This design comes from an exercise in tuning for small area on the open sky130 flow, not from production work. Where RTL was checked, it was by simulation tests only, not by an equivalence proof against the original. Not every run is shown, and edits may drop behaviour that the tests do not exercise. The RTL of runs 1, 2, 4 and 5 was laid out without a check of its function. Power figures rest on the tool's default switching activity, not on a simulated workload.

### Layout detail, run 1

Bar = 10 um. Region (139, 443) to (164, 468) um. Cells in grey, sequential cells in the stronger grey; small squares are vias.
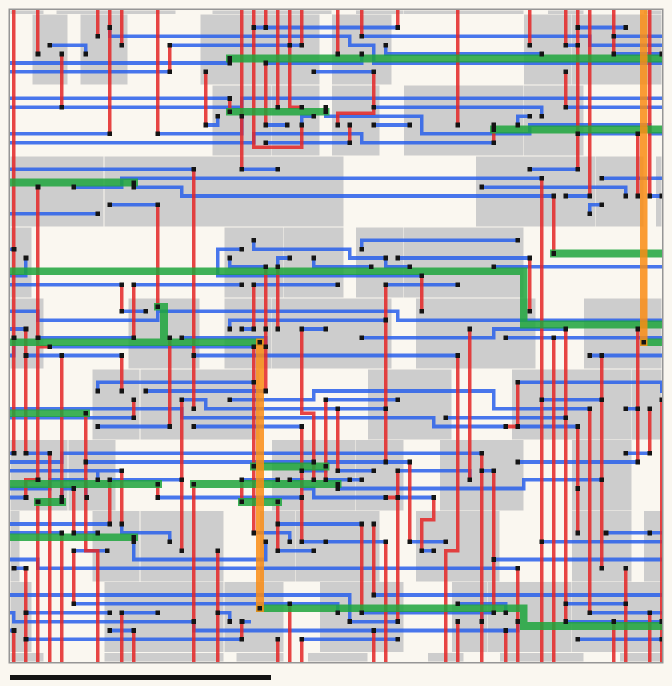
### Wires at chosen ports, followed through buffers, run 1

Bar = 200 um.
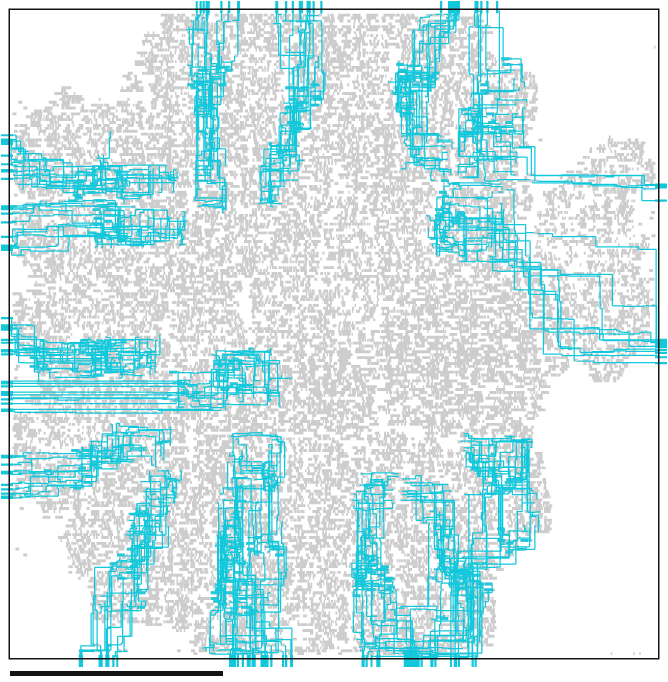
### Cells coloured by class, run 1

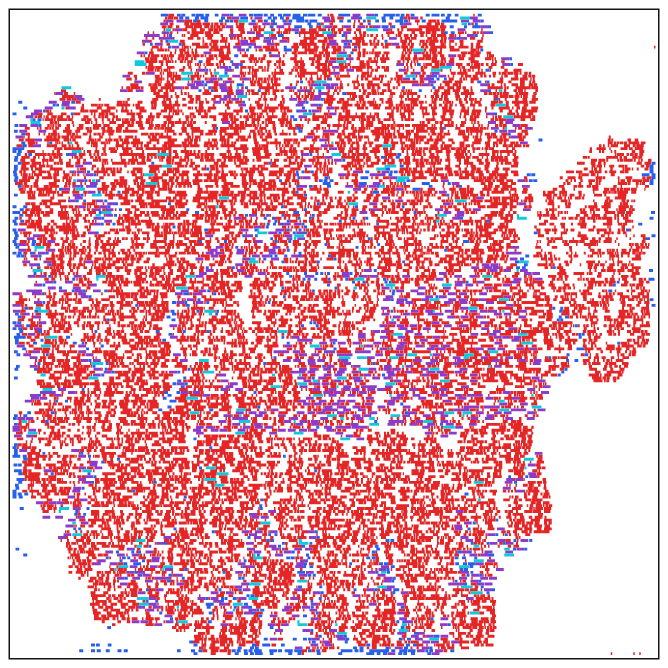
### Cell outlines without signal wires, run 1

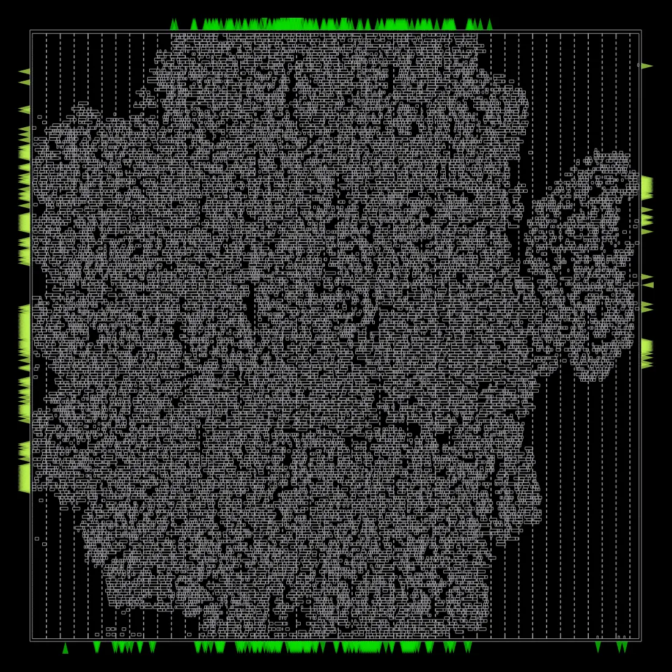
==> design/flow/design.v <==
`timescale 1ns / 1ps
module rand_gen(
    input wire clk,
    input wire reset,
    input wire en,
    output reg [31:0] rand_out
    );
    always @ (posedge clk) begin 
        if (reset) rand_out <= 1;
        else if (en) rand_out <= (rand_out * 32'h41C6_4E6D + 32'h0000_3039) & 32'h7fff_ffff;
    end
endmodule
`timescale 1ns / 1ps
module barrel(
    input wire clk,   
    input wire reset,   
    input wire en,   
    input wire rst,   
    input wire start, 
    input wire over,  
    output reg [9:0] x,   
    output reg [8:0] y,   
    output reg [1:0] state,   
    output reg [2:0] animation_state   
    );
    localparam BARREL_INITIAL = 2'b00,   
               BARREL_ROLLING = 2'b01,   
               BARREL_FALLING = 2'b10;   
    localparam BARREL_ROLL1 = 3'b000,    
               BARREL_ROLL2 = 3'b001,
               BARREL_ROLL3 = 3'b010,
               BARREL_ROLL4 = 3'b011,
               BARREL_FALL1 = 3'b100,    
               BARREL_FALL2 = 3'b101;
    localparam TOP_BOARD = 9'd5,         
               BOTTOM_BOARD = 9'd461,
               LEFT_BOARD = 10'd5,
               RIGHT_BOARD = 10'd640;
    localparam land0lx = 10'd250,    
               land0ly =  9'd53,
               land0rx = 10'd388,
               land0ry =  9'd70,
               land1lx = 10'd0,
               land1ly =  9'd115,
               land1rx = 10'd591,
               land1ry =  9'd131,
               land2lx = 10'd49,
               land2ly =  9'd197,
               land2rx = 10'd640,
               land2ry =  9'd213,
               land3lx = 10'd0,
               land3ly =  9'd286,
               land3rx = 10'd591,
               land3ry =  9'd302,
               land4lx = 10'd49,
               land4ly =  9'd376,
               land4rx = 10'd640,
               land4ry =  9'd393,
               land5lx = 10'd0,
               land5ly =  9'd461,
               land5rx = 10'd640,
               land5ry =  9'd479;
    localparam ladder0lx = 10'd337,   
               ladder0ly =  9'd27,
               ladder0rx = 10'd347,
               ladder0ry =  9'd48,
               ladder1lx = 10'd539,
               ladder1ly =  9'd89,
               ladder1rx = 10'd549,
               ladder1ry =  9'd109,
               ladder2lx = 10'd46,
               ladder2ly =  9'd171,
               ladder2rx = 10'd56,
               ladder2ry =  9'd191,
               ladder3lx = 10'd544,
               ladder3ly =  9'd260,
               ladder3rx = 10'd554,
               ladder3ry =  9'd280,
               ladder4lx = 10'd51,
               ladder4ly =  9'd350,
               ladder4rx = 10'd61,
               ladder4ry =  9'd371;
    localparam BARREL_INITIAL_X = 10'd203,   
               BARREL_INITIAL_Y =  9'd90;
    localparam BARREL_FALL_WIDTH  = 10'd42,   
               BARREL_FALL_HEIGHT = 9'd24,
               BARREL_ROLL_WIDTH  = 10'd32,
               BARREL_ROLL_HEIGHT = 9'd24;
    localparam MOVSPEED_X = 3'd1,   
               MOVSPEED_Y = 3'd1,
               accumulate_Y = 1'b0;
    wire COLLATION_DOWN;
    wire EN_FALL;
    wire [31:0] randnumber;
    wire RAND_MATCH;
    assign COLLATION_DOWN = (y + BARREL_FALL_HEIGHT >= BOTTOM_BOARD) | 
                            ((x < land0rx & x + BARREL_FALL_WIDTH > land0lx) & (y + BARREL_FALL_HEIGHT >= land0ly & y + BARREL_FALL_HEIGHT <= land0ry)) |
                            ((x < land1rx & x + BARREL_FALL_WIDTH > land1lx) & (y + BARREL_FALL_HEIGHT >= land1ly & y + BARREL_FALL_HEIGHT <= land1ry)) |
                            ((x < land2rx & x + BARREL_FALL_WIDTH > land2lx) & (y + BARREL_FALL_HEIGHT >= land2ly & y + BARREL_FALL_HEIGHT <= land2ry)) |
                            ((x < land3rx & x + BARREL_FALL_WIDTH > land3lx) & (y + BARREL_FALL_HEIGHT >= land3ly & y + BARREL_FALL_HEIGHT <= land3ry)) |
                            ((x < land4rx & x + BARREL_FALL_WIDTH > land4lx) & (y + BARREL_FALL_HEIGHT >= land4ly & y + BARREL_FALL_HEIGHT <= land4ry)) |
                            ((x < land5rx & x + BARREL_FALL_WIDTH > land5lx) & (y + BARREL_FALL_HEIGHT >= land5ly & y + BARREL_FALL_HEIGHT <= land5ry));
    assign EN_FALL = (x >= ladder0lx & x <= ladder0rx & y >= ladder0ly & y <= ladder0ry) |
                     (x >= ladder1lx & x <= ladder1rx & y >= ladder1ly & y <= ladder1ry) |
                     (x >= ladder2lx & x <= ladder2rx & y >= ladder2ly & y <= ladder2ry) |
                     (x >= ladder3lx & x <= ladder3rx & y >= ladder3ly & y <= ladder3ry) |
                     (x >= ladder4lx & x <= ladder4rx & y >= ladder4ly & y <= ladder4ry);
    rand_gen m20(.clk(clk), .reset(reset), .en(en), .rand_out(randnumber));
    assign RAND_MATCH = randnumber[3:2] == 2'b10;
    reg signed [10:0] SPEED_X;
	reg signed [9:0] SPEED_Y;
    reg [1:0] next_state;
    reg [4:0] animation_counter;
    always@ (posedge clk) begin
      if (reset) begin   
        x <= BARREL_INITIAL_X;
        y <= BARREL_INITIAL_Y;
        SPEED_X <= MOVSPEED_X;
        SPEED_Y <= 0;
        state <= BARREL_INITIAL;
        animation_counter <= 0;
      end
      else if (en) begin
        state <= next_state;
        case (state)
            BARREL_INITIAL: begin
                x <= BARREL_INITIAL_X;
                y <= BARREL_INITIAL_Y;
                SPEED_X <= MOVSPEED_X;
                SPEED_Y <= 0;
            end
            BARREL_ROLLING: begin   
                if(x + BARREL_ROLL_WIDTH + SPEED_X > RIGHT_BOARD) begin
                    x <= RIGHT_BOARD - BARREL_ROLL_WIDTH;
                    SPEED_X <= -MOVSPEED_X;
                end
                else if(x + SPEED_X < LEFT_BOARD) begin
                    x <= LEFT_BOARD;
                    SPEED_X <= MOVSPEED_X;
                end
                else begin
                    x <= x + SPEED_X;
                end
                SPEED_Y <= 0;
                animation_counter <= animation_counter + 1'b1;
            end
            BARREL_FALLING: begin   
                if(y + BARREL_FALL_HEIGHT + SPEED_Y > BOTTOM_BOARD) begin
                    y <= BOTTOM_BOARD - BARREL_FALL_HEIGHT;
                    SPEED_Y <= 0;
                end
                else if((y + BARREL_FALL_HEIGHT + SPEED_Y > land0ly & y + BARREL_FALL_HEIGHT + SPEED_Y < land0ry) & (x + SPEED_X < land0rx & x + SPEED_X + BARREL_ROLL_WIDTH > land0lx) & (~EN_FALL)) begin
                    y <= land0ly - BARREL_FALL_HEIGHT;
                    SPEED_Y <= 0;
                end
                else if((y + BARREL_FALL_HEIGHT + SPEED_Y > land1ly & y + BARREL_FALL_HEIGHT + SPEED_Y < land1ry) & (x + SPEED_X < land1rx & x + SPEED_X + BARREL_ROLL_WIDTH > land1lx) & (~EN_FALL)) begin
                    y <= land1ly - BARREL_FALL_HEIGHT;
                    SPEED_Y <= 0;
                end
                else if((y + BARREL_FALL_HEIGHT + SPEED_Y > land2ly & y + BARREL_FALL_HEIGHT + SPEED_Y < land2ry) & (x + SPEED_X < land2rx & x + SPEED_X + BARREL_ROLL_WIDTH > land2lx) & (~EN_FALL)) begin
                    y <= land2ly - BARREL_FALL_HEIGHT;
                    SPEED_Y <= 0;
                end
                else if((y + BARREL_FALL_HEIGHT + SPEED_Y > land3ly & y + BARREL_FALL_HEIGHT + SPEED_Y < land3ry) & (x + SPEED_X < land3rx & x + SPEED_X + BARREL_ROLL_WIDTH > land3lx) & (~EN_FALL)) begin
                    y <= land3ly - BARREL_FALL_HEIGHT;
                    SPEED_Y <= 0;
                end
                else if((y + BARREL_FALL_HEIGHT + SPEED_Y > land4ly & y + BARREL_FALL_HEIGHT + SPEED_Y < land4ry) & (x + SPEED_X < land4rx & x + SPEED_X + BARREL_ROLL_WIDTH > land4lx) & (~EN_FALL)) begin
                    y <= land4ly - BARREL_FALL_HEIGHT;
                    SPEED_Y <= 0;
                end
                else if((y + BARREL_FALL_HEIGHT + SPEED_Y > land5ly & y + BARREL_FALL_HEIGHT + SPEED_Y < land5ry) & (x + SPEED_X < land5rx & x + SPEED_X + BARREL_ROLL_WIDTH > land5lx) & (~EN_FALL)) begin
                    y <= land5ly - BARREL_FALL_HEIGHT;
                    SPEED_Y <= 0;
                end
                else begin   
                    y <= y + SPEED_Y;
                end
                SPEED_Y <= MOVSPEED_Y;   
                animation_counter <= animation_counter + 1'b1;
            end
        endcase
      end
    end
    always@ (*) begin   
        case(state)
            BARREL_FALLING: begin
                case (animation_counter[4])
                    1'b1: animation_state = BARREL_FALL1;
                    1'b0: animation_state = BARREL_FALL2;
                endcase
            end
            default: begin
                case (animation_counter[4:3])
                    2'b00: animation_state = BARREL_ROLL1;
                    2'b01: animation_state = BARREL_ROLL2;
                    2'b10: animation_state = BARREL_ROLL3;
                    2'b11: animation_state = BARREL_ROLL4;
                endcase
            end
        endcase
    end
    always@ (*) begin   
        next_state = state;
        case(state)
            BARREL_INITIAL: begin
                if(start & (~rst)) next_state = BARREL_ROLLING;
                else next_state = BARREL_INITIAL;
            end
            BARREL_ROLLING: begin
                if(rst) next_state = BARREL_INITIAL;
                else if(over) next_state = BARREL_INITIAL;
                else if(~COLLATION_DOWN) next_state = BARREL_FALLING;
                else if(EN_FALL & RAND_MATCH) next_state = BARREL_FALLING;
                else next_state = BARREL_ROLLING;
            end
            BARREL_FALLING: begin
                if(rst) next_state = BARREL_INITIAL;
                else if(over) next_state = BARREL_INITIAL;
                else if(EN_FALL) next_state = BARREL_FALLING;
                else if(COLLATION_DOWN) next_state = BARREL_ROLLING;
                else next_state = BARREL_FALLING;
            end
        endcase
    end
endmodule
`timescale 1ns / 1ps
module mario(
    input wire clk,   
    input wire reset,   
    input wire en,   
    input wire rst,   
    input wire start, 
    input wire over,  
    input wire [4:0] keydown,   
    output reg [9:0] x,   
    output reg [8:0] y,   
    output reg [2:0] state,   
    output reg [3:0] animation_state   
    );
    localparam MARIO_INITIAL  = 3'b000,   
               MARIO_FLYING   = 3'b001,
               MARIO_JUMPING  = 3'b010,
               MARIO_WALKING  = 3'b011,
               MARIO_STANDING = 3'b100,
               MARIO_DYING    = 3'b101,
               MARIO_CLAMPING = 3'b110;
    localparam MARIO_STAND       = 4'b0000,   
               MARIO_WALK_LEFT1  = 4'b0001,
               MARIO_WALK_LEFT2  = 4'b0010,
               MARIO_WALK_LEFT3  = 4'b0011,
               MARIO_WALK_RIGHT1 = 4'b0100,
               MARIO_WALK_RIGHT2 = 4'b0101,
               MARIO_WALK_RIGHT3 = 4'b1110,
               MARIO_FLY_LEFT    = 4'b0110,
               MARIO_FLY_RIGHT   = 4'b0111,
               MARIO_CLAMP1      = 4'b1000,
               MARIO_CLAMP2      = 4'b1001,
               MARIO_DIE1        = 4'b1010,
               MARIO_DIE2        = 4'b1011,
               MARIO_DIE3        = 4'b1100,
               MARIO_DIE4        = 4'b1101;
    localparam TOP_BOARD = 9'd5,   
               BOTTOM_BOARD = 9'd461,
               LEFT_BOARD = 10'd5,
               RIGHT_BOARD = 10'd640;
    localparam land0lx = 10'd250,   
               land0ly =  9'd53,
               land0rx = 10'd388,
               land0ry =  9'd70,
               land1lx = 10'd0,
               land1ly =  9'd115,
               land1rx = 10'd591,
               land1ry =  9'd131,
               land2lx = 10'd49,
               land2ly =  9'd197,
               land2rx = 10'd640,
               land2ry =  9'd213,
               land3lx = 10'd0,
               land3ly =  9'd286,
               land3rx = 10'd591,
               land3ry =  9'd302,
               land4lx = 10'd49,
               land4ly =  9'd376,
               land4rx = 10'd640,
               land4ry =  9'd393,
               land5lx = 10'd0,
               land5ly =  9'd461,
               land5rx = 10'd640,
               land5ry =  9'd479;
    localparam ladder0lx = 10'd339,   
               ladder0ly =  9'd15,
               ladder0rx = 10'd353,
               ladder0ry =  9'd81,
               ladder1lx = 10'd541,
               ladder1ly =  9'd77,
               ladder1rx = 10'd555,
               ladder1ry =  9'd163,
               ladder2lx = 10'd48,
               ladder2ly =  9'd159,
               ladder2rx = 10'd62,
               ladder2ry =  9'd252,
               ladder3lx = 10'd546,
               ladder3ly =  9'd248,
               ladder3rx = 10'd560,
               ladder3ry =  9'd342,
               ladder4lx = 10'd53,
               ladder4ly =  9'd338,
               ladder4rx = 10'd67,
               ladder4ry =  9'd427;
    localparam MARIO_INITIAL_X = 10'd450,   
               MARIO_INITIAL_Y = 9'd425;
    localparam MARIO_HEIGHT = 9'd36,   
	           MARIO_WIDTH  = 10'd34;
    localparam MOVSPEED_X = 3'd4,   
               MOVSPEED_Y = 6'd50,
               CLAMPSPEED = 3'd3,
               ACCELERATION_Y = 3'd3;
    wire COLLATION_LEFT, COLLATION_RIGHT, COLLATION_DOWN, COLLATION_UP;
    wire KEYUP, KEYDOWN, KEYLEFT, KEYRIGHT, KEYJUMP;
    wire EN_CLAMP_DOWN, EN_CLAMP_UP;
    assign COLLATION_RIGHT = (x + MARIO_WIDTH  >= RIGHT_BOARD) |
                             (y < land0ry & y + MARIO_HEIGHT > land0ly) & (x + MARIO_WIDTH >= land0lx & x + MARIO_WIDTH <= land0rx) |
                             (y < land1ry & y + MARIO_HEIGHT > land1ly) & (x + MARIO_WIDTH >= land1lx & x + MARIO_WIDTH <= land1rx) |
                             (y < land2ry & y + MARIO_HEIGHT > land2ly) & (x + MARIO_WIDTH >= land2lx & x + MARIO_WIDTH <= land2rx) |
                             (y < land3ry & y + MARIO_HEIGHT > land3ly) & (x + MARIO_WIDTH >= land3lx & x + MARIO_WIDTH <= land3rx) |
                             (y < land4ry & y + MARIO_HEIGHT > land4ly) & (x + MARIO_WIDTH >= land4lx & x + MARIO_WIDTH <= land4rx) |
                             (y < land5ry & y + MARIO_HEIGHT > land5ly) & (x + MARIO_WIDTH >= land5lx & x + MARIO_WIDTH <= land5rx);
    assign COLLATION_LEFT  = (x <= LEFT_BOARD) |
                             ((y < land0ry & y + MARIO_HEIGHT > land0ly) & (x >= land0lx & x <= land0rx)) |
                             ((y < land1ry & y + MARIO_HEIGHT > land1ly) & (x >= land1lx & x <= land1rx)) |
                             ((y < land2ry & y + MARIO_HEIGHT > land2ly) & (x >= land2lx & x <= land2rx)) |
                             ((y < land3ry & y + MARIO_HEIGHT > land3ly) & (x >= land3lx & x <= land3rx)) |
                             ((y < land4ry & y + MARIO_HEIGHT > land4ly) & (x >= land4lx & x <= land4rx)) |
                             ((y < land5ry & y + MARIO_HEIGHT > land5ly) & (x >= land5lx & x <= land5rx));
    assign COLLATION_DOWN  = (y + MARIO_HEIGHT >= BOTTOM_BOARD) | 
                             ((x < land0rx & x + MARIO_WIDTH > land0lx) & (y + MARIO_HEIGHT >= land0ly & y + MARIO_HEIGHT <= land0ry)) |
                             ((x < land1rx & x + MARIO_WIDTH > land1lx) & (y + MARIO_HEIGHT >= land1ly & y + MARIO_HEIGHT <= land1ry)) |
                             ((x < land2rx & x + MARIO_WIDTH > land2lx) & (y + MARIO_HEIGHT >= land2ly & y + MARIO_HEIGHT <= land2ry)) |
                             ((x < land3rx & x + MARIO_WIDTH > land3lx) & (y + MARIO_HEIGHT >= land3ly & y + MARIO_HEIGHT <= land3ry)) |
                             ((x < land4rx & x + MARIO_WIDTH > land4lx) & (y + MARIO_HEIGHT >= land4ly & y + MARIO_HEIGHT <= land4ry)) |
                             ((x < land5rx & x + MARIO_WIDTH > land5lx) & (y + MARIO_HEIGHT >= land5ly & y + MARIO_HEIGHT <= land5ry));
    assign COLLATION_UP    = (y <= TOP_BOARD) |
                             ((x < land0rx & x + MARIO_WIDTH > land0lx) & (y >= land0ly & y <= land0ry)) |
                             ((x < land1rx & x + MARIO_WIDTH > land1lx) & (y >= land1ly & y <= land1ry)) |
                             ((x < land2rx & x + MARIO_WIDTH > land2lx) & (y >= land2ly & y <= land2ry)) |
                             ((x < land3rx & x + MARIO_WIDTH > land3lx) & (y >= land3ly & y <= land3ry)) |
                             ((x < land4rx & x + MARIO_WIDTH > land4lx) & (y >= land4ly & y <= land4ry)) |
                             ((x < land5rx & x + MARIO_WIDTH > land5lx) & (y >= land5ly & y <= land5ry));
    assign KEYUP    = keydown[0];
    assign KEYLEFT  = keydown[1];
    assign KEYRIGHT = keydown[2];
    assign KEYDOWN  = keydown[3];
    assign KEYJUMP  = keydown[4];
    assign EN_CLAMP_UP   = (x > 300 && x < 400) | 
                           (x >= ladder0lx & x <= ladder0rx & y > ladder0ly & y < ladder0ry) |
                           (x >= ladder1lx & x <= ladder1rx & y > ladder1ly & y < ladder1ry) |
                           (x >= ladder2lx & x <= ladder2rx & y > ladder2ly & y < ladder2ry) |
                           (x >= ladder3lx & x <= ladder3rx & y > ladder3ly & y < ladder3ry) |
                           (x >= ladder4lx & x <= ladder4rx & y > ladder4ly & y < ladder4ry);
    assign EN_CLAMP_DOWN = (x > 300 && x < 400) |
                           (x >= ladder0lx & x <= ladder0rx & y > ladder0ly & y < ladder0ry) |
                           (x >= ladder1lx & x <= ladder1rx & y > ladder1ly & y < ladder1ry) |
                           (x >= ladder2lx & x <= ladder2rx & y > ladder2ly & y < ladder2ry) |
                           (x >= ladder3lx & x <= ladder3rx & y > ladder3ly & y < ladder3ry) |
                           (x >= ladder4lx & x <= ladder4rx & y > ladder4ly & y < ladder4ry);
    reg signed [9:0] SPEED_X;
    wire signed [12:0] SPEED_Y;
    reg signed [12:0] SPEED_Y10x;   
    assign SPEED_Y = SPEED_Y10x / 10;
    reg [2:0] next_state;
    reg [4:0] animation_counter;
    reg last_direction;
    always@ (posedge clk) begin   
      if (reset) begin   
        x <= MARIO_INITIAL_X;
        y <= MARIO_INITIAL_Y;
        SPEED_X <= 0;
        SPEED_Y10x <= 0;
        state <= MARIO_INITIAL;
        animation_counter <= 0;
        last_direction <= 1'b1;
      end
      else if (en) begin
        state <= next_state;
        case (state)
            MARIO_INITIAL: begin   
                x <= MARIO_INITIAL_X;
                y <= MARIO_INITIAL_Y;
            end
            MARIO_JUMPING: begin   
                SPEED_Y10x <= -MOVSPEED_Y;
            end
            MARIO_FLYING: begin   
                animation_counter <= animation_counter + 1'b1;
                if(y + SPEED_Y < TOP_BOARD) begin   
                    y <= TOP_BOARD;
                    SPEED_Y10x <= 0;
                end 
                else if((y + SPEED_Y > land0ly & y + SPEED_Y < land0ry) & (x + SPEED_X < land0rx & x + SPEED_X + MARIO_WIDTH > land0lx)) begin
                    y <= land0ry;
                    SPEED_Y10x <= 0;
                end
                else if((y + SPEED_Y > land1ly & y + SPEED_Y < land1ry) & (x + SPEED_X < land1rx & x + SPEED_X + MARIO_WIDTH > land1lx)) begin
                    y <= land1ry;
                    SPEED_Y10x <= 0;
                end
                else if((y + SPEED_Y > land2ly & y + SPEED_Y < land2ry) & (x + SPEED_X < land2rx & x + SPEED_X + MARIO_WIDTH > land2lx)) begin
                    y <= land2ry;
                    SPEED_Y10x <= 0;
                end
                else if((y + SPEED_Y > land3ly & y + SPEED_Y < land3ry) & (x + SPEED_X < land3rx & x + SPEED_X + MARIO_WIDTH > land3lx)) begin
                    y <= land3ry;
                    SPEED_Y10x <= 0;
                end
                else if((y + SPEED_Y > land4ly & y + SPEED_Y < land4ry) & (x + SPEED_X < land4rx & x + SPEED_X + MARIO_WIDTH > land4lx)) begin
                    y <= land4ry;
                    SPEED_Y10x <= 0;
                end
                else if((y + SPEED_Y > land5ly & y + SPEED_Y < land5ry) & (x + SPEED_X < land5rx & x + SPEED_X + MARIO_WIDTH > land5lx)) begin
                    y <= land5ry;
                    SPEED_Y10x <= 0;
                end 
                else if(y + MARIO_HEIGHT + SPEED_Y > BOTTOM_BOARD) begin
                    y <= BOTTOM_BOARD - MARIO_HEIGHT;
                    SPEED_Y10x <= 0;
                end
                else if((y + MARIO_HEIGHT + SPEED_Y > land0ly & y + MARIO_HEIGHT + SPEED_Y < land0ry) & (x + SPEED_X < land0rx & x + SPEED_X + MARIO_WIDTH > land0lx)) begin
                    y <= land0ly - MARIO_HEIGHT;
                    SPEED_Y10x <= 0;
                end
                else if((y + MARIO_HEIGHT + SPEED_Y > land1ly & y + MARIO_HEIGHT + SPEED_Y < land1ry) & (x + SPEED_X < land1rx & x + SPEED_X + MARIO_WIDTH > land1lx)) begin
                    y <= land1ly - MARIO_HEIGHT;
                    SPEED_Y10x <= 0;
                end
                else if((y + MARIO_HEIGHT + SPEED_Y > land2ly & y + MARIO_HEIGHT + SPEED_Y < land2ry) & (x + SPEED_X < land2rx & x + SPEED_X + MARIO_WIDTH > land2lx)) begin
                    y <= land2ly - MARIO_HEIGHT;
                    SPEED_Y10x <= 0;
                end
                else if((y + MARIO_HEIGHT + SPEED_Y > land3ly & y + MARIO_HEIGHT + SPEED_Y < land3ry) & (x + SPEED_X < land3rx & x + SPEED_X + MARIO_WIDTH > land3lx)) begin
                    y <= land3ly - MARIO_HEIGHT;
                    SPEED_Y10x <= 0;
                end
                else if((y + MARIO_HEIGHT + SPEED_Y > land4ly & y + MARIO_HEIGHT + SPEED_Y < land4ry) & (x + SPEED_X < land4rx & x + SPEED_X + MARIO_WIDTH > land4lx)) begin
                    y <= land4ly - MARIO_HEIGHT;
                    SPEED_Y10x <= 0;
                end
                else if((y + MARIO_HEIGHT + SPEED_Y > land5ly & y + MARIO_HEIGHT + SPEED_Y < land5ry) & (x + SPEED_X < land5rx & x + SPEED_X + MARIO_WIDTH > land5lx)) begin
                    y <= land5ly - MARIO_HEIGHT;
                    SPEED_Y10x <= 0;
                end
                else y <= y + SPEED_Y;
                if(x + SPEED_X < LEFT_BOARD) begin
                    x <= LEFT_BOARD;
                    SPEED_X <= 0;
                end
                else if(x + MARIO_WIDTH + SPEED_X > RIGHT_BOARD) begin
                    x <= RIGHT_BOARD - MARIO_WIDTH;
                    SPEED_X <= 0;
                end
                else x <= x + SPEED_X;   
                SPEED_Y10x <= SPEED_Y10x + ACCELERATION_Y;
            end
            MARIO_WALKING: begin   
                animation_counter <= animation_counter + 1'b1;
                SPEED_Y10x <= 0;
                if(KEYLEFT) begin   
                    SPEED_X <= -MOVSPEED_X;
                    last_direction <= 1;
                end
                else if(KEYRIGHT) begin   
                    SPEED_X <= MOVSPEED_X;
                    last_direction <= 0;
                end
                else begin
                    SPEED_X <= MOVSPEED_X;   
                end
                if(x + SPEED_X < LEFT_BOARD)  
                    x <= LEFT_BOARD;
                else if(x + MARIO_WIDTH + SPEED_X > RIGHT_BOARD)   
                    x <= RIGHT_BOARD - MARIO_WIDTH;
                else x <= x + SPEED_X;   
            end
            MARIO_STANDING: begin   
                SPEED_X <= 0;
                SPEED_Y10x <= 0;
            end
            MARIO_DYING: begin   
                animation_counter <= animation_counter + 1'b1;
                SPEED_X <= 0;
                SPEED_Y10x <= 0;
            end
            MARIO_CLAMPING: begin   
                SPEED_X <= 0;
                SPEED_Y10x <= 0;
                if(KEYUP | KEYDOWN) begin
                    animation_counter <= animation_counter + 1'b1;
                    if(KEYUP) begin   
                        if(y - CLAMPSPEED < TOP_BOARD)
                            y <= TOP_BOARD;
                        else y <= y - CLAMPSPEED;
                    end
                    else begin   
                        if(y + MARIO_HEIGHT + CLAMPSPEED > BOTTOM_BOARD)
                            y <= BOTTOM_BOARD - MARIO_HEIGHT;
                        else y <= y + CLAMPSPEED;
                    end
                end
            end
        endcase
      end
    end
    always@ (*) begin   
        case(state)
            MARIO_FLYING: begin   
                if(last_direction) animation_state = MARIO_FLY_LEFT;
                else animation_state = MARIO_FLY_RIGHT;
            end
            MARIO_WALKING: begin   
                if(SPEED_X > 0) begin
                    case (animation_counter[3:2])
                        2'b00: animation_state = MARIO_WALK_RIGHT1;
                        2'b01: animation_state = MARIO_WALK_RIGHT3;
                        2'b10: animation_state = MARIO_WALK_RIGHT2;
                        2'b11: animation_state = MARIO_WALK_RIGHT3;
                    endcase
                end
                else begin
                    case (animation_counter[3:2])
                        2'b00: animation_state = MARIO_WALK_LEFT1;
                        2'b01: animation_state = MARIO_WALK_LEFT3;
                        2'b10: animation_state = MARIO_WALK_LEFT2;
                        2'b11: animation_state = MARIO_WALK_LEFT3;
                    endcase
                end
            end
            MARIO_DYING: begin   
                case (animation_counter[4:3])
                    2'b00: animation_state = MARIO_DIE1;
                    2'b01: animation_state = MARIO_DIE2;
                    2'b10: animation_state = MARIO_DIE3;
                    2'b11: animation_state = MARIO_DIE4;
                endcase
            end
            MARIO_CLAMPING: begin   
                if(KEYDOWN | KEYUP) begin
                    case (animation_counter[2:1])
                        2'b00: animation_state = MARIO_CLAMP1;
                        2'b01: animation_state = MARIO_CLAMP1;
                        2'b10: animation_state = MARIO_CLAMP2;
                        2'b11: animation_state = MARIO_CLAMP2;
                    endcase
                end
                else animation_state = MARIO_CLAMP1;
            end
            default: animation_state = last_direction ? MARIO_WALK_LEFT3 : MARIO_WALK_RIGHT3;
        endcase
    end
    always@ (*) begin  
        next_state = state;
        case(state)
            MARIO_INITIAL: begin
                if(start & (~rst)) next_state = MARIO_STANDING;
                else next_state = MARIO_INITIAL;
            end
            MARIO_JUMPING: begin
                if(rst) next_state = MARIO_INITIAL;
                else if(over) next_state = MARIO_DYING;
                else next_state = MARIO_FLYING;
            end
            MARIO_FLYING: begin
                if(rst) next_state = MARIO_INITIAL;
                else if(over) next_state = MARIO_DYING;
                else if(COLLATION_DOWN & (SPEED_Y10x >= 0)) next_state = MARIO_STANDING;   
                else next_state = MARIO_FLYING;
            end
            MARIO_WALKING: begin
                if(rst) next_state = MARIO_INITIAL;
                else if(over) next_state = MARIO_DYING;
                else if(~COLLATION_DOWN) next_state = MARIO_FLYING;
                else if(KEYJUMP) next_state = MARIO_JUMPING;   
                else if(KEYUP & EN_CLAMP_UP) next_state = MARIO_CLAMPING;
                else if(KEYDOWN & EN_CLAMP_DOWN) next_state = MARIO_CLAMPING;
                else if((~KEYLEFT) & (~KEYRIGHT)) next_state = MARIO_STANDING;
                else next_state = MARIO_WALKING;
            end
            MARIO_STANDING: begin
                if(rst) begin
                    next_state = MARIO_INITIAL;
                end
                else if(over) begin
                    next_state = MARIO_DYING;
                end
                else if(~COLLATION_DOWN) begin
                    next_state = MARIO_FLYING;
                end
                else if(KEYJUMP) begin   
                    next_state = MARIO_JUMPING;
                end
                else if(KEYUP & EN_CLAMP_UP) begin
                    next_state = MARIO_CLAMPING;
                end
                else if(KEYDOWN & EN_CLAMP_DOWN) begin
                    next_state = MARIO_CLAMPING;
                end
                else if(KEYLEFT | KEYRIGHT) begin
                    next_state = MARIO_WALKING;
                end
                else next_state = MARIO_STANDING;
            end
            MARIO_DYING: begin
                if(rst) begin
                    next_state = MARIO_INITIAL;
                end
                else next_state = MARIO_DYING;
            end
            MARIO_CLAMPING: begin
                if(rst) begin
                    next_state = MARIO_INITIAL;
                end
                else if(over) begin
                    next_state = MARIO_DYING;
                end
                else if(COLLATION_DOWN & KEYJUMP) begin
                    next_state = MARIO_JUMPING;
                end
                else if(KEYLEFT & (~COLLATION_LEFT)) begin   
                    next_state = MARIO_WALKING;
                end
                else if(KEYRIGHT & (~COLLATION_RIGHT)) begin   
                    next_state = MARIO_WALKING;
                end
                else if(EN_CLAMP_UP | EN_CLAMP_DOWN) begin
                    next_state = MARIO_CLAMPING;
                end
                else begin
                    next_state = MARIO_STANDING;
                end
            end
        endcase
    end
endmodule
`timescale 1ns / 1ps
module kong(
    input wire clk,   
    input wire reset,   
    input wire en,   
    input wire rst,   
    input wire start, 
    input wire over,  
    output wire [9:0] x,   
    output wire [8:0] y,   
    output reg [3:0] drop_count,   
    output reg state,    
    output reg [1:0] animation_state   
    );
    localparam KONG_INITIAL = 1'b0,   
               KONG_PLAYING = 1'b1;
    localparam KONG_NORMAL = 2'b00,   
               KONG_GET    = 2'b01,
               KONG_HOLD   = 2'b10,
               KONG_DROP   = 2'b11;
    localparam KONG_INITIAL_X = 127,   
               KONG_INITIAL_Y = 79;
    reg next_state;
    reg [7:0] animation_counter;
    reg [10:0] clk_div;
    assign x = KONG_INITIAL_X;
    assign y = KONG_INITIAL_Y;
    always@ (posedge clk) begin
      if (reset) begin   
        state <= KONG_INITIAL;
        clk_div <= 0;
      end
      else if (en) begin
        state <= next_state;
        clk_div <= clk_div + 1'b1;   
      end
    end
    always@ (posedge clk) begin
      if (reset) begin
        animation_state <= KONG_NORMAL;
        drop_count <= 0;
        animation_counter <= 0;
      end
      else if (en && clk_div[5:0] == 6'b011111) begin
        case(state)
            KONG_INITIAL: begin
                animation_state <= KONG_NORMAL;
            end
            KONG_PLAYING: begin
                case(animation_state)
                    KONG_GET: begin
                        animation_state <= KONG_HOLD;
                    end
                    KONG_HOLD: begin
                        animation_state <= KONG_DROP;
                    end
                    KONG_DROP: begin
                        animation_state <= KONG_NORMAL;
                        drop_count <= drop_count + 1'b1;   
                    end
                    KONG_NORMAL: begin
                        if(animation_counter[2:0] == 3'b101) begin
                            animation_counter <= 0;
                            animation_state <= KONG_GET;
                        end
                        else begin
                            animation_counter <= animation_counter + 1'b1;
                        end
                    end
                endcase
            end
        endcase
      end
    end
    always@ (*) begin   
        next_state = state;
        case(state)
            KONG_INITIAL: begin
                if(start & (~rst)) next_state = KONG_PLAYING;
                else next_state = KONG_INITIAL;
            end
            KONG_PLAYING: begin
                if(rst | over) next_state = KONG_INITIAL;
                else next_state = KONG_PLAYING;
            end
        endcase
    end
endmodule
`timescale 1ns / 1ps
module queue(
    input wire clk,   
    input wire reset,   
    input wire en,   
    input wire rst,   
    input wire start, 
    input wire over,  
    output wire [9:0] x,  
    output wire [8:0] y,   
    output reg state,   
    output reg animation_state   
    );
    localparam QUEUE_INITIAL = 1'b0,   
               QUEUE_PLAYING = 1'b1;
    localparam QUEUE_LEFT  = 1'b0,  
               QUEUE_RIGHT = 1'b1;
    localparam QUEUE_INITIAL_X = 280,   
               QUEUE_INITIAL_Y = 27;
    reg next_state;
    reg [4:0] animation_counter;
    assign x = QUEUE_INITIAL_X;
    assign y = QUEUE_INITIAL_Y;
    always@ (posedge clk) begin
        if (reset) state <= QUEUE_INITIAL;
        else if (en) state <= next_state;
    end
    always@ (posedge clk) begin   
      if (reset) begin
        animation_state <= QUEUE_RIGHT;
        animation_counter <= 0;
      end
      else if (en) begin
        case(state)
            QUEUE_INITIAL: begin
                animation_state <= QUEUE_RIGHT;
            end
            QUEUE_PLAYING: begin
                case (animation_counter[4])
                    1'b0: animation_state <= QUEUE_RIGHT;
                    1'b1: animation_state <= QUEUE_LEFT;
                endcase
                animation_counter <= animation_counter + 1'b1;
            end
        endcase
      end
    end
    always@ (*) begin   
        next_state = state;
        case(state)
            QUEUE_INITIAL: begin
                if(start & (~rst)) next_state = QUEUE_PLAYING;
                else next_state = QUEUE_INITIAL;
            end
            QUEUE_PLAYING: begin
                if(rst | over) next_state = QUEUE_INITIAL;
                else next_state = QUEUE_PLAYING;
            end
        endcase
    end
endmodule
`timescale 1ns / 1ps
module state_fsm(
    input wire clk,
    input wire reset,
    input wire start,
    input wire restart,
    input wire over,
    input wire success,
    output reg [1:0] state
    );
    localparam GAME_INITIAL = 2'b00,   
               GAME_RUNNING = 2'b01,
               GAME_OVER    = 2'b10,
               GAME_SUCCESS = 2'b11;
    reg [1:0] next_state;
    always @ (posedge clk) begin
        if (reset) state <= GAME_INITIAL;   
        else state <= next_state;
    end
    always@ (*) begin   
        next_state = state;
        case (state)
            GAME_INITIAL: begin
                if (start & ~restart)
                    next_state = GAME_RUNNING;
            end
            GAME_RUNNING: begin
                if (over) begin
                    next_state = GAME_OVER;
                end
                else if (restart) begin
                    next_state = GAME_INITIAL;
                end
                else if (success) begin
                    next_state = GAME_SUCCESS;
                end
            end
            GAME_OVER: begin
                if (restart) begin
                    next_state = GAME_INITIAL;
                end
            end
            GAME_SUCCESS: begin
                if(restart) begin
                    next_state = GAME_INITIAL;
                end
            end
        endcase
    end
endmodule
`timescale 1ns / 1ps
module WelStateControl(
	 input wire clk,
	 input wire reset,
	 input wire start,
	 input wire [4:0] movement,
    output reg [1:0] state
    );
	localparam Welcome_choice1 = 2'b00,
              Welcome_choice2 = 2'b01,
              Acknowledge   =   2'b10,
				  StartRunning  =   2'b11; 
	reg [1:0] next_state;
	always @ (posedge clk) begin
        if (reset) state <= 2'b00;
        else state <= next_state;
   end
	always@ (*) begin
		if(start == 1)begin 
			  next_state = state;
			  case (state)
					Welcome_choice1: 
					begin
						 if (movement[4]) next_state = StartRunning;
						 else if(movement[3]) next_state = Welcome_choice2; 
					end
					Welcome_choice2:
					begin
						 if (movement[4]) next_state = Acknowledge;
						 else if (movement[0]) next_state = Welcome_choice1;
					end
					Acknowledge: 
					begin
						 if (movement[1]) next_state = Welcome_choice2;
					end
			  endcase
		 end
		 else next_state = Welcome_choice1;
    end
endmodule
module score(
    input wire clk,   
    input wire rst,   
    input wire[9:0] mario_posx, barrel_posx,   
    input wire[8:0] mario_posy, barrel_posy,
    input wire barrel_fall,   
    input wire mario_jumping,   
    output reg[10:0] count
);
    localparam[2:0] same_floor_no_intersection = 3'b001, start = 3'b000,
        different_floor = 3'b010, same_floor_with_intersection = 3'b011, goal = 3'b100;   
    localparam[9:0] mario_width = 34, barrel_fall_width = 42, barrel_roll_width = 32;   
    localparam[8:0] mario_height = 36, barrel_height = 24, jump_height = 60;
    wire same_floor;   
    wire intersection;   
    wire[9:0] barrel_posx1,barrel_posx2,mario_posx1,mario_posx2;
    wire[8:0] barrel_bottom, mario_bottom;
    reg[10:0] count_next;
    reg[2:0] state, state_next;
    assign barrel_posx1 = barrel_posx;
    assign barrel_posx2 = barrel_posx + (barrel_fall ? barrel_fall_width : barrel_roll_width);   
    assign mario_posx1 = mario_posx;
    assign mario_posx2 = mario_posx + mario_width;   
    assign barrel_bottom = barrel_posy + barrel_height;
    assign mario_bottom = mario_posy + mario_height;
    assign same_floor = mario_bottom <= barrel_bottom + 4 & mario_bottom >= barrel_bottom - jump_height;   
    assign intersection = (mario_posx2 > barrel_posx1 & barrel_posx2 > mario_posx1)   
    | (mario_posx2 < barrel_posx1 & barrel_posx2 < mario_posx1);
    always @(posedge clk)   
    begin
        if(rst)
        begin
            count <= 0;
            state <= start;
        end
        else begin
            count <= count_next;
            state <= state_next;
        end
    end
    always @(*) begin   
        case (state)
			 start:
			 begin
				count_next <= 0;
				if(same_floor)
                state_next <= intersection ? same_floor_with_intersection : same_floor_no_intersection;
            else
                state_next <= different_floor;
			 end
          different_floor:   
			 begin
				count_next <= count;
            if(same_floor)
                state_next <= intersection ? same_floor_with_intersection : same_floor_no_intersection;
            else
                state_next <= different_floor;
			 end
          same_floor_no_intersection:   
			 begin
				count_next <= count;
            if(same_floor)
                state_next <= intersection ? same_floor_with_intersection : same_floor_no_intersection;
            else
                state_next <= different_floor;
			 end
          same_floor_with_intersection:   
			 begin
				count_next <= count;
            if(same_floor)
                state_next <=  intersection ? same_floor_with_intersection :   
                 (mario_jumping ? goal : same_floor_no_intersection);
            else
                state_next <= different_floor;
			 end
          goal: 
            begin
                count_next <= count + 1;   
                state_next <= same_floor_no_intersection;   
            end
          default:
            begin
                count_next <= count;
                state_next <= start;
            end
        endcase
    end
endmodule
`timescale 1ns / 1ps
module dk_core(
	input wire clk,
	input wire reset,   
	input wire tick_fast,   
	input wire tick_slow,   
	input wire [4:0] keys,   
	input wire [1:0] SW,   
	output wire [1:0] game_state,
	output wire [1:0] menu_state,
	output wire [9:0] mario_x,
	output wire [8:0] mario_y,
	output wire [2:0] mario_state,
	output wire [3:0] mario_anim,
	output wire kong_state,
	output wire [1:0] kong_anim,
	output wire queue_state,
	output wire queue_anim,
	output wire [159:0] barrel_x_all,   
	output wire [143:0] barrel_y_all,   
	output wire [31:0] barrel_state_all,   
	output wire [47:0] barrel_anim_all,   
	output wire collision,
	output wire [23:0] score_bcd   
    );
	wire [31:0] total_count;
	wire [4:0] movement;
	assign movement = keys;
	localparam GAME_INITIAL = 2'b00,   
               GAME_RUNNING = 2'b01,
               GAME_OVER    = 2'b10,
               GAME_SUCCESS = 2'b11;
	wire start, over, restart, success;
	wire [1:0] cur_state;
	wire [1:0] W_state;   
	assign start = W_state[0] & W_state[1];   
	assign restart = SW[1];   
	assign success = mario_y < 30 && (mario_x > 250 && mario_x < 350) && mario_state == 3'b100;  
	state_fsm StateControl(.clk(clk), .reset(reset), .start(start), .restart(restart), .over(over), .success(success), .state(cur_state));
	WelStateControl Wel00(.clk(clk), .reset(reset), .start(cur_state == GAME_INITIAL), .movement(movement), .state(W_state));
	assign game_state = cur_state;
	assign menu_state = W_state;
	localparam mario_height 	  = 36,
	           mario_width        = 34,
			   BARREL_FALL_WIDTH  = 42,
               BARREL_FALL_HEIGHT = 24,
               BARREL_ROLL_WIDTH  = 32,
               BARREL_ROLL_HEIGHT = 24;
	mario myMario(.clk(clk), .reset(reset), .en(tick_slow),   
				  .rst(cur_state == GAME_INITIAL),
				  .start(cur_state == GAME_RUNNING),
				  .over(cur_state == GAME_OVER),
				  .keydown(movement),
				  .x(mario_x), .y(mario_y),
				  .state(mario_state),
				  .animation_state(mario_animation));
	wire [3:0] mario_animation;
	assign mario_anim = mario_animation;
	wire [9:0] kong_x;   
	wire [8:0] kong_y;
	wire [3:0] drop_count;   
	kong myKong(.clk(clk), .reset(reset), .en(tick_slow),
				.rst(cur_state == GAME_INITIAL),
				.start(cur_state == GAME_RUNNING),
				.over(cur_state == GAME_OVER),
				.x(kong_x), .y(kong_y),
				.drop_count(drop_count),
				.state(kong_state),
				.animation_state(kong_anim));
	wire [9:0] queue_x;  
	wire [8:0] queue_y;
	queue myQueue(.clk(clk), .reset(reset), .en(tick_slow),
				  .rst(cur_state == GAME_INITIAL),
				  .start(cur_state == GAME_RUNNING),
				  .over(cur_state == GAME_OVER),
				  .x(queue_x), .y(queue_y),
				  .state(queue_state),
				  .animation_state(queue_anim));
	localparam BARREL_NUM_MAX = 16;   
	localparam BARREL_INITIAL = 2'b00,
               BARREL_ROLLING = 2'b01,
               BARREL_FALLING = 2'b10;
	wire [9:0] barrel_x [0:BARREL_NUM_MAX - 1];   
	wire [8:0] barrel_y [0:BARREL_NUM_MAX - 1];
	wire [1:0] barrel_state [0:BARREL_NUM_MAX - 1];   
	wire [2:0] barrel_animation [0:BARREL_NUM_MAX - 1];   
	wire [9:0] barrel_curwidth [0:BARREL_NUM_MAX - 1];   
	wire [8:0] barrel_curheight [0:BARREL_NUM_MAX - 1];
	wire [10:0] barrel_count [0:BARREL_NUM_MAX - 1];   
	generate   
		genvar target_index;
		for(target_index = 0; target_index < BARREL_NUM_MAX; target_index = target_index + 1) begin: barrel_generator
			barrel myBarrel(.clk(clk), .reset(reset), .en(tick_fast),
							.rst(cur_state == GAME_INITIAL),
							.start((cur_state == GAME_RUNNING) & (target_index == drop_count)),
							.over((cur_state == GAME_OVER) | (barrel_x[target_index] > 560 & barrel_y[target_index] > 410)),
							.x(barrel_x[target_index]), .y(barrel_y[target_index]),
							.state(barrel_state[target_index]),
							.animation_state(barrel_animation[target_index]));
			assign barrel_curwidth[target_index] = barrel_state[target_index] == BARREL_FALLING ? BARREL_FALL_WIDTH : (barrel_state[target_index] == BARREL_ROLLING ? BARREL_ROLL_WIDTH : 0);   
			assign barrel_curheight[target_index] = barrel_state[target_index] == BARREL_FALLING ? BARREL_FALL_HEIGHT : (barrel_state[target_index] == BARREL_ROLLING ? BARREL_ROLL_HEIGHT : 0);
			score myScore(.clk(clk),   
						  .rst(reset | (cur_state == GAME_INITIAL)),
						  .mario_posx(mario_x), .mario_posy(mario_y),
						  .barrel_posx(barrel_x[target_index]), .barrel_posy(barrel_y[target_index]),
						  .barrel_fall(barrel_animation[target_index][2] == 1'b1),
						  .mario_jumping(mario_state == 3'b001),
						  .count(barrel_count[target_index]));
			assign barrel_x_all[10*target_index +: 10] = barrel_x[target_index];
			assign barrel_y_all[9*target_index +: 9] = barrel_y[target_index];
			assign barrel_state_all[2*target_index +: 2] = barrel_state[target_index];
			assign barrel_anim_all[3*target_index +: 3] = barrel_animation[target_index];
		end
	endgenerate
	assign total_count = (barrel_count[0] + barrel_count[1] + barrel_count[2] + barrel_count[3] + barrel_count[4] + barrel_count[5] + barrel_count[6] + barrel_count[7] + barrel_count[8] + barrel_count[9] + barrel_count[10] + barrel_count[11] + barrel_count[12] + barrel_count[13] + barrel_count[14] + barrel_count[15]);   
	assign
        score_bcd[ 3: 0] = total_count % 10,
        score_bcd[ 7: 4] = total_count/     10 % 10,
        score_bcd[11: 8] = total_count/    100 % 10,
        score_bcd[15:12] = total_count/   1000 % 10,
        score_bcd[19:16] = total_count/  10000 % 10,
        score_bcd[23:20] = total_count/ 100000 % 10;   
	reg [BARREL_NUM_MAX - 1 : 0] mario_collision;   
	generate
		genvar coltarget_index;
		for(coltarget_index = 0; coltarget_index < BARREL_NUM_MAX; coltarget_index = coltarget_index + 1) begin: barrel_collision_check
			always@ (*) begin   
				mario_collision[coltarget_index] = ((barrel_state[coltarget_index] == BARREL_ROLLING) ||
				(barrel_state[coltarget_index] == BARREL_FALLING)) &&
				((barrel_x[coltarget_index] > mario_x &&
				barrel_x[coltarget_index] < mario_x + mario_width &&
				barrel_y[coltarget_index] > mario_y &&
				barrel_y[coltarget_index] < mario_y + mario_height) ||
				(barrel_x[coltarget_index] + barrel_curwidth[coltarget_index] > mario_x &&
				barrel_x[coltarget_index] + barrel_curwidth[coltarget_index] < mario_x + mario_width &&
				barrel_y[coltarget_index] > mario_y &&
				barrel_y[coltarget_index] < mario_y + mario_height) ||
				(barrel_x[coltarget_index] > mario_x &&
				barrel_x[coltarget_index] < mario_x + mario_width &&
				barrel_y[coltarget_index] + barrel_curheight[coltarget_index] > mario_y &&
				barrel_y[coltarget_index] + barrel_curheight[coltarget_index] < mario_y + mario_height) ||
				(barrel_x[coltarget_index] + barrel_curwidth[coltarget_index] > mario_x &&
				barrel_x[coltarget_index] + barrel_curwidth[coltarget_index] < mario_x + mario_width &&
				barrel_y[coltarget_index] + barrel_curheight[coltarget_index] > mario_y &&
				barrel_y[coltarget_index] + barrel_curheight[coltarget_index] < mario_y + mario_height));
			end
		end
	endgenerate
	reg[127:0] collision_sampler;   
	assign collision = |mario_collision;
	assign over = (~SW[0]) & ((&collision_sampler) | (mario_x < 183 && mario_y < 114));
	always @(posedge clk)
	begin
		if (reset) collision_sampler <= 128'b0;
		else if (tick_slow) collision_sampler <= {collision_sampler[126:0], collision};
	end
endmodule
==> design/flow/run.sh <==
#!/bin/bash
# synth_recipe.tcl (not shown) runs the flow's synth.tcl, then flattens the netlist and writes it again
# the make line also repeats each setting of config.mk as NAME=value (left out here)
make -C /OpenROAD-flow-scripts/flow DESIGN_CONFIG=/design/flow/config.mk WORK_HOME=/design/flow/orfs CLKGATE_MAP_FILE= SYNTH_SCRIPT=/design/flow/synth_recipe.tcl finish
==> design/flow/config.mk <==
export PLATFORM = sky130hd
export DESIGN_NAME = dk_core
export DESIGN_NICKNAME = dk_core
export VERILOG_FILES = /design/flow/design.v
export SDC_FILE = /design/flow/constraint.sdc
export NUM_CORES = 4
export LEC_CHECK = 0
export CAP_MARGIN = 20
export CORE_MARGIN = 2
export CORE_UTILIZATION = 40
export SLEW_MARGIN = 20
==> design/flow/constraint.sdc <==
create_clock -name core_clock -period 30.0 [get_ports {clk}]
set_input_delay 6.0000 -clock core_clock [delete_from_list [all_inputs] [get_ports {clk}]]
set_output_delay 6.0000 -clock core_clock [all_outputs]
set_load 0.01 [all_outputs]
==> metrics.md, run 1 <==
| Metric | Value |
|---|---|
| Clock latency (worst-skew pair) | 0.84 ns |
| Critical-path top delay cell | o31ai_2 |
| Synthesis-to-layout area growth | 10.65% |
| Die width | 607.3 um |
| Clock Sinks | 934 |
| Number of flops mapped to enable cells by yosys | 0 |
| DP Area | 0.1569 mm2 |
| Warnings, synthesis | 9 |
| Slew HR | 0.08955 |
| Most frequent cell after synthesis | ha_1 |
| Initial DRC count | 14.77k |
| Endpoints failing setup | 0 |
| Power per cell area | 23.48 mW/mm2 |
| DRC Markers | 0 |
| Reg power frac | 0.345 |
| WL final | 566,700 um |
| Sw Ratio | 0.3347 |
| Synthesized instance count | 19.33k |
| Share of the synthesized area in the top cell type | 0.2150 |
| Power share of the clock group | 0.415 |
| Slew @ Worst Pin | 1.366 ns |
| Hold Buf Count CTS | 0 |
| Most frequent cells in the layout | 2,500 x ha_1, 1,866 x nor2_1, 1,718 x a21oi_1 |
| Via density per instance | 6.055 |
| Initial Util | 0.4019 |
| Total number of vias | 148.2k |
| Post-Syn Area | 0.1456 mm2 |
| Placed Cells | 24.26k |
| Clock Root Buffer | clkbuf_16 |
| Top post-synthesis cells by area | ha_1 22%, dfxtp_1 13%, a21oi_1 5.9% |
| Unrepaired setup endpoints after global routing | false |
| Top_reg_cell synth | dfxtp_1 |
| Asr flop ratio synth | 0 |
| H-tree depth | 3 |
| Power after layout | 3.783 mW |
| Crit path largest cell delay | 0.89 ns |
| Post-route insts no fill | 24.49k |
| Adder-cell share of the synthesized area | 0.2587 |
| Fraction of layout cells with a size suffix above 1 | 0.04926 |
| Crit path capture type | output pin |
| Main power group | clock |
| Comb group | 0.907 mW |
| Slew Limit Fails | 0 |
| VDD IR max | 0.05154 mV |
| Pleak | 68.44 nW |
| First-pass GRT wire length | 856,100 um |
| Mux cell area share after synthesis | 0.02003 |
| Number of global-route vias before repair | 139.5k |
| Synth cell count leaders | 2,502 x ha_1, 1,869 x nor2_1, 1,718 x a21oi_1, 1,457 x nand2_1, 1,186 x o21ai_0 |
| Post-route setup TNS | 0 ns |
| Layout Nets | 22.40k |
| Most flop-heavy register | barrel_generator.myScore.count |
| Commonest non-fill, non-tap cell in the layout | ha_1 |
| Worst r2r src | myMario.SPEED_Y10x[0]$_SDFFE_PP0P_ |
| Chip height | 607.3 um |
| Routed Antenna Nets | 0 |
| Crit-path max FO | 18 |
| Setup WS post-layout | 6.268 ns |
| Largest net degree at the start of global routing | 133 |
| Internal power | 2.517 mW |
| RD Place Congestion | 0.9599 |
| Synth Area in Compound Gates | 0.2336 |
| Dominant cell type by area after synthesis | ha_1 |
| Largest register FFs | 176 |
| 1st-pass router iterations | 6 |
| TritonCTS clock tree | built |
| Total grt overflow | 0 |
| Startpoint Class | flop |
| Drt wl/cell | 23.15 um |
| Dpl hpwl | 422,800 um |
| WP data arrival | 17.73 ns |
| Total net switching power | 1.266 mW |
| Status | complete, no violations |
| Fin area | 0.1611 mm2 |
| Required @ worst endpoint | 24.00 ns |
| Port Buffer Count | 449 |
| Comb power frac | 0.240 |
| Sequential fraction of the synthesis area | 0.1284 |
| CP most frequent cell | fa_1 |
| CTS Buf Count | 114 |
| CTS resizes | 0 |
| Die Area | 0.3688 mm2 |
| Unique masters post-synth | 132 |
| Antenna violations before repair | 37 |
| Hold Crit Class | flop to flop |
| Clk pwr | 1.57 mW |
| Pre-CTS setup slack | 7.307 ns |
| Sequential power | 1.31 mW |
| Post-synthesis simple-gate area fraction | 0.2289 |
| Yosys reg bits | 934 |
| Peak Freq | 42.14 MHz |
| CTS max path bufs | 3 |
| Final hold vios | 0 |
| Critical path origin | barrel_generator[6].myScore.count[6]$_SDFFE_PP0P_ |
| Setup CP Type | flop to output pin |
| Worst hold slack | 0.4769 ns |
| Syn avg cell area | 7.534 um2 |
Notes on 'Layout detail' above:
orange -> metal 4
blue -> metal 1
red -> metal 2
green -> metal 3
most frequent = ha_1 (13), a21oi_1 (6), xnor2_1 (6)
cells with their middle in the window = 47
sequential cells in the window = 0

Notes on 'Wires at chosen ports, followed through buffers' above:
cyan -> barrel_x_all  # bits 160, direction output, edge 60 bottom, 50 left, 36 top, 14 right, end cells 160, buffers 297, wire 52.1 mm

Notes on 'Cells coloured by class' above:
blue -> remaining buffers and delay cells  # cells 915, share of their area 5.2%
red -> combinational and other logic  # cells 17,612, share of their area 80%
cyan -> clock drivers and dummy loads  # cells 212, share of their area 2.7%
purple -> sequential cells  # cells 934, share of their area 12%

Notes on 'Cell outlines without signal wires' above:
final core utilization: 0.4448
Fill cells: 36.93k
Seq/total area: 0.1162
sequential cells: 934
Cell Rows: 221

run 1: worst max-delay path: cells and delay by family (launching register included):
kind / cells / cell delay, ns
adder cells (fa/ha/maj): 9 / 4.37
flip-flops: 1 / 0.36
XOR/XNOR: 2 / 0.56
buffers and inverters: 5 / 1.28
AND/OR/NAND/NOR: 12 / 3.58
multiplexers: 2 / 0.53
AO/OA/AOI/OAI: 17 / 6.16
run 1: per-layer routing:
metal  global-route usage  wire [um]
met1               0.3784     240300
met2               0.4701     249400
met3              0.04923      45220
met4               0.1439      31620
met5                    0        187
run 1: path summary, 6_finish.rpt:
| path | to | slack, ns | depth (start not counted) |
|---|---|---|---|
| setup / recovery | score_bcd[7] | 6.27 | 47 |
| hold / removal | flop | 0.48 | 2 |
| setup reg to reg | myMario.y[1]$_SDFFE_PP0P_ | 17.47 | 45 |
| hold reg to reg | flop | 0.48 | 2 |
run 1: area by class of cell:
cell class | count | area (um2)
clock buffers | 151 | 3172
diodes | 18 | 45.04
multi-input cells | 16670 | 120600
clock inverters | 61 | 977.2
well taps | 4794 | 5998
inverters | 947 | 3601
fillers | 36930 | 201100
repair buffers | 915 | 8031
flip-flops and latches | 934 | 18720
--- run 2 (changed files replaced; the others as in run 1) ---
removed: design/flow/run.sh
==> design/flow/design.v <==
`timescale 1ns / 1ps
module rand_gen(
    input wire clk,
    input wire reset,
    input wire en,
    output reg [3:0] rand_out
    );
    function [3:0] lcg4(input [3:0] r);
        case (r)
            4'd0: lcg4 = 4'd9;    4'd1: lcg4 = 4'd6;    4'd2: lcg4 = 4'd3;    4'd3: lcg4 = 4'd0;
            4'd4: lcg4 = 4'd13;   4'd5: lcg4 = 4'd10;   4'd6: lcg4 = 4'd7;    4'd7: lcg4 = 4'd4;
            4'd8: lcg4 = 4'd1;    4'd9: lcg4 = 4'd14;   4'd10: lcg4 = 4'd11;  4'd11: lcg4 = 4'd8;
            4'd12: lcg4 = 4'd5;   4'd13: lcg4 = 4'd2;   4'd14: lcg4 = 4'd15;  default: lcg4 = 4'd12;
        endcase
    endfunction
    always @ (posedge clk) begin
        if (reset) rand_out <= 4'd1;
        else if (en) rand_out <= lcg4(rand_out);
    end
endmodule
`timescale 1ns / 1ps
module barrel(
    input wire clk,
    input wire reset,
    input wire en,
    input wire rst,
    input wire start,
    input wire game_over,
    input wire rand_match,
    output reg [9:0] x,
    output reg [8:0] y,
    output reg [1:0] state,
    output wire [2:0] animation_state
    );
    localparam BARREL_INITIAL = 2'b00,
               BARREL_ROLLING = 2'b01,
               BARREL_FALLING = 2'b10;
    reg sx;          
    reg sy;          
    reg [4:0] animation_counter;
    reg [1:0] next_state;
    wire y90  = y == 9'd90;
    wire y91  = y == 9'd91;
    wire y173 = y == 9'd173;
    wire y262 = y == 9'd262;
    wire y352 = y == 9'd352;
    wire y437 = y == 9'd437;
    wire x_right = x >= 10'd591;
    wire x_left  = x <= 10'd7;
    wire lad1 = x >= 10'd539 & x <= 10'd549;
    wire lad2 = x >= 10'd46  & x <= 10'd56;
    wire lad3 = x >= 10'd544 & x <= 10'd554;
    wire lad4 = x >= 10'd51  & x <= 10'd61;
    wire COLLATION_DOWN = y437 | ((y91 | y262) & ~x_right) | ((y173 | y352) & ~x_left);
    wire EN_FALL = (y91 & lad1) | (y173 & lad2) | (y262 & lad3) | (y352 & lad4);
    wire land = COLLATION_DOWN & ~EN_FALL;
    wire over = game_over | (y437 & x == 10'd561);
    wire turn = sx ? (x <= 10'd5) : (x >= 10'd608);
    wire st_init = state == BARREL_INITIAL;
    wire st_roll = state == BARREL_ROLLING;
    wire st_fall = state == BARREL_FALLING;
    wire load = reset | (en & st_init);
    wire x_step = en & st_roll & ~turn;
    wire y_step = en & st_fall & sy & ~land;
    wire a_step = en & (st_roll | st_fall);
    reg [9:0] x_next;
    reg [8:0] y_next;
    reg [4:0] a_next;
    reg c;
    integer i;
    always @(*) begin
        c = 1'b0;
        for (i = 0; i < 10; i = i + 1) begin
            x_next[i] = x[i] ^ ((i == 0) ? x_step : (x_step & sx)) ^ c;
            c = (x[i] & ((i == 0) ? x_step : (x_step & sx))) | (c & (x[i] ^ ((i == 0) ? x_step : (x_step & sx))));
        end
        c = y_step;
        for (i = 0; i < 9; i = i + 1) begin
            y_next[i] = y[i] ^ c;
            c = c & y[i];
        end
        c = a_step;
        for (i = 0; i < 5; i = i + 1) begin
            a_next[i] = animation_counter[i] ^ c;
            c = c & animation_counter[i];
        end
    end
    always @(posedge clk) begin
        x <= load ? 10'd203 : x_next;
        y <= load ? 9'd90 : y_next;
        animation_counter <= reset ? 5'd0 : a_next;
        if (reset) begin
            sx <= 1'b0;
            sy <= 1'b0;
            state <= BARREL_INITIAL;
        end
        else if (en) begin
            state <= next_state;
            sy <= st_fall;
            if (st_init) sx <= 1'b0;
            else if (st_roll & turn) sx <= ~sx;
        end
    end
    assign animation_state = (state == BARREL_FALLING) ? {2'b10, ~animation_counter[4]}
                                                       : {1'b0, animation_counter[4:3]};
    always @(*) begin
        next_state = state;
        case (state)
            BARREL_INITIAL: if (start & ~rst) next_state = BARREL_ROLLING;
            BARREL_ROLLING: begin
                if (rst | over) next_state = BARREL_INITIAL;
                else if (~COLLATION_DOWN | (EN_FALL & rand_match)) next_state = BARREL_FALLING;
            end
            BARREL_FALLING: begin
                if (rst | over) next_state = BARREL_INITIAL;
                else if (land) next_state = BARREL_ROLLING;
            end
            default: ;
        endcase
    end
endmodule
`timescale 1ns / 1ps
module mario(
    input wire clk,
    input wire reset,
    input wire en,
    input wire rst,
    input wire start,
    input wire over,
    input wire [4:0] keydown,   
    output reg [9:0] x,
    output reg [8:0] y,
    output reg [2:0] state,
    output reg [3:0] animation_state
    );
    localparam MARIO_INITIAL  = 3'b000,
               MARIO_FLYING   = 3'b001,
               MARIO_JUMPING  = 3'b010,
               MARIO_WALKING  = 3'b011,
               MARIO_STANDING = 3'b100,
               MARIO_DYING    = 3'b101,
               MARIO_CLAMPING = 3'b110;
    localparam MARIO_STAND       = 4'b0000,
               MARIO_WALK_LEFT1  = 4'b0001,
               MARIO_WALK_LEFT2  = 4'b0010,
               MARIO_WALK_LEFT3  = 4'b0011,
               MARIO_WALK_RIGHT1 = 4'b0100,
               MARIO_WALK_RIGHT2 = 4'b0101,
               MARIO_WALK_RIGHT3 = 4'b1110,
               MARIO_FLY_LEFT    = 4'b0110,
               MARIO_FLY_RIGHT   = 4'b0111,
               MARIO_CLAMP1      = 4'b1000,
               MARIO_CLAMP2      = 4'b1001,
               MARIO_DIE1        = 4'b1010,
               MARIO_DIE2        = 4'b1011,
               MARIO_DIE3        = 4'b1100,
               MARIO_DIE4        = 4'b1101;
    wire KEYUP    = keydown[0];
    wire KEYLEFT  = keydown[1];
    wire KEYRIGHT = keydown[2];
    wire KEYDOWN  = keydown[3];
    wire KEYJUMP  = keydown[4];
    function [12:0] add13(input [12:0] a, input [12:0] b);
        integer i;
        reg c;
        begin
            c = 1'b0;
            for (i = 0; i < 13; i = i + 1) begin
                add13[i] = a[i] ^ b[i] ^ c;
                c = (a[i] & b[i]) | (c & (a[i] ^ b[i]));
            end
        end
    endfunction
    function [9:0] add10(input [9:0] a, input [9:0] b);
        integer i;
        reg c;
        begin
            c = 1'b0;
            for (i = 0; i < 10; i = i + 1) begin
                add10[i] = a[i] ^ b[i] ^ c;
                c = (a[i] & b[i]) | (c & (a[i] ^ b[i]));
            end
        end
    endfunction
    function [4:0] inc5(input [4:0] v);
        integer i;
        reg c;
        begin
            c = 1'b1;
            for (i = 0; i < 5; i = i + 1) begin
                inc5[i] = v[i] ^ c;
                c = c & v[i];
            end
        end
    endfunction
    reg sx_nz, sx_neg;
    wire [9:0] SPEED_X = sx_nz ? (sx_neg ? 10'h3fc : 10'd4) : 10'd0;
    wire speed_x_pos = sx_nz & ~sx_neg;
    reg signed [9:0] vq;
    reg signed [4:0] vr;
    wire v_neg = vq[9] | vr[4];
    wire v_wrap = (vq == 10'sd409) & (vr >= 5'sd3);                        
    wire v_carry = v_neg ? (vq[9] & (vr >= -5'sd2) & (vr <= 5'sd0)) : (vr >= 5'sd7);
    wire [9:0] vq_inc = add10(vq, 10'd1);
    wire signed [9:0] vq_acc = v_wrap ? -10'sd409 : (v_carry ? vq_inc : vq);
    wire signed [4:0] vr_acc = v_wrap ? vr - 5'sd9 : (v_carry ? vr - 5'sd7 : vr + 5'sd3);
    wire [12:0] ys = add13({4'd0, y}, {{3{vq[9]}}, vq});
    wire [9:0]  xs = add10(x, SPEED_X);
    wire ys_hi0 = ys[12:9] == 4'd0;
    wire [8:0] ysl = ys[8:0];
    wire xs_l0 = xs >= 10'd217 && xs <= 10'd387;
    wire xs_l1 = xs < 10'd591;    
    wire xs_l2 = xs >= 10'd16;    
    wire COLLATION_DOWN = (y >= 9'd425 && y <= 9'd475) |
                          (x >= 10'd217 && x <= 10'd387 && y >= 9'd17 && y <= 9'd34) |
                          (x <= 10'd590 && y >= 9'd79  && y <= 9'd95) |
                          (x >= 10'd16  && y >= 9'd161 && y <= 9'd177) |
                          (x <= 10'd590 && y >= 9'd250 && y <= 9'd266) |
                          (x >= 10'd16  && y >= 9'd340 && y <= 9'd357);
    wire COLLATION_LEFT  = (x <= 10'd5) |
                           (x >= 10'd250 && x <= 10'd388 && y >= 9'd18  && y <= 9'd69) |
                           (x <= 10'd591 && y >= 9'd80  && y <= 9'd130) |
                           (x >= 10'd49  && y >= 9'd162 && y <= 9'd212) |
                           (x <= 10'd591 && y >= 9'd251 && y <= 9'd301) |
                           (x >= 10'd49  && y >= 9'd341 && y <= 9'd392) |
                           (y >= 9'd426 && y <= 9'd475);
    wire COLLATION_RIGHT = (x >= 10'd606) |
                           (x >= 10'd216 && x <= 10'd354 && y >= 9'd18  && y <= 9'd69) |
                           (x <= 10'd557 && y >= 9'd80  && y <= 9'd130) |
                           (x >= 10'd15  && y >= 9'd162 && y <= 9'd212) |
                           (x <= 10'd557 && y >= 9'd251 && y <= 9'd301) |
                           (x >= 10'd15  && y >= 9'd341 && y <= 9'd392) |
                           (y >= 9'd426 && y <= 9'd475);
    wire EN_CLAMP = (x >= 10'd301 && x <= 10'd399) |
                    (x >= 10'd541 && x <= 10'd555 && y >= 9'd78  && y <= 9'd162) |
                    (x >= 10'd48  && x <= 10'd62  && y >= 9'd160 && y <= 9'd251) |
                    (x >= 10'd546 && x <= 10'd560 && y >= 9'd249 && y <= 9'd341) |
                    (x >= 10'd53  && x <= 10'd67  && y >= 9'd339 && y <= 9'd426);
    wire [9:0] x_move = (xs < 10'd5) ? 10'd5 : (xs > 10'd606) ? 10'd606 : xs;
    wire x_stop = (xs < 10'd5) | (xs > 10'd606);
    reg [8:0] y_fly;
    always @(*) begin
        if (ys < 13'd5) y_fly = 9'd5;
        else if (ys_hi0 && ysl > 9'd53  && ysl < 9'd70  && xs_l0) y_fly = 9'd70;
        else if (ys_hi0 && ysl > 9'd115 && ysl < 9'd131 && xs_l1) y_fly = 9'd131;
        else if (ys_hi0 && ysl > 9'd197 && ysl < 9'd213 && xs_l2) y_fly = 9'd213;
        else if (ys_hi0 && ysl > 9'd286 && ysl < 9'd302 && xs_l1) y_fly = 9'd302;
        else if (ys_hi0 && ysl > 9'd376 && ysl < 9'd393 && xs_l2) y_fly = 9'd393;
        else if (ys_hi0 && ysl > 9'd461 && ysl < 9'd479) y_fly = 9'd479;
        else if (ys > 13'd425 && ys < 13'd8156) y_fly = 9'd425;
        else if (ys_hi0 && ysl > 9'd17  && ysl < 9'd34  && xs_l0) y_fly = 9'd17;
        else if (ys_hi0 && ysl > 9'd79  && ysl < 9'd95  && xs_l1) y_fly = 9'd79;
        else if (ys_hi0 && ysl > 9'd161 && ysl < 9'd177 && xs_l2) y_fly = 9'd161;
        else if (ys_hi0 && ysl > 9'd250 && ysl < 9'd266 && xs_l1) y_fly = 9'd250;
        else if (ys_hi0 && ysl > 9'd340 && ysl < 9'd357 && xs_l2) y_fly = 9'd340;
        else y_fly = ysl;
    end
    wire [8:0] y_up   = (y >= 9'd3 && y <= 9'd7) ? 9'd5 : y - 9'd3;
    wire [8:0] y_down = (y >= 9'd423 && y <= 9'd472) ? 9'd425 : y + 9'd3;
    reg [2:0] next_state;
    reg [4:0] animation_counter;
    reg last_direction;
    always @(posedge clk) begin
      if (reset) begin
        x <= 10'd450;
        y <= 9'd425;
        sx_nz <= 1'b0;
        sx_neg <= 1'b0;
        vq <= 10'sd0;
        vr <= 5'sd0;
        state <= MARIO_INITIAL;
        animation_counter <= 5'd0;
        last_direction <= 1'b1;
      end
      else if (en) begin
        state <= next_state;
        case (state)
            MARIO_INITIAL: begin
                x <= 10'd450;
                y <= 9'd425;
            end
            MARIO_JUMPING: begin
                vq <= -10'sd5;
                vr <= 5'sd0;
            end
            MARIO_FLYING: begin
                animation_counter <= inc5(animation_counter);
                y <= y_fly;
                x <= x_move;
                if (x_stop) sx_nz <= 1'b0;
                vq <= vq_acc;
                vr <= vr_acc;
            end
            MARIO_WALKING: begin
                animation_counter <= inc5(animation_counter);
                vq <= 10'sd0;
                vr <= 5'sd0;
                sx_nz <= 1'b1;
                sx_neg <= KEYLEFT;
                if (KEYLEFT) last_direction <= 1'b1;
                else if (KEYRIGHT) last_direction <= 1'b0;
                x <= x_move;
            end
            MARIO_STANDING: begin
                sx_nz <= 1'b0;
                vq <= 10'sd0;
                vr <= 5'sd0;
            end
            MARIO_DYING: begin
                animation_counter <= inc5(animation_counter);
                sx_nz <= 1'b0;
                vq <= 10'sd0;
                vr <= 5'sd0;
            end
            MARIO_CLAMPING: begin
                sx_nz <= 1'b0;
                vq <= 10'sd0;
                vr <= 5'sd0;
                if (KEYUP | KEYDOWN) begin
                    animation_counter <= inc5(animation_counter);
                    y <= KEYUP ? y_up : y_down;
                end
            end
            default: ;
        endcase
      end
    end
    always @(*) begin
        case (state)
            MARIO_FLYING: animation_state = last_direction ? MARIO_FLY_LEFT : MARIO_FLY_RIGHT;
            MARIO_WALKING: begin
                if (speed_x_pos) animation_state = animation_counter[2] ? MARIO_WALK_RIGHT3 :
                                                   animation_counter[3] ? MARIO_WALK_RIGHT2 : MARIO_WALK_RIGHT1;
                else animation_state = animation_counter[2] ? MARIO_WALK_LEFT3 :
                                       animation_counter[3] ? MARIO_WALK_LEFT2 : MARIO_WALK_LEFT1;
            end
            MARIO_DYING: case (animation_counter[4:3])
                2'b00: animation_state = MARIO_DIE1;
                2'b01: animation_state = MARIO_DIE2;
                2'b10: animation_state = MARIO_DIE3;
                default: animation_state = MARIO_DIE4;
            endcase
            MARIO_CLAMPING: animation_state = ((KEYDOWN | KEYUP) & animation_counter[2]) ? MARIO_CLAMP2 : MARIO_CLAMP1;
            default: animation_state = last_direction ? MARIO_WALK_LEFT3 : MARIO_WALK_RIGHT3;
        endcase
    end
    always @(*) begin
        next_state = state;
        case (state)
            MARIO_INITIAL: next_state = (start & ~rst) ? MARIO_STANDING : MARIO_INITIAL;
            MARIO_JUMPING: next_state = rst ? MARIO_INITIAL : over ? MARIO_DYING : MARIO_FLYING;
            MARIO_FLYING: begin
                if (rst) next_state = MARIO_INITIAL;
                else if (over) next_state = MARIO_DYING;
                else if (COLLATION_DOWN & ~v_neg) next_state = MARIO_STANDING;
            end
            MARIO_WALKING: begin
                if (rst) next_state = MARIO_INITIAL;
                else if (over) next_state = MARIO_DYING;
                else if (~COLLATION_DOWN) next_state = MARIO_FLYING;
                else if (KEYJUMP) next_state = MARIO_JUMPING;
                else if ((KEYUP | KEYDOWN) & EN_CLAMP) next_state = MARIO_CLAMPING;
                else if (~KEYLEFT & ~KEYRIGHT) next_state = MARIO_STANDING;
            end
            MARIO_STANDING: begin
                if (rst) next_state = MARIO_INITIAL;
                else if (over) next_state = MARIO_DYING;
                else if (~COLLATION_DOWN) next_state = MARIO_FLYING;
                else if (KEYJUMP) next_state = MARIO_JUMPING;
                else if ((KEYUP | KEYDOWN) & EN_CLAMP) next_state = MARIO_CLAMPING;
                else if (KEYLEFT | KEYRIGHT) next_state = MARIO_WALKING;
            end
            MARIO_DYING: if (rst) next_state = MARIO_INITIAL;
            MARIO_CLAMPING: begin
                if (rst) next_state = MARIO_INITIAL;
                else if (over) next_state = MARIO_DYING;
                else if (COLLATION_DOWN & KEYJUMP) next_state = MARIO_JUMPING;
                else if (KEYLEFT & ~COLLATION_LEFT) next_state = MARIO_WALKING;
                else if (KEYRIGHT & ~COLLATION_RIGHT) next_state = MARIO_WALKING;
                else if (~EN_CLAMP) next_state = MARIO_STANDING;
            end
            default: ;
        endcase
    end
endmodule
`timescale 1ns / 1ps
module kong(
    input wire clk,
    input wire reset,
    input wire en,
    input wire rst,
    input wire start,
    input wire over,
    output reg [3:0] drop_count,   
    output reg state,
    output reg [1:0] animation_state
    );
    localparam KONG_INITIAL = 1'b0,
               KONG_PLAYING = 1'b1;
    localparam KONG_NORMAL = 2'b00,
               KONG_GET    = 2'b01,
               KONG_HOLD   = 2'b10,
               KONG_DROP   = 2'b11;
    reg [2:0] animation_counter;   
    reg [5:0] clk_div;             
    always @(posedge clk) begin
      if (reset) begin
        state <= KONG_INITIAL;
        clk_div <= 6'd0;
      end
      else if (en) begin
        state <= state ? ~(rst | over) : (start & ~rst);
        clk_div <= clk_div + 1'b1;
      end
    end
    always @(posedge clk) begin
      if (reset) begin
        animation_state <= KONG_NORMAL;
        drop_count <= 4'd0;
        animation_counter <= 3'd0;
      end
      else if (en && clk_div == 6'b011111) begin
        if (state == KONG_INITIAL) animation_state <= KONG_NORMAL;
        else begin
            case (animation_state)
                KONG_GET: animation_state <= KONG_HOLD;
                KONG_HOLD: animation_state <= KONG_DROP;
                KONG_DROP: begin
                    animation_state <= KONG_NORMAL;
                    drop_count <= drop_count + 1'b1;
                end
                KONG_NORMAL: begin
                    if (animation_counter == 3'b101) begin
                        animation_counter <= 3'd0;
                        animation_state <= KONG_GET;
                    end
                    else animation_counter <= animation_counter + 1'b1;
                end
            endcase
        end
      end
    end
endmodule
`timescale 1ns / 1ps
module queue(
    input wire clk,
    input wire reset,
    input wire en,
    input wire state,
    output reg animation_state
    );
    reg [4:0] animation_counter;
    always @(posedge clk) begin
      if (reset) begin
        animation_state <= 1'b1;
        animation_counter <= 5'd0;
      end
      else if (en) begin
        if (state) begin
            animation_state <= ~animation_counter[4];
            animation_counter <= animation_counter + 1'b1;
        end
        else animation_state <= 1'b1;
      end
    end
endmodule
`timescale 1ns / 1ps
module state_fsm(
    input wire clk,
    input wire reset,
    input wire start,
    input wire restart,
    input wire over,
    input wire success,
    output reg [1:0] state
    );
    localparam GAME_INITIAL = 2'b00,   
               GAME_RUNNING = 2'b01,
               GAME_OVER    = 2'b10,
               GAME_SUCCESS = 2'b11;
    reg [1:0] next_state;
    always @ (posedge clk) begin
        if (reset) state <= GAME_INITIAL;   
        else state <= next_state;
    end
    always@ (*) begin   
        next_state = state;
        case (state)
            GAME_INITIAL: begin
                if (start & ~restart)
                    next_state = GAME_RUNNING;
            end
            GAME_RUNNING: begin
                if (over) begin
                    next_state = GAME_OVER;
                end
                else if (restart) begin
                    next_state = GAME_INITIAL;
                end
                else if (success) begin
                    next_state = GAME_SUCCESS;
                end
            end
            GAME_OVER: begin
                if (restart) begin
                    next_state = GAME_INITIAL;
                end
            end
            GAME_SUCCESS: begin
                if(restart) begin
                    next_state = GAME_INITIAL;
                end
            end
        endcase
    end
endmodule
`timescale 1ns / 1ps
module WelStateControl(
	 input wire clk,
	 input wire reset,
	 input wire start,
	 input wire [4:0] movement,
    output reg [1:0] state
    );
	localparam Welcome_choice1 = 2'b00,
              Welcome_choice2 = 2'b01,
              Acknowledge   =   2'b10,
				  StartRunning  =   2'b11; 
	reg [1:0] next_state;
	always @ (posedge clk) begin
        if (reset) state <= 2'b00;
        else state <= next_state;
   end
	always@ (*) begin
		if(start == 1)begin 
			  next_state = state;
			  case (state)
					Welcome_choice1: 
					begin
						 if (movement[4]) next_state = StartRunning;
						 else if(movement[3]) next_state = Welcome_choice2; 
					end
					Welcome_choice2:
					begin
						 if (movement[4]) next_state = Acknowledge;
						 else if (movement[0]) next_state = Welcome_choice1;
					end
					Acknowledge: 
					begin
						 if (movement[1]) next_state = Welcome_choice2;
					end
			  endcase
		 end
		 else next_state = Welcome_choice1;
    end
endmodule
`timescale 1ns / 1ps
module score(
    input wire clk,
    input wire rst,             
    input wire same_floor,
    input wire intersection,
    input wire mario_jumping,
    output wire goal,           
    output wire wrap            
);
    localparam [1:0] S_IDLE = 2'd0, S_OVER = 2'd1, S_GOAL = 2'd2;
    reg [1:0] state;
    reg [10:0] cnt;             
    wire fb = cnt[10] ^ cnt[8] ^ (cnt[9:0] == 10'd0);
    wire [10:0] cnt_next = {cnt[9:0], fb};
    assign goal = state == S_GOAL;
    assign wrap = goal & (cnt == 11'b10000000000);
    always @(posedge clk) begin
        if (rst) begin
            state <= S_IDLE;
            cnt <= 11'd0;
        end
        else begin
            if (goal) cnt <= cnt_next;
            case (state)
                S_OVER: state <= ~same_floor ? S_IDLE :
                                 intersection ? S_OVER :
                                 mario_jumping ? S_GOAL : S_IDLE;
                S_GOAL: state <= S_IDLE;
                default: state <= (same_floor & intersection) ? S_OVER : S_IDLE;
            endcase
        end
    end
endmodule
module score_total(
    input wire clk,
    input wire rst,
    input wire [15:0] goal,
    input wire [15:0] wrap,
    output reg [19:0] score_dec     
);
    function [1:0] fa(input a, input b, input c);
        fa = {(a & b) | (c & (a ^ b)), a ^ b ^ c};
    endfunction
    function [4:0] pop16(input [15:0] v);
        reg [1:0] a0, a1, a2, a3, a4, b0, b1, b2, d0, d1, d2, e0, e1, e2;
        begin
            a0 = fa(v[0], v[1], v[2]);     a1 = fa(v[3], v[4], v[5]);
            a2 = fa(v[6], v[7], v[8]);     a3 = fa(v[9], v[10], v[11]);
            a4 = fa(v[12], v[13], v[14]);
            b0 = fa(a0[0], a1[0], a2[0]);  b1 = fa(a3[0], a4[0], v[15]);
            b2 = fa(a0[1], a1[1], a2[1]);
            d0 = fa(b0[0], b1[0], 1'b0);
            d1 = fa(b0[1], b1[1], b2[0]);
            d2 = fa(a3[1], a4[1], d0[1]);
            e0 = fa(d1[0], d2[0], 1'b0);
            e1 = fa(b2[1], d1[1], d2[1]);
            e2 = fa(e1[0], e0[1], 1'b0);
            pop16 = {e1[1] & e2[1], e1[1] ^ e2[1], e2[0], e0[0], d0[0]};
        end
    endfunction
    function [4:0] dadd(input [3:0] a, input [3:0] b, input ci);
        reg [1:0] f0, f1, f2, f3;
        reg [3:0] s;
        reg z;
        begin
            f0 = fa(a[0], b[0], ci);
            f1 = fa(a[1], b[1], f0[1]);
            f2 = fa(a[2], b[2], f1[1]);
            f3 = fa(a[3], b[3], f2[1]);
            s = {f3[0], f2[0], f1[0], f0[0]};
            z = f3[1] | (s[3] & (s[2] | s[1]));    
            dadd = {z, s[3] ^ (z & (s[2] | s[1])), s[2] ^ (z & ~s[1]), s[1] ^ z, s[0]};
        end
    endfunction
    function [4:0] dinc(input [3:0] a, input ci);
        reg nine;
        begin
            nine = a[3] & a[0];    
            if (ci & nine) dinc = 5'b10000;
            else dinc = {1'b0, a[3] ^ (ci & a[2] & a[1] & a[0]), a[2] ^ (ci & a[1] & a[0]), a[1] ^ (ci & a[0]), a[0] ^ ci};
        end
    endfunction
    function [19:0] wrap_nines(input [4:0] w);
        case (w)
            5'd0:  wrap_nines = 20'h99999; 5'd1:  wrap_nines = 20'h97951; 5'd2:  wrap_nines = 20'h95903; 5'd3:  wrap_nines = 20'h93855;
            5'd4:  wrap_nines = 20'h91807; 5'd5:  wrap_nines = 20'h89759; 5'd6:  wrap_nines = 20'h87711; 5'd7:  wrap_nines = 20'h85663;
            5'd8:  wrap_nines = 20'h83615; 5'd9:  wrap_nines = 20'h81567; 5'd10: wrap_nines = 20'h79519; 5'd11: wrap_nines = 20'h77471;
            5'd12: wrap_nines = 20'h75423; 5'd13: wrap_nines = 20'h73375; 5'd14: wrap_nines = 20'h71327; 5'd15: wrap_nines = 20'h69279;
            default: wrap_nines = 20'h67231;
        endcase
    endfunction
    function [4:0] bin_dec(input [4:0] n);
        case (n)
            5'd10: bin_dec = 5'h10; 5'd11: bin_dec = 5'h11; 5'd12: bin_dec = 5'h12; 5'd13: bin_dec = 5'h13;
            5'd14: bin_dec = 5'h14; 5'd15: bin_dec = 5'h15; 5'd16: bin_dec = 5'h16;
            default: bin_dec = n;
        endcase
    endfunction
    wire [4:0] n_goal = pop16(goal);
    wire [4:0] n_wrap = pop16(wrap);
    wire [19:0] wk = wrap_nines(n_wrap);
    wire [4:0] ng = bin_dec(n_goal);
    wire [4:0] s0 = dadd(score_dec[3:0], ng[3:0], 1'b0);
    wire [4:0] s1 = dadd(score_dec[7:4], {3'd0, ng[4]}, s0[4]);
    wire [4:0] s2 = dinc(score_dec[11:8], s1[4]);
    wire [4:0] s3 = dinc(score_dec[15:12], s2[4]);
    wire [4:0] s4 = dinc(score_dec[19:16], s3[4]);
    wire [4:0] t0 = dadd(s0[3:0], wk[3:0], 1'b1);
    wire [4:0] t1 = dadd(s1[3:0], wk[7:4], t0[4]);
    wire [4:0] t2 = dadd(s2[3:0], wk[11:8], t1[4]);
    wire [4:0] t3 = dadd(s3[3:0], wk[15:12], t2[4]);
    wire [4:0] t4 = dadd(s4[3:0], wk[19:16], t3[4]);
    always @(posedge clk) begin
        if (rst) score_dec <= 20'd0;
        else score_dec <= {t4[3:0], t3[3:0], t2[3:0], t1[3:0], t0[3:0]};
    end
endmodule
`timescale 1ns / 1ps
module dk_core(
	input wire clk,
	input wire reset,
	input wire tick_fast,
	input wire tick_slow,
	input wire [4:0] keys,
	input wire [1:0] SW,
	output wire [1:0] game_state,
	output wire [1:0] menu_state,
	output wire [9:0] mario_x,
	output wire [8:0] mario_y,
	output wire [2:0] mario_state,
	output wire [3:0] mario_anim,
	output wire kong_state,
	output wire [1:0] kong_anim,
	output wire queue_state,
	output wire queue_anim,
	output wire [159:0] barrel_x_all,
	output wire [143:0] barrel_y_all,
	output wire [31:0] barrel_state_all,
	output wire [47:0] barrel_anim_all,
	output wire collision,
	output wire [23:0] score_bcd
    );
	localparam GAME_INITIAL = 2'b00,
	           GAME_RUNNING = 2'b01,
	           GAME_OVER    = 2'b10,
	           GAME_SUCCESS = 2'b11;
	wire over, success;
	wire [1:0] cur_state;
	wire [1:0] W_state;
	wire g_init = cur_state == GAME_INITIAL;
	wire g_run  = cur_state == GAME_RUNNING;
	wire g_over = cur_state == GAME_OVER;
	assign success = mario_y < 30 && (mario_x > 250 && mario_x < 350) && mario_state == 3'b100;
	state_fsm StateControl(.clk(clk), .reset(reset), .start(W_state[0] & W_state[1]), .restart(SW[1]),
	                       .over(over), .success(success), .state(cur_state));
	WelStateControl Wel00(.clk(clk), .reset(reset), .start(g_init), .movement(keys), .state(W_state));
	assign game_state = cur_state;
	assign menu_state = W_state;
	mario myMario(.clk(clk), .reset(reset), .en(tick_slow),
	              .rst(g_init), .start(g_run), .over(g_over),
	              .keydown(keys),
	              .x(mario_x), .y(mario_y),
	              .state(mario_state),
	              .animation_state(mario_anim));
	wire [3:0] drop_count;
	kong myKong(.clk(clk), .reset(reset), .en(tick_slow),
	            .rst(g_init), .start(g_run), .over(g_over),
	            .drop_count(drop_count),
	            .state(kong_state),
	            .animation_state(kong_anim));
	assign queue_state = kong_state;
	queue myQueue(.clk(clk), .reset(reset), .en(tick_slow),
	              .state(kong_state),
	              .animation_state(queue_anim));
	wire [3:0] rnd;
	rand_gen rg(.clk(clk), .reset(reset), .en(tick_fast), .rand_out(rnd));
	wire rand_match = rnd[3:2] == 2'b10;
	localparam BARREL_NUM_MAX = 16;
	wire score_rst = reset | g_init;
	wire mario_jumping = mario_state == 3'b001;
	wire mario_low_ok = mario_y < 9'd476;
	function [10:0] add11(input [10:0] a, input [10:0] b);
		integer j;
		reg c;
		begin
			c = 1'b0;
			for (j = 0; j < 11; j = j + 1) begin
				add11[j] = a[j] ^ b[j] ^ c;
				c = (a[j] & b[j]) | (c & (a[j] ^ b[j]));
			end
		end
	endfunction
	wire [10:0] mx_off = 11'd41 - {1'b0, mario_x};
	wire [9:0]  my_off = 10'd23 - {1'b0, mario_y};
	wire [15:0] barrel_collision;
	wire [15:0] goal;
	wire [15:0] wrap;
	generate
		genvar i;
		for (i = 0; i < BARREL_NUM_MAX; i = i + 1) begin: barrel_generator
			wire [9:0] bx;
			wire [8:0] by;
			wire [1:0] bs;
			wire [2:0] ba;
			barrel myBarrel(.clk(clk), .reset(reset), .en(tick_fast),
			                .rst(g_init),
			                .start(g_run & (drop_count == i)),
			                .game_over(g_over),
			                .rand_match(rand_match),
			                .x(bx), .y(by), .state(bs), .animation_state(ba));
			wire [10:0] ex = add11({1'b0, bx}, mx_off);
			wire [10:0] ey11 = add11({2'b0, by}, {my_off[9], my_off});
			wire [9:0]  ey = ey11[9:0];
			wire ex_in = ex[10:7] == 4'd0;      
			wire ey_in = ey[9:7] == 3'd0;       
			wire falling = bs == 2'b10;
			wire rolling = bs == 2'b01;
			wire y_hit = ey_in && ey[6:0] <= 7'd58;
			wire x_roll = ex_in && ex[6:0] >= 7'd10 && ex[6:0] <= 7'd74;
			wire x_fall = ex_in && (ex[6:0] <= 7'd32 || (ex[6:0] >= 7'd42 && ex[6:0] <= 7'd74));
			assign barrel_collision[i] = y_hit & ((rolling & x_roll) | (falling & x_fall));
			wire same_floor = mario_low_ok && ey_in && ey[6:0] >= 7'd31 && ey[6:0] <= 7'd95;
			wire intersection = ex_in && ex[6:0] <= 7'd74 && (falling || ex[6:0] >= 7'd10);
			score myScore(.clk(clk), .rst(score_rst),
			              .same_floor(same_floor), .intersection(intersection),
			              .mario_jumping(mario_jumping),
			              .goal(goal[i]), .wrap(wrap[i]));
			assign barrel_x_all[10*i +: 10] = bx;
			assign barrel_y_all[9*i +: 9] = by;
			assign barrel_state_all[2*i +: 2] = bs;
			assign barrel_anim_all[3*i +: 3] = ba;
		end
	endgenerate
	wire [19:0] score_dec;
	score_total myTotal(.clk(clk), .rst(score_rst), .goal(goal), .wrap(wrap), .score_dec(score_dec));
	assign score_bcd = {4'd0, score_dec};
	assign collision = |barrel_collision;
	reg [6:0] coll_run;
	reg coll_full;
	always @(posedge clk) begin
		if (reset) begin
			coll_run <= 7'd0;
			coll_full <= 1'b0;
		end
		else if (tick_slow) begin
			if (~collision) begin
				coll_run <= 7'd0;
				coll_full <= 1'b0;
			end
			else begin
				coll_run <= {coll_run[5:0], coll_run[6] ^ coll_run[5] ^ (coll_run[5:0] == 6'd0)};
				if (coll_run == 7'b1000000) coll_full <= 1'b1;   
			end
		end
	end
	assign over = (~SW[0]) & (coll_full | (mario_x < 183 && mario_y < 114));
endmodule
==> design/flow/flow/run.sh <==
#!/bin/bash
# Layout flow: the standard flow (standard synthesis unchanged), with
#  - the port buffers made from the smallest buffer cell instead of the one
#    buffer_ports picks by default;
#  - a clock tree of smaller clock buffers in larger clusters, without dummy
#    loads.
# The make output goes to flow_make.log here.
set -euo pipefail
bash standard.sh \
  "BUFFER_PORTS_ARGS=-buffer_cell sky130_fd_sc_hd__buf_1" \
  "CTS_ARGS=-sink_clustering_enable -repair_clock_nets -dont_use_dummy_load -buf_list {sky130_fd_sc_hd__clkbuf_4 sky130_fd_sc_hd__clkbuf_8} -sink_clustering_size 12 -sink_clustering_max_diameter 50" \
  finish > flow_make.log 2>&1
==> design/flow/standard.sh <==
#!/bin/bash
# synth_recipe.tcl (not shown) runs the flow's synth.tcl, then flattens the netlist and writes it again
# the make line also repeats each setting of config.mk as NAME=value (left out here)
make -C /OpenROAD-flow-scripts/flow DESIGN_CONFIG=/design/flow/config.mk WORK_HOME=/design/flow/orfs CLKGATE_MAP_FILE= SYNTH_SCRIPT=/design/flow/synth_recipe.tcl "${@:-finish}"
==> design/flow/config.mk <==
export PLATFORM = sky130hd
export DESIGN_NAME = dk_core
export DESIGN_NICKNAME = dk_core
export VERILOG_FILES = /design/flow/design.v
export SDC_FILE = /design/flow/constraint.sdc
export NUM_CORES = 4
export LEC_CHECK = 0
export CAP_MARGIN = 20
export CORE_MARGIN = 2
export CORE_UTILIZATION = 55
export SLEW_MARGIN = 20
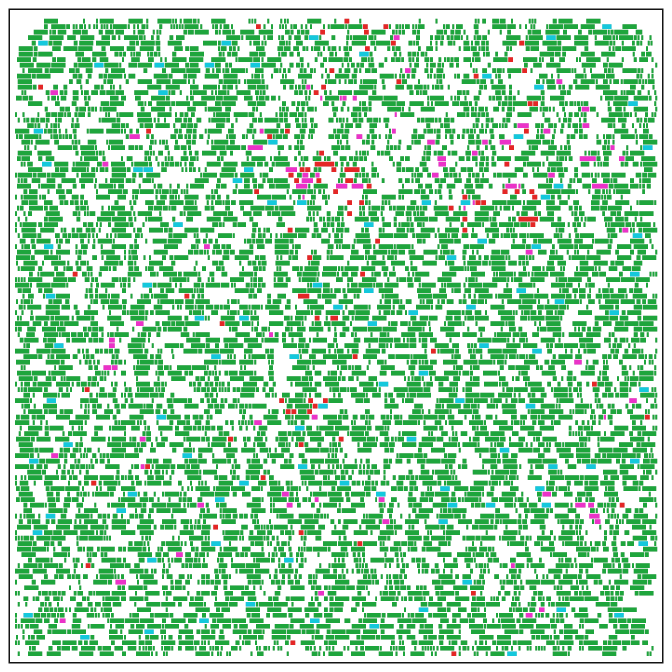
*Sizing map, run 2*
cyan -> _6 and larger  # cells 103
red -> _3 and _4 cells  # cells 89
green -> _0 and _1 cells  # cells 6,250
magenta -> _2 cells  # cells 79
synthesis-to-layout area growth: 8.121%
Non-CTS buffers: 531
fin area: 0.06027 mm2
Setup WS post-layout: 15.00 ns

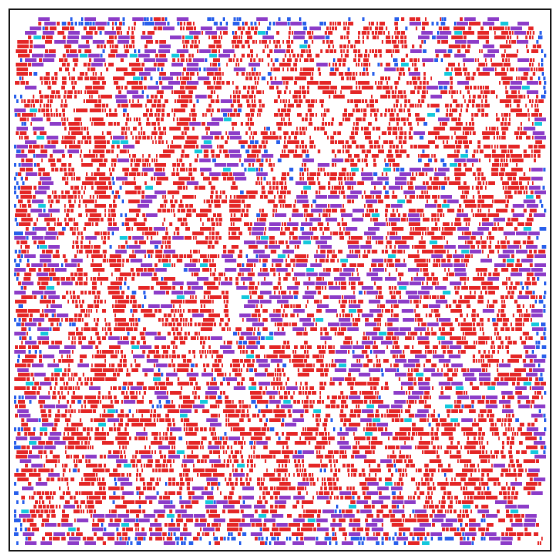
*Cells coloured by class, run 2*
blue -> remaining buffers and delay cells  # cells 531, share of their area 3.9%
cyan -> clock drivers  # cells 103, share of their area 2.4%
red -> combinational and other logic  # cells 5,128, share of their area 68%
purple -> sequential cells  # cells 759, share of their area 26%

==> run 2 against run 1 <==
Clock skew rose by 0.0039 ns. Design area down 63%. Core utilization increased by 16 points. Via count fell by 69%. Worst setup slack improved by 8.7 ns. Area after synthesis down 62%. Hold slack better by 0.0020 ns. Final cell count decreased by 68%. Synthesized cell count fell by 68%. Critical path depth up 11. Critical endpoint is now myTotal.score_dec[18]$_SDFF_PP0_. Largest cell class unchanged.
==> metrics.md, run 2 <==
| Metric | Value |
|---|---|
| Most flop-heavy register | barrel_generator.myScore.cnt |
| VDD IR max | 0.03415 mV |
| Critical-path top delay cell | or4b_2 |
| Yosys reg bits | 759 |
| Clock skew | 0.07671 ns |
| Clk pin slew, worst setup/hold paths | 0.08 ns |
| Critical path depth in cells | 58 |
| CTS Buf Count | 103 |
| Via density per instance | 5.924 |
| Dominant cell type by area after synthesis | dfxtp_1 |
| Final hold vios | 0 |
| Top_reg_cell synth | dfxtp_1 |
| Layout Nets | 7,410 |
| Required @ worst endpoint | 30.65 ns |
| Clock Sinks | 759 |
| Hold Buf Count CTS | 0 |
| Grt peak-use layer | met2 |
| Hold Crit Class | flop to flop |
| Crit path capture type | flop |
| Final core utilization | 0.6009 |
| Commonest non-fill, non-tap cell in the layout | dfxtp_1 |
| H-tree depth | 3 |
| Post-Syn Area | 0.05574 mm2 |
| Largest net degree at the start of global routing | 103 |
| Crit path buf inv count | 16 |
| Syn avg cell area | 9.068 um2 |
| Top post-synthesis cells by area | dfxtp_1 27%, fa_1 16%, ha_1 9.4% |
| Number of global-route vias before repair | 43.96k |
| CP most frequent cell | fa_1 |
| Routed Antenna Nets | 0 |
| DRC Markers | 0 |
| Placed Cells | 7,775 |
| Final worst-path cycle share | 0.5000 |
| Die Area | 0.1039 mm2 |
| Power per cell area | 29.72 mW/mm2 |
| Slew @ Worst Pin | 1.064 ns |
| Clock Root Buffer | clkbuf_8 |
| Setup crit end | myTotal.score_dec[18]$_SDFF_PP0_ |
| Antenna violations before repair | 8 |
| Hold depth | 2 |
| Post-route insts no fill | 7,881 |
| Met1 track demand over resource | 0.4403 |
| WL final | 172,900 um |
| First-pass GRT wire length | 263,400 um |
| Core box area | 0.1003 mm2 |
| GR met3 Demand/Resource | 0.07214 |
| Chip height | 322.3 um |
| Total grt overflow | 0 |
| Worst hold slack | 0.4789 ns |
| GR Util met2 | 0.5276 |
| Initial DRC count | 3,711 |
| TritonCTS clock tree | built |
| CTS resizes | 0 |
| Post-route setup TNS | 0 ns |
| CP delay by family, top | adder cells |
| WL met1 | 73,460 um |
| Unique masters post-synth | 94 |
| Number of flops mapped to enable cells by yosys | 0 |
| Global-route usage over all layers | 0.3298 |
| RD Place Congestion | 0.9537 |
| Unrepaired setup endpoints after global routing | false |
| Clock latency (worst-skew pair) | 0.80 ns |
| Endpoints failing setup | 0 |
| Dpl hpwl | 128,200 um |
| Synthesized instance count | 6,147 |
| Most frequent cells in the layout | 758 x dfxtp_1, 602 x inv_1, 506 x nor2_1 |
| Period minus WS final | 15.00 ns |
| Status | complete, no violations |
| WP data arrival | 15.65 ns |
| Asr flop ratio synth | 0 |
| Hold path endpoint | myKong.animation_counter[2]$_SDFFE_PP0P_ |
| Drt wl/cell | 21.93 um |
| Share of the synthesized area in the top cell type | 0.2726 |
| CTS max path bufs | 3 |
| Startpoint Class | flop |
| Die width | 322.3 um |
| Crit path largest cell delay | 0.62 ns |
| Crit-path max FO | 13 |
| Pleak | 24.21 nW |
| Peak Freq | 66.67 MHz |
| Highest routed layer | met5 |
| Reg2reg end | myTotal.score_dec[18]$_SDFF_PP0_ |
| Most frequent cell after synthesis | dfxtp_1 |
| Sequential fraction of the synthesis area | 0.2726 |
| Fraction of layout cells with a size suffix above 1 | 0.04156 |
| MaxCap Viol Count | 0 |
| 1st-pass router iterations | 6 |
| Post-CTS Setup Bufs | 0 |
| Worst reg-to-reg path cell count | 58 |
| Hold path startpoint | myKong.animation_counter[1]$_SDFFE_PP0P_ |
| Setup CP Type | flop to flop |
| Critical path origin | barrel_generator[3].myScore.state[0]$_SDFF_PP0_ |
| Pre-CTS setup slack | 14.96 ns |
| Synth cell count leaders | 759 x dfxtp_1, 611 x inv_1, 509 x nor2_1, 457 x fa_1, 419 x ha_1 |
| Power after layout | 1.791 mW |
| Total number of vias | 46.69k |
| Largest register FFs | 176 |
| Worst r2r src | barrel_generator[3].myScore.state[0]$_SDFF_PP0_ |
| Warnings, synthesis | 10 |
| WL met3 | 13,950 um |
| Metal2 WL | 78,870 um |
| R2R Setup Slk | 15.00 ns |
| DP Area | 0.05883 mm2 |
| Cell Rows | 116 |
| Slew Limit Fails | 0 |
| Initial Util | 0.5558 |
| Slew HR | 0.2844 |
| Regs by FF count | barrel_generator.myScore.cnt (176), barrel_generator.myBarrel.x (160), barrel_generator.myBarrel.y (144) |
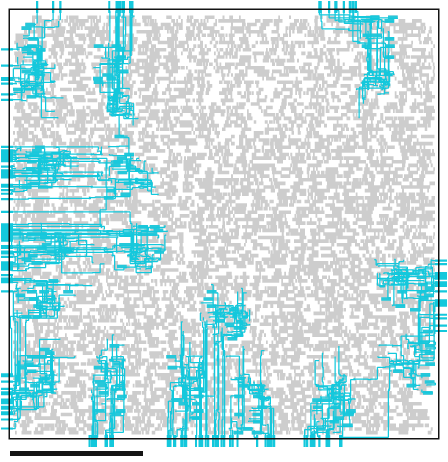
*Wires at chosen ports, followed through buffers, run 2*
Bar = 100 um.
cyan -> barrel_x_all  # bits 160, direction output, edge 67 left, 52 bottom, 23 top, 18 right, end cells 160, buffers 160, wire 17,400 um
I/O pin total: 455
Port Buffer Count: 450

## run 2: cell types whose count changed after synthesis, moves of 303 or more
cell,delta
ha_1,-2083
a21oi_1,-1490
nor2_1,-1360
nand2_1,-1127
o21ai_0,-990
xnor2_1,-813
nand3_1,-460
xor2_1,-452
clkbuf_1,-417
nand4_1,-355
a21o_1,-314
nor2b_1,-312
nor3_1,-303
## run 2: cells by family after synthesis
logic type | after synthesis | share of synthesized area
and+or+nand+nor | 2256 | 0.2206
other | 1 | 0.00006728
muxes | 256 | 0.04658
xor gates and xnor gates | 139 | 0.02184
buffers and inverters | 876 | 0.06061
adders and majority gates | 876 | 0.2582
DFF | 759 | 0.2726
AOI/OAI and AO/OA | 984 | 0.1195
## run 2: layout make-up
type	instances	area [um2]
fillers	9114	40020
multi-input cells	4515	37340
flip-flops and latches	759	15200
repair buffers	531	2305
inverters	613	2301
well taps	1357	1698
clock buffers	103	1418
diodes	3	7.507
## run 2: power breakdown
group / total, mW / leakage (nW) / switching [mW] / internal, mW
registers: 1.02 / 6.12 / 0.00692 / 1.01
logic: 0.0995 / 17.3 / 0.0701 / 0.0294
clock network: 0.673 / 0.741 / 0.372 / 0.301
### Cell outlines without signal wires, run 2

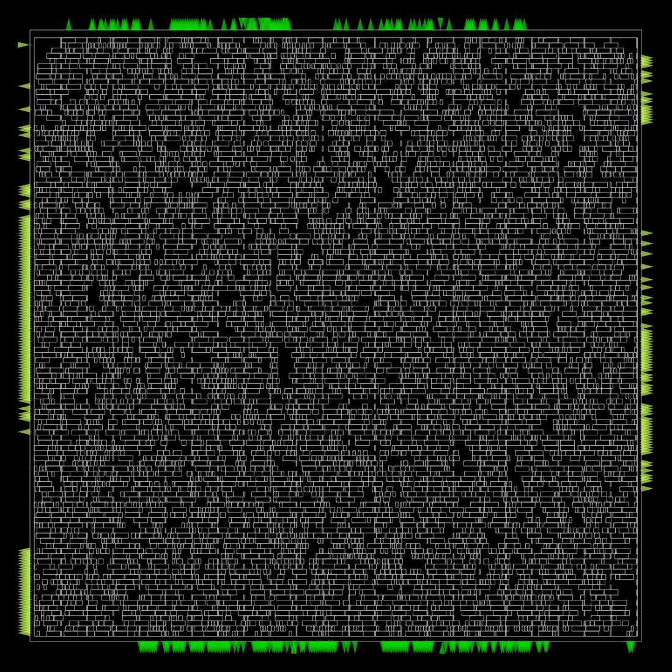

==> run 3, diff against run 2 <==
--- a/design/flow/design.v
+++ b/design/flow/design.v
@@ -129,6 +129,8 @@
     input wire over,
     input wire [4:0] keydown,   
-    output reg [9:0] x,
-    output reg [8:0] y,
+    output wire [9:0] x,
+    output wire [8:0] y,
+    output reg [9:0] xn,        
+    output reg [8:0] yn,
     output reg [2:0] state,
     output reg [3:0] animation_state
@@ -258,4 +260,6 @@
     wire [8:0] y_up   = (y >= 9'd3 && y <= 9'd7) ? 9'd5 : y - 9'd3;
     wire [8:0] y_down = (y >= 9'd423 && y <= 9'd472) ? 9'd425 : y + 9'd3;
+    assign x = ~xn;
+    assign y = ~yn;
     reg [2:0] next_state;
     reg [4:0] animation_counter;
@@ -263,6 +267,6 @@
     always @(posedge clk) begin
       if (reset) begin
-        x <= 10'd450;
-        y <= 9'd425;
+        xn <= ~(10'd450);
+        yn <= ~(9'd425);
         sx_nz <= 1'b0;
         sx_neg <= 1'b0;
@@ -277,6 +281,6 @@
         case (state)
             MARIO_INITIAL: begin
-                x <= 10'd450;
-                y <= 9'd425;
+                xn <= ~(10'd450);
+                yn <= ~(9'd425);
             end
             MARIO_JUMPING: begin
@@ -286,6 +290,6 @@
             MARIO_FLYING: begin
                 animation_counter <= inc5(animation_counter);
-                y <= y_fly;
-                x <= x_move;
+                yn <= ~(y_fly);
+                xn <= ~(x_move);
                 if (x_stop) sx_nz <= 1'b0;
                 vq <= vq_acc;
@@ -300,5 +304,5 @@
                 if (KEYLEFT) last_direction <= 1'b1;
                 else if (KEYRIGHT) last_direction <= 1'b0;
-                x <= x_move;
+                xn <= ~(x_move);
             end
             MARIO_STANDING: begin
@@ -319,5 +323,5 @@
                 if (KEYUP | KEYDOWN) begin
                     animation_counter <= inc5(animation_counter);
-                    y <= KEYUP ? y_up : y_down;
+                    yn <= ~(KEYUP ? y_up : y_down);
                 end
             end
@@ -714,8 +718,10 @@
 	assign game_state = cur_state;
 	assign menu_state = W_state;
+	wire [9:0] mario_xn;   
+	wire [8:0] mario_yn;   
 	mario myMario(.clk(clk), .reset(reset), .en(tick_slow),
 	              .rst(g_init), .start(g_run), .over(g_over),
 	              .keydown(keys),
-	              .x(mario_x), .y(mario_y),
+	              .x(mario_x), .y(mario_y), .xn(mario_xn), .yn(mario_yn),
 	              .state(mario_state),
 	              .animation_state(mario_anim));
@@ -748,6 +754,4 @@
 		end
 	endfunction
-	wire [10:0] mx_off = 11'd41 - {1'b0, mario_x};
-	wire [9:0]  my_off = 10'd23 - {1'b0, mario_y};
 	wire [15:0] barrel_collision;
 	wire [15:0] goal;
@@ -766,17 +770,23 @@
 			                .rand_match(rand_match),
 			                .x(bx), .y(by), .state(bs), .animation_state(ba));
-			wire [10:0] ex = add11({1'b0, bx}, mx_off);
-			wire [10:0] ey11 = add11({2'b0, by}, {my_off[9], my_off});
+			wire [10:0] ex = add11({1'b0, bx}, {1'b1, mario_xn});
+			wire [10:0] ey11 = add11({2'b0, by}, {2'b11, mario_yn});
 			wire [9:0]  ey = ey11[9:0];
-			wire ex_in = ex[10:7] == 4'd0;      
-			wire ey_in = ey[9:7] == 3'd0;       
+			wire ex_pos = ex[10:6] == 5'b00000;    
+			wire ex_neg = ex[10:6] == 5'b11111;    
+			wire ey_pos = ey[9:7] == 3'b000;       
+			wire ey_neg = ey[9:7] == 3'b111;       
 			wire falling = bs == 2'b10;
 			wire rolling = bs == 2'b01;
-			wire y_hit = ey_in && ey[6:0] <= 7'd58;
-			wire x_roll = ex_in && ex[6:0] >= 7'd10 && ex[6:0] <= 7'd74;
-			wire x_fall = ex_in && (ex[6:0] <= 7'd32 || (ex[6:0] >= 7'd42 && ex[6:0] <= 7'd74));
+			wire ex_0_32  = ex_pos && ex[5:0] <= 6'd32;                     
+			wire ex_m32_m1 = ex_neg && ex[5:0] >= 6'd32;                    
+			wire ex_m42_m1 = ex_neg && ex[5:0] >= 6'd22;                    
+			wire ex_m42_m10 = ex_neg && ex[5:0] >= 6'd22 && ex[5:0] <= 6'd54;   
+			wire y_hit = (ey_pos && ey[6:0] <= 7'd34) || (ey_neg && ey[6:0] >= 7'd104);
+			wire x_roll = ex_0_32 | ex_m32_m1;
+			wire x_fall = ex_0_32 | ex_m42_m10;
 			assign barrel_collision[i] = y_hit & ((rolling & x_roll) | (falling & x_fall));
-			wire same_floor = mario_low_ok && ey_in && ey[6:0] >= 7'd31 && ey[6:0] <= 7'd95;
-			wire intersection = ex_in && ex[6:0] <= 7'd74 && (falling || ex[6:0] >= 7'd10);
+			wire same_floor = mario_low_ok && ey_pos && ey[6:0] >= 7'd7 && ey[6:0] <= 7'd71;
+			wire intersection = ex_0_32 | (falling ? ex_m42_m1 : ex_m32_m1);
 			score myScore(.clk(clk), .rst(score_rst),
 			              .same_floor(same_floor), .intersection(intersection),
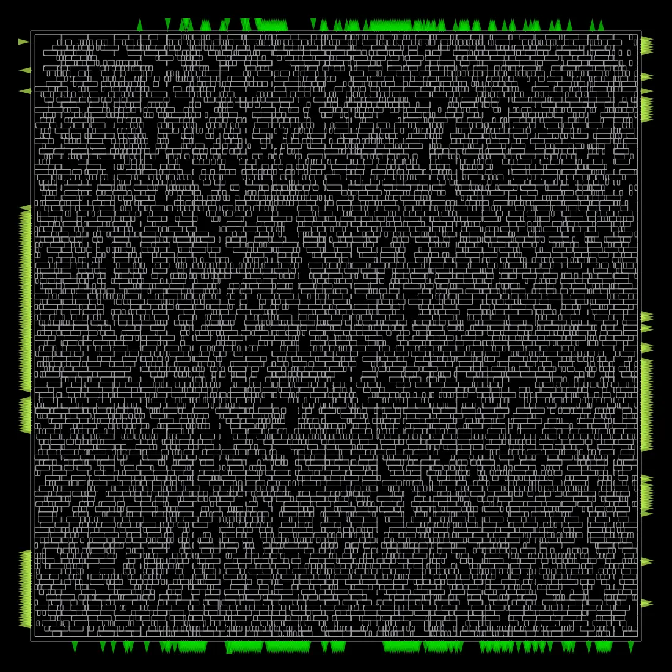
*Cell outlines without signal wires, run 3*
core box area: 0.09971 mm2
Seq/total area: 0.2560
Cell Rows: 116

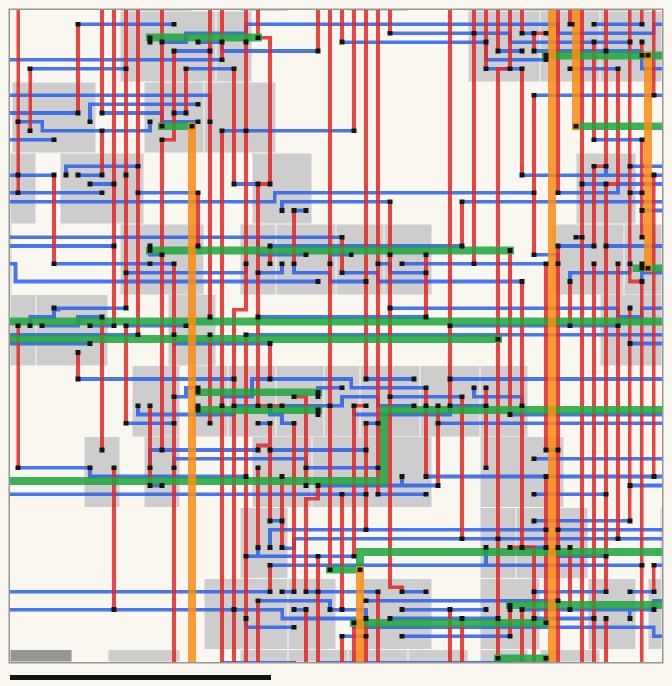
*Layout detail, run 3*
Bar = 10 um. Region (68, 228) to (93, 253) um. Cells in grey, sequential cells in the stronger grey; small squares are vias.
red -> metal 2
blue -> metal 1
green -> metal 3
orange -> metal 4
cells with their middle in the window = 44
most frequent = o21ai_0 (5), a21oi_1 (5), nand2_1 (5)
sequential cells in the window = 0

==> run 3 against run 2 <==
Clock power is 1% lower. Critical endpoint unchanged. Global-route usage down 0.70 points. Register-to-register slack better by 0.08 ns.
==> metrics.md, run 3 <==
| Metric | Value |
|---|---|
| Worst r2r src | barrel_generator[3].myScore.state[0]$_SDFF_PP0_ |
| DP Area | 0.05801 mm2 |
| Total grt overflow | 0 |
| Warnings, synthesis | 10 |
| WL final | 167,300 um |
| Hold Crit Class | flop to flop |
| Clk pin slew, worst setup/hold paths | 0.07 ns |
| RD Place Congestion | 0.9235 |
| Most flop-heavy register | barrel_generator.myScore.cnt |
| Multi-Input Combinational | 4,459 |
| Critical path depth in cells | 60 |
| Comb power frac | 0.055 |
| Peak Freq | 67.03 MHz |
| Power per cell area | 29.87 mW/mm2 |
| Dpl hpwl | 123,700 um |
| First-pass GRT wire length | 257,000 um |
| Setup CP Type | flop to flop |
| Final worst-path cycle share | 0.4973 |
| Clock Sinks | 759 |
| Slew Limit Fails | 0 |
| Sequential power | 1.01 mW |
| CTS Buf Count | 100 |
| Sw Ratio | 0.2493 |
| Top_reg_cell synth | dfxtp_1 |
| Main power group | registers |
| Share of the synthesized area in the top cell type | 0.2759 |
| DRC Markers | 0 |
| Fill cells | 9,088 |
| Asr flop ratio synth | 0 |
| Port Buffer Count | 450 |
| Critical path origin | barrel_generator[3].myScore.state[0]$_SDFF_PP0_ |
| Worst reg-to-reg path cell count | 60 |
| 1st-pass router iterations | 7 |
| Clock Root Buffer | clkbuf_8 |
| Endpoints failing setup | 0 |
| Multi-input gate share of the layout cell area | 0.6146 |
| Regs by FF count | barrel_generator.myScore.cnt (176), barrel_generator.myBarrel.x (160), barrel_generator.myBarrel.y (144) |
| Layout Nets | 7,370 |
| CP delay by family, top | adder cells |
| Hold path endpoint | myMario.sx_neg$_SDFFE_PP0P_ |
| MaxCap Viol Count | 0 |
| Crit path capture type | flop |
| Clk pwr | 0.663 mW |
| CTS max path bufs | 3 |
| Clkbuf count | 100 |
| Footprint of the multi-input gates | 0.03651 mm2 |
| Sequential cells | 759 |
| Clock latency (worst-skew pair) | 0.78 ns |
| Critical-path top delay cell | ha_1 |
| CP most frequent cell | fa_1 |
| Setup crit end | myTotal.score_dec[18]$_SDFF_PP0_ |
| Pleak | 23.78 nW |
| Most frequent cells in the layout | 752 x dfxtp_1, 638 x inv_1, 557 x nor2_1 |
| Die Area | 0.1027 mm2 |
| Total number of vias | 45.98k |
| Power share of the clock group | 0.374 |
| I/O pin total | 455 |
| Largest class | multi-input combinational cells |
| Synthesis-to-layout area growth | 7.866% |
| Initial DRC count | 4,305 |
| Required @ worst endpoint | 30.61 ns |
| Non-clk invs | 655 |
| CTS resizes | 0 |
| Global-route usage over all layers | 0.3228 |
| Dominant cell type by area after synthesis | dfxtp_1 |
| Slew @ Worst Pin | 1.107 ns |
| FF/Latch Area | 0.01520 mm2 |
| Post-Syn Area | 0.05507 mm2 |
| Total net switching power | 0.4423 mW |
| Yosys reg bits | 759 |
| Status | complete, no violations |
| Synthesized instance count | 6,105 |
| Post-CTS Setup Bufs | 0 |
| Post-route setup TNS | 0 ns |
| Final hold vios | 0 |
| Hold depth | 2 |
| Startpoint Class | flop |
| Slew HR | 0.2619 |
| TritonCTS clock tree | built |
| Crit-path max FO | 13 |
| Via density per instance | 5.901 |
| Sequential fraction of the synthesis area | 0.2759 |
| Crit path buf inv count | 17 |
| Fraction of layout cells with a size suffix above 1 | 0.03789 |
| R2R Setup Slk | 15.08 ns |
| Crit path largest cell delay | 0.60 ns |
| Top post-synthesis cells by area | dfxtp_1 28%, fa_1 17%, ha_1 9.3% |
| WP data arrival | 15.53 ns |
| Most frequent cell after synthesis | dfxtp_1 |
| Synth cell count leaders | 759 x dfxtp_1, 649 x inv_1, 559 x nor2_1, 457 x fa_1, 408 x ha_1 |
| Unrepaired setup endpoints after global routing | false |
| Commonest non-fill, non-tap cell in the layout | dfxtp_1 |
| Internal power | 1.332 mW |
| Chip height | 320.4 um |
| ClkCell Share | 0.02317 |
| NonClk Buf Share | 0.03743 |
| Syn avg cell area | 9.020 um2 |
| Largest net degree at the start of global routing | 129 |
| Period minus WS final | 14.92 ns |
| Reg2reg end | myTotal.score_dec[18]$_SDFF_PP0_ |
| H-tree depth | 3 |
| Hold Buf Count CTS | 0 |
| Comb group | 0.0972 mW |
| Initial Util | 0.5523 |
| Hold path startpoint | myMario.sx_neg$_SDFFE_PP0P_ |
| Die width | 320.4 um |
| Antenna violations before repair | 6 |
| Unique masters post-synth | 101 |
| Routed Antenna Nets | 0 |
| VDD IR max | 0.02941 mV |
| Number of global-route vias before repair | 43.33k |
| Number of flops mapped to enable cells by yosys | 0 |
| # diodes | 2 |
| Clock skew | 0.06292 ns |
| Drt wl/cell | 21.47 um |
| Largest register FFs | 176 |
| Reg power frac | 0.571 |
| Tap cells | 1,298 |
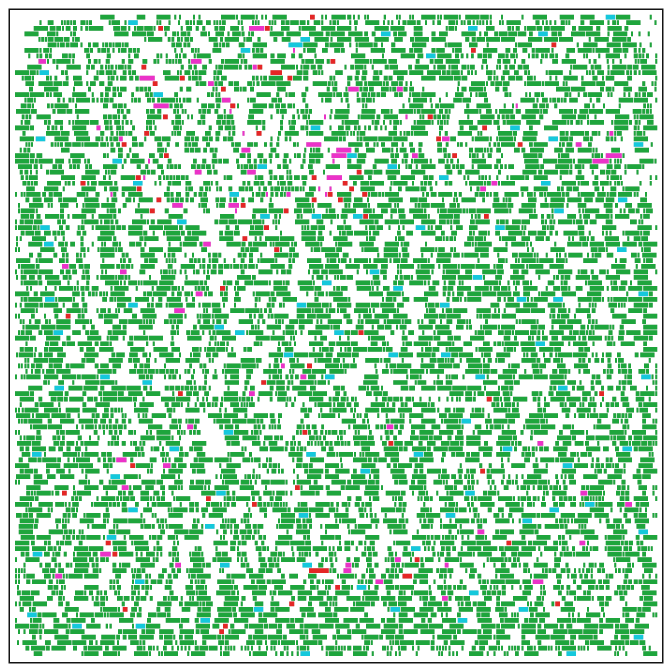
*Sizing map, run 3*
red -> _3 and _4 cells  # cells 72
green -> _0 and _1 cells  # cells 6,246
cyan -> _6 and larger  # cells 101
magenta -> _2 cells  # cells 73
Non-CTS buffers: 519
fin area: 0.05940 mm2

==> run 3: logic make-up after synthesis <==
| logic type | Yosys count | share of synthesized area |
|---|---|---|
| AND/OR/NAND/NOR | 2218 | 0.2164 |
| AO/OA/AOI/OAI | 1024 | 0.1252 |
| buffers and inverters | 890 | 0.06226 |
| adder cells (fa/ha/maj) | 866 | 0.2590 |
| flip-flops | 759 | 0.2759 |
| multiplexers | 233 | 0.04294 |
| XOR/XNOR | 114 | 0.01813 |
| other | 1 | 0.00006810 |
==> run 3: metrics by stage <==
stage	instances	setup WS (ns)	util	hold slack [ns]	total power [mW]
after CTS	7790	15.15	0.5956	0.4739	1.796
after global routing	7791	14.23	0.5957	0.4901	1.845
after floorplan	6108	15.86	-	0.4388	1.099
after detailed placement	7690	15.15	0.5818	0.4679	1.132
final	7792	15.08	0.5957	0.4747	1.774
after global placement	7689	15.44	0.5818	0.4561	1.131
==> run 3: routing by layer <==
metal | vias up | GRT usage | wire, um
li1 | 21830 | - | -
met1 | 22220 | 0.4403 | 72690
met2 | 1616 | 0.5176 | 76510
met3 | 313 | 0.05948 | 12080
met4 | 2 | 0.1064 | 6016
met5 | - | 0 | 13
### Wires at chosen ports, followed through buffers, run 3

Bar = 100 um.
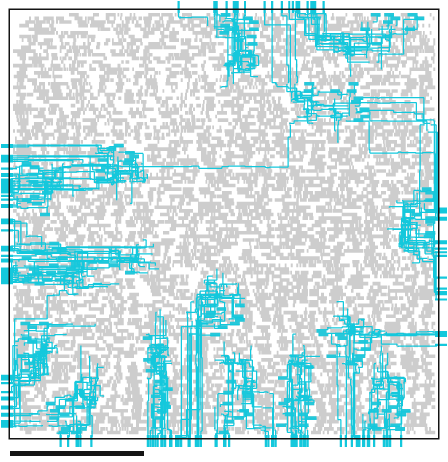

==> run 4, diff against run 3 <==
--- a/design/flow/design.v
+++ b/design/flow/design.v
@@ -30,5 +30,5 @@
     output reg [9:0] x,
     output reg [8:0] y,
-    output reg [1:0] state,
+    output wire [1:0] state,
     output wire [2:0] animation_state
     );
@@ -37,7 +37,8 @@
                BARREL_FALLING = 2'b10;
     reg sx;          
-    reg sy;          
     reg [4:0] animation_counter;
+    reg [1:0] st;
     reg [1:0] next_state;
+    assign state = {st[1], st[0] & ~st[1]};
     wire y90  = y == 9'd90;
     wire y91  = y == 9'd91;
@@ -57,7 +58,8 @@
     wire over = game_over | (y437 & x == 10'd561);
     wire turn = sx ? (x <= 10'd5) : (x >= 10'd608);
-    wire st_init = state == BARREL_INITIAL;
-    wire st_roll = state == BARREL_ROLLING;
-    wire st_fall = state == BARREL_FALLING;
+    wire st_init = st == 2'b00;
+    wire st_roll = st == 2'b01;
+    wire st_fall = st[1];
+    wire sy = ~st[0];    
     wire load = reset | (en & st_init);
     wire x_step = en & st_roll & ~turn;
@@ -92,30 +94,24 @@
         if (reset) begin
             sx <= 1'b0;
-            sy <= 1'b0;
-            state <= BARREL_INITIAL;
+            st <= 2'b00;
         end
         else if (en) begin
-            state <= next_state;
-            sy <= st_fall;
+            st <= next_state;
             if (st_init) sx <= 1'b0;
             else if (st_roll & turn) sx <= ~sx;
         end
     end
-    assign animation_state = (state == BARREL_FALLING) ? {2'b10, ~animation_counter[4]}
+    assign animation_state = st_fall ? {2'b10, ~animation_counter[4]}
                                                        : {1'b0, animation_counter[4:3]};
     always @(*) begin
-        next_state = state;
-        case (state)
-            BARREL_INITIAL: if (start & ~rst) next_state = BARREL_ROLLING;
-            BARREL_ROLLING: begin
-                if (rst | over) next_state = BARREL_INITIAL;
-                else if (~COLLATION_DOWN | (EN_FALL & rand_match)) next_state = BARREL_FALLING;
-            end
-            BARREL_FALLING: begin
-                if (rst | over) next_state = BARREL_INITIAL;
-                else if (land) next_state = BARREL_ROLLING;
-            end
-            default: ;
-        endcase
+        next_state = st;
+        if (st_init) begin
+            if (start & ~rst) next_state = 2'b01;
+        end
+        else if (rst | over) next_state = 2'b00;
+        else if (st_roll) begin
+            if (~COLLATION_DOWN | (EN_FALL & rand_match)) next_state = 2'b11;
+        end
+        else next_state = land ? 2'b01 : 2'b10;
     end
 endmodule
@@ -749,6 +745,5 @@
 			c = 1'b0;
 			for (j = 0; j < 11; j = j + 1) begin
-				add11[j] = a[j] ^ b[j] ^ c;
-				c = (a[j] & b[j]) | (c & (a[j] ^ b[j]));
+				{c, add11[j]} = {1'b0, a[j]} + {1'b0, b[j]} + {1'b0, c};
 			end
 		end
==> design/flow/flow/run.sh (replaced) <==
#!/bin/bash
# Layout flow: the standard flow (standard synthesis unchanged), with
#  - the port buffers made from the smallest buffer cell instead of the one
#    buffer_ports picks by default;
#  - a clock tree of clkbuf_8 buffers in clusters of up to 16 sinks, without
#    dummy loads.
# The make output goes to flow_make.log here.
set -euo pipefail
bash standard.sh \
  "BUFFER_PORTS_ARGS=-buffer_cell sky130_fd_sc_hd__buf_1" \
  "CTS_ARGS=-sink_clustering_enable -repair_clock_nets -dont_use_dummy_load -buf_list {sky130_fd_sc_hd__clkbuf_8} -sink_clustering_size 16 -sink_clustering_max_diameter 50" \
  finish > flow_make.log 2>&1
--- a/design/flow/config.mk
+++ b/design/flow/config.mk
@@ -6,6 +6,6 @@
 export NUM_CORES = 4
 export LEC_CHECK = 0
-export CAP_MARGIN = 20
+export CAP_MARGIN = 5
 export CORE_MARGIN = 2
 export CORE_UTILIZATION = 55
-export SLEW_MARGIN = 20
+export SLEW_MARGIN = 5
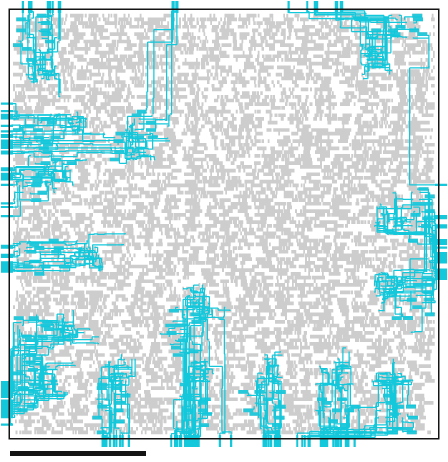
*Wires at chosen ports, followed through buffers, run 4*
Bar = 100 um.
cyan -> barrel_x_all  # bits 160, direction output, edge 60 bottom, 56 left, 23 top, 21 right, end cells 160, buffers 160, wire 16,900 um

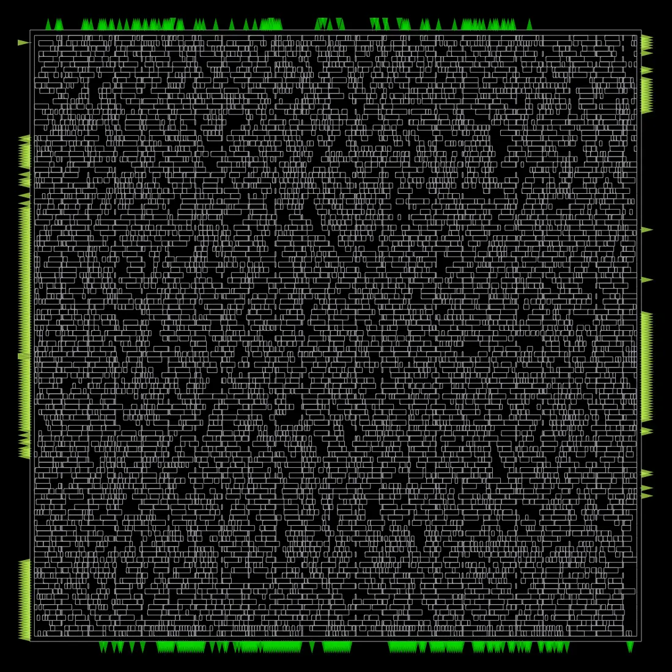
*Cell outlines without signal wires, run 4*
final core utilization: 0.5949
sequential cells: 743
tap cells: 1,276

==> run 4 against run 3 <==
Clock power hardly changed. Synthesized cell count shrank 3.2%. Power shrank 1.4%. Sequential cell count decreased by 16. Final cell count decreased by 3.4%. Largest power group unchanged.
==> metrics.md, run 4 <==
| Metric | Value |
|---|---|
| Post-Syn Area | 0.05341 mm2 |
| Worst reg-to-reg path cell count | 60 |
| CTS Buf Count | 101 |
| Setup crit end | myTotal.score_dec[18]$_SDFF_PP0_ |
| XOR/XNOR Fraction of Synth Area | 0.01968 |
| Warnings, synthesis | 10 |
| Dpl hpwl | 122,000 um |
| Adder-cell share of the synthesized area | 0.2523 |
| CP delay by family, top | adder cells |
| Startpoint Class | flop |
| Die Area | 0.09961 mm2 |
| DP Area | 0.05596 mm2 |
| Clock latency (worst-skew pair) | 0.78 ns |
| MaxCap Viol Count | 0 |
| Crit path buf inv count | 17 |
| RD Place Congestion | 0.9459 |
| Unrepaired setup endpoints after global routing | false |
| Antenna violations before repair | 6 |
| Slew HR | 0.3002 |
| Power after layout | 1.750 mW |
| Synthesized instance count | 5,911 |
| Setup CP Type | flop to flop |
| Mux cell area share after synthesis | 0.04304 |
| Hold Buf Count CTS | 0 |
| Unique masters post-synth | 103 |
| Layout Nets | 7,062 |
| Most frequent cell after synthesis | dfxtp_1 |
| Syn avg cell area | 9.035 um2 |
| TritonCTS clock tree | built |
| Highest routed layer | met5 |
| Post-route setup TNS | 0 ns |
| Metal2 WL | 72,690 um |
| Critical-path top delay cell | ha_1 |
| Setup WS post-layout | 15.12 ns |
| Pleak | 22.18 nW |
| H-tree depth | 3 |
| Initial DRC count | 4,005 |
| Post-route insts no fill | 7,525 |
| Total grt overflow | 0 |
| Top post-synthesis cells by area | dfxtp_1 28%, fa_1 17%, ha_1 8.1% |
| Drt wl/cell | 21.97 um |
| Share of the synthesized area in the top cell type | 0.2785 |
| Asr flop ratio synth | 0 |
| I/O pin total | 455 |
| Number of global-route vias before repair | 42.81k |
| Clock Root Buffer | clkbuf_8 |
| Regs by FF count | barrel_generator.myScore.cnt (176), barrel_generator.myBarrel.x (160), barrel_generator.myBarrel.y (144) |
| Clk pin slew, worst setup/hold paths | 0.08 ns |
| Status | complete, no violations |
| Power per cell area | 30.51 mW/mm2 |
| Most flop-heavy register | barrel_generator.myScore.cnt |
| Slew @ Worst Pin | 1.045 ns |
| Placed Cells | 7,422 |
| Post-CTS Setup Bufs | 0 |
| Critical path depth in cells | 60 |
| Core box area | 0.09642 mm2 |
| Fill cells | 8,808 |
| Synthesis-to-layout area growth | 7.399% |
| Required @ worst endpoint | 30.62 ns |
| Total number of vias | 45.34k |
| Worst hold slack | 0.4748 ns |
| Synth Area in Compound Gates | 0.1248 |
| Yosys reg bits | 743 |
| Final worst-path cycle share | 0.4961 |
| Period minus WS final | 14.88 ns |
| Crit path largest cell delay | 0.59 ns |
| Clock Sinks | 743 |
| CTS max path bufs | 3 |
| Fin area | 0.05736 mm2 |
| Most frequent cells in the layout | 736 x dfxtp_1, 586 x nor2_1, 527 x inv_1 |
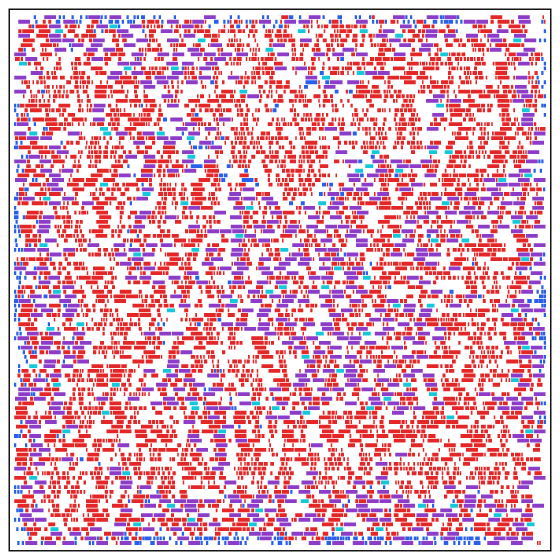
*Cells coloured by class, run 4*
red -> combinational and other logic  # cells 4,904, share of their area 67%
blue -> remaining buffers and delay cells  # cells 499, share of their area 3.8%
purple -> sequential cells  # cells 743, share of their area 27%
cyan -> clock drivers  # cells 101, share of their area 2.5%

[run 4: cell types whose count changed after synthesis, moves of 33 or more]
cell	delta
xnor2_1	+34
or3_1	+122
ha_1	-63
nor3_1	+33
a21oi_1	-42
o21ai_0	-61
nand2b_1	-99
inv_1	-108
nand3_1	-37
and2_1	-37
[run 4: power by group]
| part | switching, mW | leakage, nW | internal, mW | total [mW] |
|---|---|---|---|---|
| registers | 0.00444 | 5.99 | 0.989 | 0.993 |
| logic | 0.0685 | 15.5 | 0.0269 | 0.0954 |
| clock network | 0.366 | 0.726 | 0.295 | 0.661 |
| total | 0.439 | 22.2 | 1.31 | 1.75 |
[run 4: area by class of cell]
type / count / area, um2 / share of cell area
Antenna cell: 2 / 5.005 / 0.00008726
Clock buffer: 101 / 1390 / 0.02424
Inverter: 545 / 2046 / 0.03567
Multi-Input combinational cell: 4359 / 35340 / 0.6161
Sequential cell: 743 / 14880 / 0.2595
Tap cell: 1276 / 1597 / 0.02783
Timing Repair Buffer: 499 / 2100 / 0.03660
[run 4: routing by layer]
layer | global-route usage | vias up
met5 | 0 | -
met4 | 0.1165 | 4
met2 | 0.5065 | 1692
met1 | 0.4624 | 21980
met3 | 0.06848 | 323
li1 | - | 21340
### Layout detail, run 4

Bar = 10 um. Region (66, 224) to (91, 249) um. Cells in grey, sequential cells in the stronger grey; small squares are vias.
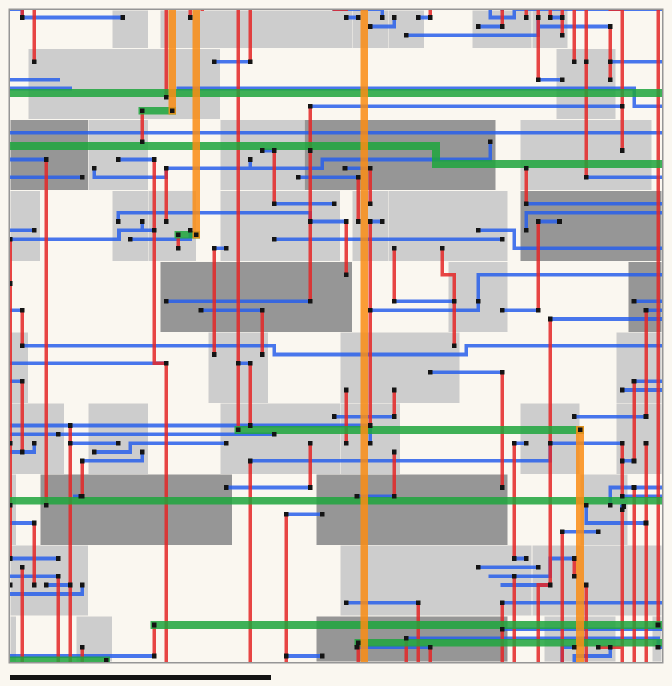

==> run 5, diff against run 4 <==
==> design/flow/flow/run.sh (replaced) <==
#!/bin/bash
# Layout flow: the standard flow (standard synthesis unchanged), with
#  - the port buffers made from the smallest buffer cell instead of the one
#    buffer_ports picks by default;
#  - a clock tree of clkbuf_8 and clkbuf_16 buffers in clusters of up to 30 sinks, without
#    dummy loads.
# The make output goes to flow_make.log here.
set -euo pipefail
bash standard.sh \
  "BUFFER_PORTS_ARGS=-buffer_cell sky130_fd_sc_hd__buf_1" \
  "CTS_ARGS=-sink_clustering_enable -repair_clock_nets -dont_use_dummy_load -buf_list {sky130_fd_sc_hd__clkbuf_8 sky130_fd_sc_hd__clkbuf_16} -sink_clustering_size 30 -sink_clustering_max_diameter 100" \
  finish > flow_make.log 2>&1
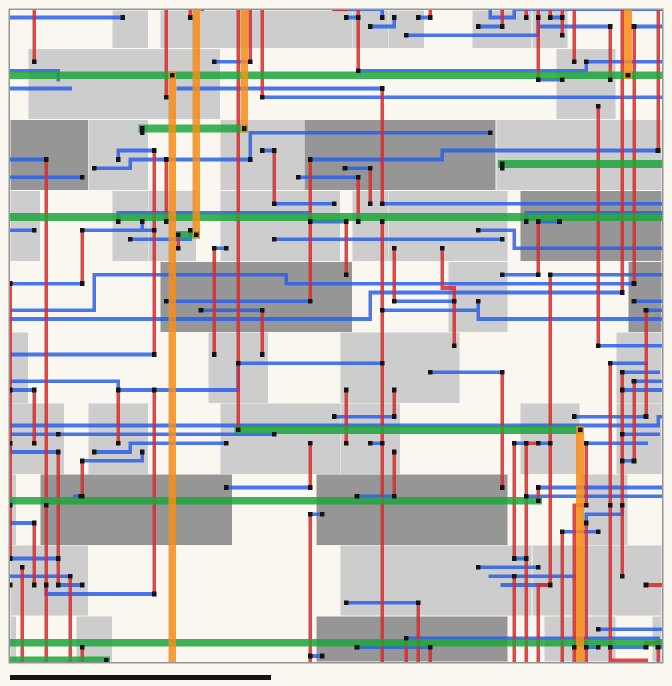
*Layout detail, run 5*
Bar = 10 um. Region (66, 224) to (91, 249) um. Cells in grey, sequential cells in the stronger grey; small squares are vias.
orange -> metal 4
blue -> metal 1
green -> metal 3
red -> metal 2
netlist names of flops here include = barrel_generator.myBarrel.animation_counter (5), barrel_generator.myBarrel.x (1)
most frequent = dfxtp_1 (6), nor2b_1 (5)
sequential cells in the window = 6
cells with their middle in the window = 36

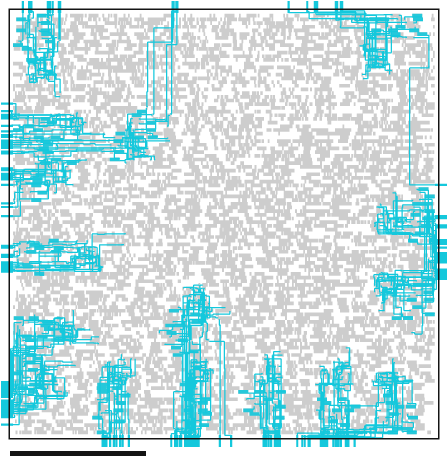
*Wires at chosen ports, followed through buffers, run 5*
Bar = 100 um.
cyan -> barrel_x_all  # bits 160, direction output, edge 60 bottom, 56 left, 23 top, 21 right, end cells 160, buffers 160, wire 16,900 um

==> run 5 against run 4 <==
Still clean. Hold slack better by 0.0027 ns. Register-to-register slack worse by 0.08 ns. Core utilization down 0.48 points. First-iteration DRC count up 1.0%. Area after synthesis unchanged. Critical path depth unchanged. Wire length down 0.55%. Sequential share of layout area up 0.21 points.
==> metrics.md, run 5 <==
| Metric | Value |
|---|---|
| XOR/XNOR Fraction of Synth Area | 0.01968 |
| GR Util met2 | 0.5067 |
| Number of global-route vias before repair | 42.22k |
| Top_reg_cell synth | dfxtp_1 |
| Slew @ Worst Pin | 1.042 ns |
| WL met3 | 11,780 um |
| Startpoint Class | flop |
| Fill cells | 8,819 |
| Final core utilization | 0.5900 |
| Final hold vios | 0 |
| Required @ worst endpoint | 30.46 ns |
| Status | complete, no violations |
| Adder-cell share of the synthesized area | 0.2523 |
| Clock Root Buffer | clkbuf_16 |
| Sequential fraction of the synthesis area | 0.2785 |
| GR met3 Demand/Resource | 0.05851 |
| Clock latency (worst-skew pair) | 0.67 ns |
| Post-synthesis simple-gate area fraction | 0.2212 |
| Worst hold slack | 0.4774 ns |
| Number of flops mapped to enable cells by yosys | 0 |
| Unique masters post-synth | 103 |
| Multi-input gate share of the layout cell area | 0.6211 |
| Routed Antenna Nets | 0 |
| Tap cells | 1,276 |
| Critical-path top delay cell | ha_1 |
| Clock skew | 0.07519 ns |
| Hold Buf Count CTS | 0 |
| Post-Syn Area | 0.05341 mm2 |
| Crit-path max FO | 13 |
| Crit path largest cell delay | 0.58 ns |
| Peak Freq | 66.84 MHz |
| Clock Sinks | 743 |
| Most frequent cells in the layout | 736 x dfxtp_1, 586 x nor2_1, 527 x inv_1 |
| Die Area | 0.09961 mm2 |
| Period minus WS final | 14.96 ns |
| Mux cell area share after synthesis | 0.04304 |
| MaxCap Viol Count | 0 |
| Die width | 315.6 um |
| Core box area | 0.09642 mm2 |
| Yosys reg bits | 743 |
| DRC Markers | 0 |
| Most frequent cell after synthesis | dfxtp_1 |
| Synthesized instance count | 5,911 |
| Setup WS post-layout | 15.04 ns |
| Hold Crit Class | flop to flop |
| Global-route usage over all layers | 0.3282 |
| H-tree depth | 2 |
| Met1 track demand over resource | 0.4687 |
| Pre-CTS setup slack | 15.11 ns |
| Via density per instance | 6.023 |
| Regs by FF count | barrel_generator.myScore.cnt (176), barrel_generator.myBarrel.x (160), barrel_generator.myBarrel.y (144) |
| Placed Cells | 7,422 |
| Unrepaired setup endpoints after global routing | false |
| ClkCell Share | 0.01627 |
| Pleak | 21.91 nW |
| Final worst-path cycle share | 0.4987 |
| WL met1 | 74,210 um |
| NonClk Buf Share | 0.03690 |
| Total number of vias | 44.94k |
| Dpl hpwl | 122,000 um |
| Slew HR | 0.2966 |
| # diodes | 2 |
| Setup CP Type | flop to flop |
| 1st-pass router iterations | 6 |
| Power per cell area | 28.95 mW/mm2 |
| Synth cell count leaders | 743 x dfxtp_1, 589 x nor2_1, 541 x inv_1, 457 x fa_1 |
| Initial Util | 0.5539 |
| Largest register FFs | 176 |
| Post-route insts no fill | 7,461 |
| Warnings, synthesis | 10 |
| Sequential cells | 743 |
| Seq/total area | 0.2616 |
| FF/Latch Area | 0.01488 mm2 |
| VDD IR max | 0.03862 mV |
| Slew Limit Fails | 0 |
| Multi-Input Combinational | 4,359 |
| Syn avg cell area | 9.035 um2 |
| Metal2 WL | 72,880 um |
| Non-clk invs | 545 |
| Synth Area in Compound Gates | 0.1248 |
| Largest family of logic cells by synthesized area | adder cells |
| RD Place Congestion | 0.9459 |
| CTS max path bufs | 3 |
| Antenna violations before repair | 5 |
| Fin area | 0.05689 mm2 |
| CTS resizes | 0 |
| Layout Nets | 6,998 |
| Dominant cell type by area after synthesis | dfxtp_1 |
| Most flop-heavy register | barrel_generator.myScore.cnt |
| Fraction of layout cells with a size suffix above 1 | 0.02976 |
| Synthesis-to-layout area growth | 6.529% |
| WP data arrival | 15.42 ns |
| Footprint of the multi-input gates | 0.03534 mm2 |
| CTS Buf Count | 37 |
| Share of the synthesized area in the top cell type | 0.2785 |
| Cell Rows | 114 |
| CP most frequent cell | fa_1 |
| Largest net degree at the start of global routing | 197 |
| Crit path capture type | flop |
| WL final | 164,400 um |
| Largest class | multi-input combinational cells |
| Initial DRC count | 4,046 |
| Clkbuf count | 37 |
| Commonest non-fill, non-tap cell in the layout | dfxtp_1 |
| Post-CTS Setup Bufs | 0 |
| Non-CTS buffers | 499 |
| Grt peak-use layer | met2 |
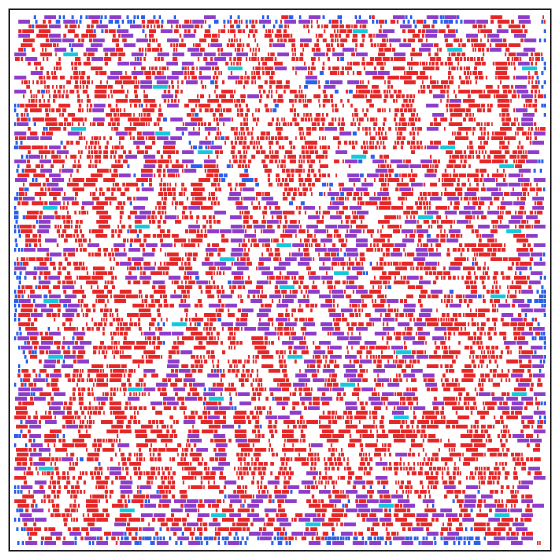
*Cells coloured by class, run 5*
blue -> remaining buffers and delay cells  # cells 499, share of their area 3.8%
cyan -> clock drivers  # cells 37, share of their area 1.7%
red -> combinational and other logic  # cells 4,904, share of their area 68%
purple -> sequential cells  # cells 743, share of their area 27%

[run 5: cell counts after synthesis]
No cell type changed its count.
[run 5: worst paths after layout]
path / from / end / slack (ns) / depth (start not counted)
max reg2reg: barrel_generator[0].myScore.state[0]$_SDFF_PP0_ / myTotal.score_dec[18]$_SDFF_PP0_ / 15.04 / 60
min reg2reg: barrel_generator[6].myScore.cnt[3]$_SDFFE_PP0P_ / barrel_generator[6].myScore.cnt[4]$_SDFFE_PP0P_ / 0.48 / 2
max: barrel_generator[0].myScore.state[0]$_SDFF_PP0_ / myTotal.score_dec[18]$_SDFF_PP0_ / 15.04 / 60
min: barrel_generator[6].myScore.cnt[3]$_SDFFE_PP0P_ / barrel_generator[6].myScore.cnt[4]$_SDFFE_PP0P_ / 0.48 / 2
[run 5: report_power, final]
group          switching (mW)  internal [mW]
Combinational          0.0683         0.0269
Clock                   0.337          0.222
Sequential            0.00443          0.988
[run 5: worst max-delay path: cells and delay by family, from the launching register on]
kind / cells / cell delay, ns
buf+inv: 17 / 1.18
xor+xnor: 1 / 0.11
fa+ha+maj: 32 / 10.97
simple gates: 2 / 0.43
flops: 1 / 0.33
compound gates: 8 / 1.70
### Sizing map, run 5

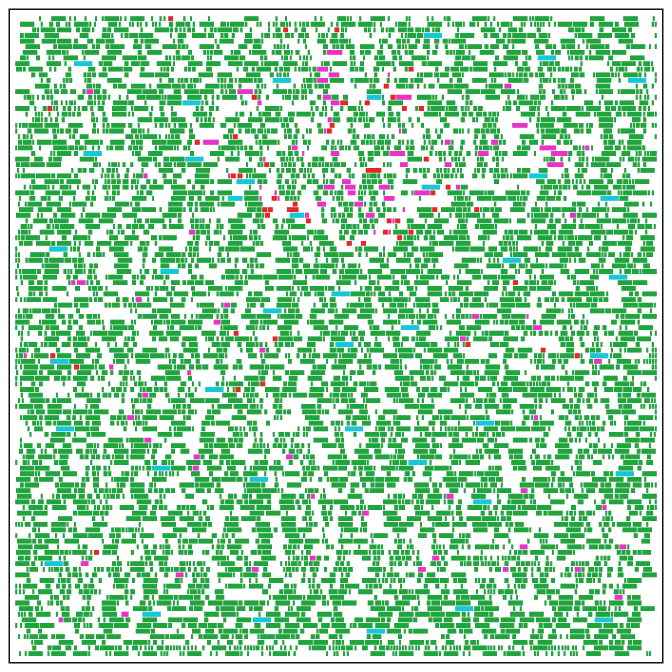

==> run 6, diff against run 5 <==
--- a/design/flow/design.v
+++ b/design/flow/design.v
@@ -739,14 +739,4 @@
 	wire mario_jumping = mario_state == 3'b001;
 	wire mario_low_ok = mario_y < 9'd476;
-	function [10:0] add11(input [10:0] a, input [10:0] b);
-		integer j;
-		reg c;
-		begin
-			c = 1'b0;
-			for (j = 0; j < 11; j = j + 1) begin
-				{c, add11[j]} = {1'b0, a[j]} + {1'b0, b[j]} + {1'b0, c};
-			end
-		end
-	endfunction
 	wire [15:0] barrel_collision;
 	wire [15:0] goal;
@@ -765,23 +755,9 @@
 			                .rand_match(rand_match),
 			                .x(bx), .y(by), .state(bs), .animation_state(ba));
-			wire [10:0] ex = add11({1'b0, bx}, {1'b1, mario_xn});
-			wire [10:0] ey11 = add11({2'b0, by}, {2'b11, mario_yn});
-			wire [9:0]  ey = ey11[9:0];
-			wire ex_pos = ex[10:6] == 5'b00000;    
-			wire ex_neg = ex[10:6] == 5'b11111;    
-			wire ey_pos = ey[9:7] == 3'b000;       
-			wire ey_neg = ey[9:7] == 3'b111;       
-			wire falling = bs == 2'b10;
-			wire rolling = bs == 2'b01;
-			wire ex_0_32  = ex_pos && ex[5:0] <= 6'd32;                     
-			wire ex_m32_m1 = ex_neg && ex[5:0] >= 6'd32;                    
-			wire ex_m42_m1 = ex_neg && ex[5:0] >= 6'd22;                    
-			wire ex_m42_m10 = ex_neg && ex[5:0] >= 6'd22 && ex[5:0] <= 6'd54;   
-			wire y_hit = (ey_pos && ey[6:0] <= 7'd34) || (ey_neg && ey[6:0] >= 7'd104);
-			wire x_roll = ex_0_32 | ex_m32_m1;
-			wire x_fall = ex_0_32 | ex_m42_m10;
-			assign barrel_collision[i] = y_hit & ((rolling & x_roll) | (falling & x_fall));
-			wire same_floor = mario_low_ok && ey_pos && ey[6:0] >= 7'd7 && ey[6:0] <= 7'd71;
-			wire intersection = ex_0_32 | (falling ? ex_m42_m1 : ex_m32_m1);
+			wire collision_i, same_floor, intersection;
+			barrel_rel myRel(.bx(bx), .by(by), .bs(bs), .mario_xn(mario_xn), .mario_yn(mario_yn),
+			                 .mario_low_ok(mario_low_ok),
+			                 .collision(collision_i), .same_floor(same_floor), .intersection(intersection));
+			assign barrel_collision[i] = collision_i;
 			score myScore(.clk(clk), .rst(score_rst),
 			              .same_floor(same_floor), .intersection(intersection),
@@ -818,2 +794,43 @@
 	assign over = (~SW[0]) & (coll_full | (mario_x < 183 && mario_y < 114));
 endmodule
+module barrel_rel(
+	input wire [9:0] bx,
+	input wire [8:0] by,
+	input wire [1:0] bs,
+	input wire [9:0] mario_xn,    
+	input wire [8:0] mario_yn,    
+	input wire mario_low_ok,      
+	output wire collision,
+	output wire same_floor,
+	output wire intersection
+	);
+	function [10:0] add11(input [10:0] a, input [10:0] b);
+		integer j;
+		reg c;
+		begin
+			c = 1'b0;
+			for (j = 0; j < 11; j = j + 1) begin
+				{c, add11[j]} = {1'b0, a[j]} + {1'b0, b[j]} + {1'b0, c};
+			end
+		end
+	endfunction
+	wire [10:0] ex = add11({1'b0, bx}, {1'b1, mario_xn});
+	wire [10:0] ey11 = add11({2'b0, by}, {2'b11, mario_yn});
+	wire [9:0]  ey = ey11[9:0];
+	wire ex_pos = ex[10:6] == 5'b00000;    
+	wire ex_neg = ex[10:6] == 5'b11111;    
+	wire ey_pos = ey[9:7] == 3'b000;       
+	wire ey_neg = ey[9:7] == 3'b111;       
+	wire falling = bs == 2'b10;
+	wire rolling = bs == 2'b01;
+	wire ex_0_32  = ex_pos && ex[5:0] <= 6'd32;                     
+	wire ex_m32_m1 = ex_neg && ex[5:0] >= 6'd32;                    
+	wire ex_m42_m1 = ex_neg && ex[5:0] >= 6'd22;                    
+	wire ex_m42_m10 = ex_neg && ex[5:0] >= 6'd22 && ex[5:0] <= 6'd54;   
+	wire y_hit = (ey_pos && ey[6:0] <= 7'd34) || (ey_neg && ey[6:0] >= 7'd104);
+	wire x_roll = ex_0_32 | ex_m32_m1;
+	wire x_fall = ex_0_32 | ex_m42_m10;
+	assign collision = y_hit & ((rolling & x_roll) | (falling & x_fall));
+	assign same_floor = mario_low_ok && ey_pos && ey[6:0] >= 7'd7 && ey[6:0] <= 7'd71;
+	assign intersection = ex_0_32 | (falling ? ex_m42_m1 : ex_m32_m1);
+endmodule
==> design/flow/flow/run.sh (replaced) <==
#!/bin/bash
# Layout flow: the standard flow, with
#  - ABC mapping for area: ORFS's own scripts, copied, with abc_speed.script
#    replaced by flow/abc_speed.script (ORFS's speed script with area
#    recovery in &nf and without ABC's buffering and gate upsizing, which
#    placement undoes or repeats anyway); the synthesis is otherwise the
#    standard one, so the registers are the same;
#  - the port buffers made from the smallest buffer cell instead of the one
#    buffer_ports picks by default;
#  - a clock tree of larger clusters, without dummy loads.
# The make output goes to flow_make.log here.
set -euo pipefail
rm -rf scripts_alt
cp -r "$FLOW_HOME/scripts" scripts_alt
cp flow/abc_speed.script scripts_alt/abc_speed.script
bash standard.sh \
  "SCRIPTS_DIR=$PWD/scripts_alt" \
  "BUFFER_PORTS_ARGS=-buffer_cell sky130_fd_sc_hd__buf_1" \
  "CTS_ARGS=-sink_clustering_enable -repair_clock_nets -dont_use_dummy_load -buf_list {sky130_fd_sc_hd__clkbuf_8 sky130_fd_sc_hd__clkbuf_16} -sink_clustering_size 24 -sink_clustering_max_diameter 60" \
  finish > flow_make.log 2>&1
==> design/flow/flow/abc_speed.script (new file) <==
strash
&get -n
&st
&dch
&nf -R 1000
&st
&syn2
&if -g -K 6
&synch2
&nf -R 1000
&st
&syn2
&if -g -K 6
&synch2
&nf -R 1000
&put
topo
stime -c
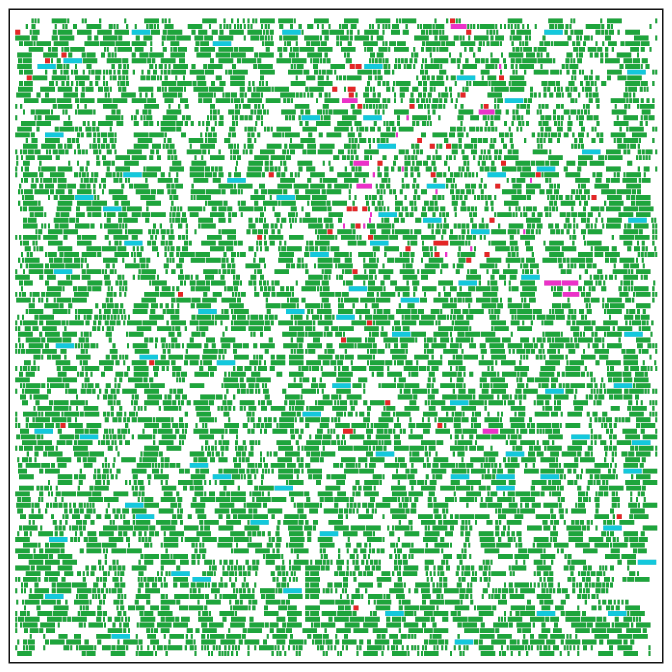
*Sizing map, run 6*
red -> _3 and _4 cells  # cells 50
green -> _0 and _1 cells  # cells 6,127
cyan -> _6 and larger  # cells 78
magenta -> _2 cells  # cells 23
Non-CTS buffers: 494
Setup WS post-layout: 14.65 ns
fin area: 0.05722 mm2
synthesis-to-layout area growth: 10.25%

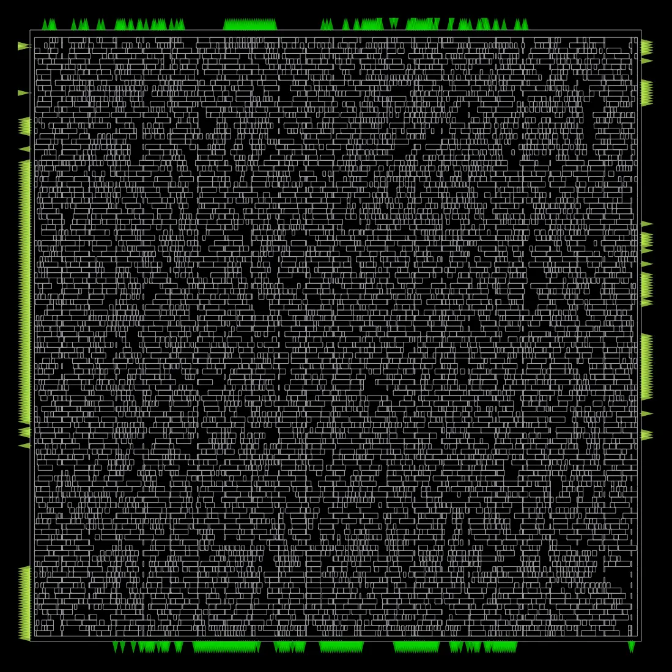
*Cell outlines without signal wires, run 6*
final core utilization: 0.6121
tap cells: 1,254

==> run 6 against run 5 <==
Still clean. Combinational power grew 6%. Non-clock buffer count fell by 5. Clock power rose by about 50%. Synthesized cell count fell by 2.9%. Hold slack gained 0.0046 ns. Design area increased by 0.57%. Critical path depth did not move. Clock skew fell by 0.0044 ns. Sequential share of layout area decreased by 0.15 points. Via count down 0.64%. Critical path type unchanged. Largest cell class unchanged. Largest power group unchanged.
==> metrics.md, run 6 <==
| Metric | Value |
|---|---|
| Total number of vias | 44.65k |
| Clock skew | 0.07075 ns |
| Unrepaired setup endpoints after global routing | false |
| Clock Sinks | 743 |
| Worst hold slack | 0.4820 ns |
| Number of flops mapped to enable cells by yosys | 0 |
| Setup crit end | myTotal.score_dec[18]$_SDFF_PP0_ |
| Startpoint Class | flop |
| Number of global-route vias before repair | 42.44k |
| Most frequent cells in the layout | 737 x dfxtp_1, 642 x nor2_1, 541 x clkinv_1 |
| Setup CP Type | flop to flop |
| Commonest non-fill, non-tap cell in the layout | dfxtp_1 |
| WP data arrival | 15.87 ns |
| DP Area | 0.05526 mm2 |
| Hold Buf Count CTS | 0 |
| Worst reg-to-reg path cell count | 60 |
| DRC Markers | 0 |
| Critical path origin | barrel_generator[4].myScore.state[0]$_SDFF_PP0_ |
| H-tree depth | 3 |
| Dpl hpwl | 118,700 um |
| Clock latency (worst-skew pair) | 0.66 ns |
| Crit path largest cell delay | 0.59 ns |
| Largest net degree at the start of global routing | 108 |
| 1st-pass router iterations | 6 |
| CP delay by family, top | adder cells |
| Grt peak-use layer | met2 |
| FF/Latch Area | 0.01488 mm2 |
| Footprint of the multi-input gates | 0.03470 mm2 |
| CTS max path bufs | 3 |
| CP most frequent cell | fa_1 |
| Worst r2r src | barrel_generator[4].myScore.state[0]$_SDFF_PP0_ |
| Period minus WS final | 15.35 ns |
| Die Area | 0.09683 mm2 |
| Yosys reg bits | 743 |
| Reg2reg end | myTotal.score_dec[18]$_SDFF_PP0_ |
| Pleak | 20.66 nW |
| Post-Syn Area | 0.05190 mm2 |
| Warnings, synthesis | 11 |
| Pre-CTS setup slack | 14.62 ns |
| Post-CTS Setup Bufs | 0 |
| Final worst-path cycle share | 0.5117 |
| Peak Freq | 65.14 MHz |
| Endpoints failing setup | 0 |
| Slew @ Worst Pin | 1.161 ns |
| Crit path capture type | flop |
| VDD IR max | 0.04022 mV |
| Port Buffer Count | 450 |
| Unique masters post-synth | 73 |
| Global-route usage over all layers | 0.3218 |
| Initial DRC count | 3,656 |
| Hold path startpoint | myQueue.animation_counter[1]$_SDFFE_PP0P_ |
| Via density per instance | 5.926 |
| Share of the synthesized area in the top cell type | 0.2866 |
| Crit path buf inv count | 17 |
| Drt wl/cell | 20.87 um |
| Synthesized instance count | 5,741 |
| WL final | 157,300 um |
| Final hold vios | 0 |
| Dominant cell type by area after synthesis | dfxtp_1 |
| Critical path depth in cells | 60 |
| Top post-synthesis cells by area | dfxtp_1 29%, fa_1 18%, ha_1 8.3% |
| Cell Rows | 112 |
| Post-route insts no fill | 7,534 |
| CTS Buf Count | 78 |
| Fill cells | 8,426 |
| Total grt overflow | 0 |
| Crit-path max FO | 13 |
| Die width | 311.2 um |
| Placed Cells | 7,454 |
| Post-route setup TNS | 0 ns |
| Clk pin slew, worst setup/hold paths | 0.06 ns |
| Largest register FFs | 176 |
| Most frequent cell after synthesis | dfxtp_1 |
| Top_reg_cell synth | dfxtp_1 |
| Sequential fraction of the synthesis area | 0.2866 |
| Met1 track demand over resource | 0.4391 |
| Required @ worst endpoint | 30.52 ns |
| GR met3 Demand/Resource | 0.05832 |
| Asr flop ratio synth | 0 |
| Initial Util | 0.5552 |
| First-pass GRT wire length | 246,000 um |
| Layout Nets | 7,092 |
| MaxCap Viol Count | 0 |
| Slew HR | 0.2161 |
| Syn avg cell area | 9.040 um2 |
| R2R Setup Slk | 14.65 ns |
| GR Util met2 | 0.5204 |
| Most flop-heavy register | barrel_generator.myScore.cnt |
| Regs by FF count | barrel_generator.myScore.cnt (176), barrel_generator.myBarrel.x (160), barrel_generator.myBarrel.y (144) |
| Hold depth | 2 |
| Status | complete, no violations |
| Slew Limit Fails | 0 |
| Fraction of layout cells with a size suffix above 1 | 0.02405 |
| Power per cell area | 33.81 mW/mm2 |
| Power after layout | 1.934 mW |
| Clock Root Buffer | clkbuf_16 |
| Critical-path top delay cell | ha_1 |
| I/O pin total | 455 |
| Hold Crit Class | flop to flop |
| RD Place Congestion | 0.9244 |
| Antenna violations before repair | 1 |
| TritonCTS clock tree | built |
| Routed Antenna Nets | 0 |
| Core box area | 0.09347 mm2 |
| Chip height | 311.2 um |
| Synth cell count leaders | 743 x dfxtp_1, 643 x nor2_1, 555 x clkinv_1, 457 x fa_1, 406 x nand2_1 |
| CTS resizes | 0 |
| Hold path endpoint | myQueue.animation_counter[1]$_SDFFE_PP0P_ |
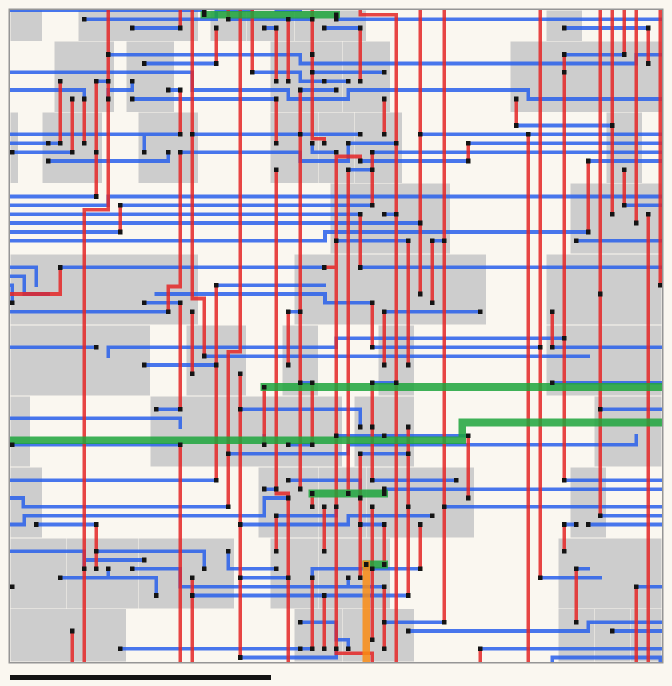
*Layout detail, run 6*
Bar = 10 um. Region (65, 221) to (90, 246) um. Cells in grey, sequential cells in the stronger grey; small squares are vias.
red -> metal 2
blue -> metal 1
green -> metal 3
orange -> metal 4
most frequent = fa_1 (9), clkinv_1 (6)
cells with their middle in the window = 37
sequential cells in the window = 0

## run 6: cell families (layout without fill, tap and decap cells)
| kind of cell | count (synthesis) | after routing | synth area share |
|---|---|---|---|
| simple gates | 2360 | 2360 | 0.2322 |
| compound gates | 897 | 897 | 0.1116 |
| fa+ha+maj | 801 | 801 | 0.2592 |
| flops | 743 | 743 | 0.2866 |
| buf+inv | 593 | 1127 | 0.04557 |
| mux | 225 | 225 | 0.04424 |
| xor+xnor | 121 | 121 | 0.02042 |
| other cells | 1 | 6 | 0.00007226 |
## run 6: layout make-up
| class | instances | area share |
|---|---|---|
| multi-input combinational | 4408 | 0.6064 |
| sequential | 743 | 0.2601 |
| clock buffer | 78 | 0.03411 |
| antenna | 2 | 0.00008747 |
| inverter | 555 | 0.03641 |
| timing repair buffer | 494 | 0.03543 |
| tap | 1254 | 0.02742 |
## run 6: metal layers
metal	part of all wire	up-vias
met3	0.072	280
li1	-	21240
met2	0.46	1568
met1	0.44	21560
met5	0	-
met4	0.033	0
## run 6: power by group
group	total, mW	internal (mW)	switching, mW
combinational	0.101	0.0310	0.0703
sequential	0.994	0.989	0.00429
clock	0.840	0.454	0.385
### Wires at chosen ports, followed through buffers, run 6

Bar = 100 um.
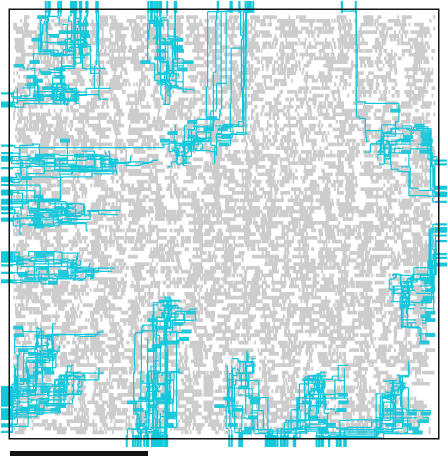

==> run 7, diff against run 6 <==
--- a/design/flow/flow/run.sh
+++ b/design/flow/flow/run.sh
@@ -17,4 +17,4 @@
   "SCRIPTS_DIR=$PWD/scripts_alt" \
   "BUFFER_PORTS_ARGS=-buffer_cell sky130_fd_sc_hd__buf_1" \
-  "CTS_ARGS=-sink_clustering_enable -repair_clock_nets -dont_use_dummy_load -buf_list {sky130_fd_sc_hd__clkbuf_8 sky130_fd_sc_hd__clkbuf_16} -sink_clustering_size 24 -sink_clustering_max_diameter 60" \
+  "CTS_ARGS=-sink_clustering_enable -repair_clock_nets -dont_use_dummy_load -buf_list {sky130_fd_sc_hd__clkbuf_16} -sink_clustering_size 30 -sink_clustering_max_diameter 60" \
   finish > flow_make.log 2>&1
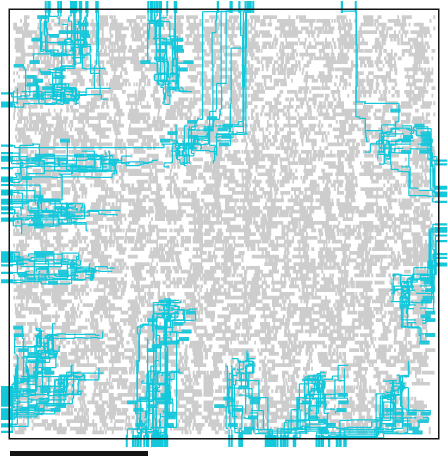
*Wires at chosen ports, followed through buffers, run 7*
Bar = 100 um.
cyan -> barrel_x_all  # bits 160, direction output, edge 55 left, 50 bottom, 37 top, 18 right, end cells 160, buffers 160, wire 16,800 um

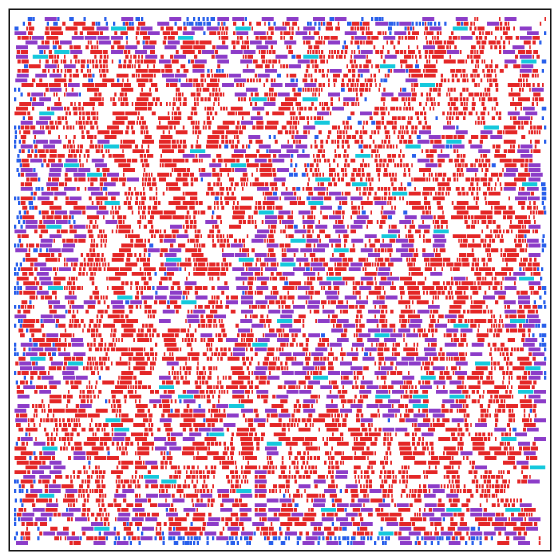
*Cells coloured by class, run 7*
blue -> remaining buffers and delay cells  # cells 494, share of their area 3.6%
cyan -> clock drivers  # cells 78, share of their area 3.5%
red -> combinational and other logic  # cells 4,963, share of their area 66%
purple -> sequential cells  # cells 743, share of their area 27%
Seq/total area: 0.2601
core box area: 0.09347 mm2
Cell Rows: 112

==> run 7 against run 6 <==
Clock power barely moved. Clock skew is essentially flat. First-iteration DRC count rose by 0.74%. Largest power group unchanged. Highest routed layer unchanged. Fmax barely moved. Worst setup slack better by 0.0078 ns. Power hardly changed. Die area unchanged. Register-to-register slack about the same.
==> metrics.md, run 7 <==
| Metric | Value |
|---|---|
| Placed Cells | 7,454 |
| Hold Crit Class | flop to flop |
| Highest routed layer | met4 |
| Crit-path max FO | 13 |
| Sequential cells | 743 |
| Clock latency (worst-skew pair) | 0.66 ns |
| Most frequent cells in the layout | 737 x dfxtp_1, 642 x nor2_1, 541 x clkinv_1 |
| GR Util met2 | 0.5204 |
| Synthesis-to-layout area growth | 10.25% |
| Chip height | 311.2 um |
| TritonCTS clock tree | built |
| 1st-pass router iterations | 7 |
| First-pass GRT wire length | 246,000 um |
| Largest family of logic cells by synthesized area | adder cells |
| Largest register FFs | 176 |
| Non-CTS buffers | 494 |
| Crit path capture type | flop |
| Final worst-path cycle share | 0.5114 |
| Adder-cell share of the synthesized area | 0.2592 |
| WL final | 157,300 um |
| XOR/XNOR Fraction of Synth Area | 0.02042 |
| Syn avg cell area | 9.040 um2 |
| FF/Latch Area | 0.01488 mm2 |
| Sequential fraction of the synthesis area | 0.2866 |
| GR met3 Demand/Resource | 0.05832 |
| Non-clk invs | 555 |
| Most frequent cell after synthesis | dfxtp_1 |
| Layout Nets | 7,092 |
| Global-route usage over all layers | 0.3218 |
| VDD IR max | 0.04045 mV |
| Top post-synthesis cells by area | dfxtp_1 29%, fa_1 18%, ha_1 8.3% |
| Warnings, synthesis | 11 |
| Final hold vios | 0 |
| Port Buffer Count | 450 |
| Slew Limit Fails | 0 |
| Antenna violations before repair | 1 |
| Pre-CTS setup slack | 14.62 ns |
| Post-synthesis simple-gate area fraction | 0.2322 |
| Number of flops mapped to enable cells by yosys | 0 |
| Fin area | 0.05722 mm2 |
| Synth cell count leaders | 743 x dfxtp_1, 643 x nor2_1, 555 x clkinv_1, 457 x fa_1, 406 x nand2_1 |
| Final core utilization | 0.6121 |
| Setup CP Type | flop to flop |
| Total grt overflow | 0 |
| Largest net degree at the start of global routing | 108 |
| NonClk Buf Share | 0.03543 |
| Yosys reg bits | 743 |
| Required @ worst endpoint | 30.52 ns |
| Status | complete, no violations |
| Dominant cell type by area after synthesis | dfxtp_1 |
| Tap cells | 1,254 |
| CTS resizes | 0 |
| Post-route insts no fill | 7,534 |
| Top_reg_cell synth | dfxtp_1 |
| Commonest non-fill, non-tap cell in the layout | dfxtp_1 |
| Crit path buf inv count | 17 |
| Asr flop ratio synth | 0 |
| Hold Buf Count CTS | 0 |
| Metal2 WL | 71,790 um |
| Synth Area in Compound Gates | 0.1116 |
| Multi-input gate share of the layout cell area | 0.6064 |
| MaxCap Viol Count | 0 |
| DRC Markers | 0 |
| Routed Antenna Nets | 0 |
| Met1 track demand over resource | 0.4390 |
| CTS max path bufs | 3 |
| Slew HR | 0.2047 |
| Initial Util | 0.5552 |
| Most flop-heavy register | barrel_generator.myScore.cnt |
| Total number of vias | 44.60k |
| Clkbuf count | 78 |
| Die Area | 0.09683 mm2 |
| Pleak | 20.66 nW |
| Dpl hpwl | 118,700 um |
| Clock Root Buffer | clkbuf_16 |
| Clock skew | 0.07114 ns |
| Unrepaired setup endpoints after global routing | false |
| Power after layout | 1.934 mW |
| Power per cell area | 33.80 mW/mm2 |
| Worst hold slack | 0.4811 ns |
| Unique masters post-synth | 73 |
| RD Place Congestion | 0.9244 |
| Grt peak-use layer | met2 |
| Drt wl/cell | 20.87 um |
| Fraction of layout cells with a size suffix above 1 | 0.02405 |
| Post-CTS Setup Bufs | 0 |
| Via density per instance | 5.920 |
| Critical-path top delay cell | ha_1 |
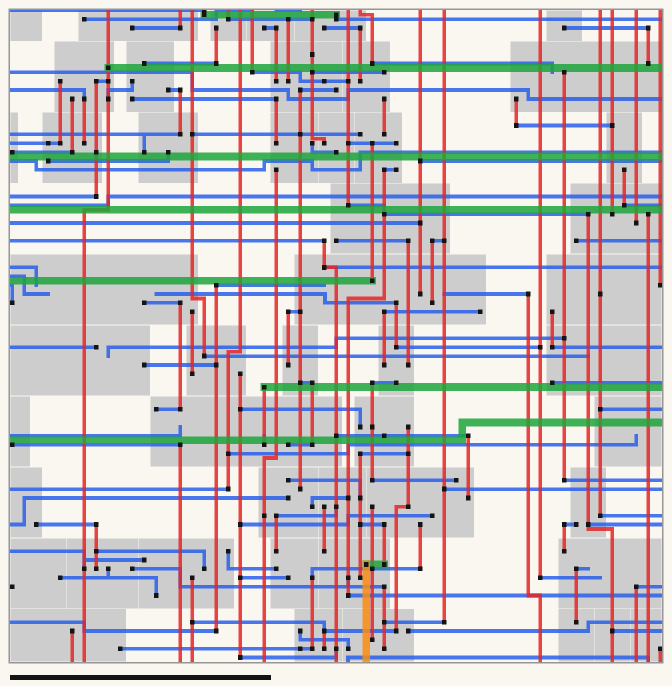
*Layout detail, run 7*
Bar = 10 um. Region (65, 221) to (90, 246) um. Cells in grey, sequential cells in the stronger grey; small squares are vias.
red -> metal 2
blue -> metal 1
orange -> metal 4
green -> metal 3
sequential cells in the window = 0
cells with their middle in the window = 37
most frequent = fa_1 (9), clkinv_1 (6)

run 7: cell counts after synthesis:
No cell type changed its count.
run 7: final timing paths:
check | from | endpoint | slack (ns) | cells past startpoint
setup / recovery | barrel_generator[4].myScore.state[0]$_SDFF_PP0_ | myTotal.score_dec[18]$_SDFF_PP0_ | 14.66 | 60
hold / removal | myQueue.animation_counter[1]$_SDFFE_PP0P_ | myQueue.animation_counter[1]$_SDFFE_PP0P_ | 0.48 | 2
setup reg to reg | barrel_generator[4].myScore.state[0]$_SDFF_PP0_ | myTotal.score_dec[18]$_SDFF_PP0_ | 14.66 | 60
hold reg to reg | myQueue.animation_counter[1]$_SDFFE_PP0P_ | myQueue.animation_counter[1]$_SDFFE_PP0P_ | 0.48 | 2
run 7: power breakdown:
group          total (mW)  leakage (nW)  internal, mW  switching, mW
clock network       0.839         0.961         0.454          0.385
registers           0.994          5.99         0.989        0.00428
logic               0.101          13.7        0.0310         0.0703
total                1.93          20.7          1.47          0.460
==> run 8, diff against run 7 <==
--- a/design/flow/flow/run.sh
+++ b/design/flow/flow/run.sh
@@ -17,4 +17,4 @@
   "SCRIPTS_DIR=$PWD/scripts_alt" \
   "BUFFER_PORTS_ARGS=-buffer_cell sky130_fd_sc_hd__buf_1" \
-  "CTS_ARGS=-sink_clustering_enable -repair_clock_nets -dont_use_dummy_load -buf_list {sky130_fd_sc_hd__clkbuf_16} -sink_clustering_size 30 -sink_clustering_max_diameter 60" \
+  "CTS_ARGS=-sink_clustering_enable -repair_clock_nets -dont_use_dummy_load -buf_list {sky130_fd_sc_hd__clkbuf_8} -sink_clustering_size 20 -sink_clustering_max_diameter 60" \
   finish > flow_make.log 2>&1
--- a/design/flow/config.mk
+++ b/design/flow/config.mk
@@ -8,4 +8,4 @@
 export CAP_MARGIN = 5
 export CORE_MARGIN = 2
-export CORE_UTILIZATION = 55
+export CORE_UTILIZATION = 70
 export SLEW_MARGIN = 5
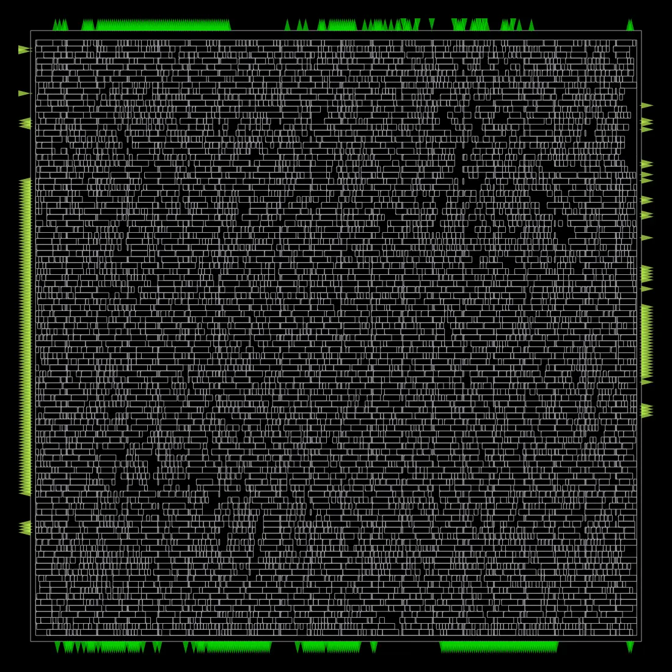
*Cell outlines without signal wires, run 8*
Cell Rows: 99
Fill cells: 5,390
Seq/total area: 0.2672
core box area: 0.07321 mm2

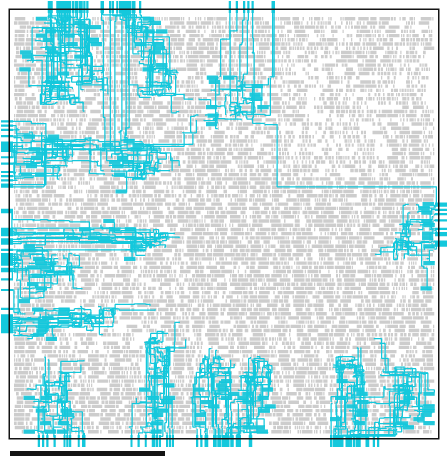
*Wires at chosen ports, followed through buffers, run 8*
Bar = 100 um.
cyan -> barrel_x_all  # bits 160, direction output, edge 60 bottom, 46 left, 43 top, 11 right, end cells 160, buffers 160, wire 15,500 um

==> run 8 against run 7 <==
Clock power down about 40%. Sequential power about the same. Synthesized cell count stayed put. Global-route usage increased by 6.7 points. Largest cell class unchanged. Design area down 2.6%. Sequential share of layout area is 0.71 points higher. Combinational power is essentially flat. Non-clock buffer count down 4.
==> metrics.md, run 8 <==
| Metric | Value |
|---|---|
| WL final | 150,300 um |
| Adder-cell share of the synthesized area | 0.2592 |
| Slew @ Worst Pin | 1.145 ns |
| Sequential fraction of the synthesis area | 0.2866 |
| Chip height | 276.3 um |
| XOR/XNOR Fraction of Synth Area | 0.02042 |
| Endpoints failing setup | 0 |
| Setup WS post-layout | 14.40 ns |
| CP delay by family, top | adder cells |
| Slew HR | 0.2353 |
| I/O pin total | 455 |
| Required @ worst endpoint | 30.51 ns |
| Global-route usage over all layers | 0.3891 |
| 1st-pass router iterations | 6 |
| Die Area | 0.07633 mm2 |
| Mux cell area share after synthesis | 0.04424 |
| Post-route setup TNS | 0 ns |
| Dpl hpwl | 112,800 um |
| Dominant cell type by area after synthesis | dfxtp_1 |
| Port Buffer Count | 450 |
| Clock Root Buffer | clkbuf_8 |
| Unrepaired setup endpoints after global routing | false |
| Grt peak-use layer | met2 |
| Final core utilization | 0.7609 |
| H-tree depth | 2 |
| Asr flop ratio synth | 0 |
| First-pass GRT wire length | 238,200 um |
| Hold Crit Class | flop to flop |
| Post-route insts no fill | 7,219 |
| Metal2 WL | 68,250 um |
| Critical path depth in cells | 60 |
| Most frequent cells in the layout | 737 x dfxtp_1, 642 x nor2_1, 541 x clkinv_1 |
| Layout Nets | 7,070 |
| Final hold vios | 0 |
| Status | complete, no violations |
| Largest register FFs | 176 |
| Startpoint Class | flop |
| R2R Setup Slk | 14.40 ns |
| Clk pin slew, worst setup/hold paths | 0.11 ns |
| Initial Util | 0.7089 |
| Post-CTS Setup Bufs | 0 |
| Crit path buf inv count | 17 |
| Largest family of logic cells by synthesized area | adder cells |
| Setup crit end | myTotal.score_dec[18]$_SDFF_PP0_ |
| Most frequent cell after synthesis | dfxtp_1 |
| Total grt overflow | 0 |
| Critical-path top delay cell | fa_1 |
| Post-synthesis simple-gate area fraction | 0.2322 |
| WL met1 | 59,800 um |
| Number of global-route vias before repair | 44.77k |
| Comb power frac | 0.063 |
| VDD IR max | 0.04301 mV |
| Number of flops mapped to enable cells by yosys | 0 |
| Peak Freq | 64.10 MHz |
| MaxCap Viol Count | 0 |
| Fraction of layout cells with a size suffix above 1 | 0.02062 |
| Crit path largest cell delay | 0.60 ns |
| Final worst-path cycle share | 0.5200 |
| Hold Buf Count CTS | 0 |
| Top post-synthesis cells by area | dfxtp_1 29%, fa_1 18%, ha_1 8.3% |
| Placed Cells | 7,155 |
| TritonCTS clock tree | built |
| Hold path startpoint | barrel_generator[8].myScore.cnt[5]$_SDFFE_PP0P_ |
| Regs by FF count | barrel_generator.myScore.cnt (176), barrel_generator.myBarrel.x (160), barrel_generator.myBarrel.y (144) |
| Hold depth | 2 |
| DRC Markers | 0 |
| Worst reg-to-reg path cell count | 60 |
| WP data arrival | 16.11 ns |
| Total number of vias | 45.83k |
| CTS resizes | 0 |
| GR Util met2 | 0.6256 |
| CTS max path bufs | 3 |
| Drt wl/cell | 20.82 um |
| Syn avg cell area | 9.040 um2 |
| Highest routed layer | met4 |
| Commonest non-fill, non-tap cell in the layout | dfxtp_1 |
| Slew Limit Fails | 0 |
| Clock Sinks | 743 |
| Reg power frac | 0.620 |
| Sw Ratio | 0.2526 |
| Power per cell area | 28.74 mW/mm2 |
| Warnings, synthesis | 11 |
| Setup CP Type | flop to flop |
| Yosys reg bits | 743 |
| Synthesized instance count | 5,741 |
| DP Area | 0.05487 mm2 |
| Met1 track demand over resource | 0.5034 |
| Initial DRC count | 4,040 |
| Critical path origin | barrel_generator[4].myScore.state[0]$_SDFF_PP0_ |
| Die width | 276.3 um |
| Crit-path max FO | 13 |
| Reg2reg end | myTotal.score_dec[18]$_SDFF_PP0_ |
| Routed Antenna Nets | 0 |
| Worst hold slack | 0.4796 ns |
| RD Place Congestion | 0.9724 |
| Worst r2r src | barrel_generator[4].myScore.state[0]$_SDFF_PP0_ |
| Power after layout | 1.601 mW |
| Post-Syn Area | 0.05190 mm2 |
| Power share of the clock group | 0.317 |
| CTS Buf Count | 60 |
| Antenna violations before repair | 4 |
| Clock latency (worst-skew pair) | 0.78 ns |
| Pleak | 20.11 nW |
| Clock skew | 0.1106 ns |
| Largest net degree at the start of global routing | 152 |
| GR met3 Demand/Resource | 0.07605 |
| Pre-CTS setup slack | 14.54 ns |
| WL met3 | 13,890 um |
| Top_reg_cell synth | dfxtp_1 |
| Most flop-heavy register | barrel_generator.myScore.cnt |
| Via density per instance | 6.348 |
| Internal power | 1.197 mW |
| Period minus WS final | 15.60 ns |
| Unique masters post-synth | 73 |
| Synth Area in Compound Gates | 0.1116 |
| Synth cell count leaders | 743 x dfxtp_1, 643 x nor2_1, 555 x clkinv_1, 457 x fa_1, 406 x nand2_1 |
| Hold path endpoint | barrel_generator[8].myScore.cnt[6]$_SDFFE_PP0P_ |
| Total net switching power | 0.4044 mW |
| CP most frequent cell | fa_1 |
| Share of the synthesized area in the top cell type | 0.2866 |
| Crit path capture type | flop |
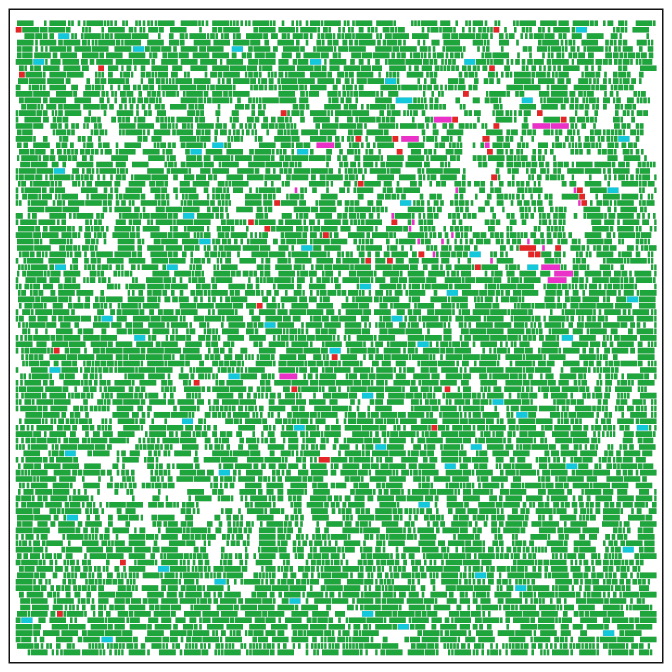
*Sizing map, run 8*
cyan -> _6 and larger  # cells 61
magenta -> _2 cells  # cells 24
green -> _0 and _1 cells  # cells 6,127
red -> _3 and _4 cells  # cells 44
synthesis-to-layout area growth: 7.337%
fin area: 0.05570 mm2

## run 8: cell counts after synthesis
No cell type changed its count.
## run 8: worst reg2reg max path, delay by kind of cell (launching register included)
kind,cells,cell delay (ns)
XOR/XNOR,1,0.11
AO/OA/AOI/OAI,8,1.61
buffers and inverters,17,1.54
flip-flops,1,0.33
adder cells (fa/ha/maj),32,11.38
AND/OR/NAND/NOR,2,0.38
## run 8: cell type report
class / instances / area [um2]
antenna: 4 / 10.01
clock buffer: 60 / 825.8
fill: 5390 / 17500
inverter: 555 / 2083
multi-input combinational: 4408 / 34690
sequential: 743 / 14880
tap: 959 / 1200
timing repair buffer: 490 / 2009
## run 8: power groups by stage
stage	clock [mW]	sequential [mW]	combinational, mW
6_report	0.507	0.993	0.101
5_1_grt	0.542	0.994	0.111
4_1_cts	0.512	0.993	0.0982
3_5_place_dp	0	1.02	0.0978
3_3_place_gp	0	1.02	0.0951
2_1_floorplan	0	1.02	0.0583
## run 8: kinds of logic after synthesis
kind of cell | Yosys count
DFF | 743
and+or+nand+nor | 2360
AOI/OAI and AO/OA | 897
muxes | 225
other | 1
xor gates and xnor gates | 121
buffers and inverters | 593
adders and majority gates | 801
### Cells coloured by class, run 8

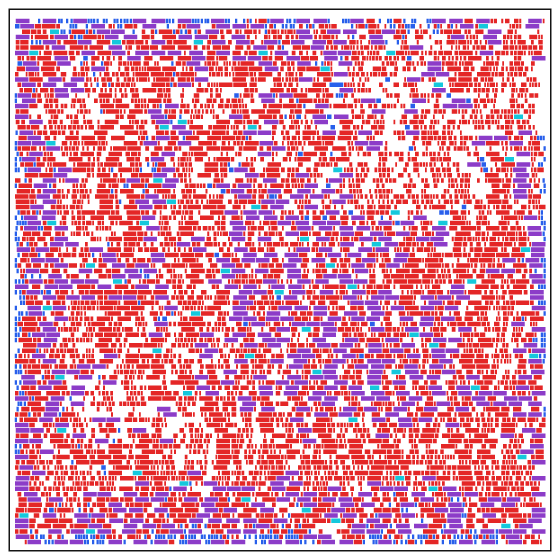

==> run 9, diff against run 8 <==
--- a/design/flow/flow/run.sh
+++ b/design/flow/flow/run.sh
@@ -17,4 +17,4 @@
   "SCRIPTS_DIR=$PWD/scripts_alt" \
   "BUFFER_PORTS_ARGS=-buffer_cell sky130_fd_sc_hd__buf_1" \
-  "CTS_ARGS=-sink_clustering_enable -repair_clock_nets -dont_use_dummy_load -buf_list {sky130_fd_sc_hd__clkbuf_8} -sink_clustering_size 20 -sink_clustering_max_diameter 60" \
+  "CTS_ARGS=-sink_clustering_enable -repair_clock_nets -dont_use_dummy_load -buf_list {sky130_fd_sc_hd__clkbuf_8} -sink_clustering_size 16 -sink_clustering_max_diameter 50" \
   finish > flow_make.log 2>&1
--- a/design/flow/config.mk
+++ b/design/flow/config.mk
@@ -8,4 +8,4 @@
 export CAP_MARGIN = 5
 export CORE_MARGIN = 2
-export CORE_UTILIZATION = 70
+export CORE_UTILIZATION = 55
 export SLEW_MARGIN = 5
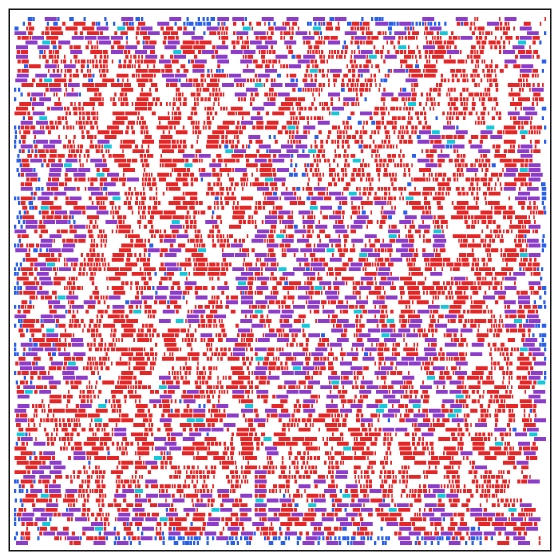
*Cells coloured by class, run 9*
purple -> sequential cells  # cells 743, share of their area 27%
blue -> remaining buffers and delay cells  # cells 494, share of their area 3.7%
red -> combinational and other logic  # cells 4,963, share of their area 67%
cyan -> clock drivers  # cells 96, share of their area 2.4%
fin area: 0.05659 mm2
core box area: 0.09347 mm2
Cell Rows: 112
Seq/total area: 0.2630
final core utilization: 0.6054

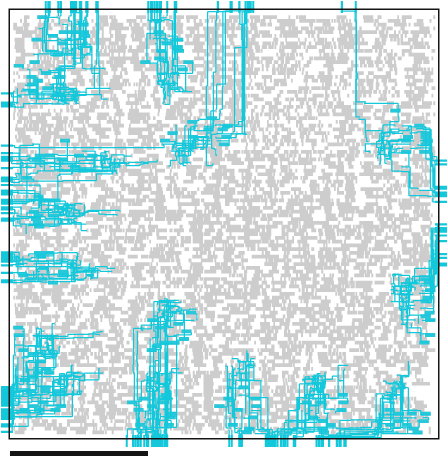
*Wires at chosen ports, followed through buffers, run 9*
Bar = 100 um.
cyan -> barrel_x_all  # bits 160, direction output, edge 55 left, 50 bottom, 37 top, 18 right, end cells 160, buffers 160, wire 16,800 um

==> run 9 against run 8 <==
Non-clock buffer count rose by 4. Fmax rose by 1.3%. Clock skew fell by 0.048 ns. Synthesized cell count did not move. Sequential power barely moved. Via count fell by 2.6%. Final cell count rose by 4.6%. Largest cell class unchanged. Largest power group unchanged.
==> metrics.md, run 9 <==
| Metric | Value |
|---|---|
| Status | complete, no violations |
| Regs by FF count | barrel_generator.myScore.cnt (176), barrel_generator.myBarrel.x (160), barrel_generator.myBarrel.y (144) |
| Reg2reg end | myTotal.score_dec[18]$_SDFF_PP0_ |
| Mux cell area share after synthesis | 0.04424 |
| Fill cells | 8,521 |
| Hold path endpoint | myMario.sx_neg$_SDFFE_PP0P_ |
| Sequential fraction of the synthesis area | 0.2866 |
| Largest family of logic cells by synthesized area | adder cells |
| Layout Nets | 7,110 |
| Largest net degree at the start of global routing | 108 |
| Hold path startpoint | myMario.sx_neg$_SDFFE_PP0P_ |
| Syn avg cell area | 9.040 um2 |
| Post-route setup TNS | 0 ns |
| Number of flops mapped to enable cells by yosys | 0 |
| Setup CP Type | flop to flop |
| Peak Freq | 64.92 MHz |
| Global-route usage over all layers | 0.3216 |
| Slew @ Worst Pin | 1.183 ns |
| Critical path origin | barrel_generator[4].myScore.state[0]$_SDFF_PP0_ |
| Crit-path max FO | 13 |
| Slew Limit Fails | 0 |
| Asr flop ratio synth | 0 |
| First-pass GRT wire length | 245,900 um |
| Post-route insts no fill | 7,552 |
| VDD IR max | 0.02891 mV |
| CTS Buf Count | 96 |
| Via density per instance | 5.909 |
| Sw Ratio | 0.2516 |
| Crit path largest cell delay | 0.59 ns |
| Clock Root Buffer | clkbuf_8 |
| I/O pin total | 455 |
| CTS resizes | 0 |
| Number of global-route vias before repair | 42.48k |
| Initial Util | 0.5552 |
| Critical path depth in cells | 60 |
| Adder-cell share of the synthesized area | 0.2592 |
| Endpoints failing setup | 0 |
| Most frequent cell after synthesis | dfxtp_1 |
| Dominant cell type by area after synthesis | dfxtp_1 |
| Period minus WS final | 15.40 ns |
| Reg power frac | 0.572 |
| Power share of the clock group | 0.370 |
| Commonest non-fill, non-tap cell in the layout | dfxtp_1 |
| Total grt overflow | 0 |
| Drt wl/cell | 20.80 um |
| Final hold vios | 0 |
| Comb power frac | 0.058 |
| WL final | 157,100 um |
| Required @ worst endpoint | 30.62 ns |
| Synthesized instance count | 5,741 |
| Most frequent cells in the layout | 737 x dfxtp_1, 642 x nor2_1, 541 x clkinv_1 |
| Clock Sinks | 743 |
| Dpl hpwl | 118,700 um |
| Pleak | 20.39 nW |
| CP delay by family, top | adder cells |
| Routed Antenna Nets | 0 |
| Post-synthesis simple-gate area fraction | 0.2322 |
| Hold Crit Class | flop to flop |
| Power after layout | 1.738 mW |
| RD Place Congestion | 0.9244 |
| 1st-pass router iterations | 8 |
| Placed Cells | 7,454 |
| CTS max path bufs | 3 |
| Crit path capture type | flop |
| Final worst-path cycle share | 0.5134 |
| Die Area | 0.09683 mm2 |
| Total net switching power | 0.4373 mW |
| Post-CTS Setup Bufs | 0 |
| Total number of vias | 44.62k |
| Worst hold slack | 0.4843 ns |
| Crit path buf inv count | 17 |
| DP Area | 0.05526 mm2 |
| H-tree depth | 3 |
| XOR/XNOR Fraction of Synth Area | 0.02042 |
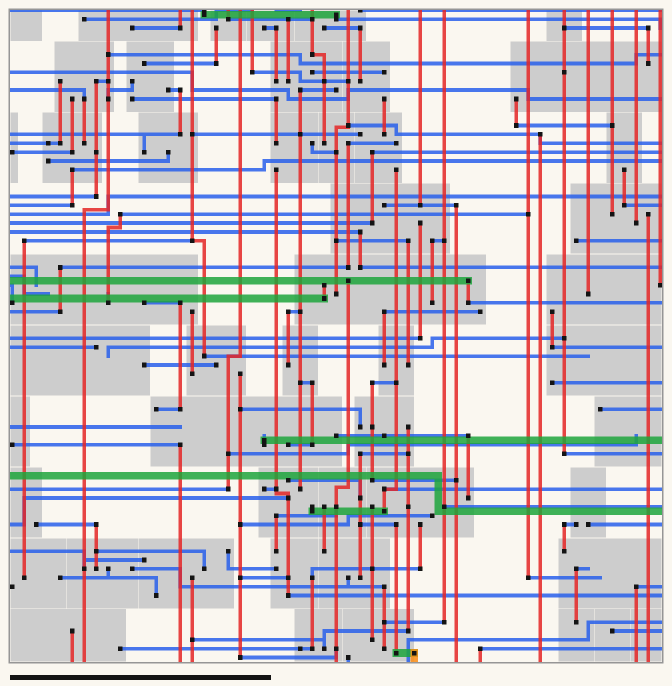
*Layout detail, run 9*
Bar = 10 um. Region (65, 221) to (90, 246) um. Cells in grey, sequential cells in the stronger grey; small squares are vias.
red -> metal 2
orange -> metal 4
green -> metal 3
blue -> metal 1
cells with their middle in the window = 37
most frequent = fa_1 (9), clkinv_1 (6)
sequential cells in the window = 0

## run 9: area by class of cell
class,instances,area [um2],share of cell area
Antenna cell,2,5.005,0.00008845
Inverter,555,2083,0.03682
Tap cell,1254,1569,0.02773
Sequential cell,743,14880,0.2630
Multi-Input combinational cell,4408,34700,0.6132
Timing Repair Buffer,494,2027,0.03582
Clock buffer,96,1321,0.02335
## run 9: power groups by stage
| stage | logic, mW | registers (mW) | clock network [mW] |
|---|---|---|---|
| final | 0.101 | 0.993 | 0.644 |
| after global routing | 0.112 | 0.993 | 0.698 |
| after CTS | 0.100 | 0.993 | 0.664 |
| after detailed placement | 0.0998 | 1.02 | 0 |
| after global placement | 0.0985 | 1.02 | 0 |
| after floorplan | 0.0583 | 1.02 | 0 |
## run 9: metal layers
layer / vias to the layer above / global-route usage / wire length (um)
li1: 21260 / - / -
met2: 1531 / 0.5166 / 71470
met1: 21560 / 0.4405 / 69440
met4: 0 / 0.1062 / 5516
met5: - / 0 / 0
met3: 280 / 0.05605 / 10680
### Sizing map, run 9

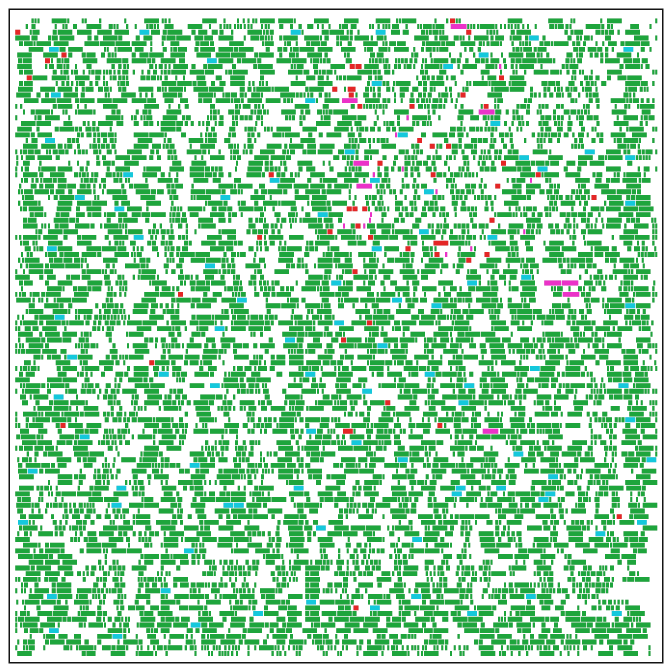

==> run 10, diff against run 9 <==
--- a/design/flow/design.v
+++ b/design/flow/design.v
@@ -159,11 +159,11 @@
     wire KEYDOWN  = keydown[3];
     wire KEYJUMP  = keydown[4];
-    function [12:0] add13(input [12:0] a, input [12:0] b);
+    function [10:0] add11(input [10:0] a, input [10:0] b);
         integer i;
         reg c;
         begin
             c = 1'b0;
-            for (i = 0; i < 13; i = i + 1) begin
-                add13[i] = a[i] ^ b[i] ^ c;
+            for (i = 0; i < 11; i = i + 1) begin
+                add11[i] = a[i] ^ b[i] ^ c;
                 c = (a[i] & b[i]) | (c & (a[i] ^ b[i]));
             end
@@ -203,7 +203,7 @@
     wire signed [9:0] vq_acc = v_wrap ? -10'sd409 : (v_carry ? vq_inc : vq);
     wire signed [4:0] vr_acc = v_wrap ? vr - 5'sd9 : (v_carry ? vr - 5'sd7 : vr + 5'sd3);
-    wire [12:0] ys = add13({4'd0, y}, {{3{vq[9]}}, vq});
+    wire [10:0] ys = add11({2'd0, y}, {vq[9], vq});
     wire [9:0]  xs = add10(x, SPEED_X);
-    wire ys_hi0 = ys[12:9] == 4'd0;
+    wire ys_hi0 = ys[10:9] == 2'd0;       
     wire [8:0] ysl = ys[8:0];
     wire xs_l0 = xs >= 10'd217 && xs <= 10'd387;
@@ -239,5 +239,5 @@
     reg [8:0] y_fly;
     always @(*) begin
-        if (ys < 13'd5) y_fly = 9'd5;
+        if (ys_hi0 && ysl < 9'd5) y_fly = 9'd5;
         else if (ys_hi0 && ysl > 9'd53  && ysl < 9'd70  && xs_l0) y_fly = 9'd70;
         else if (ys_hi0 && ysl > 9'd115 && ysl < 9'd131 && xs_l1) y_fly = 9'd131;
@@ -246,5 +246,5 @@
         else if (ys_hi0 && ysl > 9'd376 && ysl < 9'd393 && xs_l2) y_fly = 9'd393;
         else if (ys_hi0 && ysl > 9'd461 && ysl < 9'd479) y_fly = 9'd479;
-        else if (ys > 13'd425 && ys < 13'd8156) y_fly = 9'd425;
+        else if ((~ys[10] && ys[9:0] > 10'd425) || (ys[10] && ys[9:0] < 10'd988)) y_fly = 9'd425;   
         else if (ys_hi0 && ysl > 9'd17  && ysl < 9'd34  && xs_l0) y_fly = 9'd17;
         else if (ys_hi0 && ysl > 9'd79  && ysl < 9'd95  && xs_l1) y_fly = 9'd79;
==> design/flow/flow/run.sh (replaced) <==
#!/bin/bash
# Layout flow: the standard flow, with
#  - ABC mapping for area: ORFS's own scripts, copied, with abc_speed.script
#    replaced by flow/abc_speed.script (ORFS's speed script with area
#    recovery in &nf, two more choice-and-map rounds, and without ABC's
#    buffering and gate upsizing, which placement undoes or repeats
#    anyway); ABC maps only the logic between the registers, so the
#    registers are the standard synthesis's;
#  - the port buffers made from the smallest buffer cell instead of the one
#    buffer_ports picks by default;
#  - a clock tree of larger clusters, without dummy loads.
# The make output goes to flow_make.log here.
set -euo pipefail
rm -rf scripts_alt
cp -r "$FLOW_HOME/scripts" scripts_alt
cp flow/abc_speed.script scripts_alt/abc_speed.script
bash standard.sh \
  "SCRIPTS_DIR=$PWD/scripts_alt" \
  "BUFFER_PORTS_ARGS=-buffer_cell sky130_fd_sc_hd__buf_1" \
  "CTS_ARGS=-sink_clustering_enable -repair_clock_nets -dont_use_dummy_load -buf_list {sky130_fd_sc_hd__clkbuf_8} -sink_clustering_size 20 -sink_clustering_max_diameter 50" \
  finish > flow_make.log 2>&1
==> design/flow/flow/abc_speed.script (replaced) <==
strash
&get -n
&st
&dch
&nf -R 1000
&st
&syn2
&if -g -K 6
&synch2
&nf -R 1000
&st
&syn2
&if -g -K 6
&synch2
&nf -R 1000
&st
&dch -f
&nf -R 2000
&st
&dch -f
&nf -R 2000
&put
topo
stime -c
--- a/design/flow/config.mk
+++ b/design/flow/config.mk
@@ -8,4 +8,4 @@
 export CAP_MARGIN = 5
 export CORE_MARGIN = 2
-export CORE_UTILIZATION = 55
+export CORE_UTILIZATION = 70
 export SLEW_MARGIN = 5
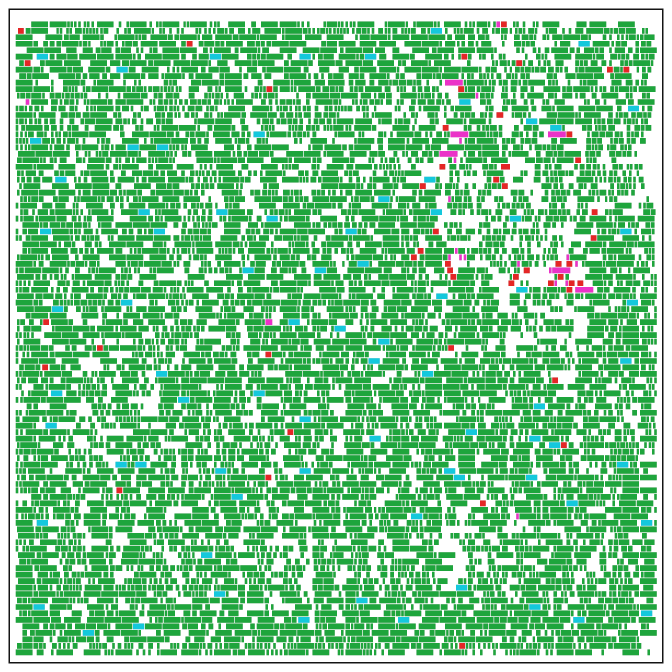
*Sizing map, run 10*
cyan -> _6 and larger  # cells 77
green -> _0 and _1 cells  # cells 6,069
magenta -> _2 cells  # cells 24
red -> _3 and _4 cells  # cells 49

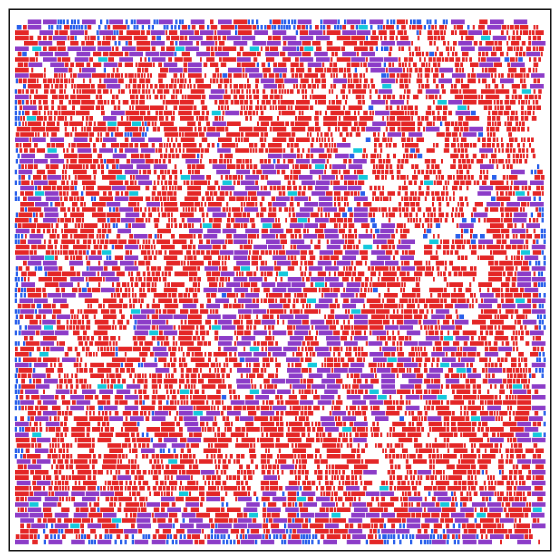
*Cells coloured by class, run 10*
cyan -> clock drivers  # cells 77, share of their area 2.0%
red -> combinational and other logic  # cells 4,903, share of their area 67%
blue -> remaining buffers and delay cells  # cells 496, share of their area 3.8%
purple -> sequential cells  # cells 743, share of their area 28%

==> run 10 against run 9 <==
Critical path type unchanged. Wire length fell by 5.8%. Final cell count fell by 5.0%. Sequential cell count did not move. Clock power fell by 12%. Register-to-register slack got worse by 0.15 ns. Critical path depth rose by 2. Still clean on timing, DRC and antenna. Design area fell by 2.7%. Fmax fell by 0.95%. Combinational power rose by 7%. Count of clock-buffer cells in the layout fell by 19. Global-route usage rose by 7.1 points. Area after synthesis fell by 1.7%.
==> metrics.md, run 10 <==
| Metric | Value |
|---|---|
| Total number of vias | 45.15k |
| CP delay by family, top | adder cells |
| Port Buffer Count | 450 |
| Largest register FFs | 176 |
| Most frequent cell after synthesis | dfxtp_1 |
| Period minus WS final | 15.55 ns |
| Endpoints failing setup | 0 |
| Hold Crit Class | flop to flop |
| CTS max path bufs | 3 |
| Reg2reg end | myTotal.score_dec[18]$_SDFF_PP0_ |
| Unique masters post-synth | 72 |
| Final core utilization | 0.7662 |
| 1st-pass router iterations | 8 |
| Fill cells | 5,351 |
| Crit-path max FO | 13 |
| DP Area | 0.05399 mm2 |
| Antenna violations before repair | 3 |
| Setup crit end | myTotal.score_dec[18]$_SDFF_PP0_ |
| Global-route usage over all layers | 0.3923 |
| Setup WS post-layout | 14.45 ns |
| Fin area | 0.05505 mm2 |
| Chip height | 273.9 um |
| GR Util met2 | 0.6295 |
| Layout Nets | 7,031 |
| Slew @ Worst Pin | 1.251 ns |
| Synth cell count leaders | 743 x dfxtp_1, 683 x nor2_1, 536 x clkinv_1, 457 x fa_1, 365 x nand2_1 |
| Dpl hpwl | 111,400 um |
| H-tree depth | 3 |
| Post-Syn Area | 0.05101 mm2 |
| Grt peak-use layer | met2 |
| Top_reg_cell synth | dfxtp_1 |
| Regs by FF count | barrel_generator.myScore.cnt (176), barrel_generator.myBarrel.x (160), barrel_generator.myBarrel.y (144) |
| Post-route insts no fill | 7,171 |
| Setup CP Type | flop to flop |
| WL met1 | 58,460 um |
| Worst r2r src | barrel_generator[10].myScore.state[1]$_SDFF_PP0_ |
| MaxCap Viol Count | 0 |
| Metal2 WL | 67,100 um |
| Hold depth | 2 |
| Placed Cells | 7,092 |
| CP most frequent cell | fa_1 |
| Hold Buf Count CTS | 0 |
| Crit path largest cell delay | 0.60 ns |
| WP data arrival | 16.08 ns |
| Met1 track demand over resource | 0.5078 |
| Asr flop ratio synth | 0 |
| Initial DRC count | 3,701 |
| R2R Setup Slk | 14.45 ns |
| Final worst-path cycle share | 0.5184 |
| Clock Root Buffer | clkbuf_8 |
| Critical-path top delay cell | fa_1 |
| Most frequent cells in the layout | 737 x dfxtp_1, 682 x nor2_1, 521 x clkinv_1 |
| Die width | 273.9 um |
| Clk pin slew, worst setup/hold paths | 0.11 ns |
| Pleak | 20.10 nW |
| Pre-CTS setup slack | 14.61 ns |
| Synthesized instance count | 5,681 |
| Critical path origin | barrel_generator[10].myScore.state[1]$_SDFF_PP0_ |
| Power per cell area | 30.39 mW/mm2 |
| Total grt overflow | 0 |
| Yosys reg bits | 743 |
| Drt wl/cell | 20.64 um |
| Post-route setup TNS | 0 ns |
| Required @ worst endpoint | 30.53 ns |
| Clock latency (worst-skew pair) | 0.71 ns |
| Top post-synthesis cells by area | dfxtp_1 29%, fa_1 18%, ha_1 8.4% |
| First-pass GRT wire length | 232,600 um |
| CTS resizes | 0 |
| Status | complete, no violations |
| Initial Util | 0.7099 |
| Peak Freq | 64.30 MHz |
| RD Place Congestion | 0.9702 |
| Post-CTS Setup Bufs | 0 |
| WL met3 | 14,260 um |
| Highest routed layer | met5 |
| Routed Antenna Nets | 0 |
| Syn avg cell area | 8.979 um2 |
| Final hold vios | 0 |
| Most flop-heavy register | barrel_generator.myScore.cnt |
| Unrepaired setup endpoints after global routing | false |
| DRC Markers | 0 |
| Share of the synthesized area in the top cell type | 0.2916 |
| Number of flops mapped to enable cells by yosys | 0 |
| WL final | 148,000 um |
| Cell Rows | 98 |
| Warnings, synthesis | 11 |
| Crit path buf inv count | 16 |
| CTS Buf Count | 77 |
| Synthesis-to-layout area growth | 7.928% |
| Clock skew | 0.08442 ns |
| Clock Sinks | 743 |
| Power after layout | 1.673 mW |
| FF/Latch Area | 0.01488 mm2 |
| Hold path startpoint | barrel_generator[0].myScore.cnt[2]$_SDFFE_PP0N_ |
| GR met3 Demand/Resource | 0.08381 |
| Worst hold slack | 0.4540 ns |
| Sequential fraction of the synthesis area | 0.2916 |
| Commonest non-fill, non-tap cell in the layout | dfxtp_1 |
| Worst reg-to-reg path cell count | 62 |
| Dominant cell type by area after synthesis | dfxtp_1 |
| Crit path capture type | flop |
| TritonCTS clock tree | built |
| Fraction of layout cells with a size suffix above 1 | 0.02412 |
| Startpoint Class | flop |
| I/O pin total | 455 |
| Via density per instance | 6.296 |
| Number of global-route vias before repair | 43.53k |
| Slew HR | 0.1657 |
| Critical path depth in cells | 62 |
| VDD IR max | 0.04253 mV |
| Hold path endpoint | barrel_generator[0].myScore.cnt[3]$_SDFFE_PP0N_ |
| Die Area | 0.07505 mm2 |
| Slew Limit Fails | 0 |
| Largest net degree at the start of global routing | 100 |
| Footprint of the multi-input gates | 0.03387 mm2 |
| Core box area | 0.07185 mm2 |
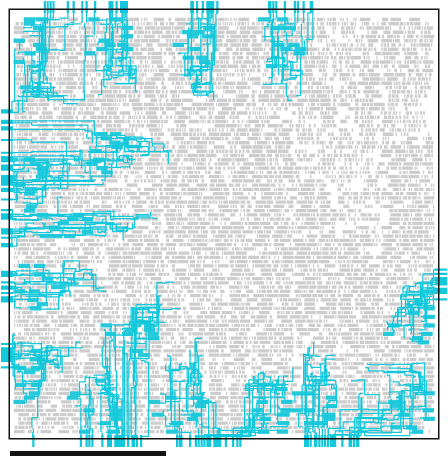
*Wires at chosen ports, followed through buffers, run 10*
Bar = 100 um.
cyan -> barrel_x_all  # bits 160, direction output, edge 61 bottom, 51 left, 38 top, 10 right, end cells 160, buffers 160, wire 14,000 um

## run 10: cell types whose count changed after synthesis, sizes merged, moves of 19 or more
cell,change
mux2i,-56
a21oi,+54
nor2b,+31
nor2,+40
or4,-23
nor3,+52
xnor2,-22
nand3b,-19
o2111ai,+23
clkinv,-19
nor4,-32
and3,+19
nand2,-41
## run 10: kinds of logic after synthesis
family | count (synthesis) | share of synthesized area
and+or+nand+nor | 2364 | 0.2333
AOI/OAI and AO/OA | 939 | 0.1180
adders and majority gates | 799 | 0.2632
DFF | 743 | 0.2916
buffers and inverters | 574 | 0.04496
muxes | 162 | 0.03181
xor gates and xnor gates | 99 | 0.01700
other | 1 | 0.00007351
## run 10: power by group
| part | total (mW) | switching, mW | internal (mW) |
|---|---|---|---|
| Combinational | 0.108 | 0.0769 | 0.0316 |
| Sequential | 0.999 | 0.00813 | 0.991 |
| Clock | 0.566 | 0.337 | 0.228 |
| Total | 1.67 | 0.422 | 1.25 |
## run 10: final cells by class
type | count | share of cell area
tap | 950 | 0.02159
sequential | 743 | 0.2703
multi-input combinational | 4367 | 0.6151
clock buffer | 77 | 0.01925
timing repair buffer | 496 | 0.03707
antenna | 2 | 0.00009091
inverter | 536 | 0.03654
### Cell outlines without signal wires, run 10

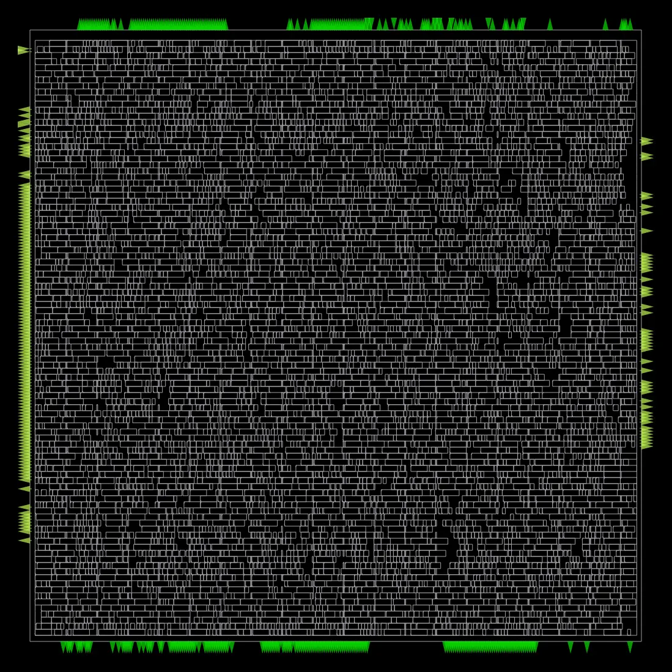

==> run 11, diff against run 10 <==
--- a/design/flow/flow/run.sh
+++ b/design/flow/flow/run.sh
@@ -18,4 +18,4 @@
   "SCRIPTS_DIR=$PWD/scripts_alt" \
   "BUFFER_PORTS_ARGS=-buffer_cell sky130_fd_sc_hd__buf_1" \
-  "CTS_ARGS=-sink_clustering_enable -repair_clock_nets -dont_use_dummy_load -buf_list {sky130_fd_sc_hd__clkbuf_8} -sink_clustering_size 20 -sink_clustering_max_diameter 50" \
+  "CTS_ARGS=-sink_clustering_enable -repair_clock_nets -dont_use_dummy_load -buf_list {sky130_fd_sc_hd__clkbuf_4} -sink_clustering_size 10 -sink_clustering_max_diameter 40" \
   finish > flow_make.log 2>&1
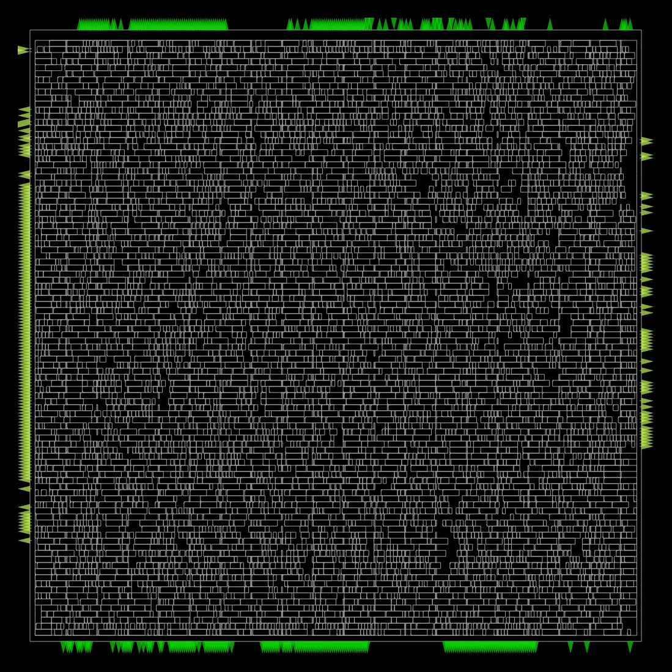
*Cell outlines without signal wires, run 11*
Seq/total area: 0.2715
post-route insts no fill: 7,203
final core utilization: 0.7628
tap cells: 950
Fill cells: 5,429

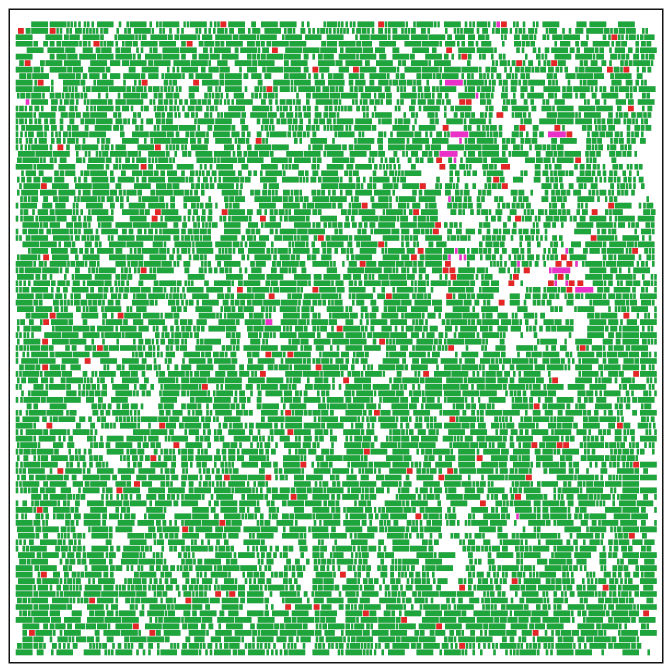
*Sizing map, run 11*
red -> _3 and _4 cells  # cells 158
green -> _0 and _1 cells  # cells 6,069
magenta -> _2 cells  # cells 24
Setup WS post-layout: 14.54 ns
Non-CTS buffers: 496
synthesis-to-layout area growth: 7.454%
fin area: 0.05481 mm2

==> run 11 against run 10 <==
Synthesized cell count is the same. First-iteration DRC count grew 3.2%. Final cell count grew 0.45%. Critical path type unchanged.
==> metrics.md, run 11 <==
| Metric | Value |
|---|---|
| Hold path startpoint | barrel_generator[13].myScore.cnt[9]$_SDFFE_PP0N_ |
| Via density per instance | 6.280 |
| Total net switching power | 0.4204 mW |
| XOR/XNOR Fraction of Synth Area | 0.01700 |
| Pleak | 20.05 nW |
| Placed Cells | 7,092 |
| Crit-path max FO | 13 |
| Chip height | 273.9 um |
| Initial Util | 0.7099 |
| Unrepaired setup endpoints after global routing | false |
| Grt peak-use layer | met2 |
| MaxCap Viol Count | 0 |
| CTS resizes | 0 |
| Footprint of the multi-input gates | 0.03387 mm2 |
| Regs by FF count | barrel_generator.myScore.cnt (176), barrel_generator.myBarrel.x (160), barrel_generator.myBarrel.y (144) |
| Endpoints failing setup | 0 |
| Clock skew | 0.08389 ns |
| Sequential cells | 743 |
| Sw Ratio | 0.2616 |
| Critical-path top delay cell | ha_1 |
| ClkCell Share | 0.01493 |
| Layout Nets | 7,063 |
| Top_reg_cell synth | dfxtp_1 |
| R2R Setup Slk | 14.54 ns |
| GR Util met2 | 0.6231 |
| Asr flop ratio synth | 0 |
| Most frequent cell after synthesis | dfxtp_1 |
| Peak Freq | 64.67 MHz |
| Hold path endpoint | barrel_generator[13].myScore.cnt[10]$_SDFFE_PP0N_ |
| Sequential fraction of the synthesis area | 0.2916 |
| CTS max path bufs | 3 |
| Global-route usage over all layers | 0.3909 |
| Largest register FFs | 176 |
| CTS Buf Count | 109 |
| Post-Syn Area | 0.05101 mm2 |
| Clock Root Buffer | clkbuf_4 |
| Reg power frac | 0.621 |
| Status | complete, no violations |
| Non-clk invs | 536 |
| Dominant cell type by area after synthesis | dfxtp_1 |
| Final hold vios | 0 |
| Slew Limit Fails | 0 |
| TritonCTS clock tree | built |
| VDD IR max | 0.03326 mV |
| Drt wl/cell | 20.42 um |
| Dpl hpwl | 111,400 um |
| Post-synthesis simple-gate area fraction | 0.2333 |
| Period minus WS final | 15.46 ns |
| Synth cell count leaders | 743 x dfxtp_1, 683 x nor2_1, 536 x clkinv_1, 457 x fa_1, 365 x nand2_1 |
| Reg2reg end | myTotal.score_dec[18]$_SDFF_PP0_ |
| Worst hold slack | 0.4708 ns |
| Crit path capture type | flop |
| Post-route setup TNS | 0 ns |
| Top post-synthesis cells by area | dfxtp_1 29%, fa_1 18%, ha_1 8.4% |
| Most frequent cells in the layout | 737 x dfxtp_1, 682 x nor2_1, 521 x clkinv_1 |
| Antenna violations before repair | 2 |
| Largest family of logic cells by synthesized area | adder cells |
| Largest net degree at the start of global routing | 100 |
| Slew @ Worst Pin | 1.211 ns |
| Hold Crit Class | flop to flop |
| WP data arrival | 16.24 ns |
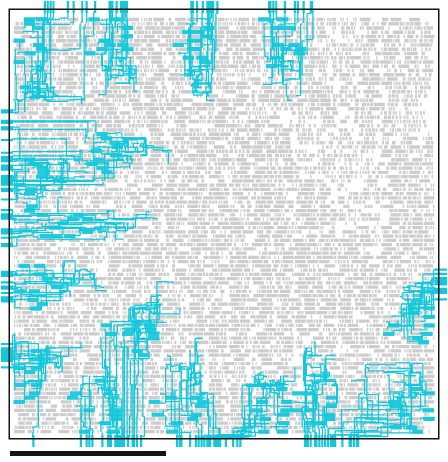
*Wires at chosen ports, followed through buffers, run 11*
Bar = 100 um.
cyan -> barrel_x_all  # bits 160, direction output, edge 61 bottom, 51 left, 38 top, 10 right, end cells 160, buffers 160, wire 14,000 um

run 11: power groups by stage:
stage	sequential [mW]	combinational, mW	clock, mW
3_5_place_dp	1.02	0.105	0
2_1_floorplan	1.02	0.0645	0
6_report	0.999	0.108	0.500
5_1_grt	1.00	0.119	0.547
4_1_cts	0.999	0.106	0.509
3_3_place_gp	1.02	0.103	0
run 11: worst max-delay path by stage:
stage	depth (start not counted)	to
detailed placement	63	myTotal.score_dec[18]$_SDFF_PP0_
CTS	63	myTotal.score_dec[18]$_SDFF_PP0_
floorplan	63	myTotal.score_dec[18]$_SDFF_PP0_
global placement	63	myTotal.score_dec[18]$_SDFF_PP0_
global route	63	myTotal.score_dec[18]$_SDFF_PP0_
finish	63	myTotal.score_dec[18]$_SDFF_PP0_
run 11: worst max-delay path, delay by kind of cell, from the launching register on:
kind	cells	cell delay, ns
AOI/OAI and AO/OA	6	1.30
buffers and inverters	17	1.42
adders and majority gates	32	11.11
and+or+nand+nor	7	1.01
xor gates and xnor gates	1	0.11
DFF	1	0.34
run 11: per-layer routing:
layer / up-vias / share of wire
met1: 21560 / 0.40
met4: 0 / 0.056
li1: 21070 / -
met3: 488 / 0.094
met2: 2124 / 0.45
met5: - / 0
### Cells coloured by class, run 11

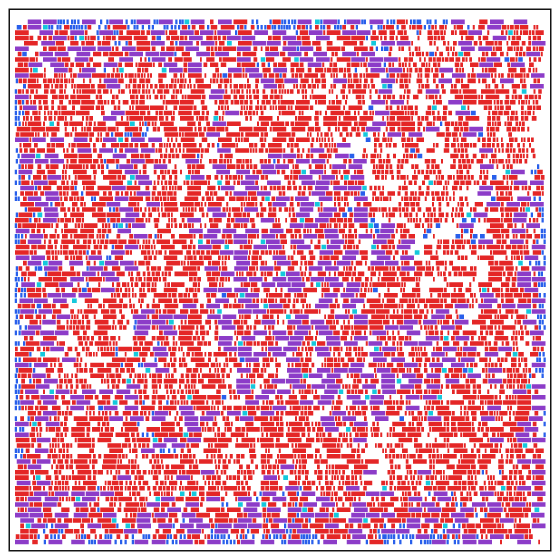

==> run 12, diff against run 11 <==
--- a/design/flow/flow/run.sh
+++ b/design/flow/flow/run.sh
@@ -18,4 +18,4 @@
   "SCRIPTS_DIR=$PWD/scripts_alt" \
   "BUFFER_PORTS_ARGS=-buffer_cell sky130_fd_sc_hd__buf_1" \
-  "CTS_ARGS=-sink_clustering_enable -repair_clock_nets -dont_use_dummy_load -buf_list {sky130_fd_sc_hd__clkbuf_4} -sink_clustering_size 10 -sink_clustering_max_diameter 40" \
+  "CTS_ARGS=-sink_clustering_enable -repair_clock_nets -dont_use_dummy_load -buf_list {sky130_fd_sc_hd__clkbuf_8} -sink_clustering_size 16 -sink_clustering_max_diameter 50" \
   finish > flow_make.log 2>&1
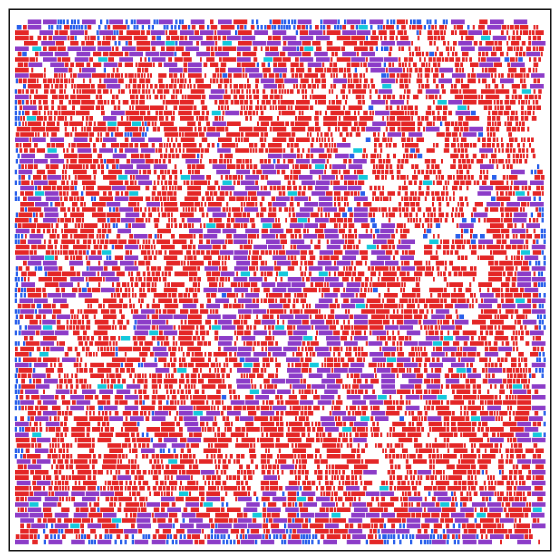
*Cells coloured by class, run 12*
blue -> remaining buffers and delay cells  # cells 496, share of their area 3.8%
cyan -> clock drivers  # cells 80, share of their area 2.0%
purple -> sequential cells  # cells 743, share of their area 28%
red -> combinational and other logic  # cells 4,903, share of their area 67%
Cell Rows: 98
Seq/total area: 0.2701

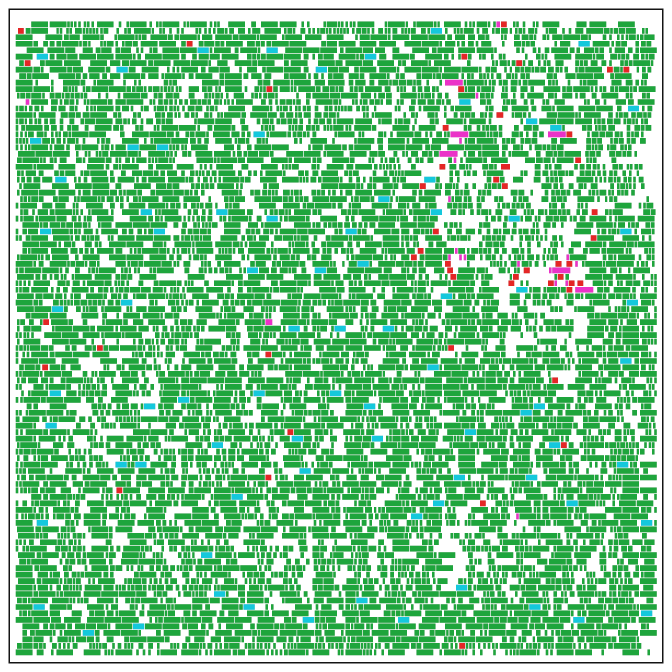
*Sizing map, run 12*
green -> _0 and _1 cells  # cells 6,069
red -> _3 and _4 cells  # cells 49
cyan -> _6 and larger  # cells 80
magenta -> _2 cells  # cells 24

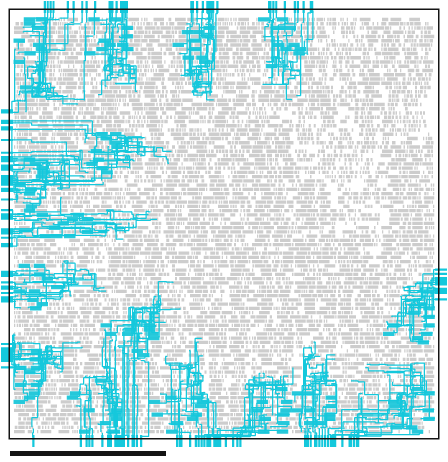
*Wires at chosen ports, followed through buffers, run 12*
Bar = 100 um.
cyan -> barrel_x_all  # bits 160, direction output, edge 61 bottom, 51 left, 38 top, 10 right, end cells 160, buffers 160, wire 14,000 um

==> run 12 against run 11 <==
Still clean on timing, DRC and antenna. Power grew 4.9%. Non-clock buffer count did not move. Hold slack improved by 0.0040 ns. Final cell count is 0.42% lower. Die area unchanged. Area after synthesis unchanged. Combinational power barely moved. Critical endpoint unchanged. Largest power group unchanged.
==> metrics.md, run 12 <==
| Metric | Value |
|---|---|
| CTS Buf Count | 80 |
| Worst hold slack | 0.4748 ns |
| WP data arrival | 16.03 ns |
| Highest routed layer | met4 |
| GR met3 Demand/Resource | 0.07917 |
| VDD IR max | 0.04146 mV |
| Mux cell area share after synthesis | 0.03181 |
| Dpl hpwl | 111,400 um |
| Hold Buf Count CTS | 0 |
| Final worst-path cycle share | 0.5161 |
| CTS resizes | 0 |
| Metal2 WL | 67,390 um |
| Internal power | 1.259 mW |
| Sw Ratio | 0.2532 |
| Clock skew | 0.07355 ns |
| Sequential power | 0.999 mW |
| Non-CTS buffers | 496 |
| Syn avg cell area | 8.979 um2 |
| Post-Syn Area | 0.05101 mm2 |
| Asr flop ratio synth | 0 |
| ClkCell Share | 0.01999 |
| Chip height | 273.9 um |
| Status | complete, no violations |
| Footprint of the multi-input gates | 0.03387 mm2 |
| Sequential fraction of the synthesis area | 0.2916 |
| Number of flops mapped to enable cells by yosys | 0 |
| Share of the synthesized area in the top cell type | 0.2916 |
| Global-route usage over all layers | 0.3919 |
| CP most frequent cell | fa_1 |
| Fill cells | 5,352 |
| Crit path largest cell delay | 0.59 ns |
| Power per cell area | 30.60 mW/mm2 |
| Clk pwr | 0.579 mW |
| # diodes | 1 |
| Largest net degree at the start of global routing | 100 |
| Power after layout | 1.686 mW |
| Final hold vios | 0 |
| Port Buffer Count | 450 |
| Top_reg_cell synth | dfxtp_1 |
| Number of global-route vias before repair | 43.52k |
| Pleak | 20.12 nW |
| Largest register FFs | 176 |
| Slew HR | 0.1814 |
| Clkbuf count | 80 |
| Critical-path top delay cell | fa_1 |
| MaxCap Viol Count | 0 |
| Clock Sinks | 743 |
| Initial DRC count | 3,897 |
| Die Area | 0.07505 mm2 |
| First-pass GRT wire length | 232,300 um |
| H-tree depth | 3 |
| Warnings, synthesis | 11 |
| Synth Area in Compound Gates | 0.1180 |
| Total number of vias | 45.10k |
| Via density per instance | 6.287 |
| Layout Nets | 7,034 |
| Grt peak-use layer | met2 |
| Clk pin slew, worst setup/hold paths | 0.10 ns |
| Drt wl/cell | 20.62 um |
| Synth cell count leaders | 743 x dfxtp_1, 683 x nor2_1, 536 x clkinv_1, 457 x fa_1, 365 x nand2_1 |
| Comb group | 0.108 mW |
| Setup CP Type | flop to flop |
| Clock latency (worst-skew pair) | 0.71 ns |
| Power share of the clock group | 0.343 |
[run 12: cell counts after synthesis]
Identical to the previous run, type by type.
[run 12: worst register-to-register path, delay by kind of cell, from the launching register on]
family / cells / cell delay (ns)
AO/OA/AOI/OAI: 6 / 1.30
XOR/XNOR: 1 / 0.11
adder cells (fa/ha/maj): 32 / 11.16
buffers and inverters: 16 / 1.37
flip-flops: 1 / 0.34
AND/OR/NAND/NOR: 7 / 1.01
[run 12: final timing paths]
check / endpoint / startpoint / slack, ns / cells past startpoint
min reg2reg: myMario.sx_neg$_SDFFE_PP0P_ / myMario.sx_neg$_SDFFE_PP0P_ / 0.47 / 2
max reg2reg: myTotal.score_dec[18]$_SDFF_PP0_ / barrel_generator[10].myScore.state[1]$_SDFF_PP0_ / 14.52 / 62
min: myMario.sx_neg$_SDFFE_PP0P_ / myMario.sx_neg$_SDFFE_PP0P_ / 0.47 / 2
max: myTotal.score_dec[18]$_SDFF_PP0_ / barrel_generator[10].myScore.state[1]$_SDFF_PP0_ / 14.52 / 62
### Cell outlines without signal wires, run 12

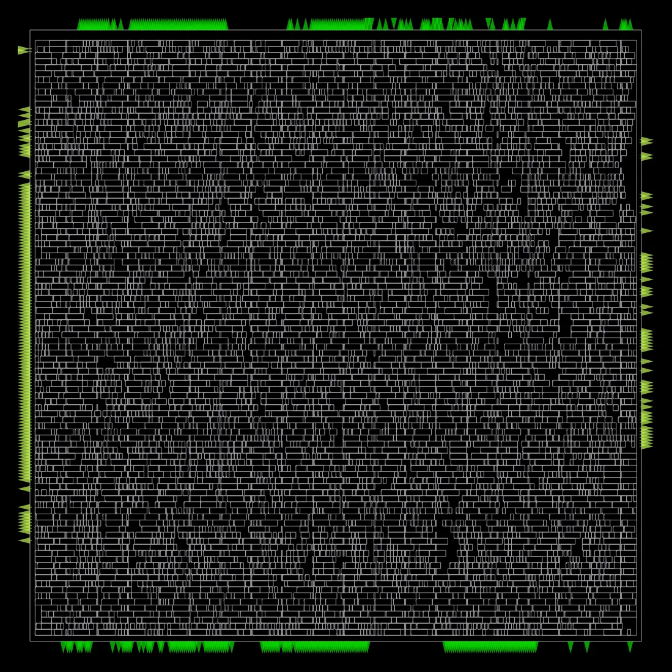

==> run 13, diff against run 12 <==
--- a/design/flow/design.v
+++ b/design/flow/design.v
@@ -254,6 +254,7 @@
         else y_fly = ysl;
     end
-    wire [8:0] y_up   = (y >= 9'd3 && y <= 9'd7) ? 9'd5 : y - 9'd3;
-    wire [8:0] y_down = (y >= 9'd423 && y <= 9'd472) ? 9'd425 : y + 9'd3;
+    wire [10:0] y_pm3 = add11({2'd0, y}, KEYUP ? 11'h7fd : 11'd3);    
+    wire [8:0] y_up   = (y >= 9'd3 && y <= 9'd7) ? 9'd5 : y_pm3[8:0];
+    wire [8:0] y_down = (y >= 9'd423 && y <= 9'd472) ? 9'd425 : y_pm3[8:0];
     assign x = ~xn;
     assign y = ~yn;
--- a/design/flow/flow/run.sh
+++ b/design/flow/flow/run.sh
@@ -9,5 +9,6 @@
 #  - the port buffers made from the smallest buffer cell instead of the one
 #    buffer_ports picks by default;
-#  - a clock tree of larger clusters, without dummy loads.
+#  - a clock tree of small clock buffers (clkbuf_4), each driving a cluster
+#    of up to 10 registers, without dummy loads.
 # The make output goes to flow_make.log here.
 set -euo pipefail
@@ -18,4 +19,4 @@
   "SCRIPTS_DIR=$PWD/scripts_alt" \
   "BUFFER_PORTS_ARGS=-buffer_cell sky130_fd_sc_hd__buf_1" \
-  "CTS_ARGS=-sink_clustering_enable -repair_clock_nets -dont_use_dummy_load -buf_list {sky130_fd_sc_hd__clkbuf_8} -sink_clustering_size 16 -sink_clustering_max_diameter 50" \
+  "CTS_ARGS=-sink_clustering_enable -repair_clock_nets -dont_use_dummy_load -buf_list {sky130_fd_sc_hd__clkbuf_4} -sink_clustering_size 10 -sink_clustering_max_diameter 40" \
   finish > flow_make.log 2>&1
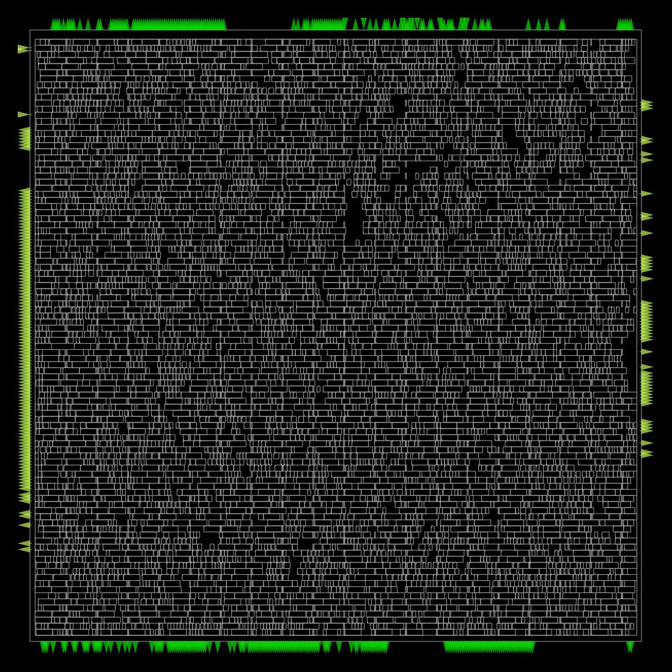
*Cell outlines without signal wires, run 13*
Fill cells: 5,386
final core utilization: 0.7621
post-route insts no fill: 7,166
core box area: 0.07173 mm2
Seq/total area: 0.2722

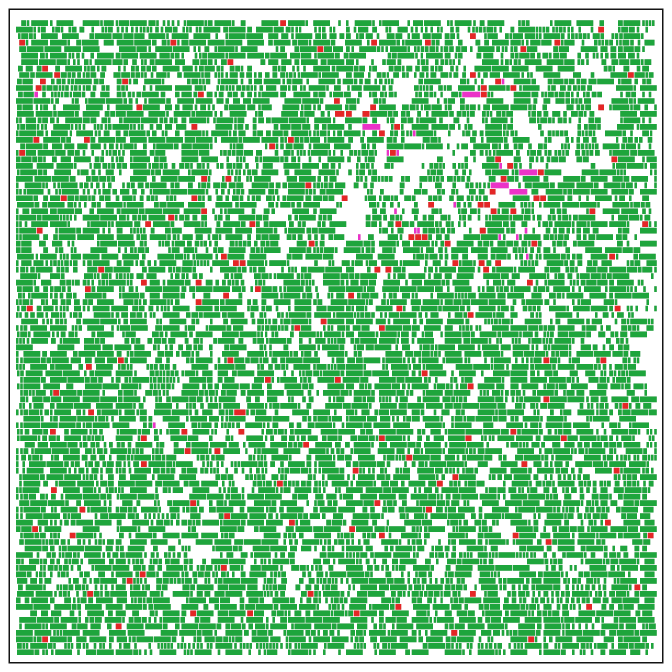
*Sizing map, run 13*
green -> _0 and _1 cells  # cells 6,023
red -> _3 and _4 cells  # cells 163
magenta -> _2 cells  # cells 21

==> run 13 against run 12 <==
Worst setup slack improved by 0.023 ns. Global-route usage increased by 0.78 points. Final cell count about the same. Area after synthesis decreased by 0.38%. Sequential cell count unchanged. Fmax increased by 0.15%. Sequential share of layout area increased by 0.21 points. Power decreased by 3.5%. Clock power decreased by 12%.
==> metrics.md, run 13 <==
| Metric | Value |
|---|---|
| DRC Markers | 0 |
| R2R Setup Slk | 14.54 ns |
| Top post-synthesis cells by area | dfxtp_1 29%, fa_1 18%, ha_1 8.4% |
| Unrepaired setup endpoints after global routing | false |
| Die width | 273.4 um |
| ClkCell Share | 0.01538 |
| Synthesized instance count | 5,633 |
| Fin area | 0.05467 mm2 |
| Non-CTS buffers | 497 |
| Synth cell count leaders | 743 x dfxtp_1, 673 x nor2_1, 539 x clkinv_1, 464 x fa_1, 377 x nand2_1 |
| CP most frequent cell | fa_1 |
| Non-clk invs | 539 |
| Hold Crit Class | flop to flop |
| Asr flop ratio synth | 0 |
| Internal power | 1.196 mW |
| Synth Area in Compound Gates | 0.1182 |
| Initial DRC count | 3,937 |
| 1st-pass router iterations | 6 |
| Sequential fraction of the synthesis area | 0.2927 |
| Most frequent cells in the layout | 738 x dfxtp_1, 672 x nor2_1, 524 x clkinv_1 |
| Worst hold slack | 0.4638 ns |
| TritonCTS clock tree | built |
| Footprint of the multi-input gates | 0.03366 mm2 |
| Commonest non-fill, non-tap cell in the layout | dfxtp_1 |
| GR Util met2 | 0.6139 |
| Hold path startpoint | barrel_generator[8].myScore.cnt[4]$_SDFFE_PP0P_ |
| Reg power frac | 0.615 |
| Die Area | 0.07476 mm2 |
| Grt peak-use layer | met2 |
| Clock Root Buffer | clkbuf_4 |
| Power after layout | 1.627 mW |
| Clk pwr | 0.509 mW |
| Global-route usage over all layers | 0.3997 |
| Peak Freq | 64.68 MHz |
| Tap cells | 950 |
| WP data arrival | 16.25 ns |
| Hold path endpoint | barrel_generator[8].myScore.cnt[5]$_SDFFE_PP0P_ |
| Unique masters post-synth | 73 |
| Clkbuf count | 112 |
| Clock Sinks | 743 |
| Regs by FF count | barrel_generator.myScore.cnt (176), barrel_generator.myBarrel.x (160), barrel_generator.myBarrel.y (144) |
| NonClk Buf Share | 0.03744 |
| Hold Buf Count CTS | 0 |
| Via density per instance | 6.278 |
| Number of global-route vias before repair | 43.22k |
| Largest family of logic cells by synthesized area | adder cells |
| Clock skew | 0.1205 ns |
| Total number of vias | 44.99k |
| Crit path capture type | flop |
| Main power group | registers |
| VDD IR max | 0.03221 mV |
| Setup CP Type | flop to flop |
| First-pass GRT wire length | 234,500 um |
| Period minus WS final | 15.46 ns |
| Slew HR | 0.1768 |
| XOR/XNOR Fraction of Synth Area | 0.01603 |
| Drt wl/cell | 20.98 um |
| Port Buffer Count | 450 |
| Warnings, synthesis | 11 |
| I/O pin total | 455 |
| Required @ worst endpoint | 30.79 ns |
| Slew Limit Fails | 0 |
| Dominant cell type by area after synthesis | dfxtp_1 |
| Crit path buf inv count | 17 |
| Adder-cell share of the synthesized area | 0.2668 |
| RD Place Congestion | 0.9690 |
| Comb power frac | 0.073 |
| Metal2 WL | 65,900 um |
| Clk pin slew, worst setup/hold paths | 0.10 ns |
| Startpoint Class | flop |
| Comb group | 0.118 mW |
| Setup WS post-layout | 14.54 ns |
| WL final | 150,300 um |
| Post-Syn Area | 0.05081 mm2 |
| Worst reg-to-reg path cell count | 63 |
| Largest class | multi-input combinational cells |
| Antenna violations before repair | 4 |
| Post-route setup TNS | 0 ns |
| Status | complete, no violations |
| Post-CTS Setup Bufs | 0 |
| Routed Antenna Nets | 0 |
| Chip height | 273.4 um |
| Synthesis-to-layout area growth | 7.581% |
| Mux cell area share after synthesis | 0.03174 |
| Crit path largest cell delay | 0.60 ns |
| Initial Util | 0.7084 |
| Sw Ratio | 0.2651 |
| Total grt overflow | 0 |
| Fraction of layout cells with a size suffix above 1 | 0.02964 |
| Critical-path top delay cell | fa_1 |
| Clock latency (worst-skew pair) | 0.99 ns |
| GR met3 Demand/Resource | 0.09877 |
| Sequential power | 1.00 mW |
| Pleak | 20.01 nW |
| Layout Nets | 7,025 |
| Yosys reg bits | 743 |
| Syn avg cell area | 9.021 um2 |
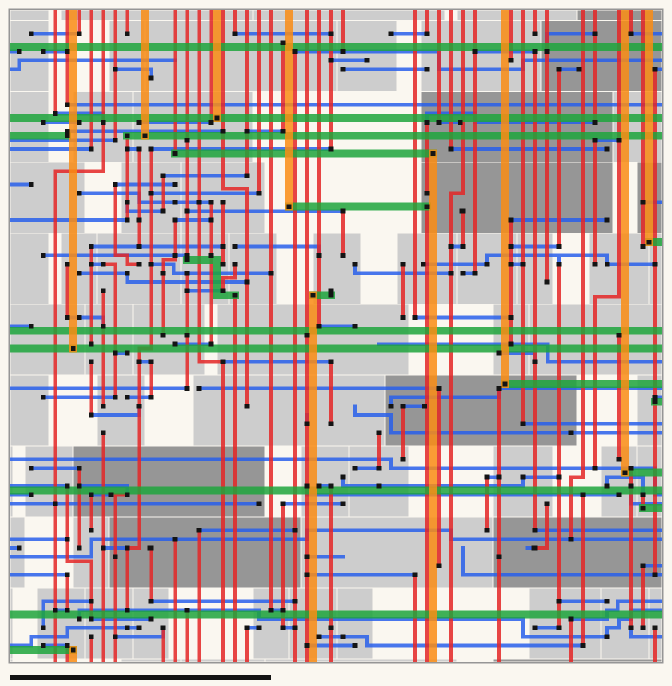
*Layout detail, run 13*
Bar = 10 um. Region (56, 193) to (81, 218) um. Cells in grey, sequential cells in the stronger grey; small squares are vias.
blue -> metal 1
green -> metal 3
orange -> metal 4
red -> metal 2
netlist names of flops here include = barrel_generator.myBarrel.x (5)
cells with their middle in the window = 47
most frequent = dfxtp_1 (7), a21oi_1 (6), fa_1 (5)
sequential cells in the window = 7

==> run 13: changes by cell type in the layout (fill, tap and decap cells not counted), sizes merged, moves of 12 or more <==
cell | before | now
clkbuf | 82 | 113
nand2 | 365 | 377
nand2b | 95 | 148
nand3 | 171 | 154
nand4 | 86 | 70
nor2b | 169 | 138
or3 | 124 | 80
==> run 13: how the worst max path moves through the flow <==
stage	end	cells after the start	startpoint	slack, ns
after floorplan	myTotal.score_dec[18]$_SDFF_PP0_	63	barrel_generator[10].myScore.state[0]$_SDFF_PP0_	15.38
after global placement	myTotal.score_dec[18]$_SDFF_PP0_	63	barrel_generator[10].myScore.state[0]$_SDFF_PP0_	14.94
after detailed placement	myTotal.score_dec[18]$_SDFF_PP0_	63	barrel_generator[10].myScore.state[0]$_SDFF_PP0_	14.54
after CTS	myTotal.score_dec[18]$_SDFF_PP0_	63	barrel_generator[10].myScore.state[0]$_SDFF_PP0_	14.58
after global routing	myTotal.score_dec[18]$_SDFF_PP0_	63	barrel_generator[6].myScore.state[0]$_SDFF_PP0_	13.71
final	myTotal.score_dec[18]$_SDFF_PP0_	63	barrel_generator[7].myScore.state[0]$_SDFF_PP0_	14.54
### Wires at chosen ports, followed through buffers, run 13

Bar = 100 um.
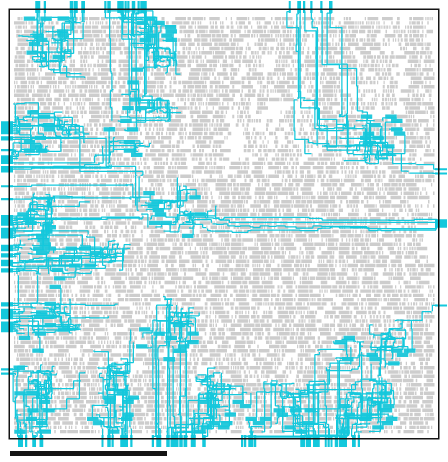

==> run 14, diff against run 13 <==
--- a/design/flow/design.v
+++ b/design/flow/design.v
@@ -595,6 +595,8 @@
     input wire [15:0] goal,
     input wire [15:0] wrap,
-    output reg [19:0] score_dec     
+    output wire [19:0] score_dec    
 );
+    reg [17:0] dec;
+    assign score_dec = {2'b00, dec};
     function [1:0] fa(input a, input b, input c);
         fa = {(a & b) | (c & (a ^ b)), a ^ b ^ c};
@@ -670,6 +672,6 @@
     wire [4:0] t4 = dadd(s4[3:0], wk[19:16], t3[4]);
     always @(posedge clk) begin
-        if (rst) score_dec <= 20'd0;
-        else score_dec <= {t4[3:0], t3[3:0], t2[3:0], t1[3:0], t0[3:0]};
+        if (rst) dec <= 18'd0;
+        else dec <= {t4[1:0], t3[3:0], t2[3:0], t1[3:0], t0[3:0]};
     end
 endmodule
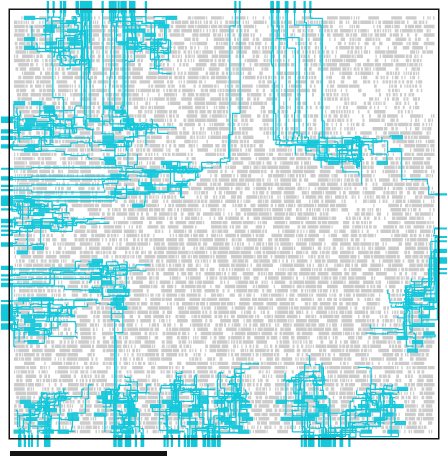
*Wires at chosen ports, followed through buffers, run 14*
Bar = 100 um.
cyan -> barrel_x_all  # bits 160, direction output, edge 62 bottom, 45 left, 42 top, 11 right, end cells 160, buffers 160, wire 14,300 um
Port Buffer Count: 448

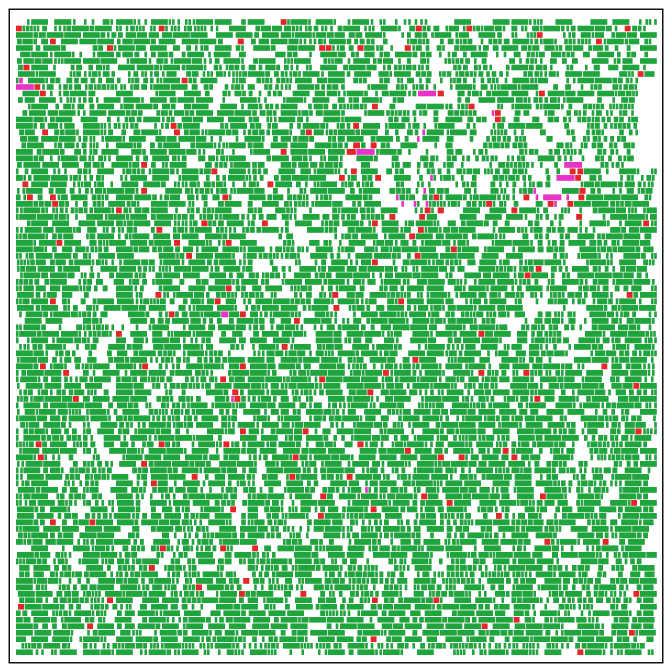
*Sizing map, run 14*
red -> _3 and _4 cells  # cells 162
magenta -> _2 cells  # cells 23
green -> _0 and _1 cells  # cells 6,027

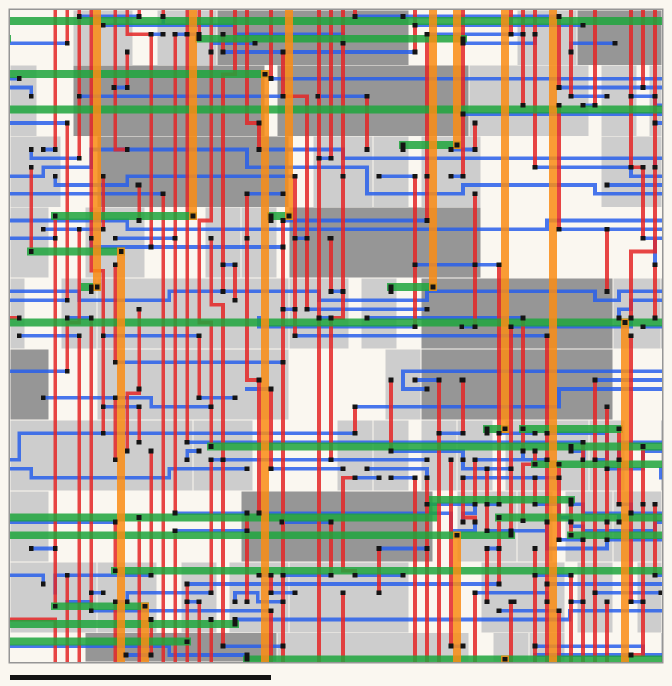
*Layout detail, run 14*
Bar = 10 um. Region (56, 192) to (81, 217) um. Cells in grey, sequential cells in the stronger grey; small squares are vias.
red -> metal 2
blue -> metal 1
green -> metal 3
orange -> metal 4
most frequent = dfxtp_1 (8), buf_1 (6)
sequential cells in the window = 8
cells with their middle in the window = 49
netlist names of flops here include = barrel_generator.myBarrel.x (4), barrel_generator.myBarrel.y (4)

==> run 14 against run 13 <==
Combinational power decreased by 45%. Power fell by 3.7%. Sequential cell count down 2. Largest power group unchanged.
==> metrics.md, run 14 <==
| Metric | Value |
|---|---|
| Clock skew | 0.1222 ns |
| Hold path endpoint | barrel_generator[14].myScore.cnt[10]$_SDFFE_PP0P_ |
| Hold Crit Class | flop to flop |
| Critical-path top delay cell | fa_1 |
| Hold Buf Count CTS | 0 |
| Asr flop ratio synth | 0 |
| Status | complete, no violations |
| Die width | 273.0 um |
| Synth Area in Compound Gates | 0.1167 |
| Clock Sinks | 741 |
| Setup crit end | myTotal.dec[17]$_SDFF_PP0_ |
| Reg2reg end | myTotal.dec[17]$_SDFF_PP0_ |
| Hold depth | 2 |
| VDD IR max | 0.03499 mV |
| Period minus WS final | 15.23 ns |
| Routed Antenna Nets | 0 |
| Warnings, synthesis | 11 |
| Via density per instance | 6.287 |
| Post-route insts no fill | 7,167 |
| Setup WS post-layout | 14.77 ns |
| Clock Root Buffer | clkbuf_4 |
| Pleak | 19.86 nW |
| Power per cell area | 28.77 mW/mm2 |
| Worst reg-to-reg path cell count | 59 |
| Crit path largest cell delay | 0.57 ns |
| Syn avg cell area | 8.978 um2 |
| Top post-synthesis cells by area | dfxtp_1 29%, fa_1 18%, ha_1 8.4% |
| Most frequent cells in the layout | 735 x dfxtp_1, 649 x nor2_1, 536 x clkinv_1 |
| Core box area | 0.07161 mm2 |
| Final core utilization | 0.7605 |
| Fin area | 0.05446 mm2 |
| Adder-cell share of the synthesized area | 0.2671 |
| GR met3 Demand/Resource | 0.08866 |
| Share of the synthesized area in the top cell type | 0.2930 |
| Number of flops mapped to enable cells by yosys | 0 |
| Sequential fraction of the synthesis area | 0.2930 |
| Required @ worst endpoint | 30.84 ns |
| Dpl hpwl | 111,500 um |
| Slew HR | 0.2716 |
| Die Area | 0.07450 mm2 |
| Total grt overflow | 0 |
| Pre-CTS setup slack | 14.80 ns |
| H-tree depth | 3 |
| Unrepaired setup endpoints after global routing | false |
| WL final | 148,200 um |
| Most frequent cell after synthesis | dfxtp_1 |
| Grt peak-use layer | met2 |
| Dominant cell type by area after synthesis | dfxtp_1 |
| Critical path origin | barrel_generator[10].myScore.state[0]$_SDFF_PP0_ |
| Clk pin slew, worst setup/hold paths | 0.10 ns |
| Hold path startpoint | barrel_generator[14].myScore.cnt[9]$_SDFFE_PP0P_ |
| MaxCap Viol Count | 0 |
| CTS resizes | 0 |
| Commonest non-fill, non-tap cell in the layout | dfxtp_1 |
| Most flop-heavy register | barrel_generator.myScore.cnt |
| Largest net degree at the start of global routing | 93 |
| Slew Limit Fails | 0 |
| CP most frequent cell | fa_1 |
| Post-Syn Area | 0.05063 mm2 |
| Metal2 WL | 67,080 um |
| Global-route usage over all layers | 0.3940 |
| XOR/XNOR Fraction of Synth Area | 0.01574 |
| Largest family of logic cells by synthesized area | adder cells |
| Crit path capture type | flop |
| TritonCTS clock tree | built |
| Initial Util | 0.7071 |
| Met1 track demand over resource | 0.5044 |
| Startpoint Class | flop |
| Mux cell area share after synthesis | 0.03007 |
| Largest register FFs | 176 |
| Top_reg_cell synth | dfxtp_1 |
| Synthesis-to-layout area growth | 7.552% |
| GR Util met2 | 0.6216 |
| Drt wl/cell | 20.68 um |
| I/O pin total | 455 |
| Chip height | 273.0 um |
| Peak Freq | 65.68 MHz |
| Initial DRC count | 4,189 |
| Post-CTS Setup Bufs | 0 |
| WP data arrival | 16.06 ns |
| CTS Buf Count | 114 |
| R2R Setup Slk | 14.77 ns |
| Total number of vias | 45.06k |
| Final hold vios | 0 |
| DRC Markers | 0 |
| Final worst-path cycle share | 0.5075 |
| Fraction of layout cells with a size suffix above 1 | 0.02978 |
| Regs by FF count | barrel_generator.myScore.cnt (176), barrel_generator.myBarrel.x (160), barrel_generator.myBarrel.y (144) |
| Endpoints failing setup | 0 |
| Post-route setup TNS | 0 ns |
| Slew @ Worst Pin | 1.093 ns |
| Crit-path max FO | 13 |
| Yosys reg bits | 741 |
| Worst r2r src | barrel_generator[10].myScore.state[0]$_SDFF_PP0_ |
| Unique masters post-synth | 72 |
| Highest routed layer | met4 |
| Power after layout | 1.567 mW |
| Synthesized instance count | 5,640 |
| Worst hold slack | 0.4408 ns |
| Antenna violations before repair | 3 |
| WL met1 | 57,660 um |
| Number of global-route vias before repair | 43.02k |
| Layout Nets | 7,028 |
| Synth cell count leaders | 741 x dfxtp_1, 650 x nor2_1, 551 x clkinv_1, 463 x fa_1, 386 x nand2_1 |
| Post-synthesis simple-gate area fraction | 0.2307 |
| 1st-pass router iterations | 9 |
| Fill cells | 5,408 |
| Setup CP Type | flop to flop |
| DP Area | 0.05359 mm2 |
| Placed Cells | 7,048 |
| CTS max path bufs | 3 |
| Clock latency (worst-skew pair) | 0.98 ns |
| RD Place Congestion | 0.9773 |
| WL met3 | 14,410 um |
| Cell Rows | 98 |
| First-pass GRT wire length | 231,400 um |
-- run 14: changes by cell type after synthesis, moves of 11 or more --
cell      change
or3_1        +11
nor2_1       -23
nand2b_1     -18
a21oi_1      +11
clkinv_1     +12
nand4_1      +17
nor4_1       +19
-- run 14: cell families after synthesis --
family          count (synthesis)
mux                           152
flops                         741
fa+ha+maj                     803
simple gates                 2326
xor+xnor                       91
compound gates                935
buf+inv                       591
other cells                     1
-- run 14: layout make-up --
cell class / count / area (um2) / area share
clock buffer: 114 / 855.8 / 0.01572
inverter: 551 / 2068 / 0.03798
multi-input combinational: 4313 / 33470 / 0.6145
sequential: 741 / 14840 / 0.2725
timing repair buffer: 493 / 2024 / 0.03717
antenna: 5 / 12.51 / 0.0002298
tap: 950 / 1189 / 0.02183
-- run 14: worst max-delay path, delay by kind of cell (launching register included) --
kind / cells / cell delay [ns]
and+or+nand+nor: 6 / 1.30
DFF: 1 / 0.34
adders and majority gates: 30 / 10.78
buffers and inverters: 16 / 1.38
AOI/OAI and AO/OA: 7 / 1.28
-- run 14: power breakdown --
part	internal, mW	leakage (nW)	switching [mW]
clock network	0.172	0.525	0.341
registers	0.986	5.97	0.00429
logic	0.0176	13.4	0.0470
### Cells coloured by class, run 14

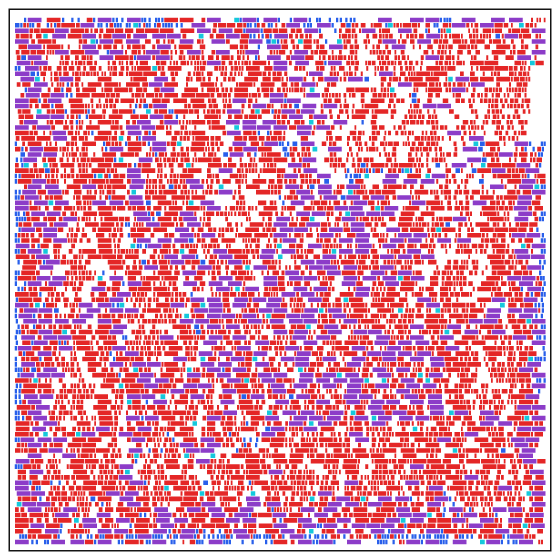

==> run 15, diff against run 14 <==
--- a/design/flow/config.mk
+++ b/design/flow/config.mk
@@ -8,4 +8,4 @@
 export CAP_MARGIN = 5
 export CORE_MARGIN = 2
-export CORE_UTILIZATION = 70
+export CORE_UTILIZATION = 80
 export SLEW_MARGIN = 5
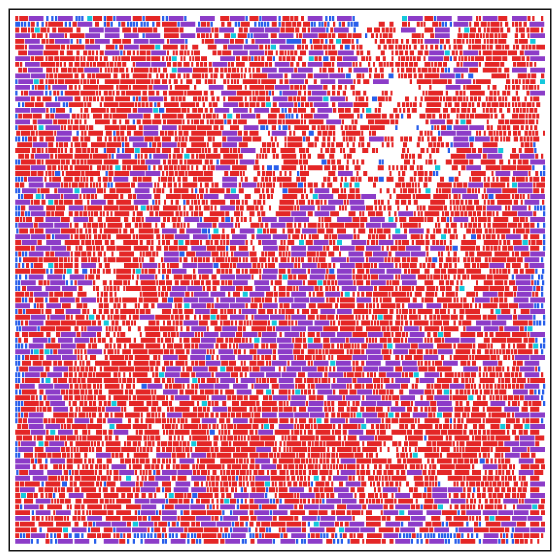
*Cells coloured by class, run 15*
blue -> remaining buffers and delay cells  # cells 489, share of their area 3.8%
purple -> sequential cells  # cells 741, share of their area 28%
cyan -> clock drivers  # cells 108, share of their area 1.5%
red -> combinational and other logic  # cells 4,864, share of their area 67%
Seq/total area: 0.2735
final core utilization: 0.8635
Cell Rows: 92

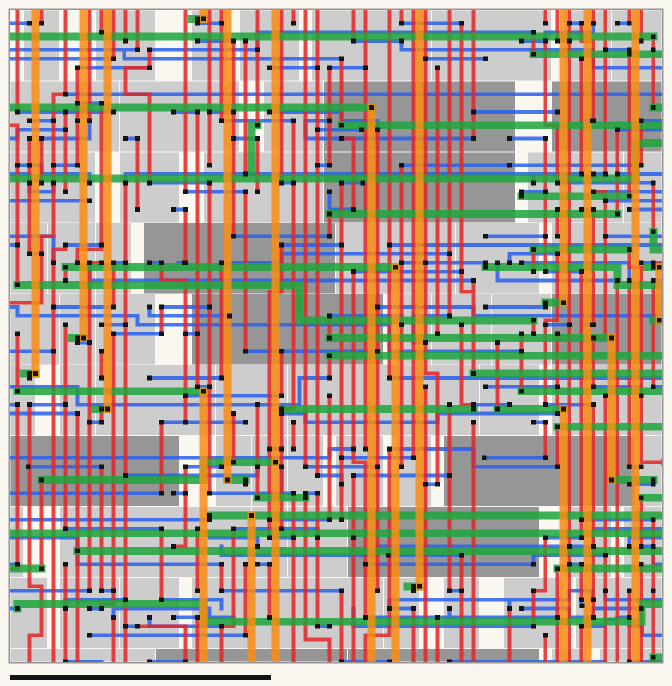
*Layout detail, run 15*
Bar = 10 um. Region (51, 179) to (76, 204) um. Cells in grey, sequential cells in the stronger grey; small squares are vias.
orange -> metal 4
green -> metal 3
red -> metal 2
blue -> metal 1
cells with their middle in the window = 62
sequential cells in the window = 9
netlist names of flops here include = barrel_generator.myBarrel.y (6), barrel_generator.myBarrel.x (3)
most frequent = dfxtp_1 (9), ha_1 (8), buf_1 (8)

==> run 15 against run 14 <==
Area after synthesis stayed put. First-iteration DRC count grew 31%. Highest routed layer is now met5. Design area fell by 0.35%. Final cell count down 1.6%. Largest cell class unchanged. Sequential cell count unchanged. Power fell by 0.31%. Core utilization rose by 10 points. Register-to-register slack got worse by 0.28 ns. Wire length up 6.2%. Worst setup slack lost 0.28 ns. Synthesized cell count did not move. Clock skew is 0.013 ns lower. Critical path type unchanged.
==> metrics.md, run 15 <==
| Metric | Value |
|---|---|
| Internal power | 1.166 mW |
| WP data arrival | 16.40 ns |
| I/O pin total | 455 |
| Top_reg_cell synth | dfxtp_1 |
| 1st-pass router iterations | 10 |
| Global-route usage over all layers | 0.4740 |
| Syn avg cell area | 8.978 um2 |
| CTS Buf Count | 108 |
| Reg power frac | 0.634 |
| Sequential power | 0.990 mW |
| TritonCTS clock tree | built |
| Clk pwr | 0.505 mW |
| Status | complete, no violations |
| Worst r2r src | barrel_generator[1].myScore.state[0]$_SDFF_PP0_ |
| Crit path largest cell delay | 0.61 ns |
| Chip height | 255.6 um |
| Setup WS post-layout | 14.49 ns |
| Startpoint Class | flop |
| Power share of the clock group | 0.324 |
| Port Buffer Count | 448 |
| Total net switching power | 0.3955 mW |
| Peak Freq | 64.48 MHz |
| Most frequent cells in the layout | 735 x dfxtp_1, 649 x nor2_1, 536 x clkinv_1 |
| Largest net degree at the start of global routing | 129 |
| Routed Antenna Nets | 0 |
| Crit path buf inv count | 16 |
| Post-CTS Setup Bufs | 0 |
| CP delay by family, top | adder cells |
| Synth cell count leaders | 741 x dfxtp_1, 650 x nor2_1, 551 x clkinv_1, 463 x fa_1, 386 x nand2_1 |
| Die Area | 0.06532 mm2 |
| Drt wl/cell | 22.31 um |
| Required @ worst endpoint | 30.90 ns |
| Sw Ratio | 0.2532 |
| Critical-path top delay cell | fa_1 |
| Grt peak-use layer | met2 |
| Clock skew | 0.1088 ns |
| Regs by FF count | barrel_generator.myScore.cnt (176), barrel_generator.myBarrel.x (160), barrel_generator.myBarrel.y (144) |
| Layout Nets | 7,018 |
| Top post-synthesis cells by area | dfxtp_1 29%, fa_1 18%, ha_1 8.4% |
| Placed Cells | 6,940 |
| Dpl hpwl | 116,600 um |
| Comb group | 0.0663 mW |
| Hold path startpoint | myMario.animation_counter[1]$_SDFFE_PP0P_ |
| Fraction of layout cells with a size suffix above 1 | 0.02838 |
| Total grt overflow | 0 |
| Number of flops mapped to enable cells by yosys | 0 |
| Unique masters post-synth | 72 |
| Unrepaired setup endpoints after global routing | false |
| Largest register FFs | 176 |
| Crit-path max FO | 13 |
| Crit path capture type | flop |
| Final hold vios | 0 |
| Hold path endpoint | myMario.animation_counter[1]$_SDFFE_PP0P_ |
| Hold depth | 2 |
| Hold Buf Count CTS | 0 |
| CP most frequent cell | fa_1 |
| Critical path origin | barrel_generator[1].myScore.state[0]$_SDFF_PP0_ |
| RD Place Congestion | 0.9903 |
| Power per cell area | 28.78 mW/mm2 |
| Dominant cell type by area after synthesis | dfxtp_1 |
| Hold Crit Class | flop to flop |
| Most flop-heavy register | barrel_generator.myScore.cnt |
| Endpoints failing setup | 0 |
| Die width | 255.6 um |
| Setup crit end | myTotal.dec[17]$_SDFF_PP0_ |
| Pre-CTS setup slack | 14.64 ns |
| Met1 track demand over resource | 0.5815 |
| Pleak | 19.82 nW |
| VDD IR max | 0.03936 mV |
| GR Util met2 | 0.7472 |
| Clock Sinks | 741 |
| H-tree depth | 3 |
| Setup CP Type | flop to flop |
| Clock Root Buffer | clkbuf_4 |
| DRC Markers | 0 |
| Post-route setup TNS | 0 ns |
| Slew Limit Fails | 0 |
| Commonest non-fill, non-tap cell in the layout | dfxtp_1 |
| Most frequent cell after synthesis | dfxtp_1 |
| Reg2reg end | myTotal.dec[17]$_SDFF_PP0_ |
| Share of the synthesized area in the top cell type | 0.2930 |
| Yosys reg bits | 741 |
| Initial DRC count | 5,486 |
| Post-Syn Area | 0.05063 mm2 |
| Slew @ Worst Pin | 1.096 ns |
| Total number of vias | 47.35k |
| WL final | 157,400 um |
| CTS max path bufs | 3 |
| Main power group | registers |
| Via density per instance | 6.714 |
| Power after layout | 1.562 mW |
| Fin area | 0.05427 mm2 |
| Period minus WS final | 15.51 ns |
| Number of global-route vias before repair | 46.53k |
| Initial Util | 0.8056 |
| Warnings, synthesis | 11 |
| DP Area | 0.05344 mm2 |
| Critical path depth in cells | 59 |
| Worst hold slack | 0.4538 ns |
| Clock latency (worst-skew pair) | 0.97 ns |
| Asr flop ratio synth | 0 |
| Slew HR | 0.2666 |
| Sequential fraction of the synthesis area | 0.2930 |
| Worst reg-to-reg path cell count | 59 |
| Antenna violations before repair | 5 |
| First-pass GRT wire length | 247,300 um |
| Synthesis-to-layout area growth | 7.179% |
| Comb power frac | 0.042 |
| R2R Setup Slk | 14.49 ns |
| Synthesized instance count | 5,640 |
| Final worst-path cycle share | 0.5169 |
| CTS resizes | 0 |
| MaxCap Viol Count | 0 |
| Clk pin slew, worst setup/hold paths | 0.10 ns |
| GR met3 Demand/Resource | 0.1217 |
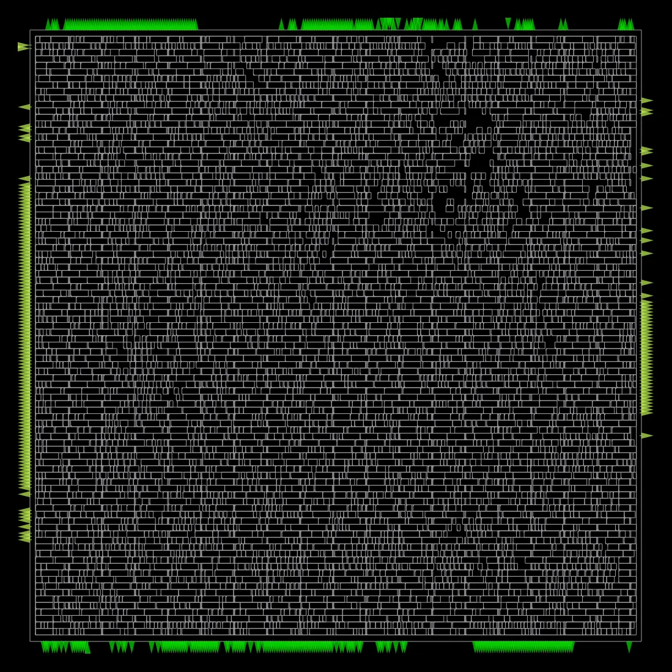
*Cell outlines without signal wires, run 15*
tap cells: 846
sequential cells: 741
post-route insts no fill: 7,053
Fill cells: 3,405
core box area: 0.06285 mm2

-- run 15: cell type report --
class,instances,area [um2],share of cell area
multi-input cells,4313,33470,0.6167
diodes,5,12.51,0.0002306
clock buffers,108,810.8,0.01494
well taps,846,1059,0.01951
repair buffers,489,2007,0.03698
inverters,551,2068,0.03811
flip-flops and latches,741,14840,0.2735
-- run 15: routing by layer --
metal  vias up  routed length [um]
met4         2               12540
met2      3391               70420
met5         -                  18
li1      20810                   -
met3       916               19070
met1     22230               55300
-- run 15: worst register-to-register path, delay by kind of cell (launching register included) --
| family | cells | cell delay, ns |
|---|---|---|
| adders and majority gates | 30 | 11.01 |
| buffers and inverters | 16 | 1.51 |
| and+or+nand+nor | 6 | 1.35 |
| AOI/OAI and AO/OA | 7 | 1.27 |
| DFF | 1 | 0.34 |
-- run 15: cells by family (layout without fill, tap and decap cells) --
family / Yosys count / in the layout / synth area share
AOI/OAI and AO/OA: 935 / 935 / 0.1167
xor gates and xnor gates: 91 / 91 / 0.01574
buffers and inverters: 591 / 1148 / 0.04670
and+or+nand+nor: 2326 / 2326 / 0.2307
adders and majority gates: 803 / 803 / 0.2671
muxes: 152 / 152 / 0.03007
other: 1 / 11 / 0.00007406
DFF: 741 / 741 / 0.2930

==> gallery <==
Cell outlines without signal wires.
image #1
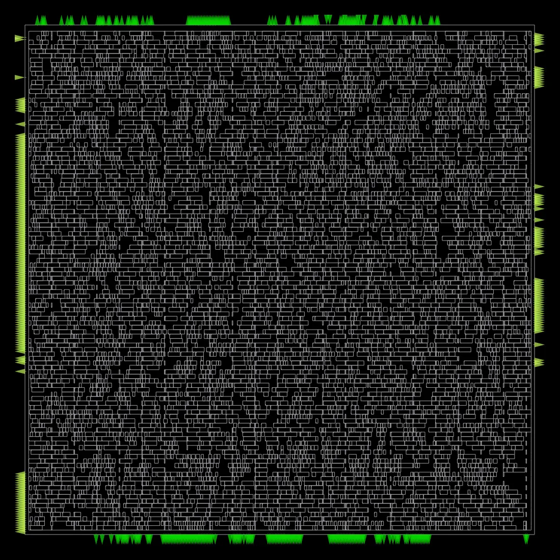
image #2
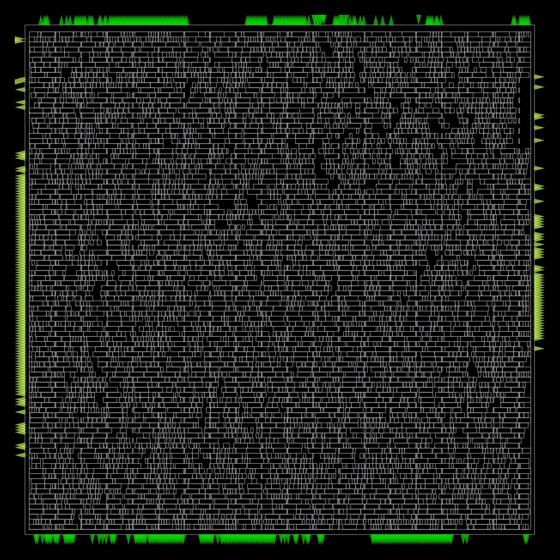
The one with the highest utilization is image #2.
For run 9, see image #1.
For run 14, see image #2.


==> notes/layouts.md <==
Pictures saved along the way, in no particular order.

Layout detail.
panel A
Bar = 10 um. Region (68, 229) to (93, 254) um. Cells in grey, sequential cells in the stronger grey; small squares are vias.
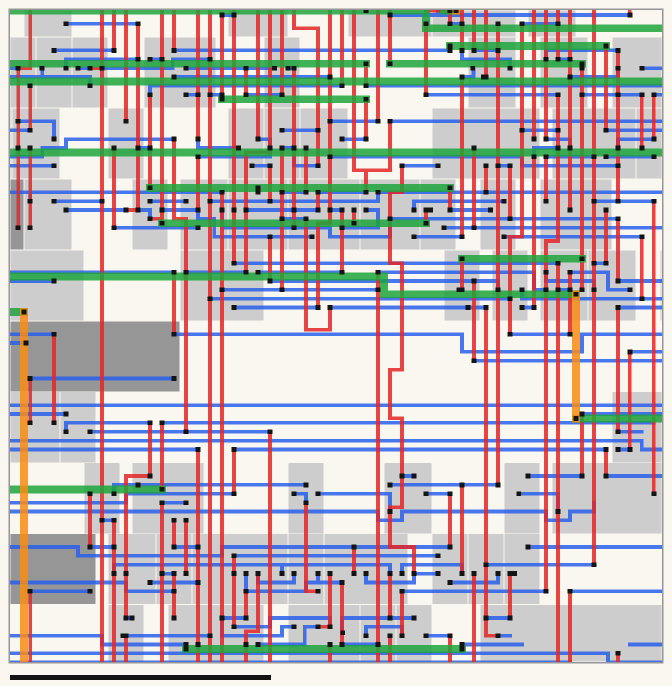
panel B
Bar = 10 um. Region (57, 195) to (82, 220) um. Cells in grey, sequential cells in the stronger grey; small squares are vias.
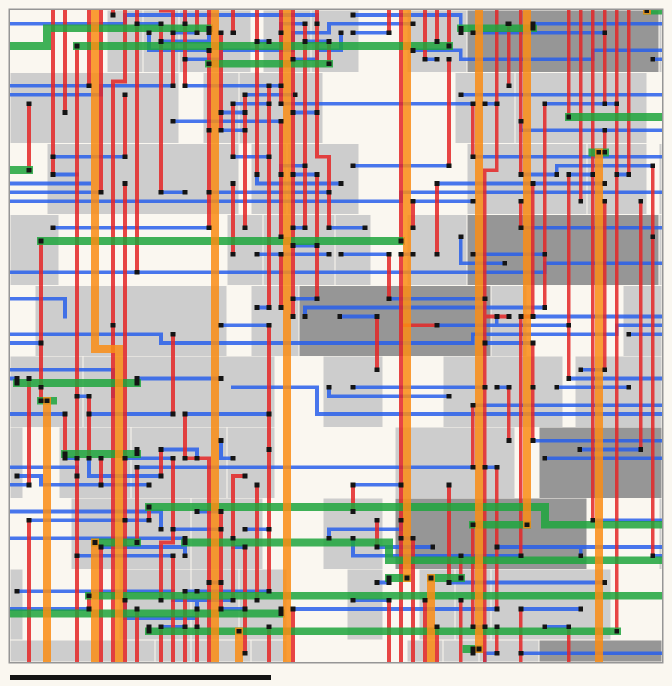
panel C
Bar = 10 um. Region (56, 193) to (81, 218) um. Cells in grey, sequential cells in the stronger grey; small squares are vias.
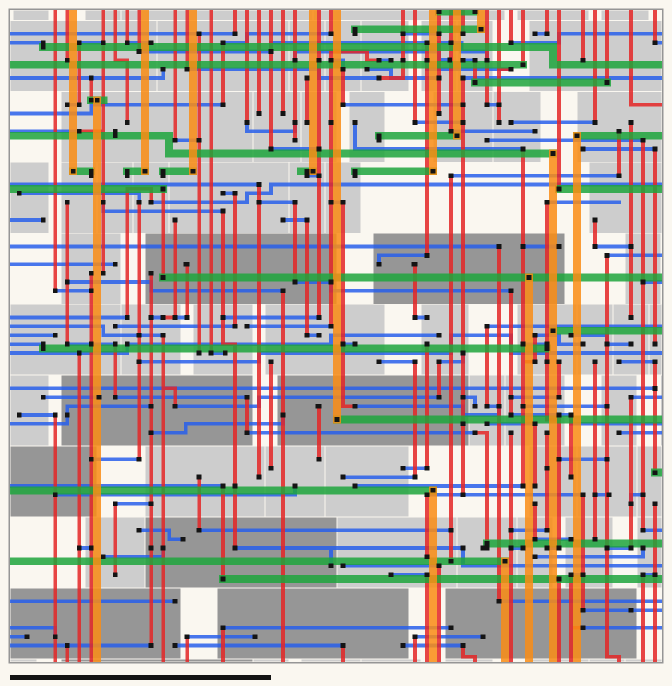
panel D
Bar = 10 um. Region (56, 193) to (81, 218) um. Cells in grey, sequential cells in the stronger grey; small squares are vias.
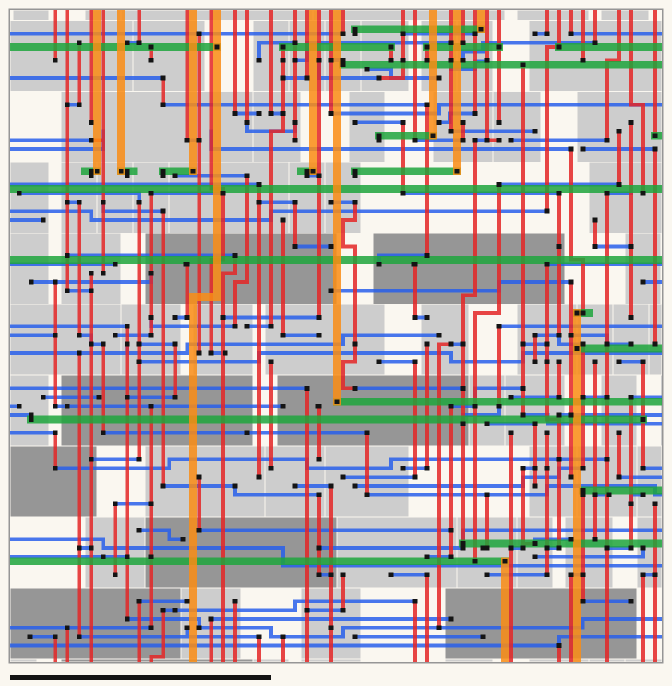
- largest die: panel A
- run 12 = panel C
- run 11 = panel D
- run 2 = panel A
- run 8 = panel B

Key to panel D:
red -> metal 2
orange -> metal 4
green -> metal 3
blue -> metal 1
cells with their middle in the window = 56
netlist names of flops here include = barrel_generator.myBarrel.y (6), barrel_generator.myBarrel.x (1)
sequential cells in the window = 7
most frequent = dfxtp_1 (7), buf_1 (7)

==> re-timing with driven ports <==
In the flow no input, the clock included, has a driving cell. The finished layouts below were timed again as built, in two steps. Step 1 assumes that a clkbuf_16 drives the clock port and a buf_2 every other input. Step 2 also shifts input and output timing later by t, the mid clock arrival at the registers, as if the neighbouring blocks saw the same clock. a / b / c = ideal ports / drivers / drivers and shift; a / b = the first two.
run	shift t [ns]	setup slack, ns	hold WS [ns]	clock arrival spread, ns	worst data-port slew with drivers (ns)
run 1	0.920	6.268 / 6.161 / 7.082	0.477 / 0.477 / 0.477	0.091 / 0.091	0.13
run 2	0.830	15.000 / 15.000 / 15.000	0.479 / 0.479 / 0.479	0.078 / 0.077	0.06
run 3	0.824	15.082 / 15.082 / 15.082	0.475 / 0.475 / 0.475	0.066 / 0.067	0.03
run 4	0.813	15.118 / 15.118 / 15.118	0.475 / 0.475 / 0.475	0.090 / 0.090	0.04
run 5	0.714	15.038 / 15.038 / 15.038	0.477 / 0.477 / 0.477	0.077 / 0.077	0.05
run 6	0.706	14.649 / 14.649 / 14.649	0.482 / 0.482 / 0.482	0.078 / 0.078	0.03
run 7	0.706	14.657 / 14.657 / 14.657	0.481 / 0.481 / 0.481	0.078 / 0.079	0.03
run 8	0.791	14.400 / 14.400 / 14.400	0.480 / 0.480 / 0.480	0.111 / 0.111	0.04
run 9	0.813	14.597 / 14.597 / 14.597	0.484 / 0.484 / 0.484	0.067 / 0.068	0.03
run 10	0.744	14.448 / 14.448 / 14.448	0.454 / 0.454 / 0.454	0.095 / 0.095	0.04
run 11	0.960	14.536 / 14.536 / 14.536	0.471 / 0.471 / 0.471	0.105 / 0.104	0.05
run 12	0.748	14.517 / 14.517 / 14.517	0.475 / 0.475 / 0.475	0.087 / 0.088	0.04
run 13	0.986	14.540 / 14.540 / 14.540	0.464 / 0.464 / 0.464	0.141 / 0.141	0.04
run 14	0.978	14.775 / 14.775 / 14.775	0.441 / 0.441 / 0.441	0.149 / 0.149	0.04
run 15	0.995	14.492 / 14.492 / 14.492	0.454 / 0.454 / 0.454	0.130 / 0.130	0.03
After both steps setup and hold are still met in every run listed.
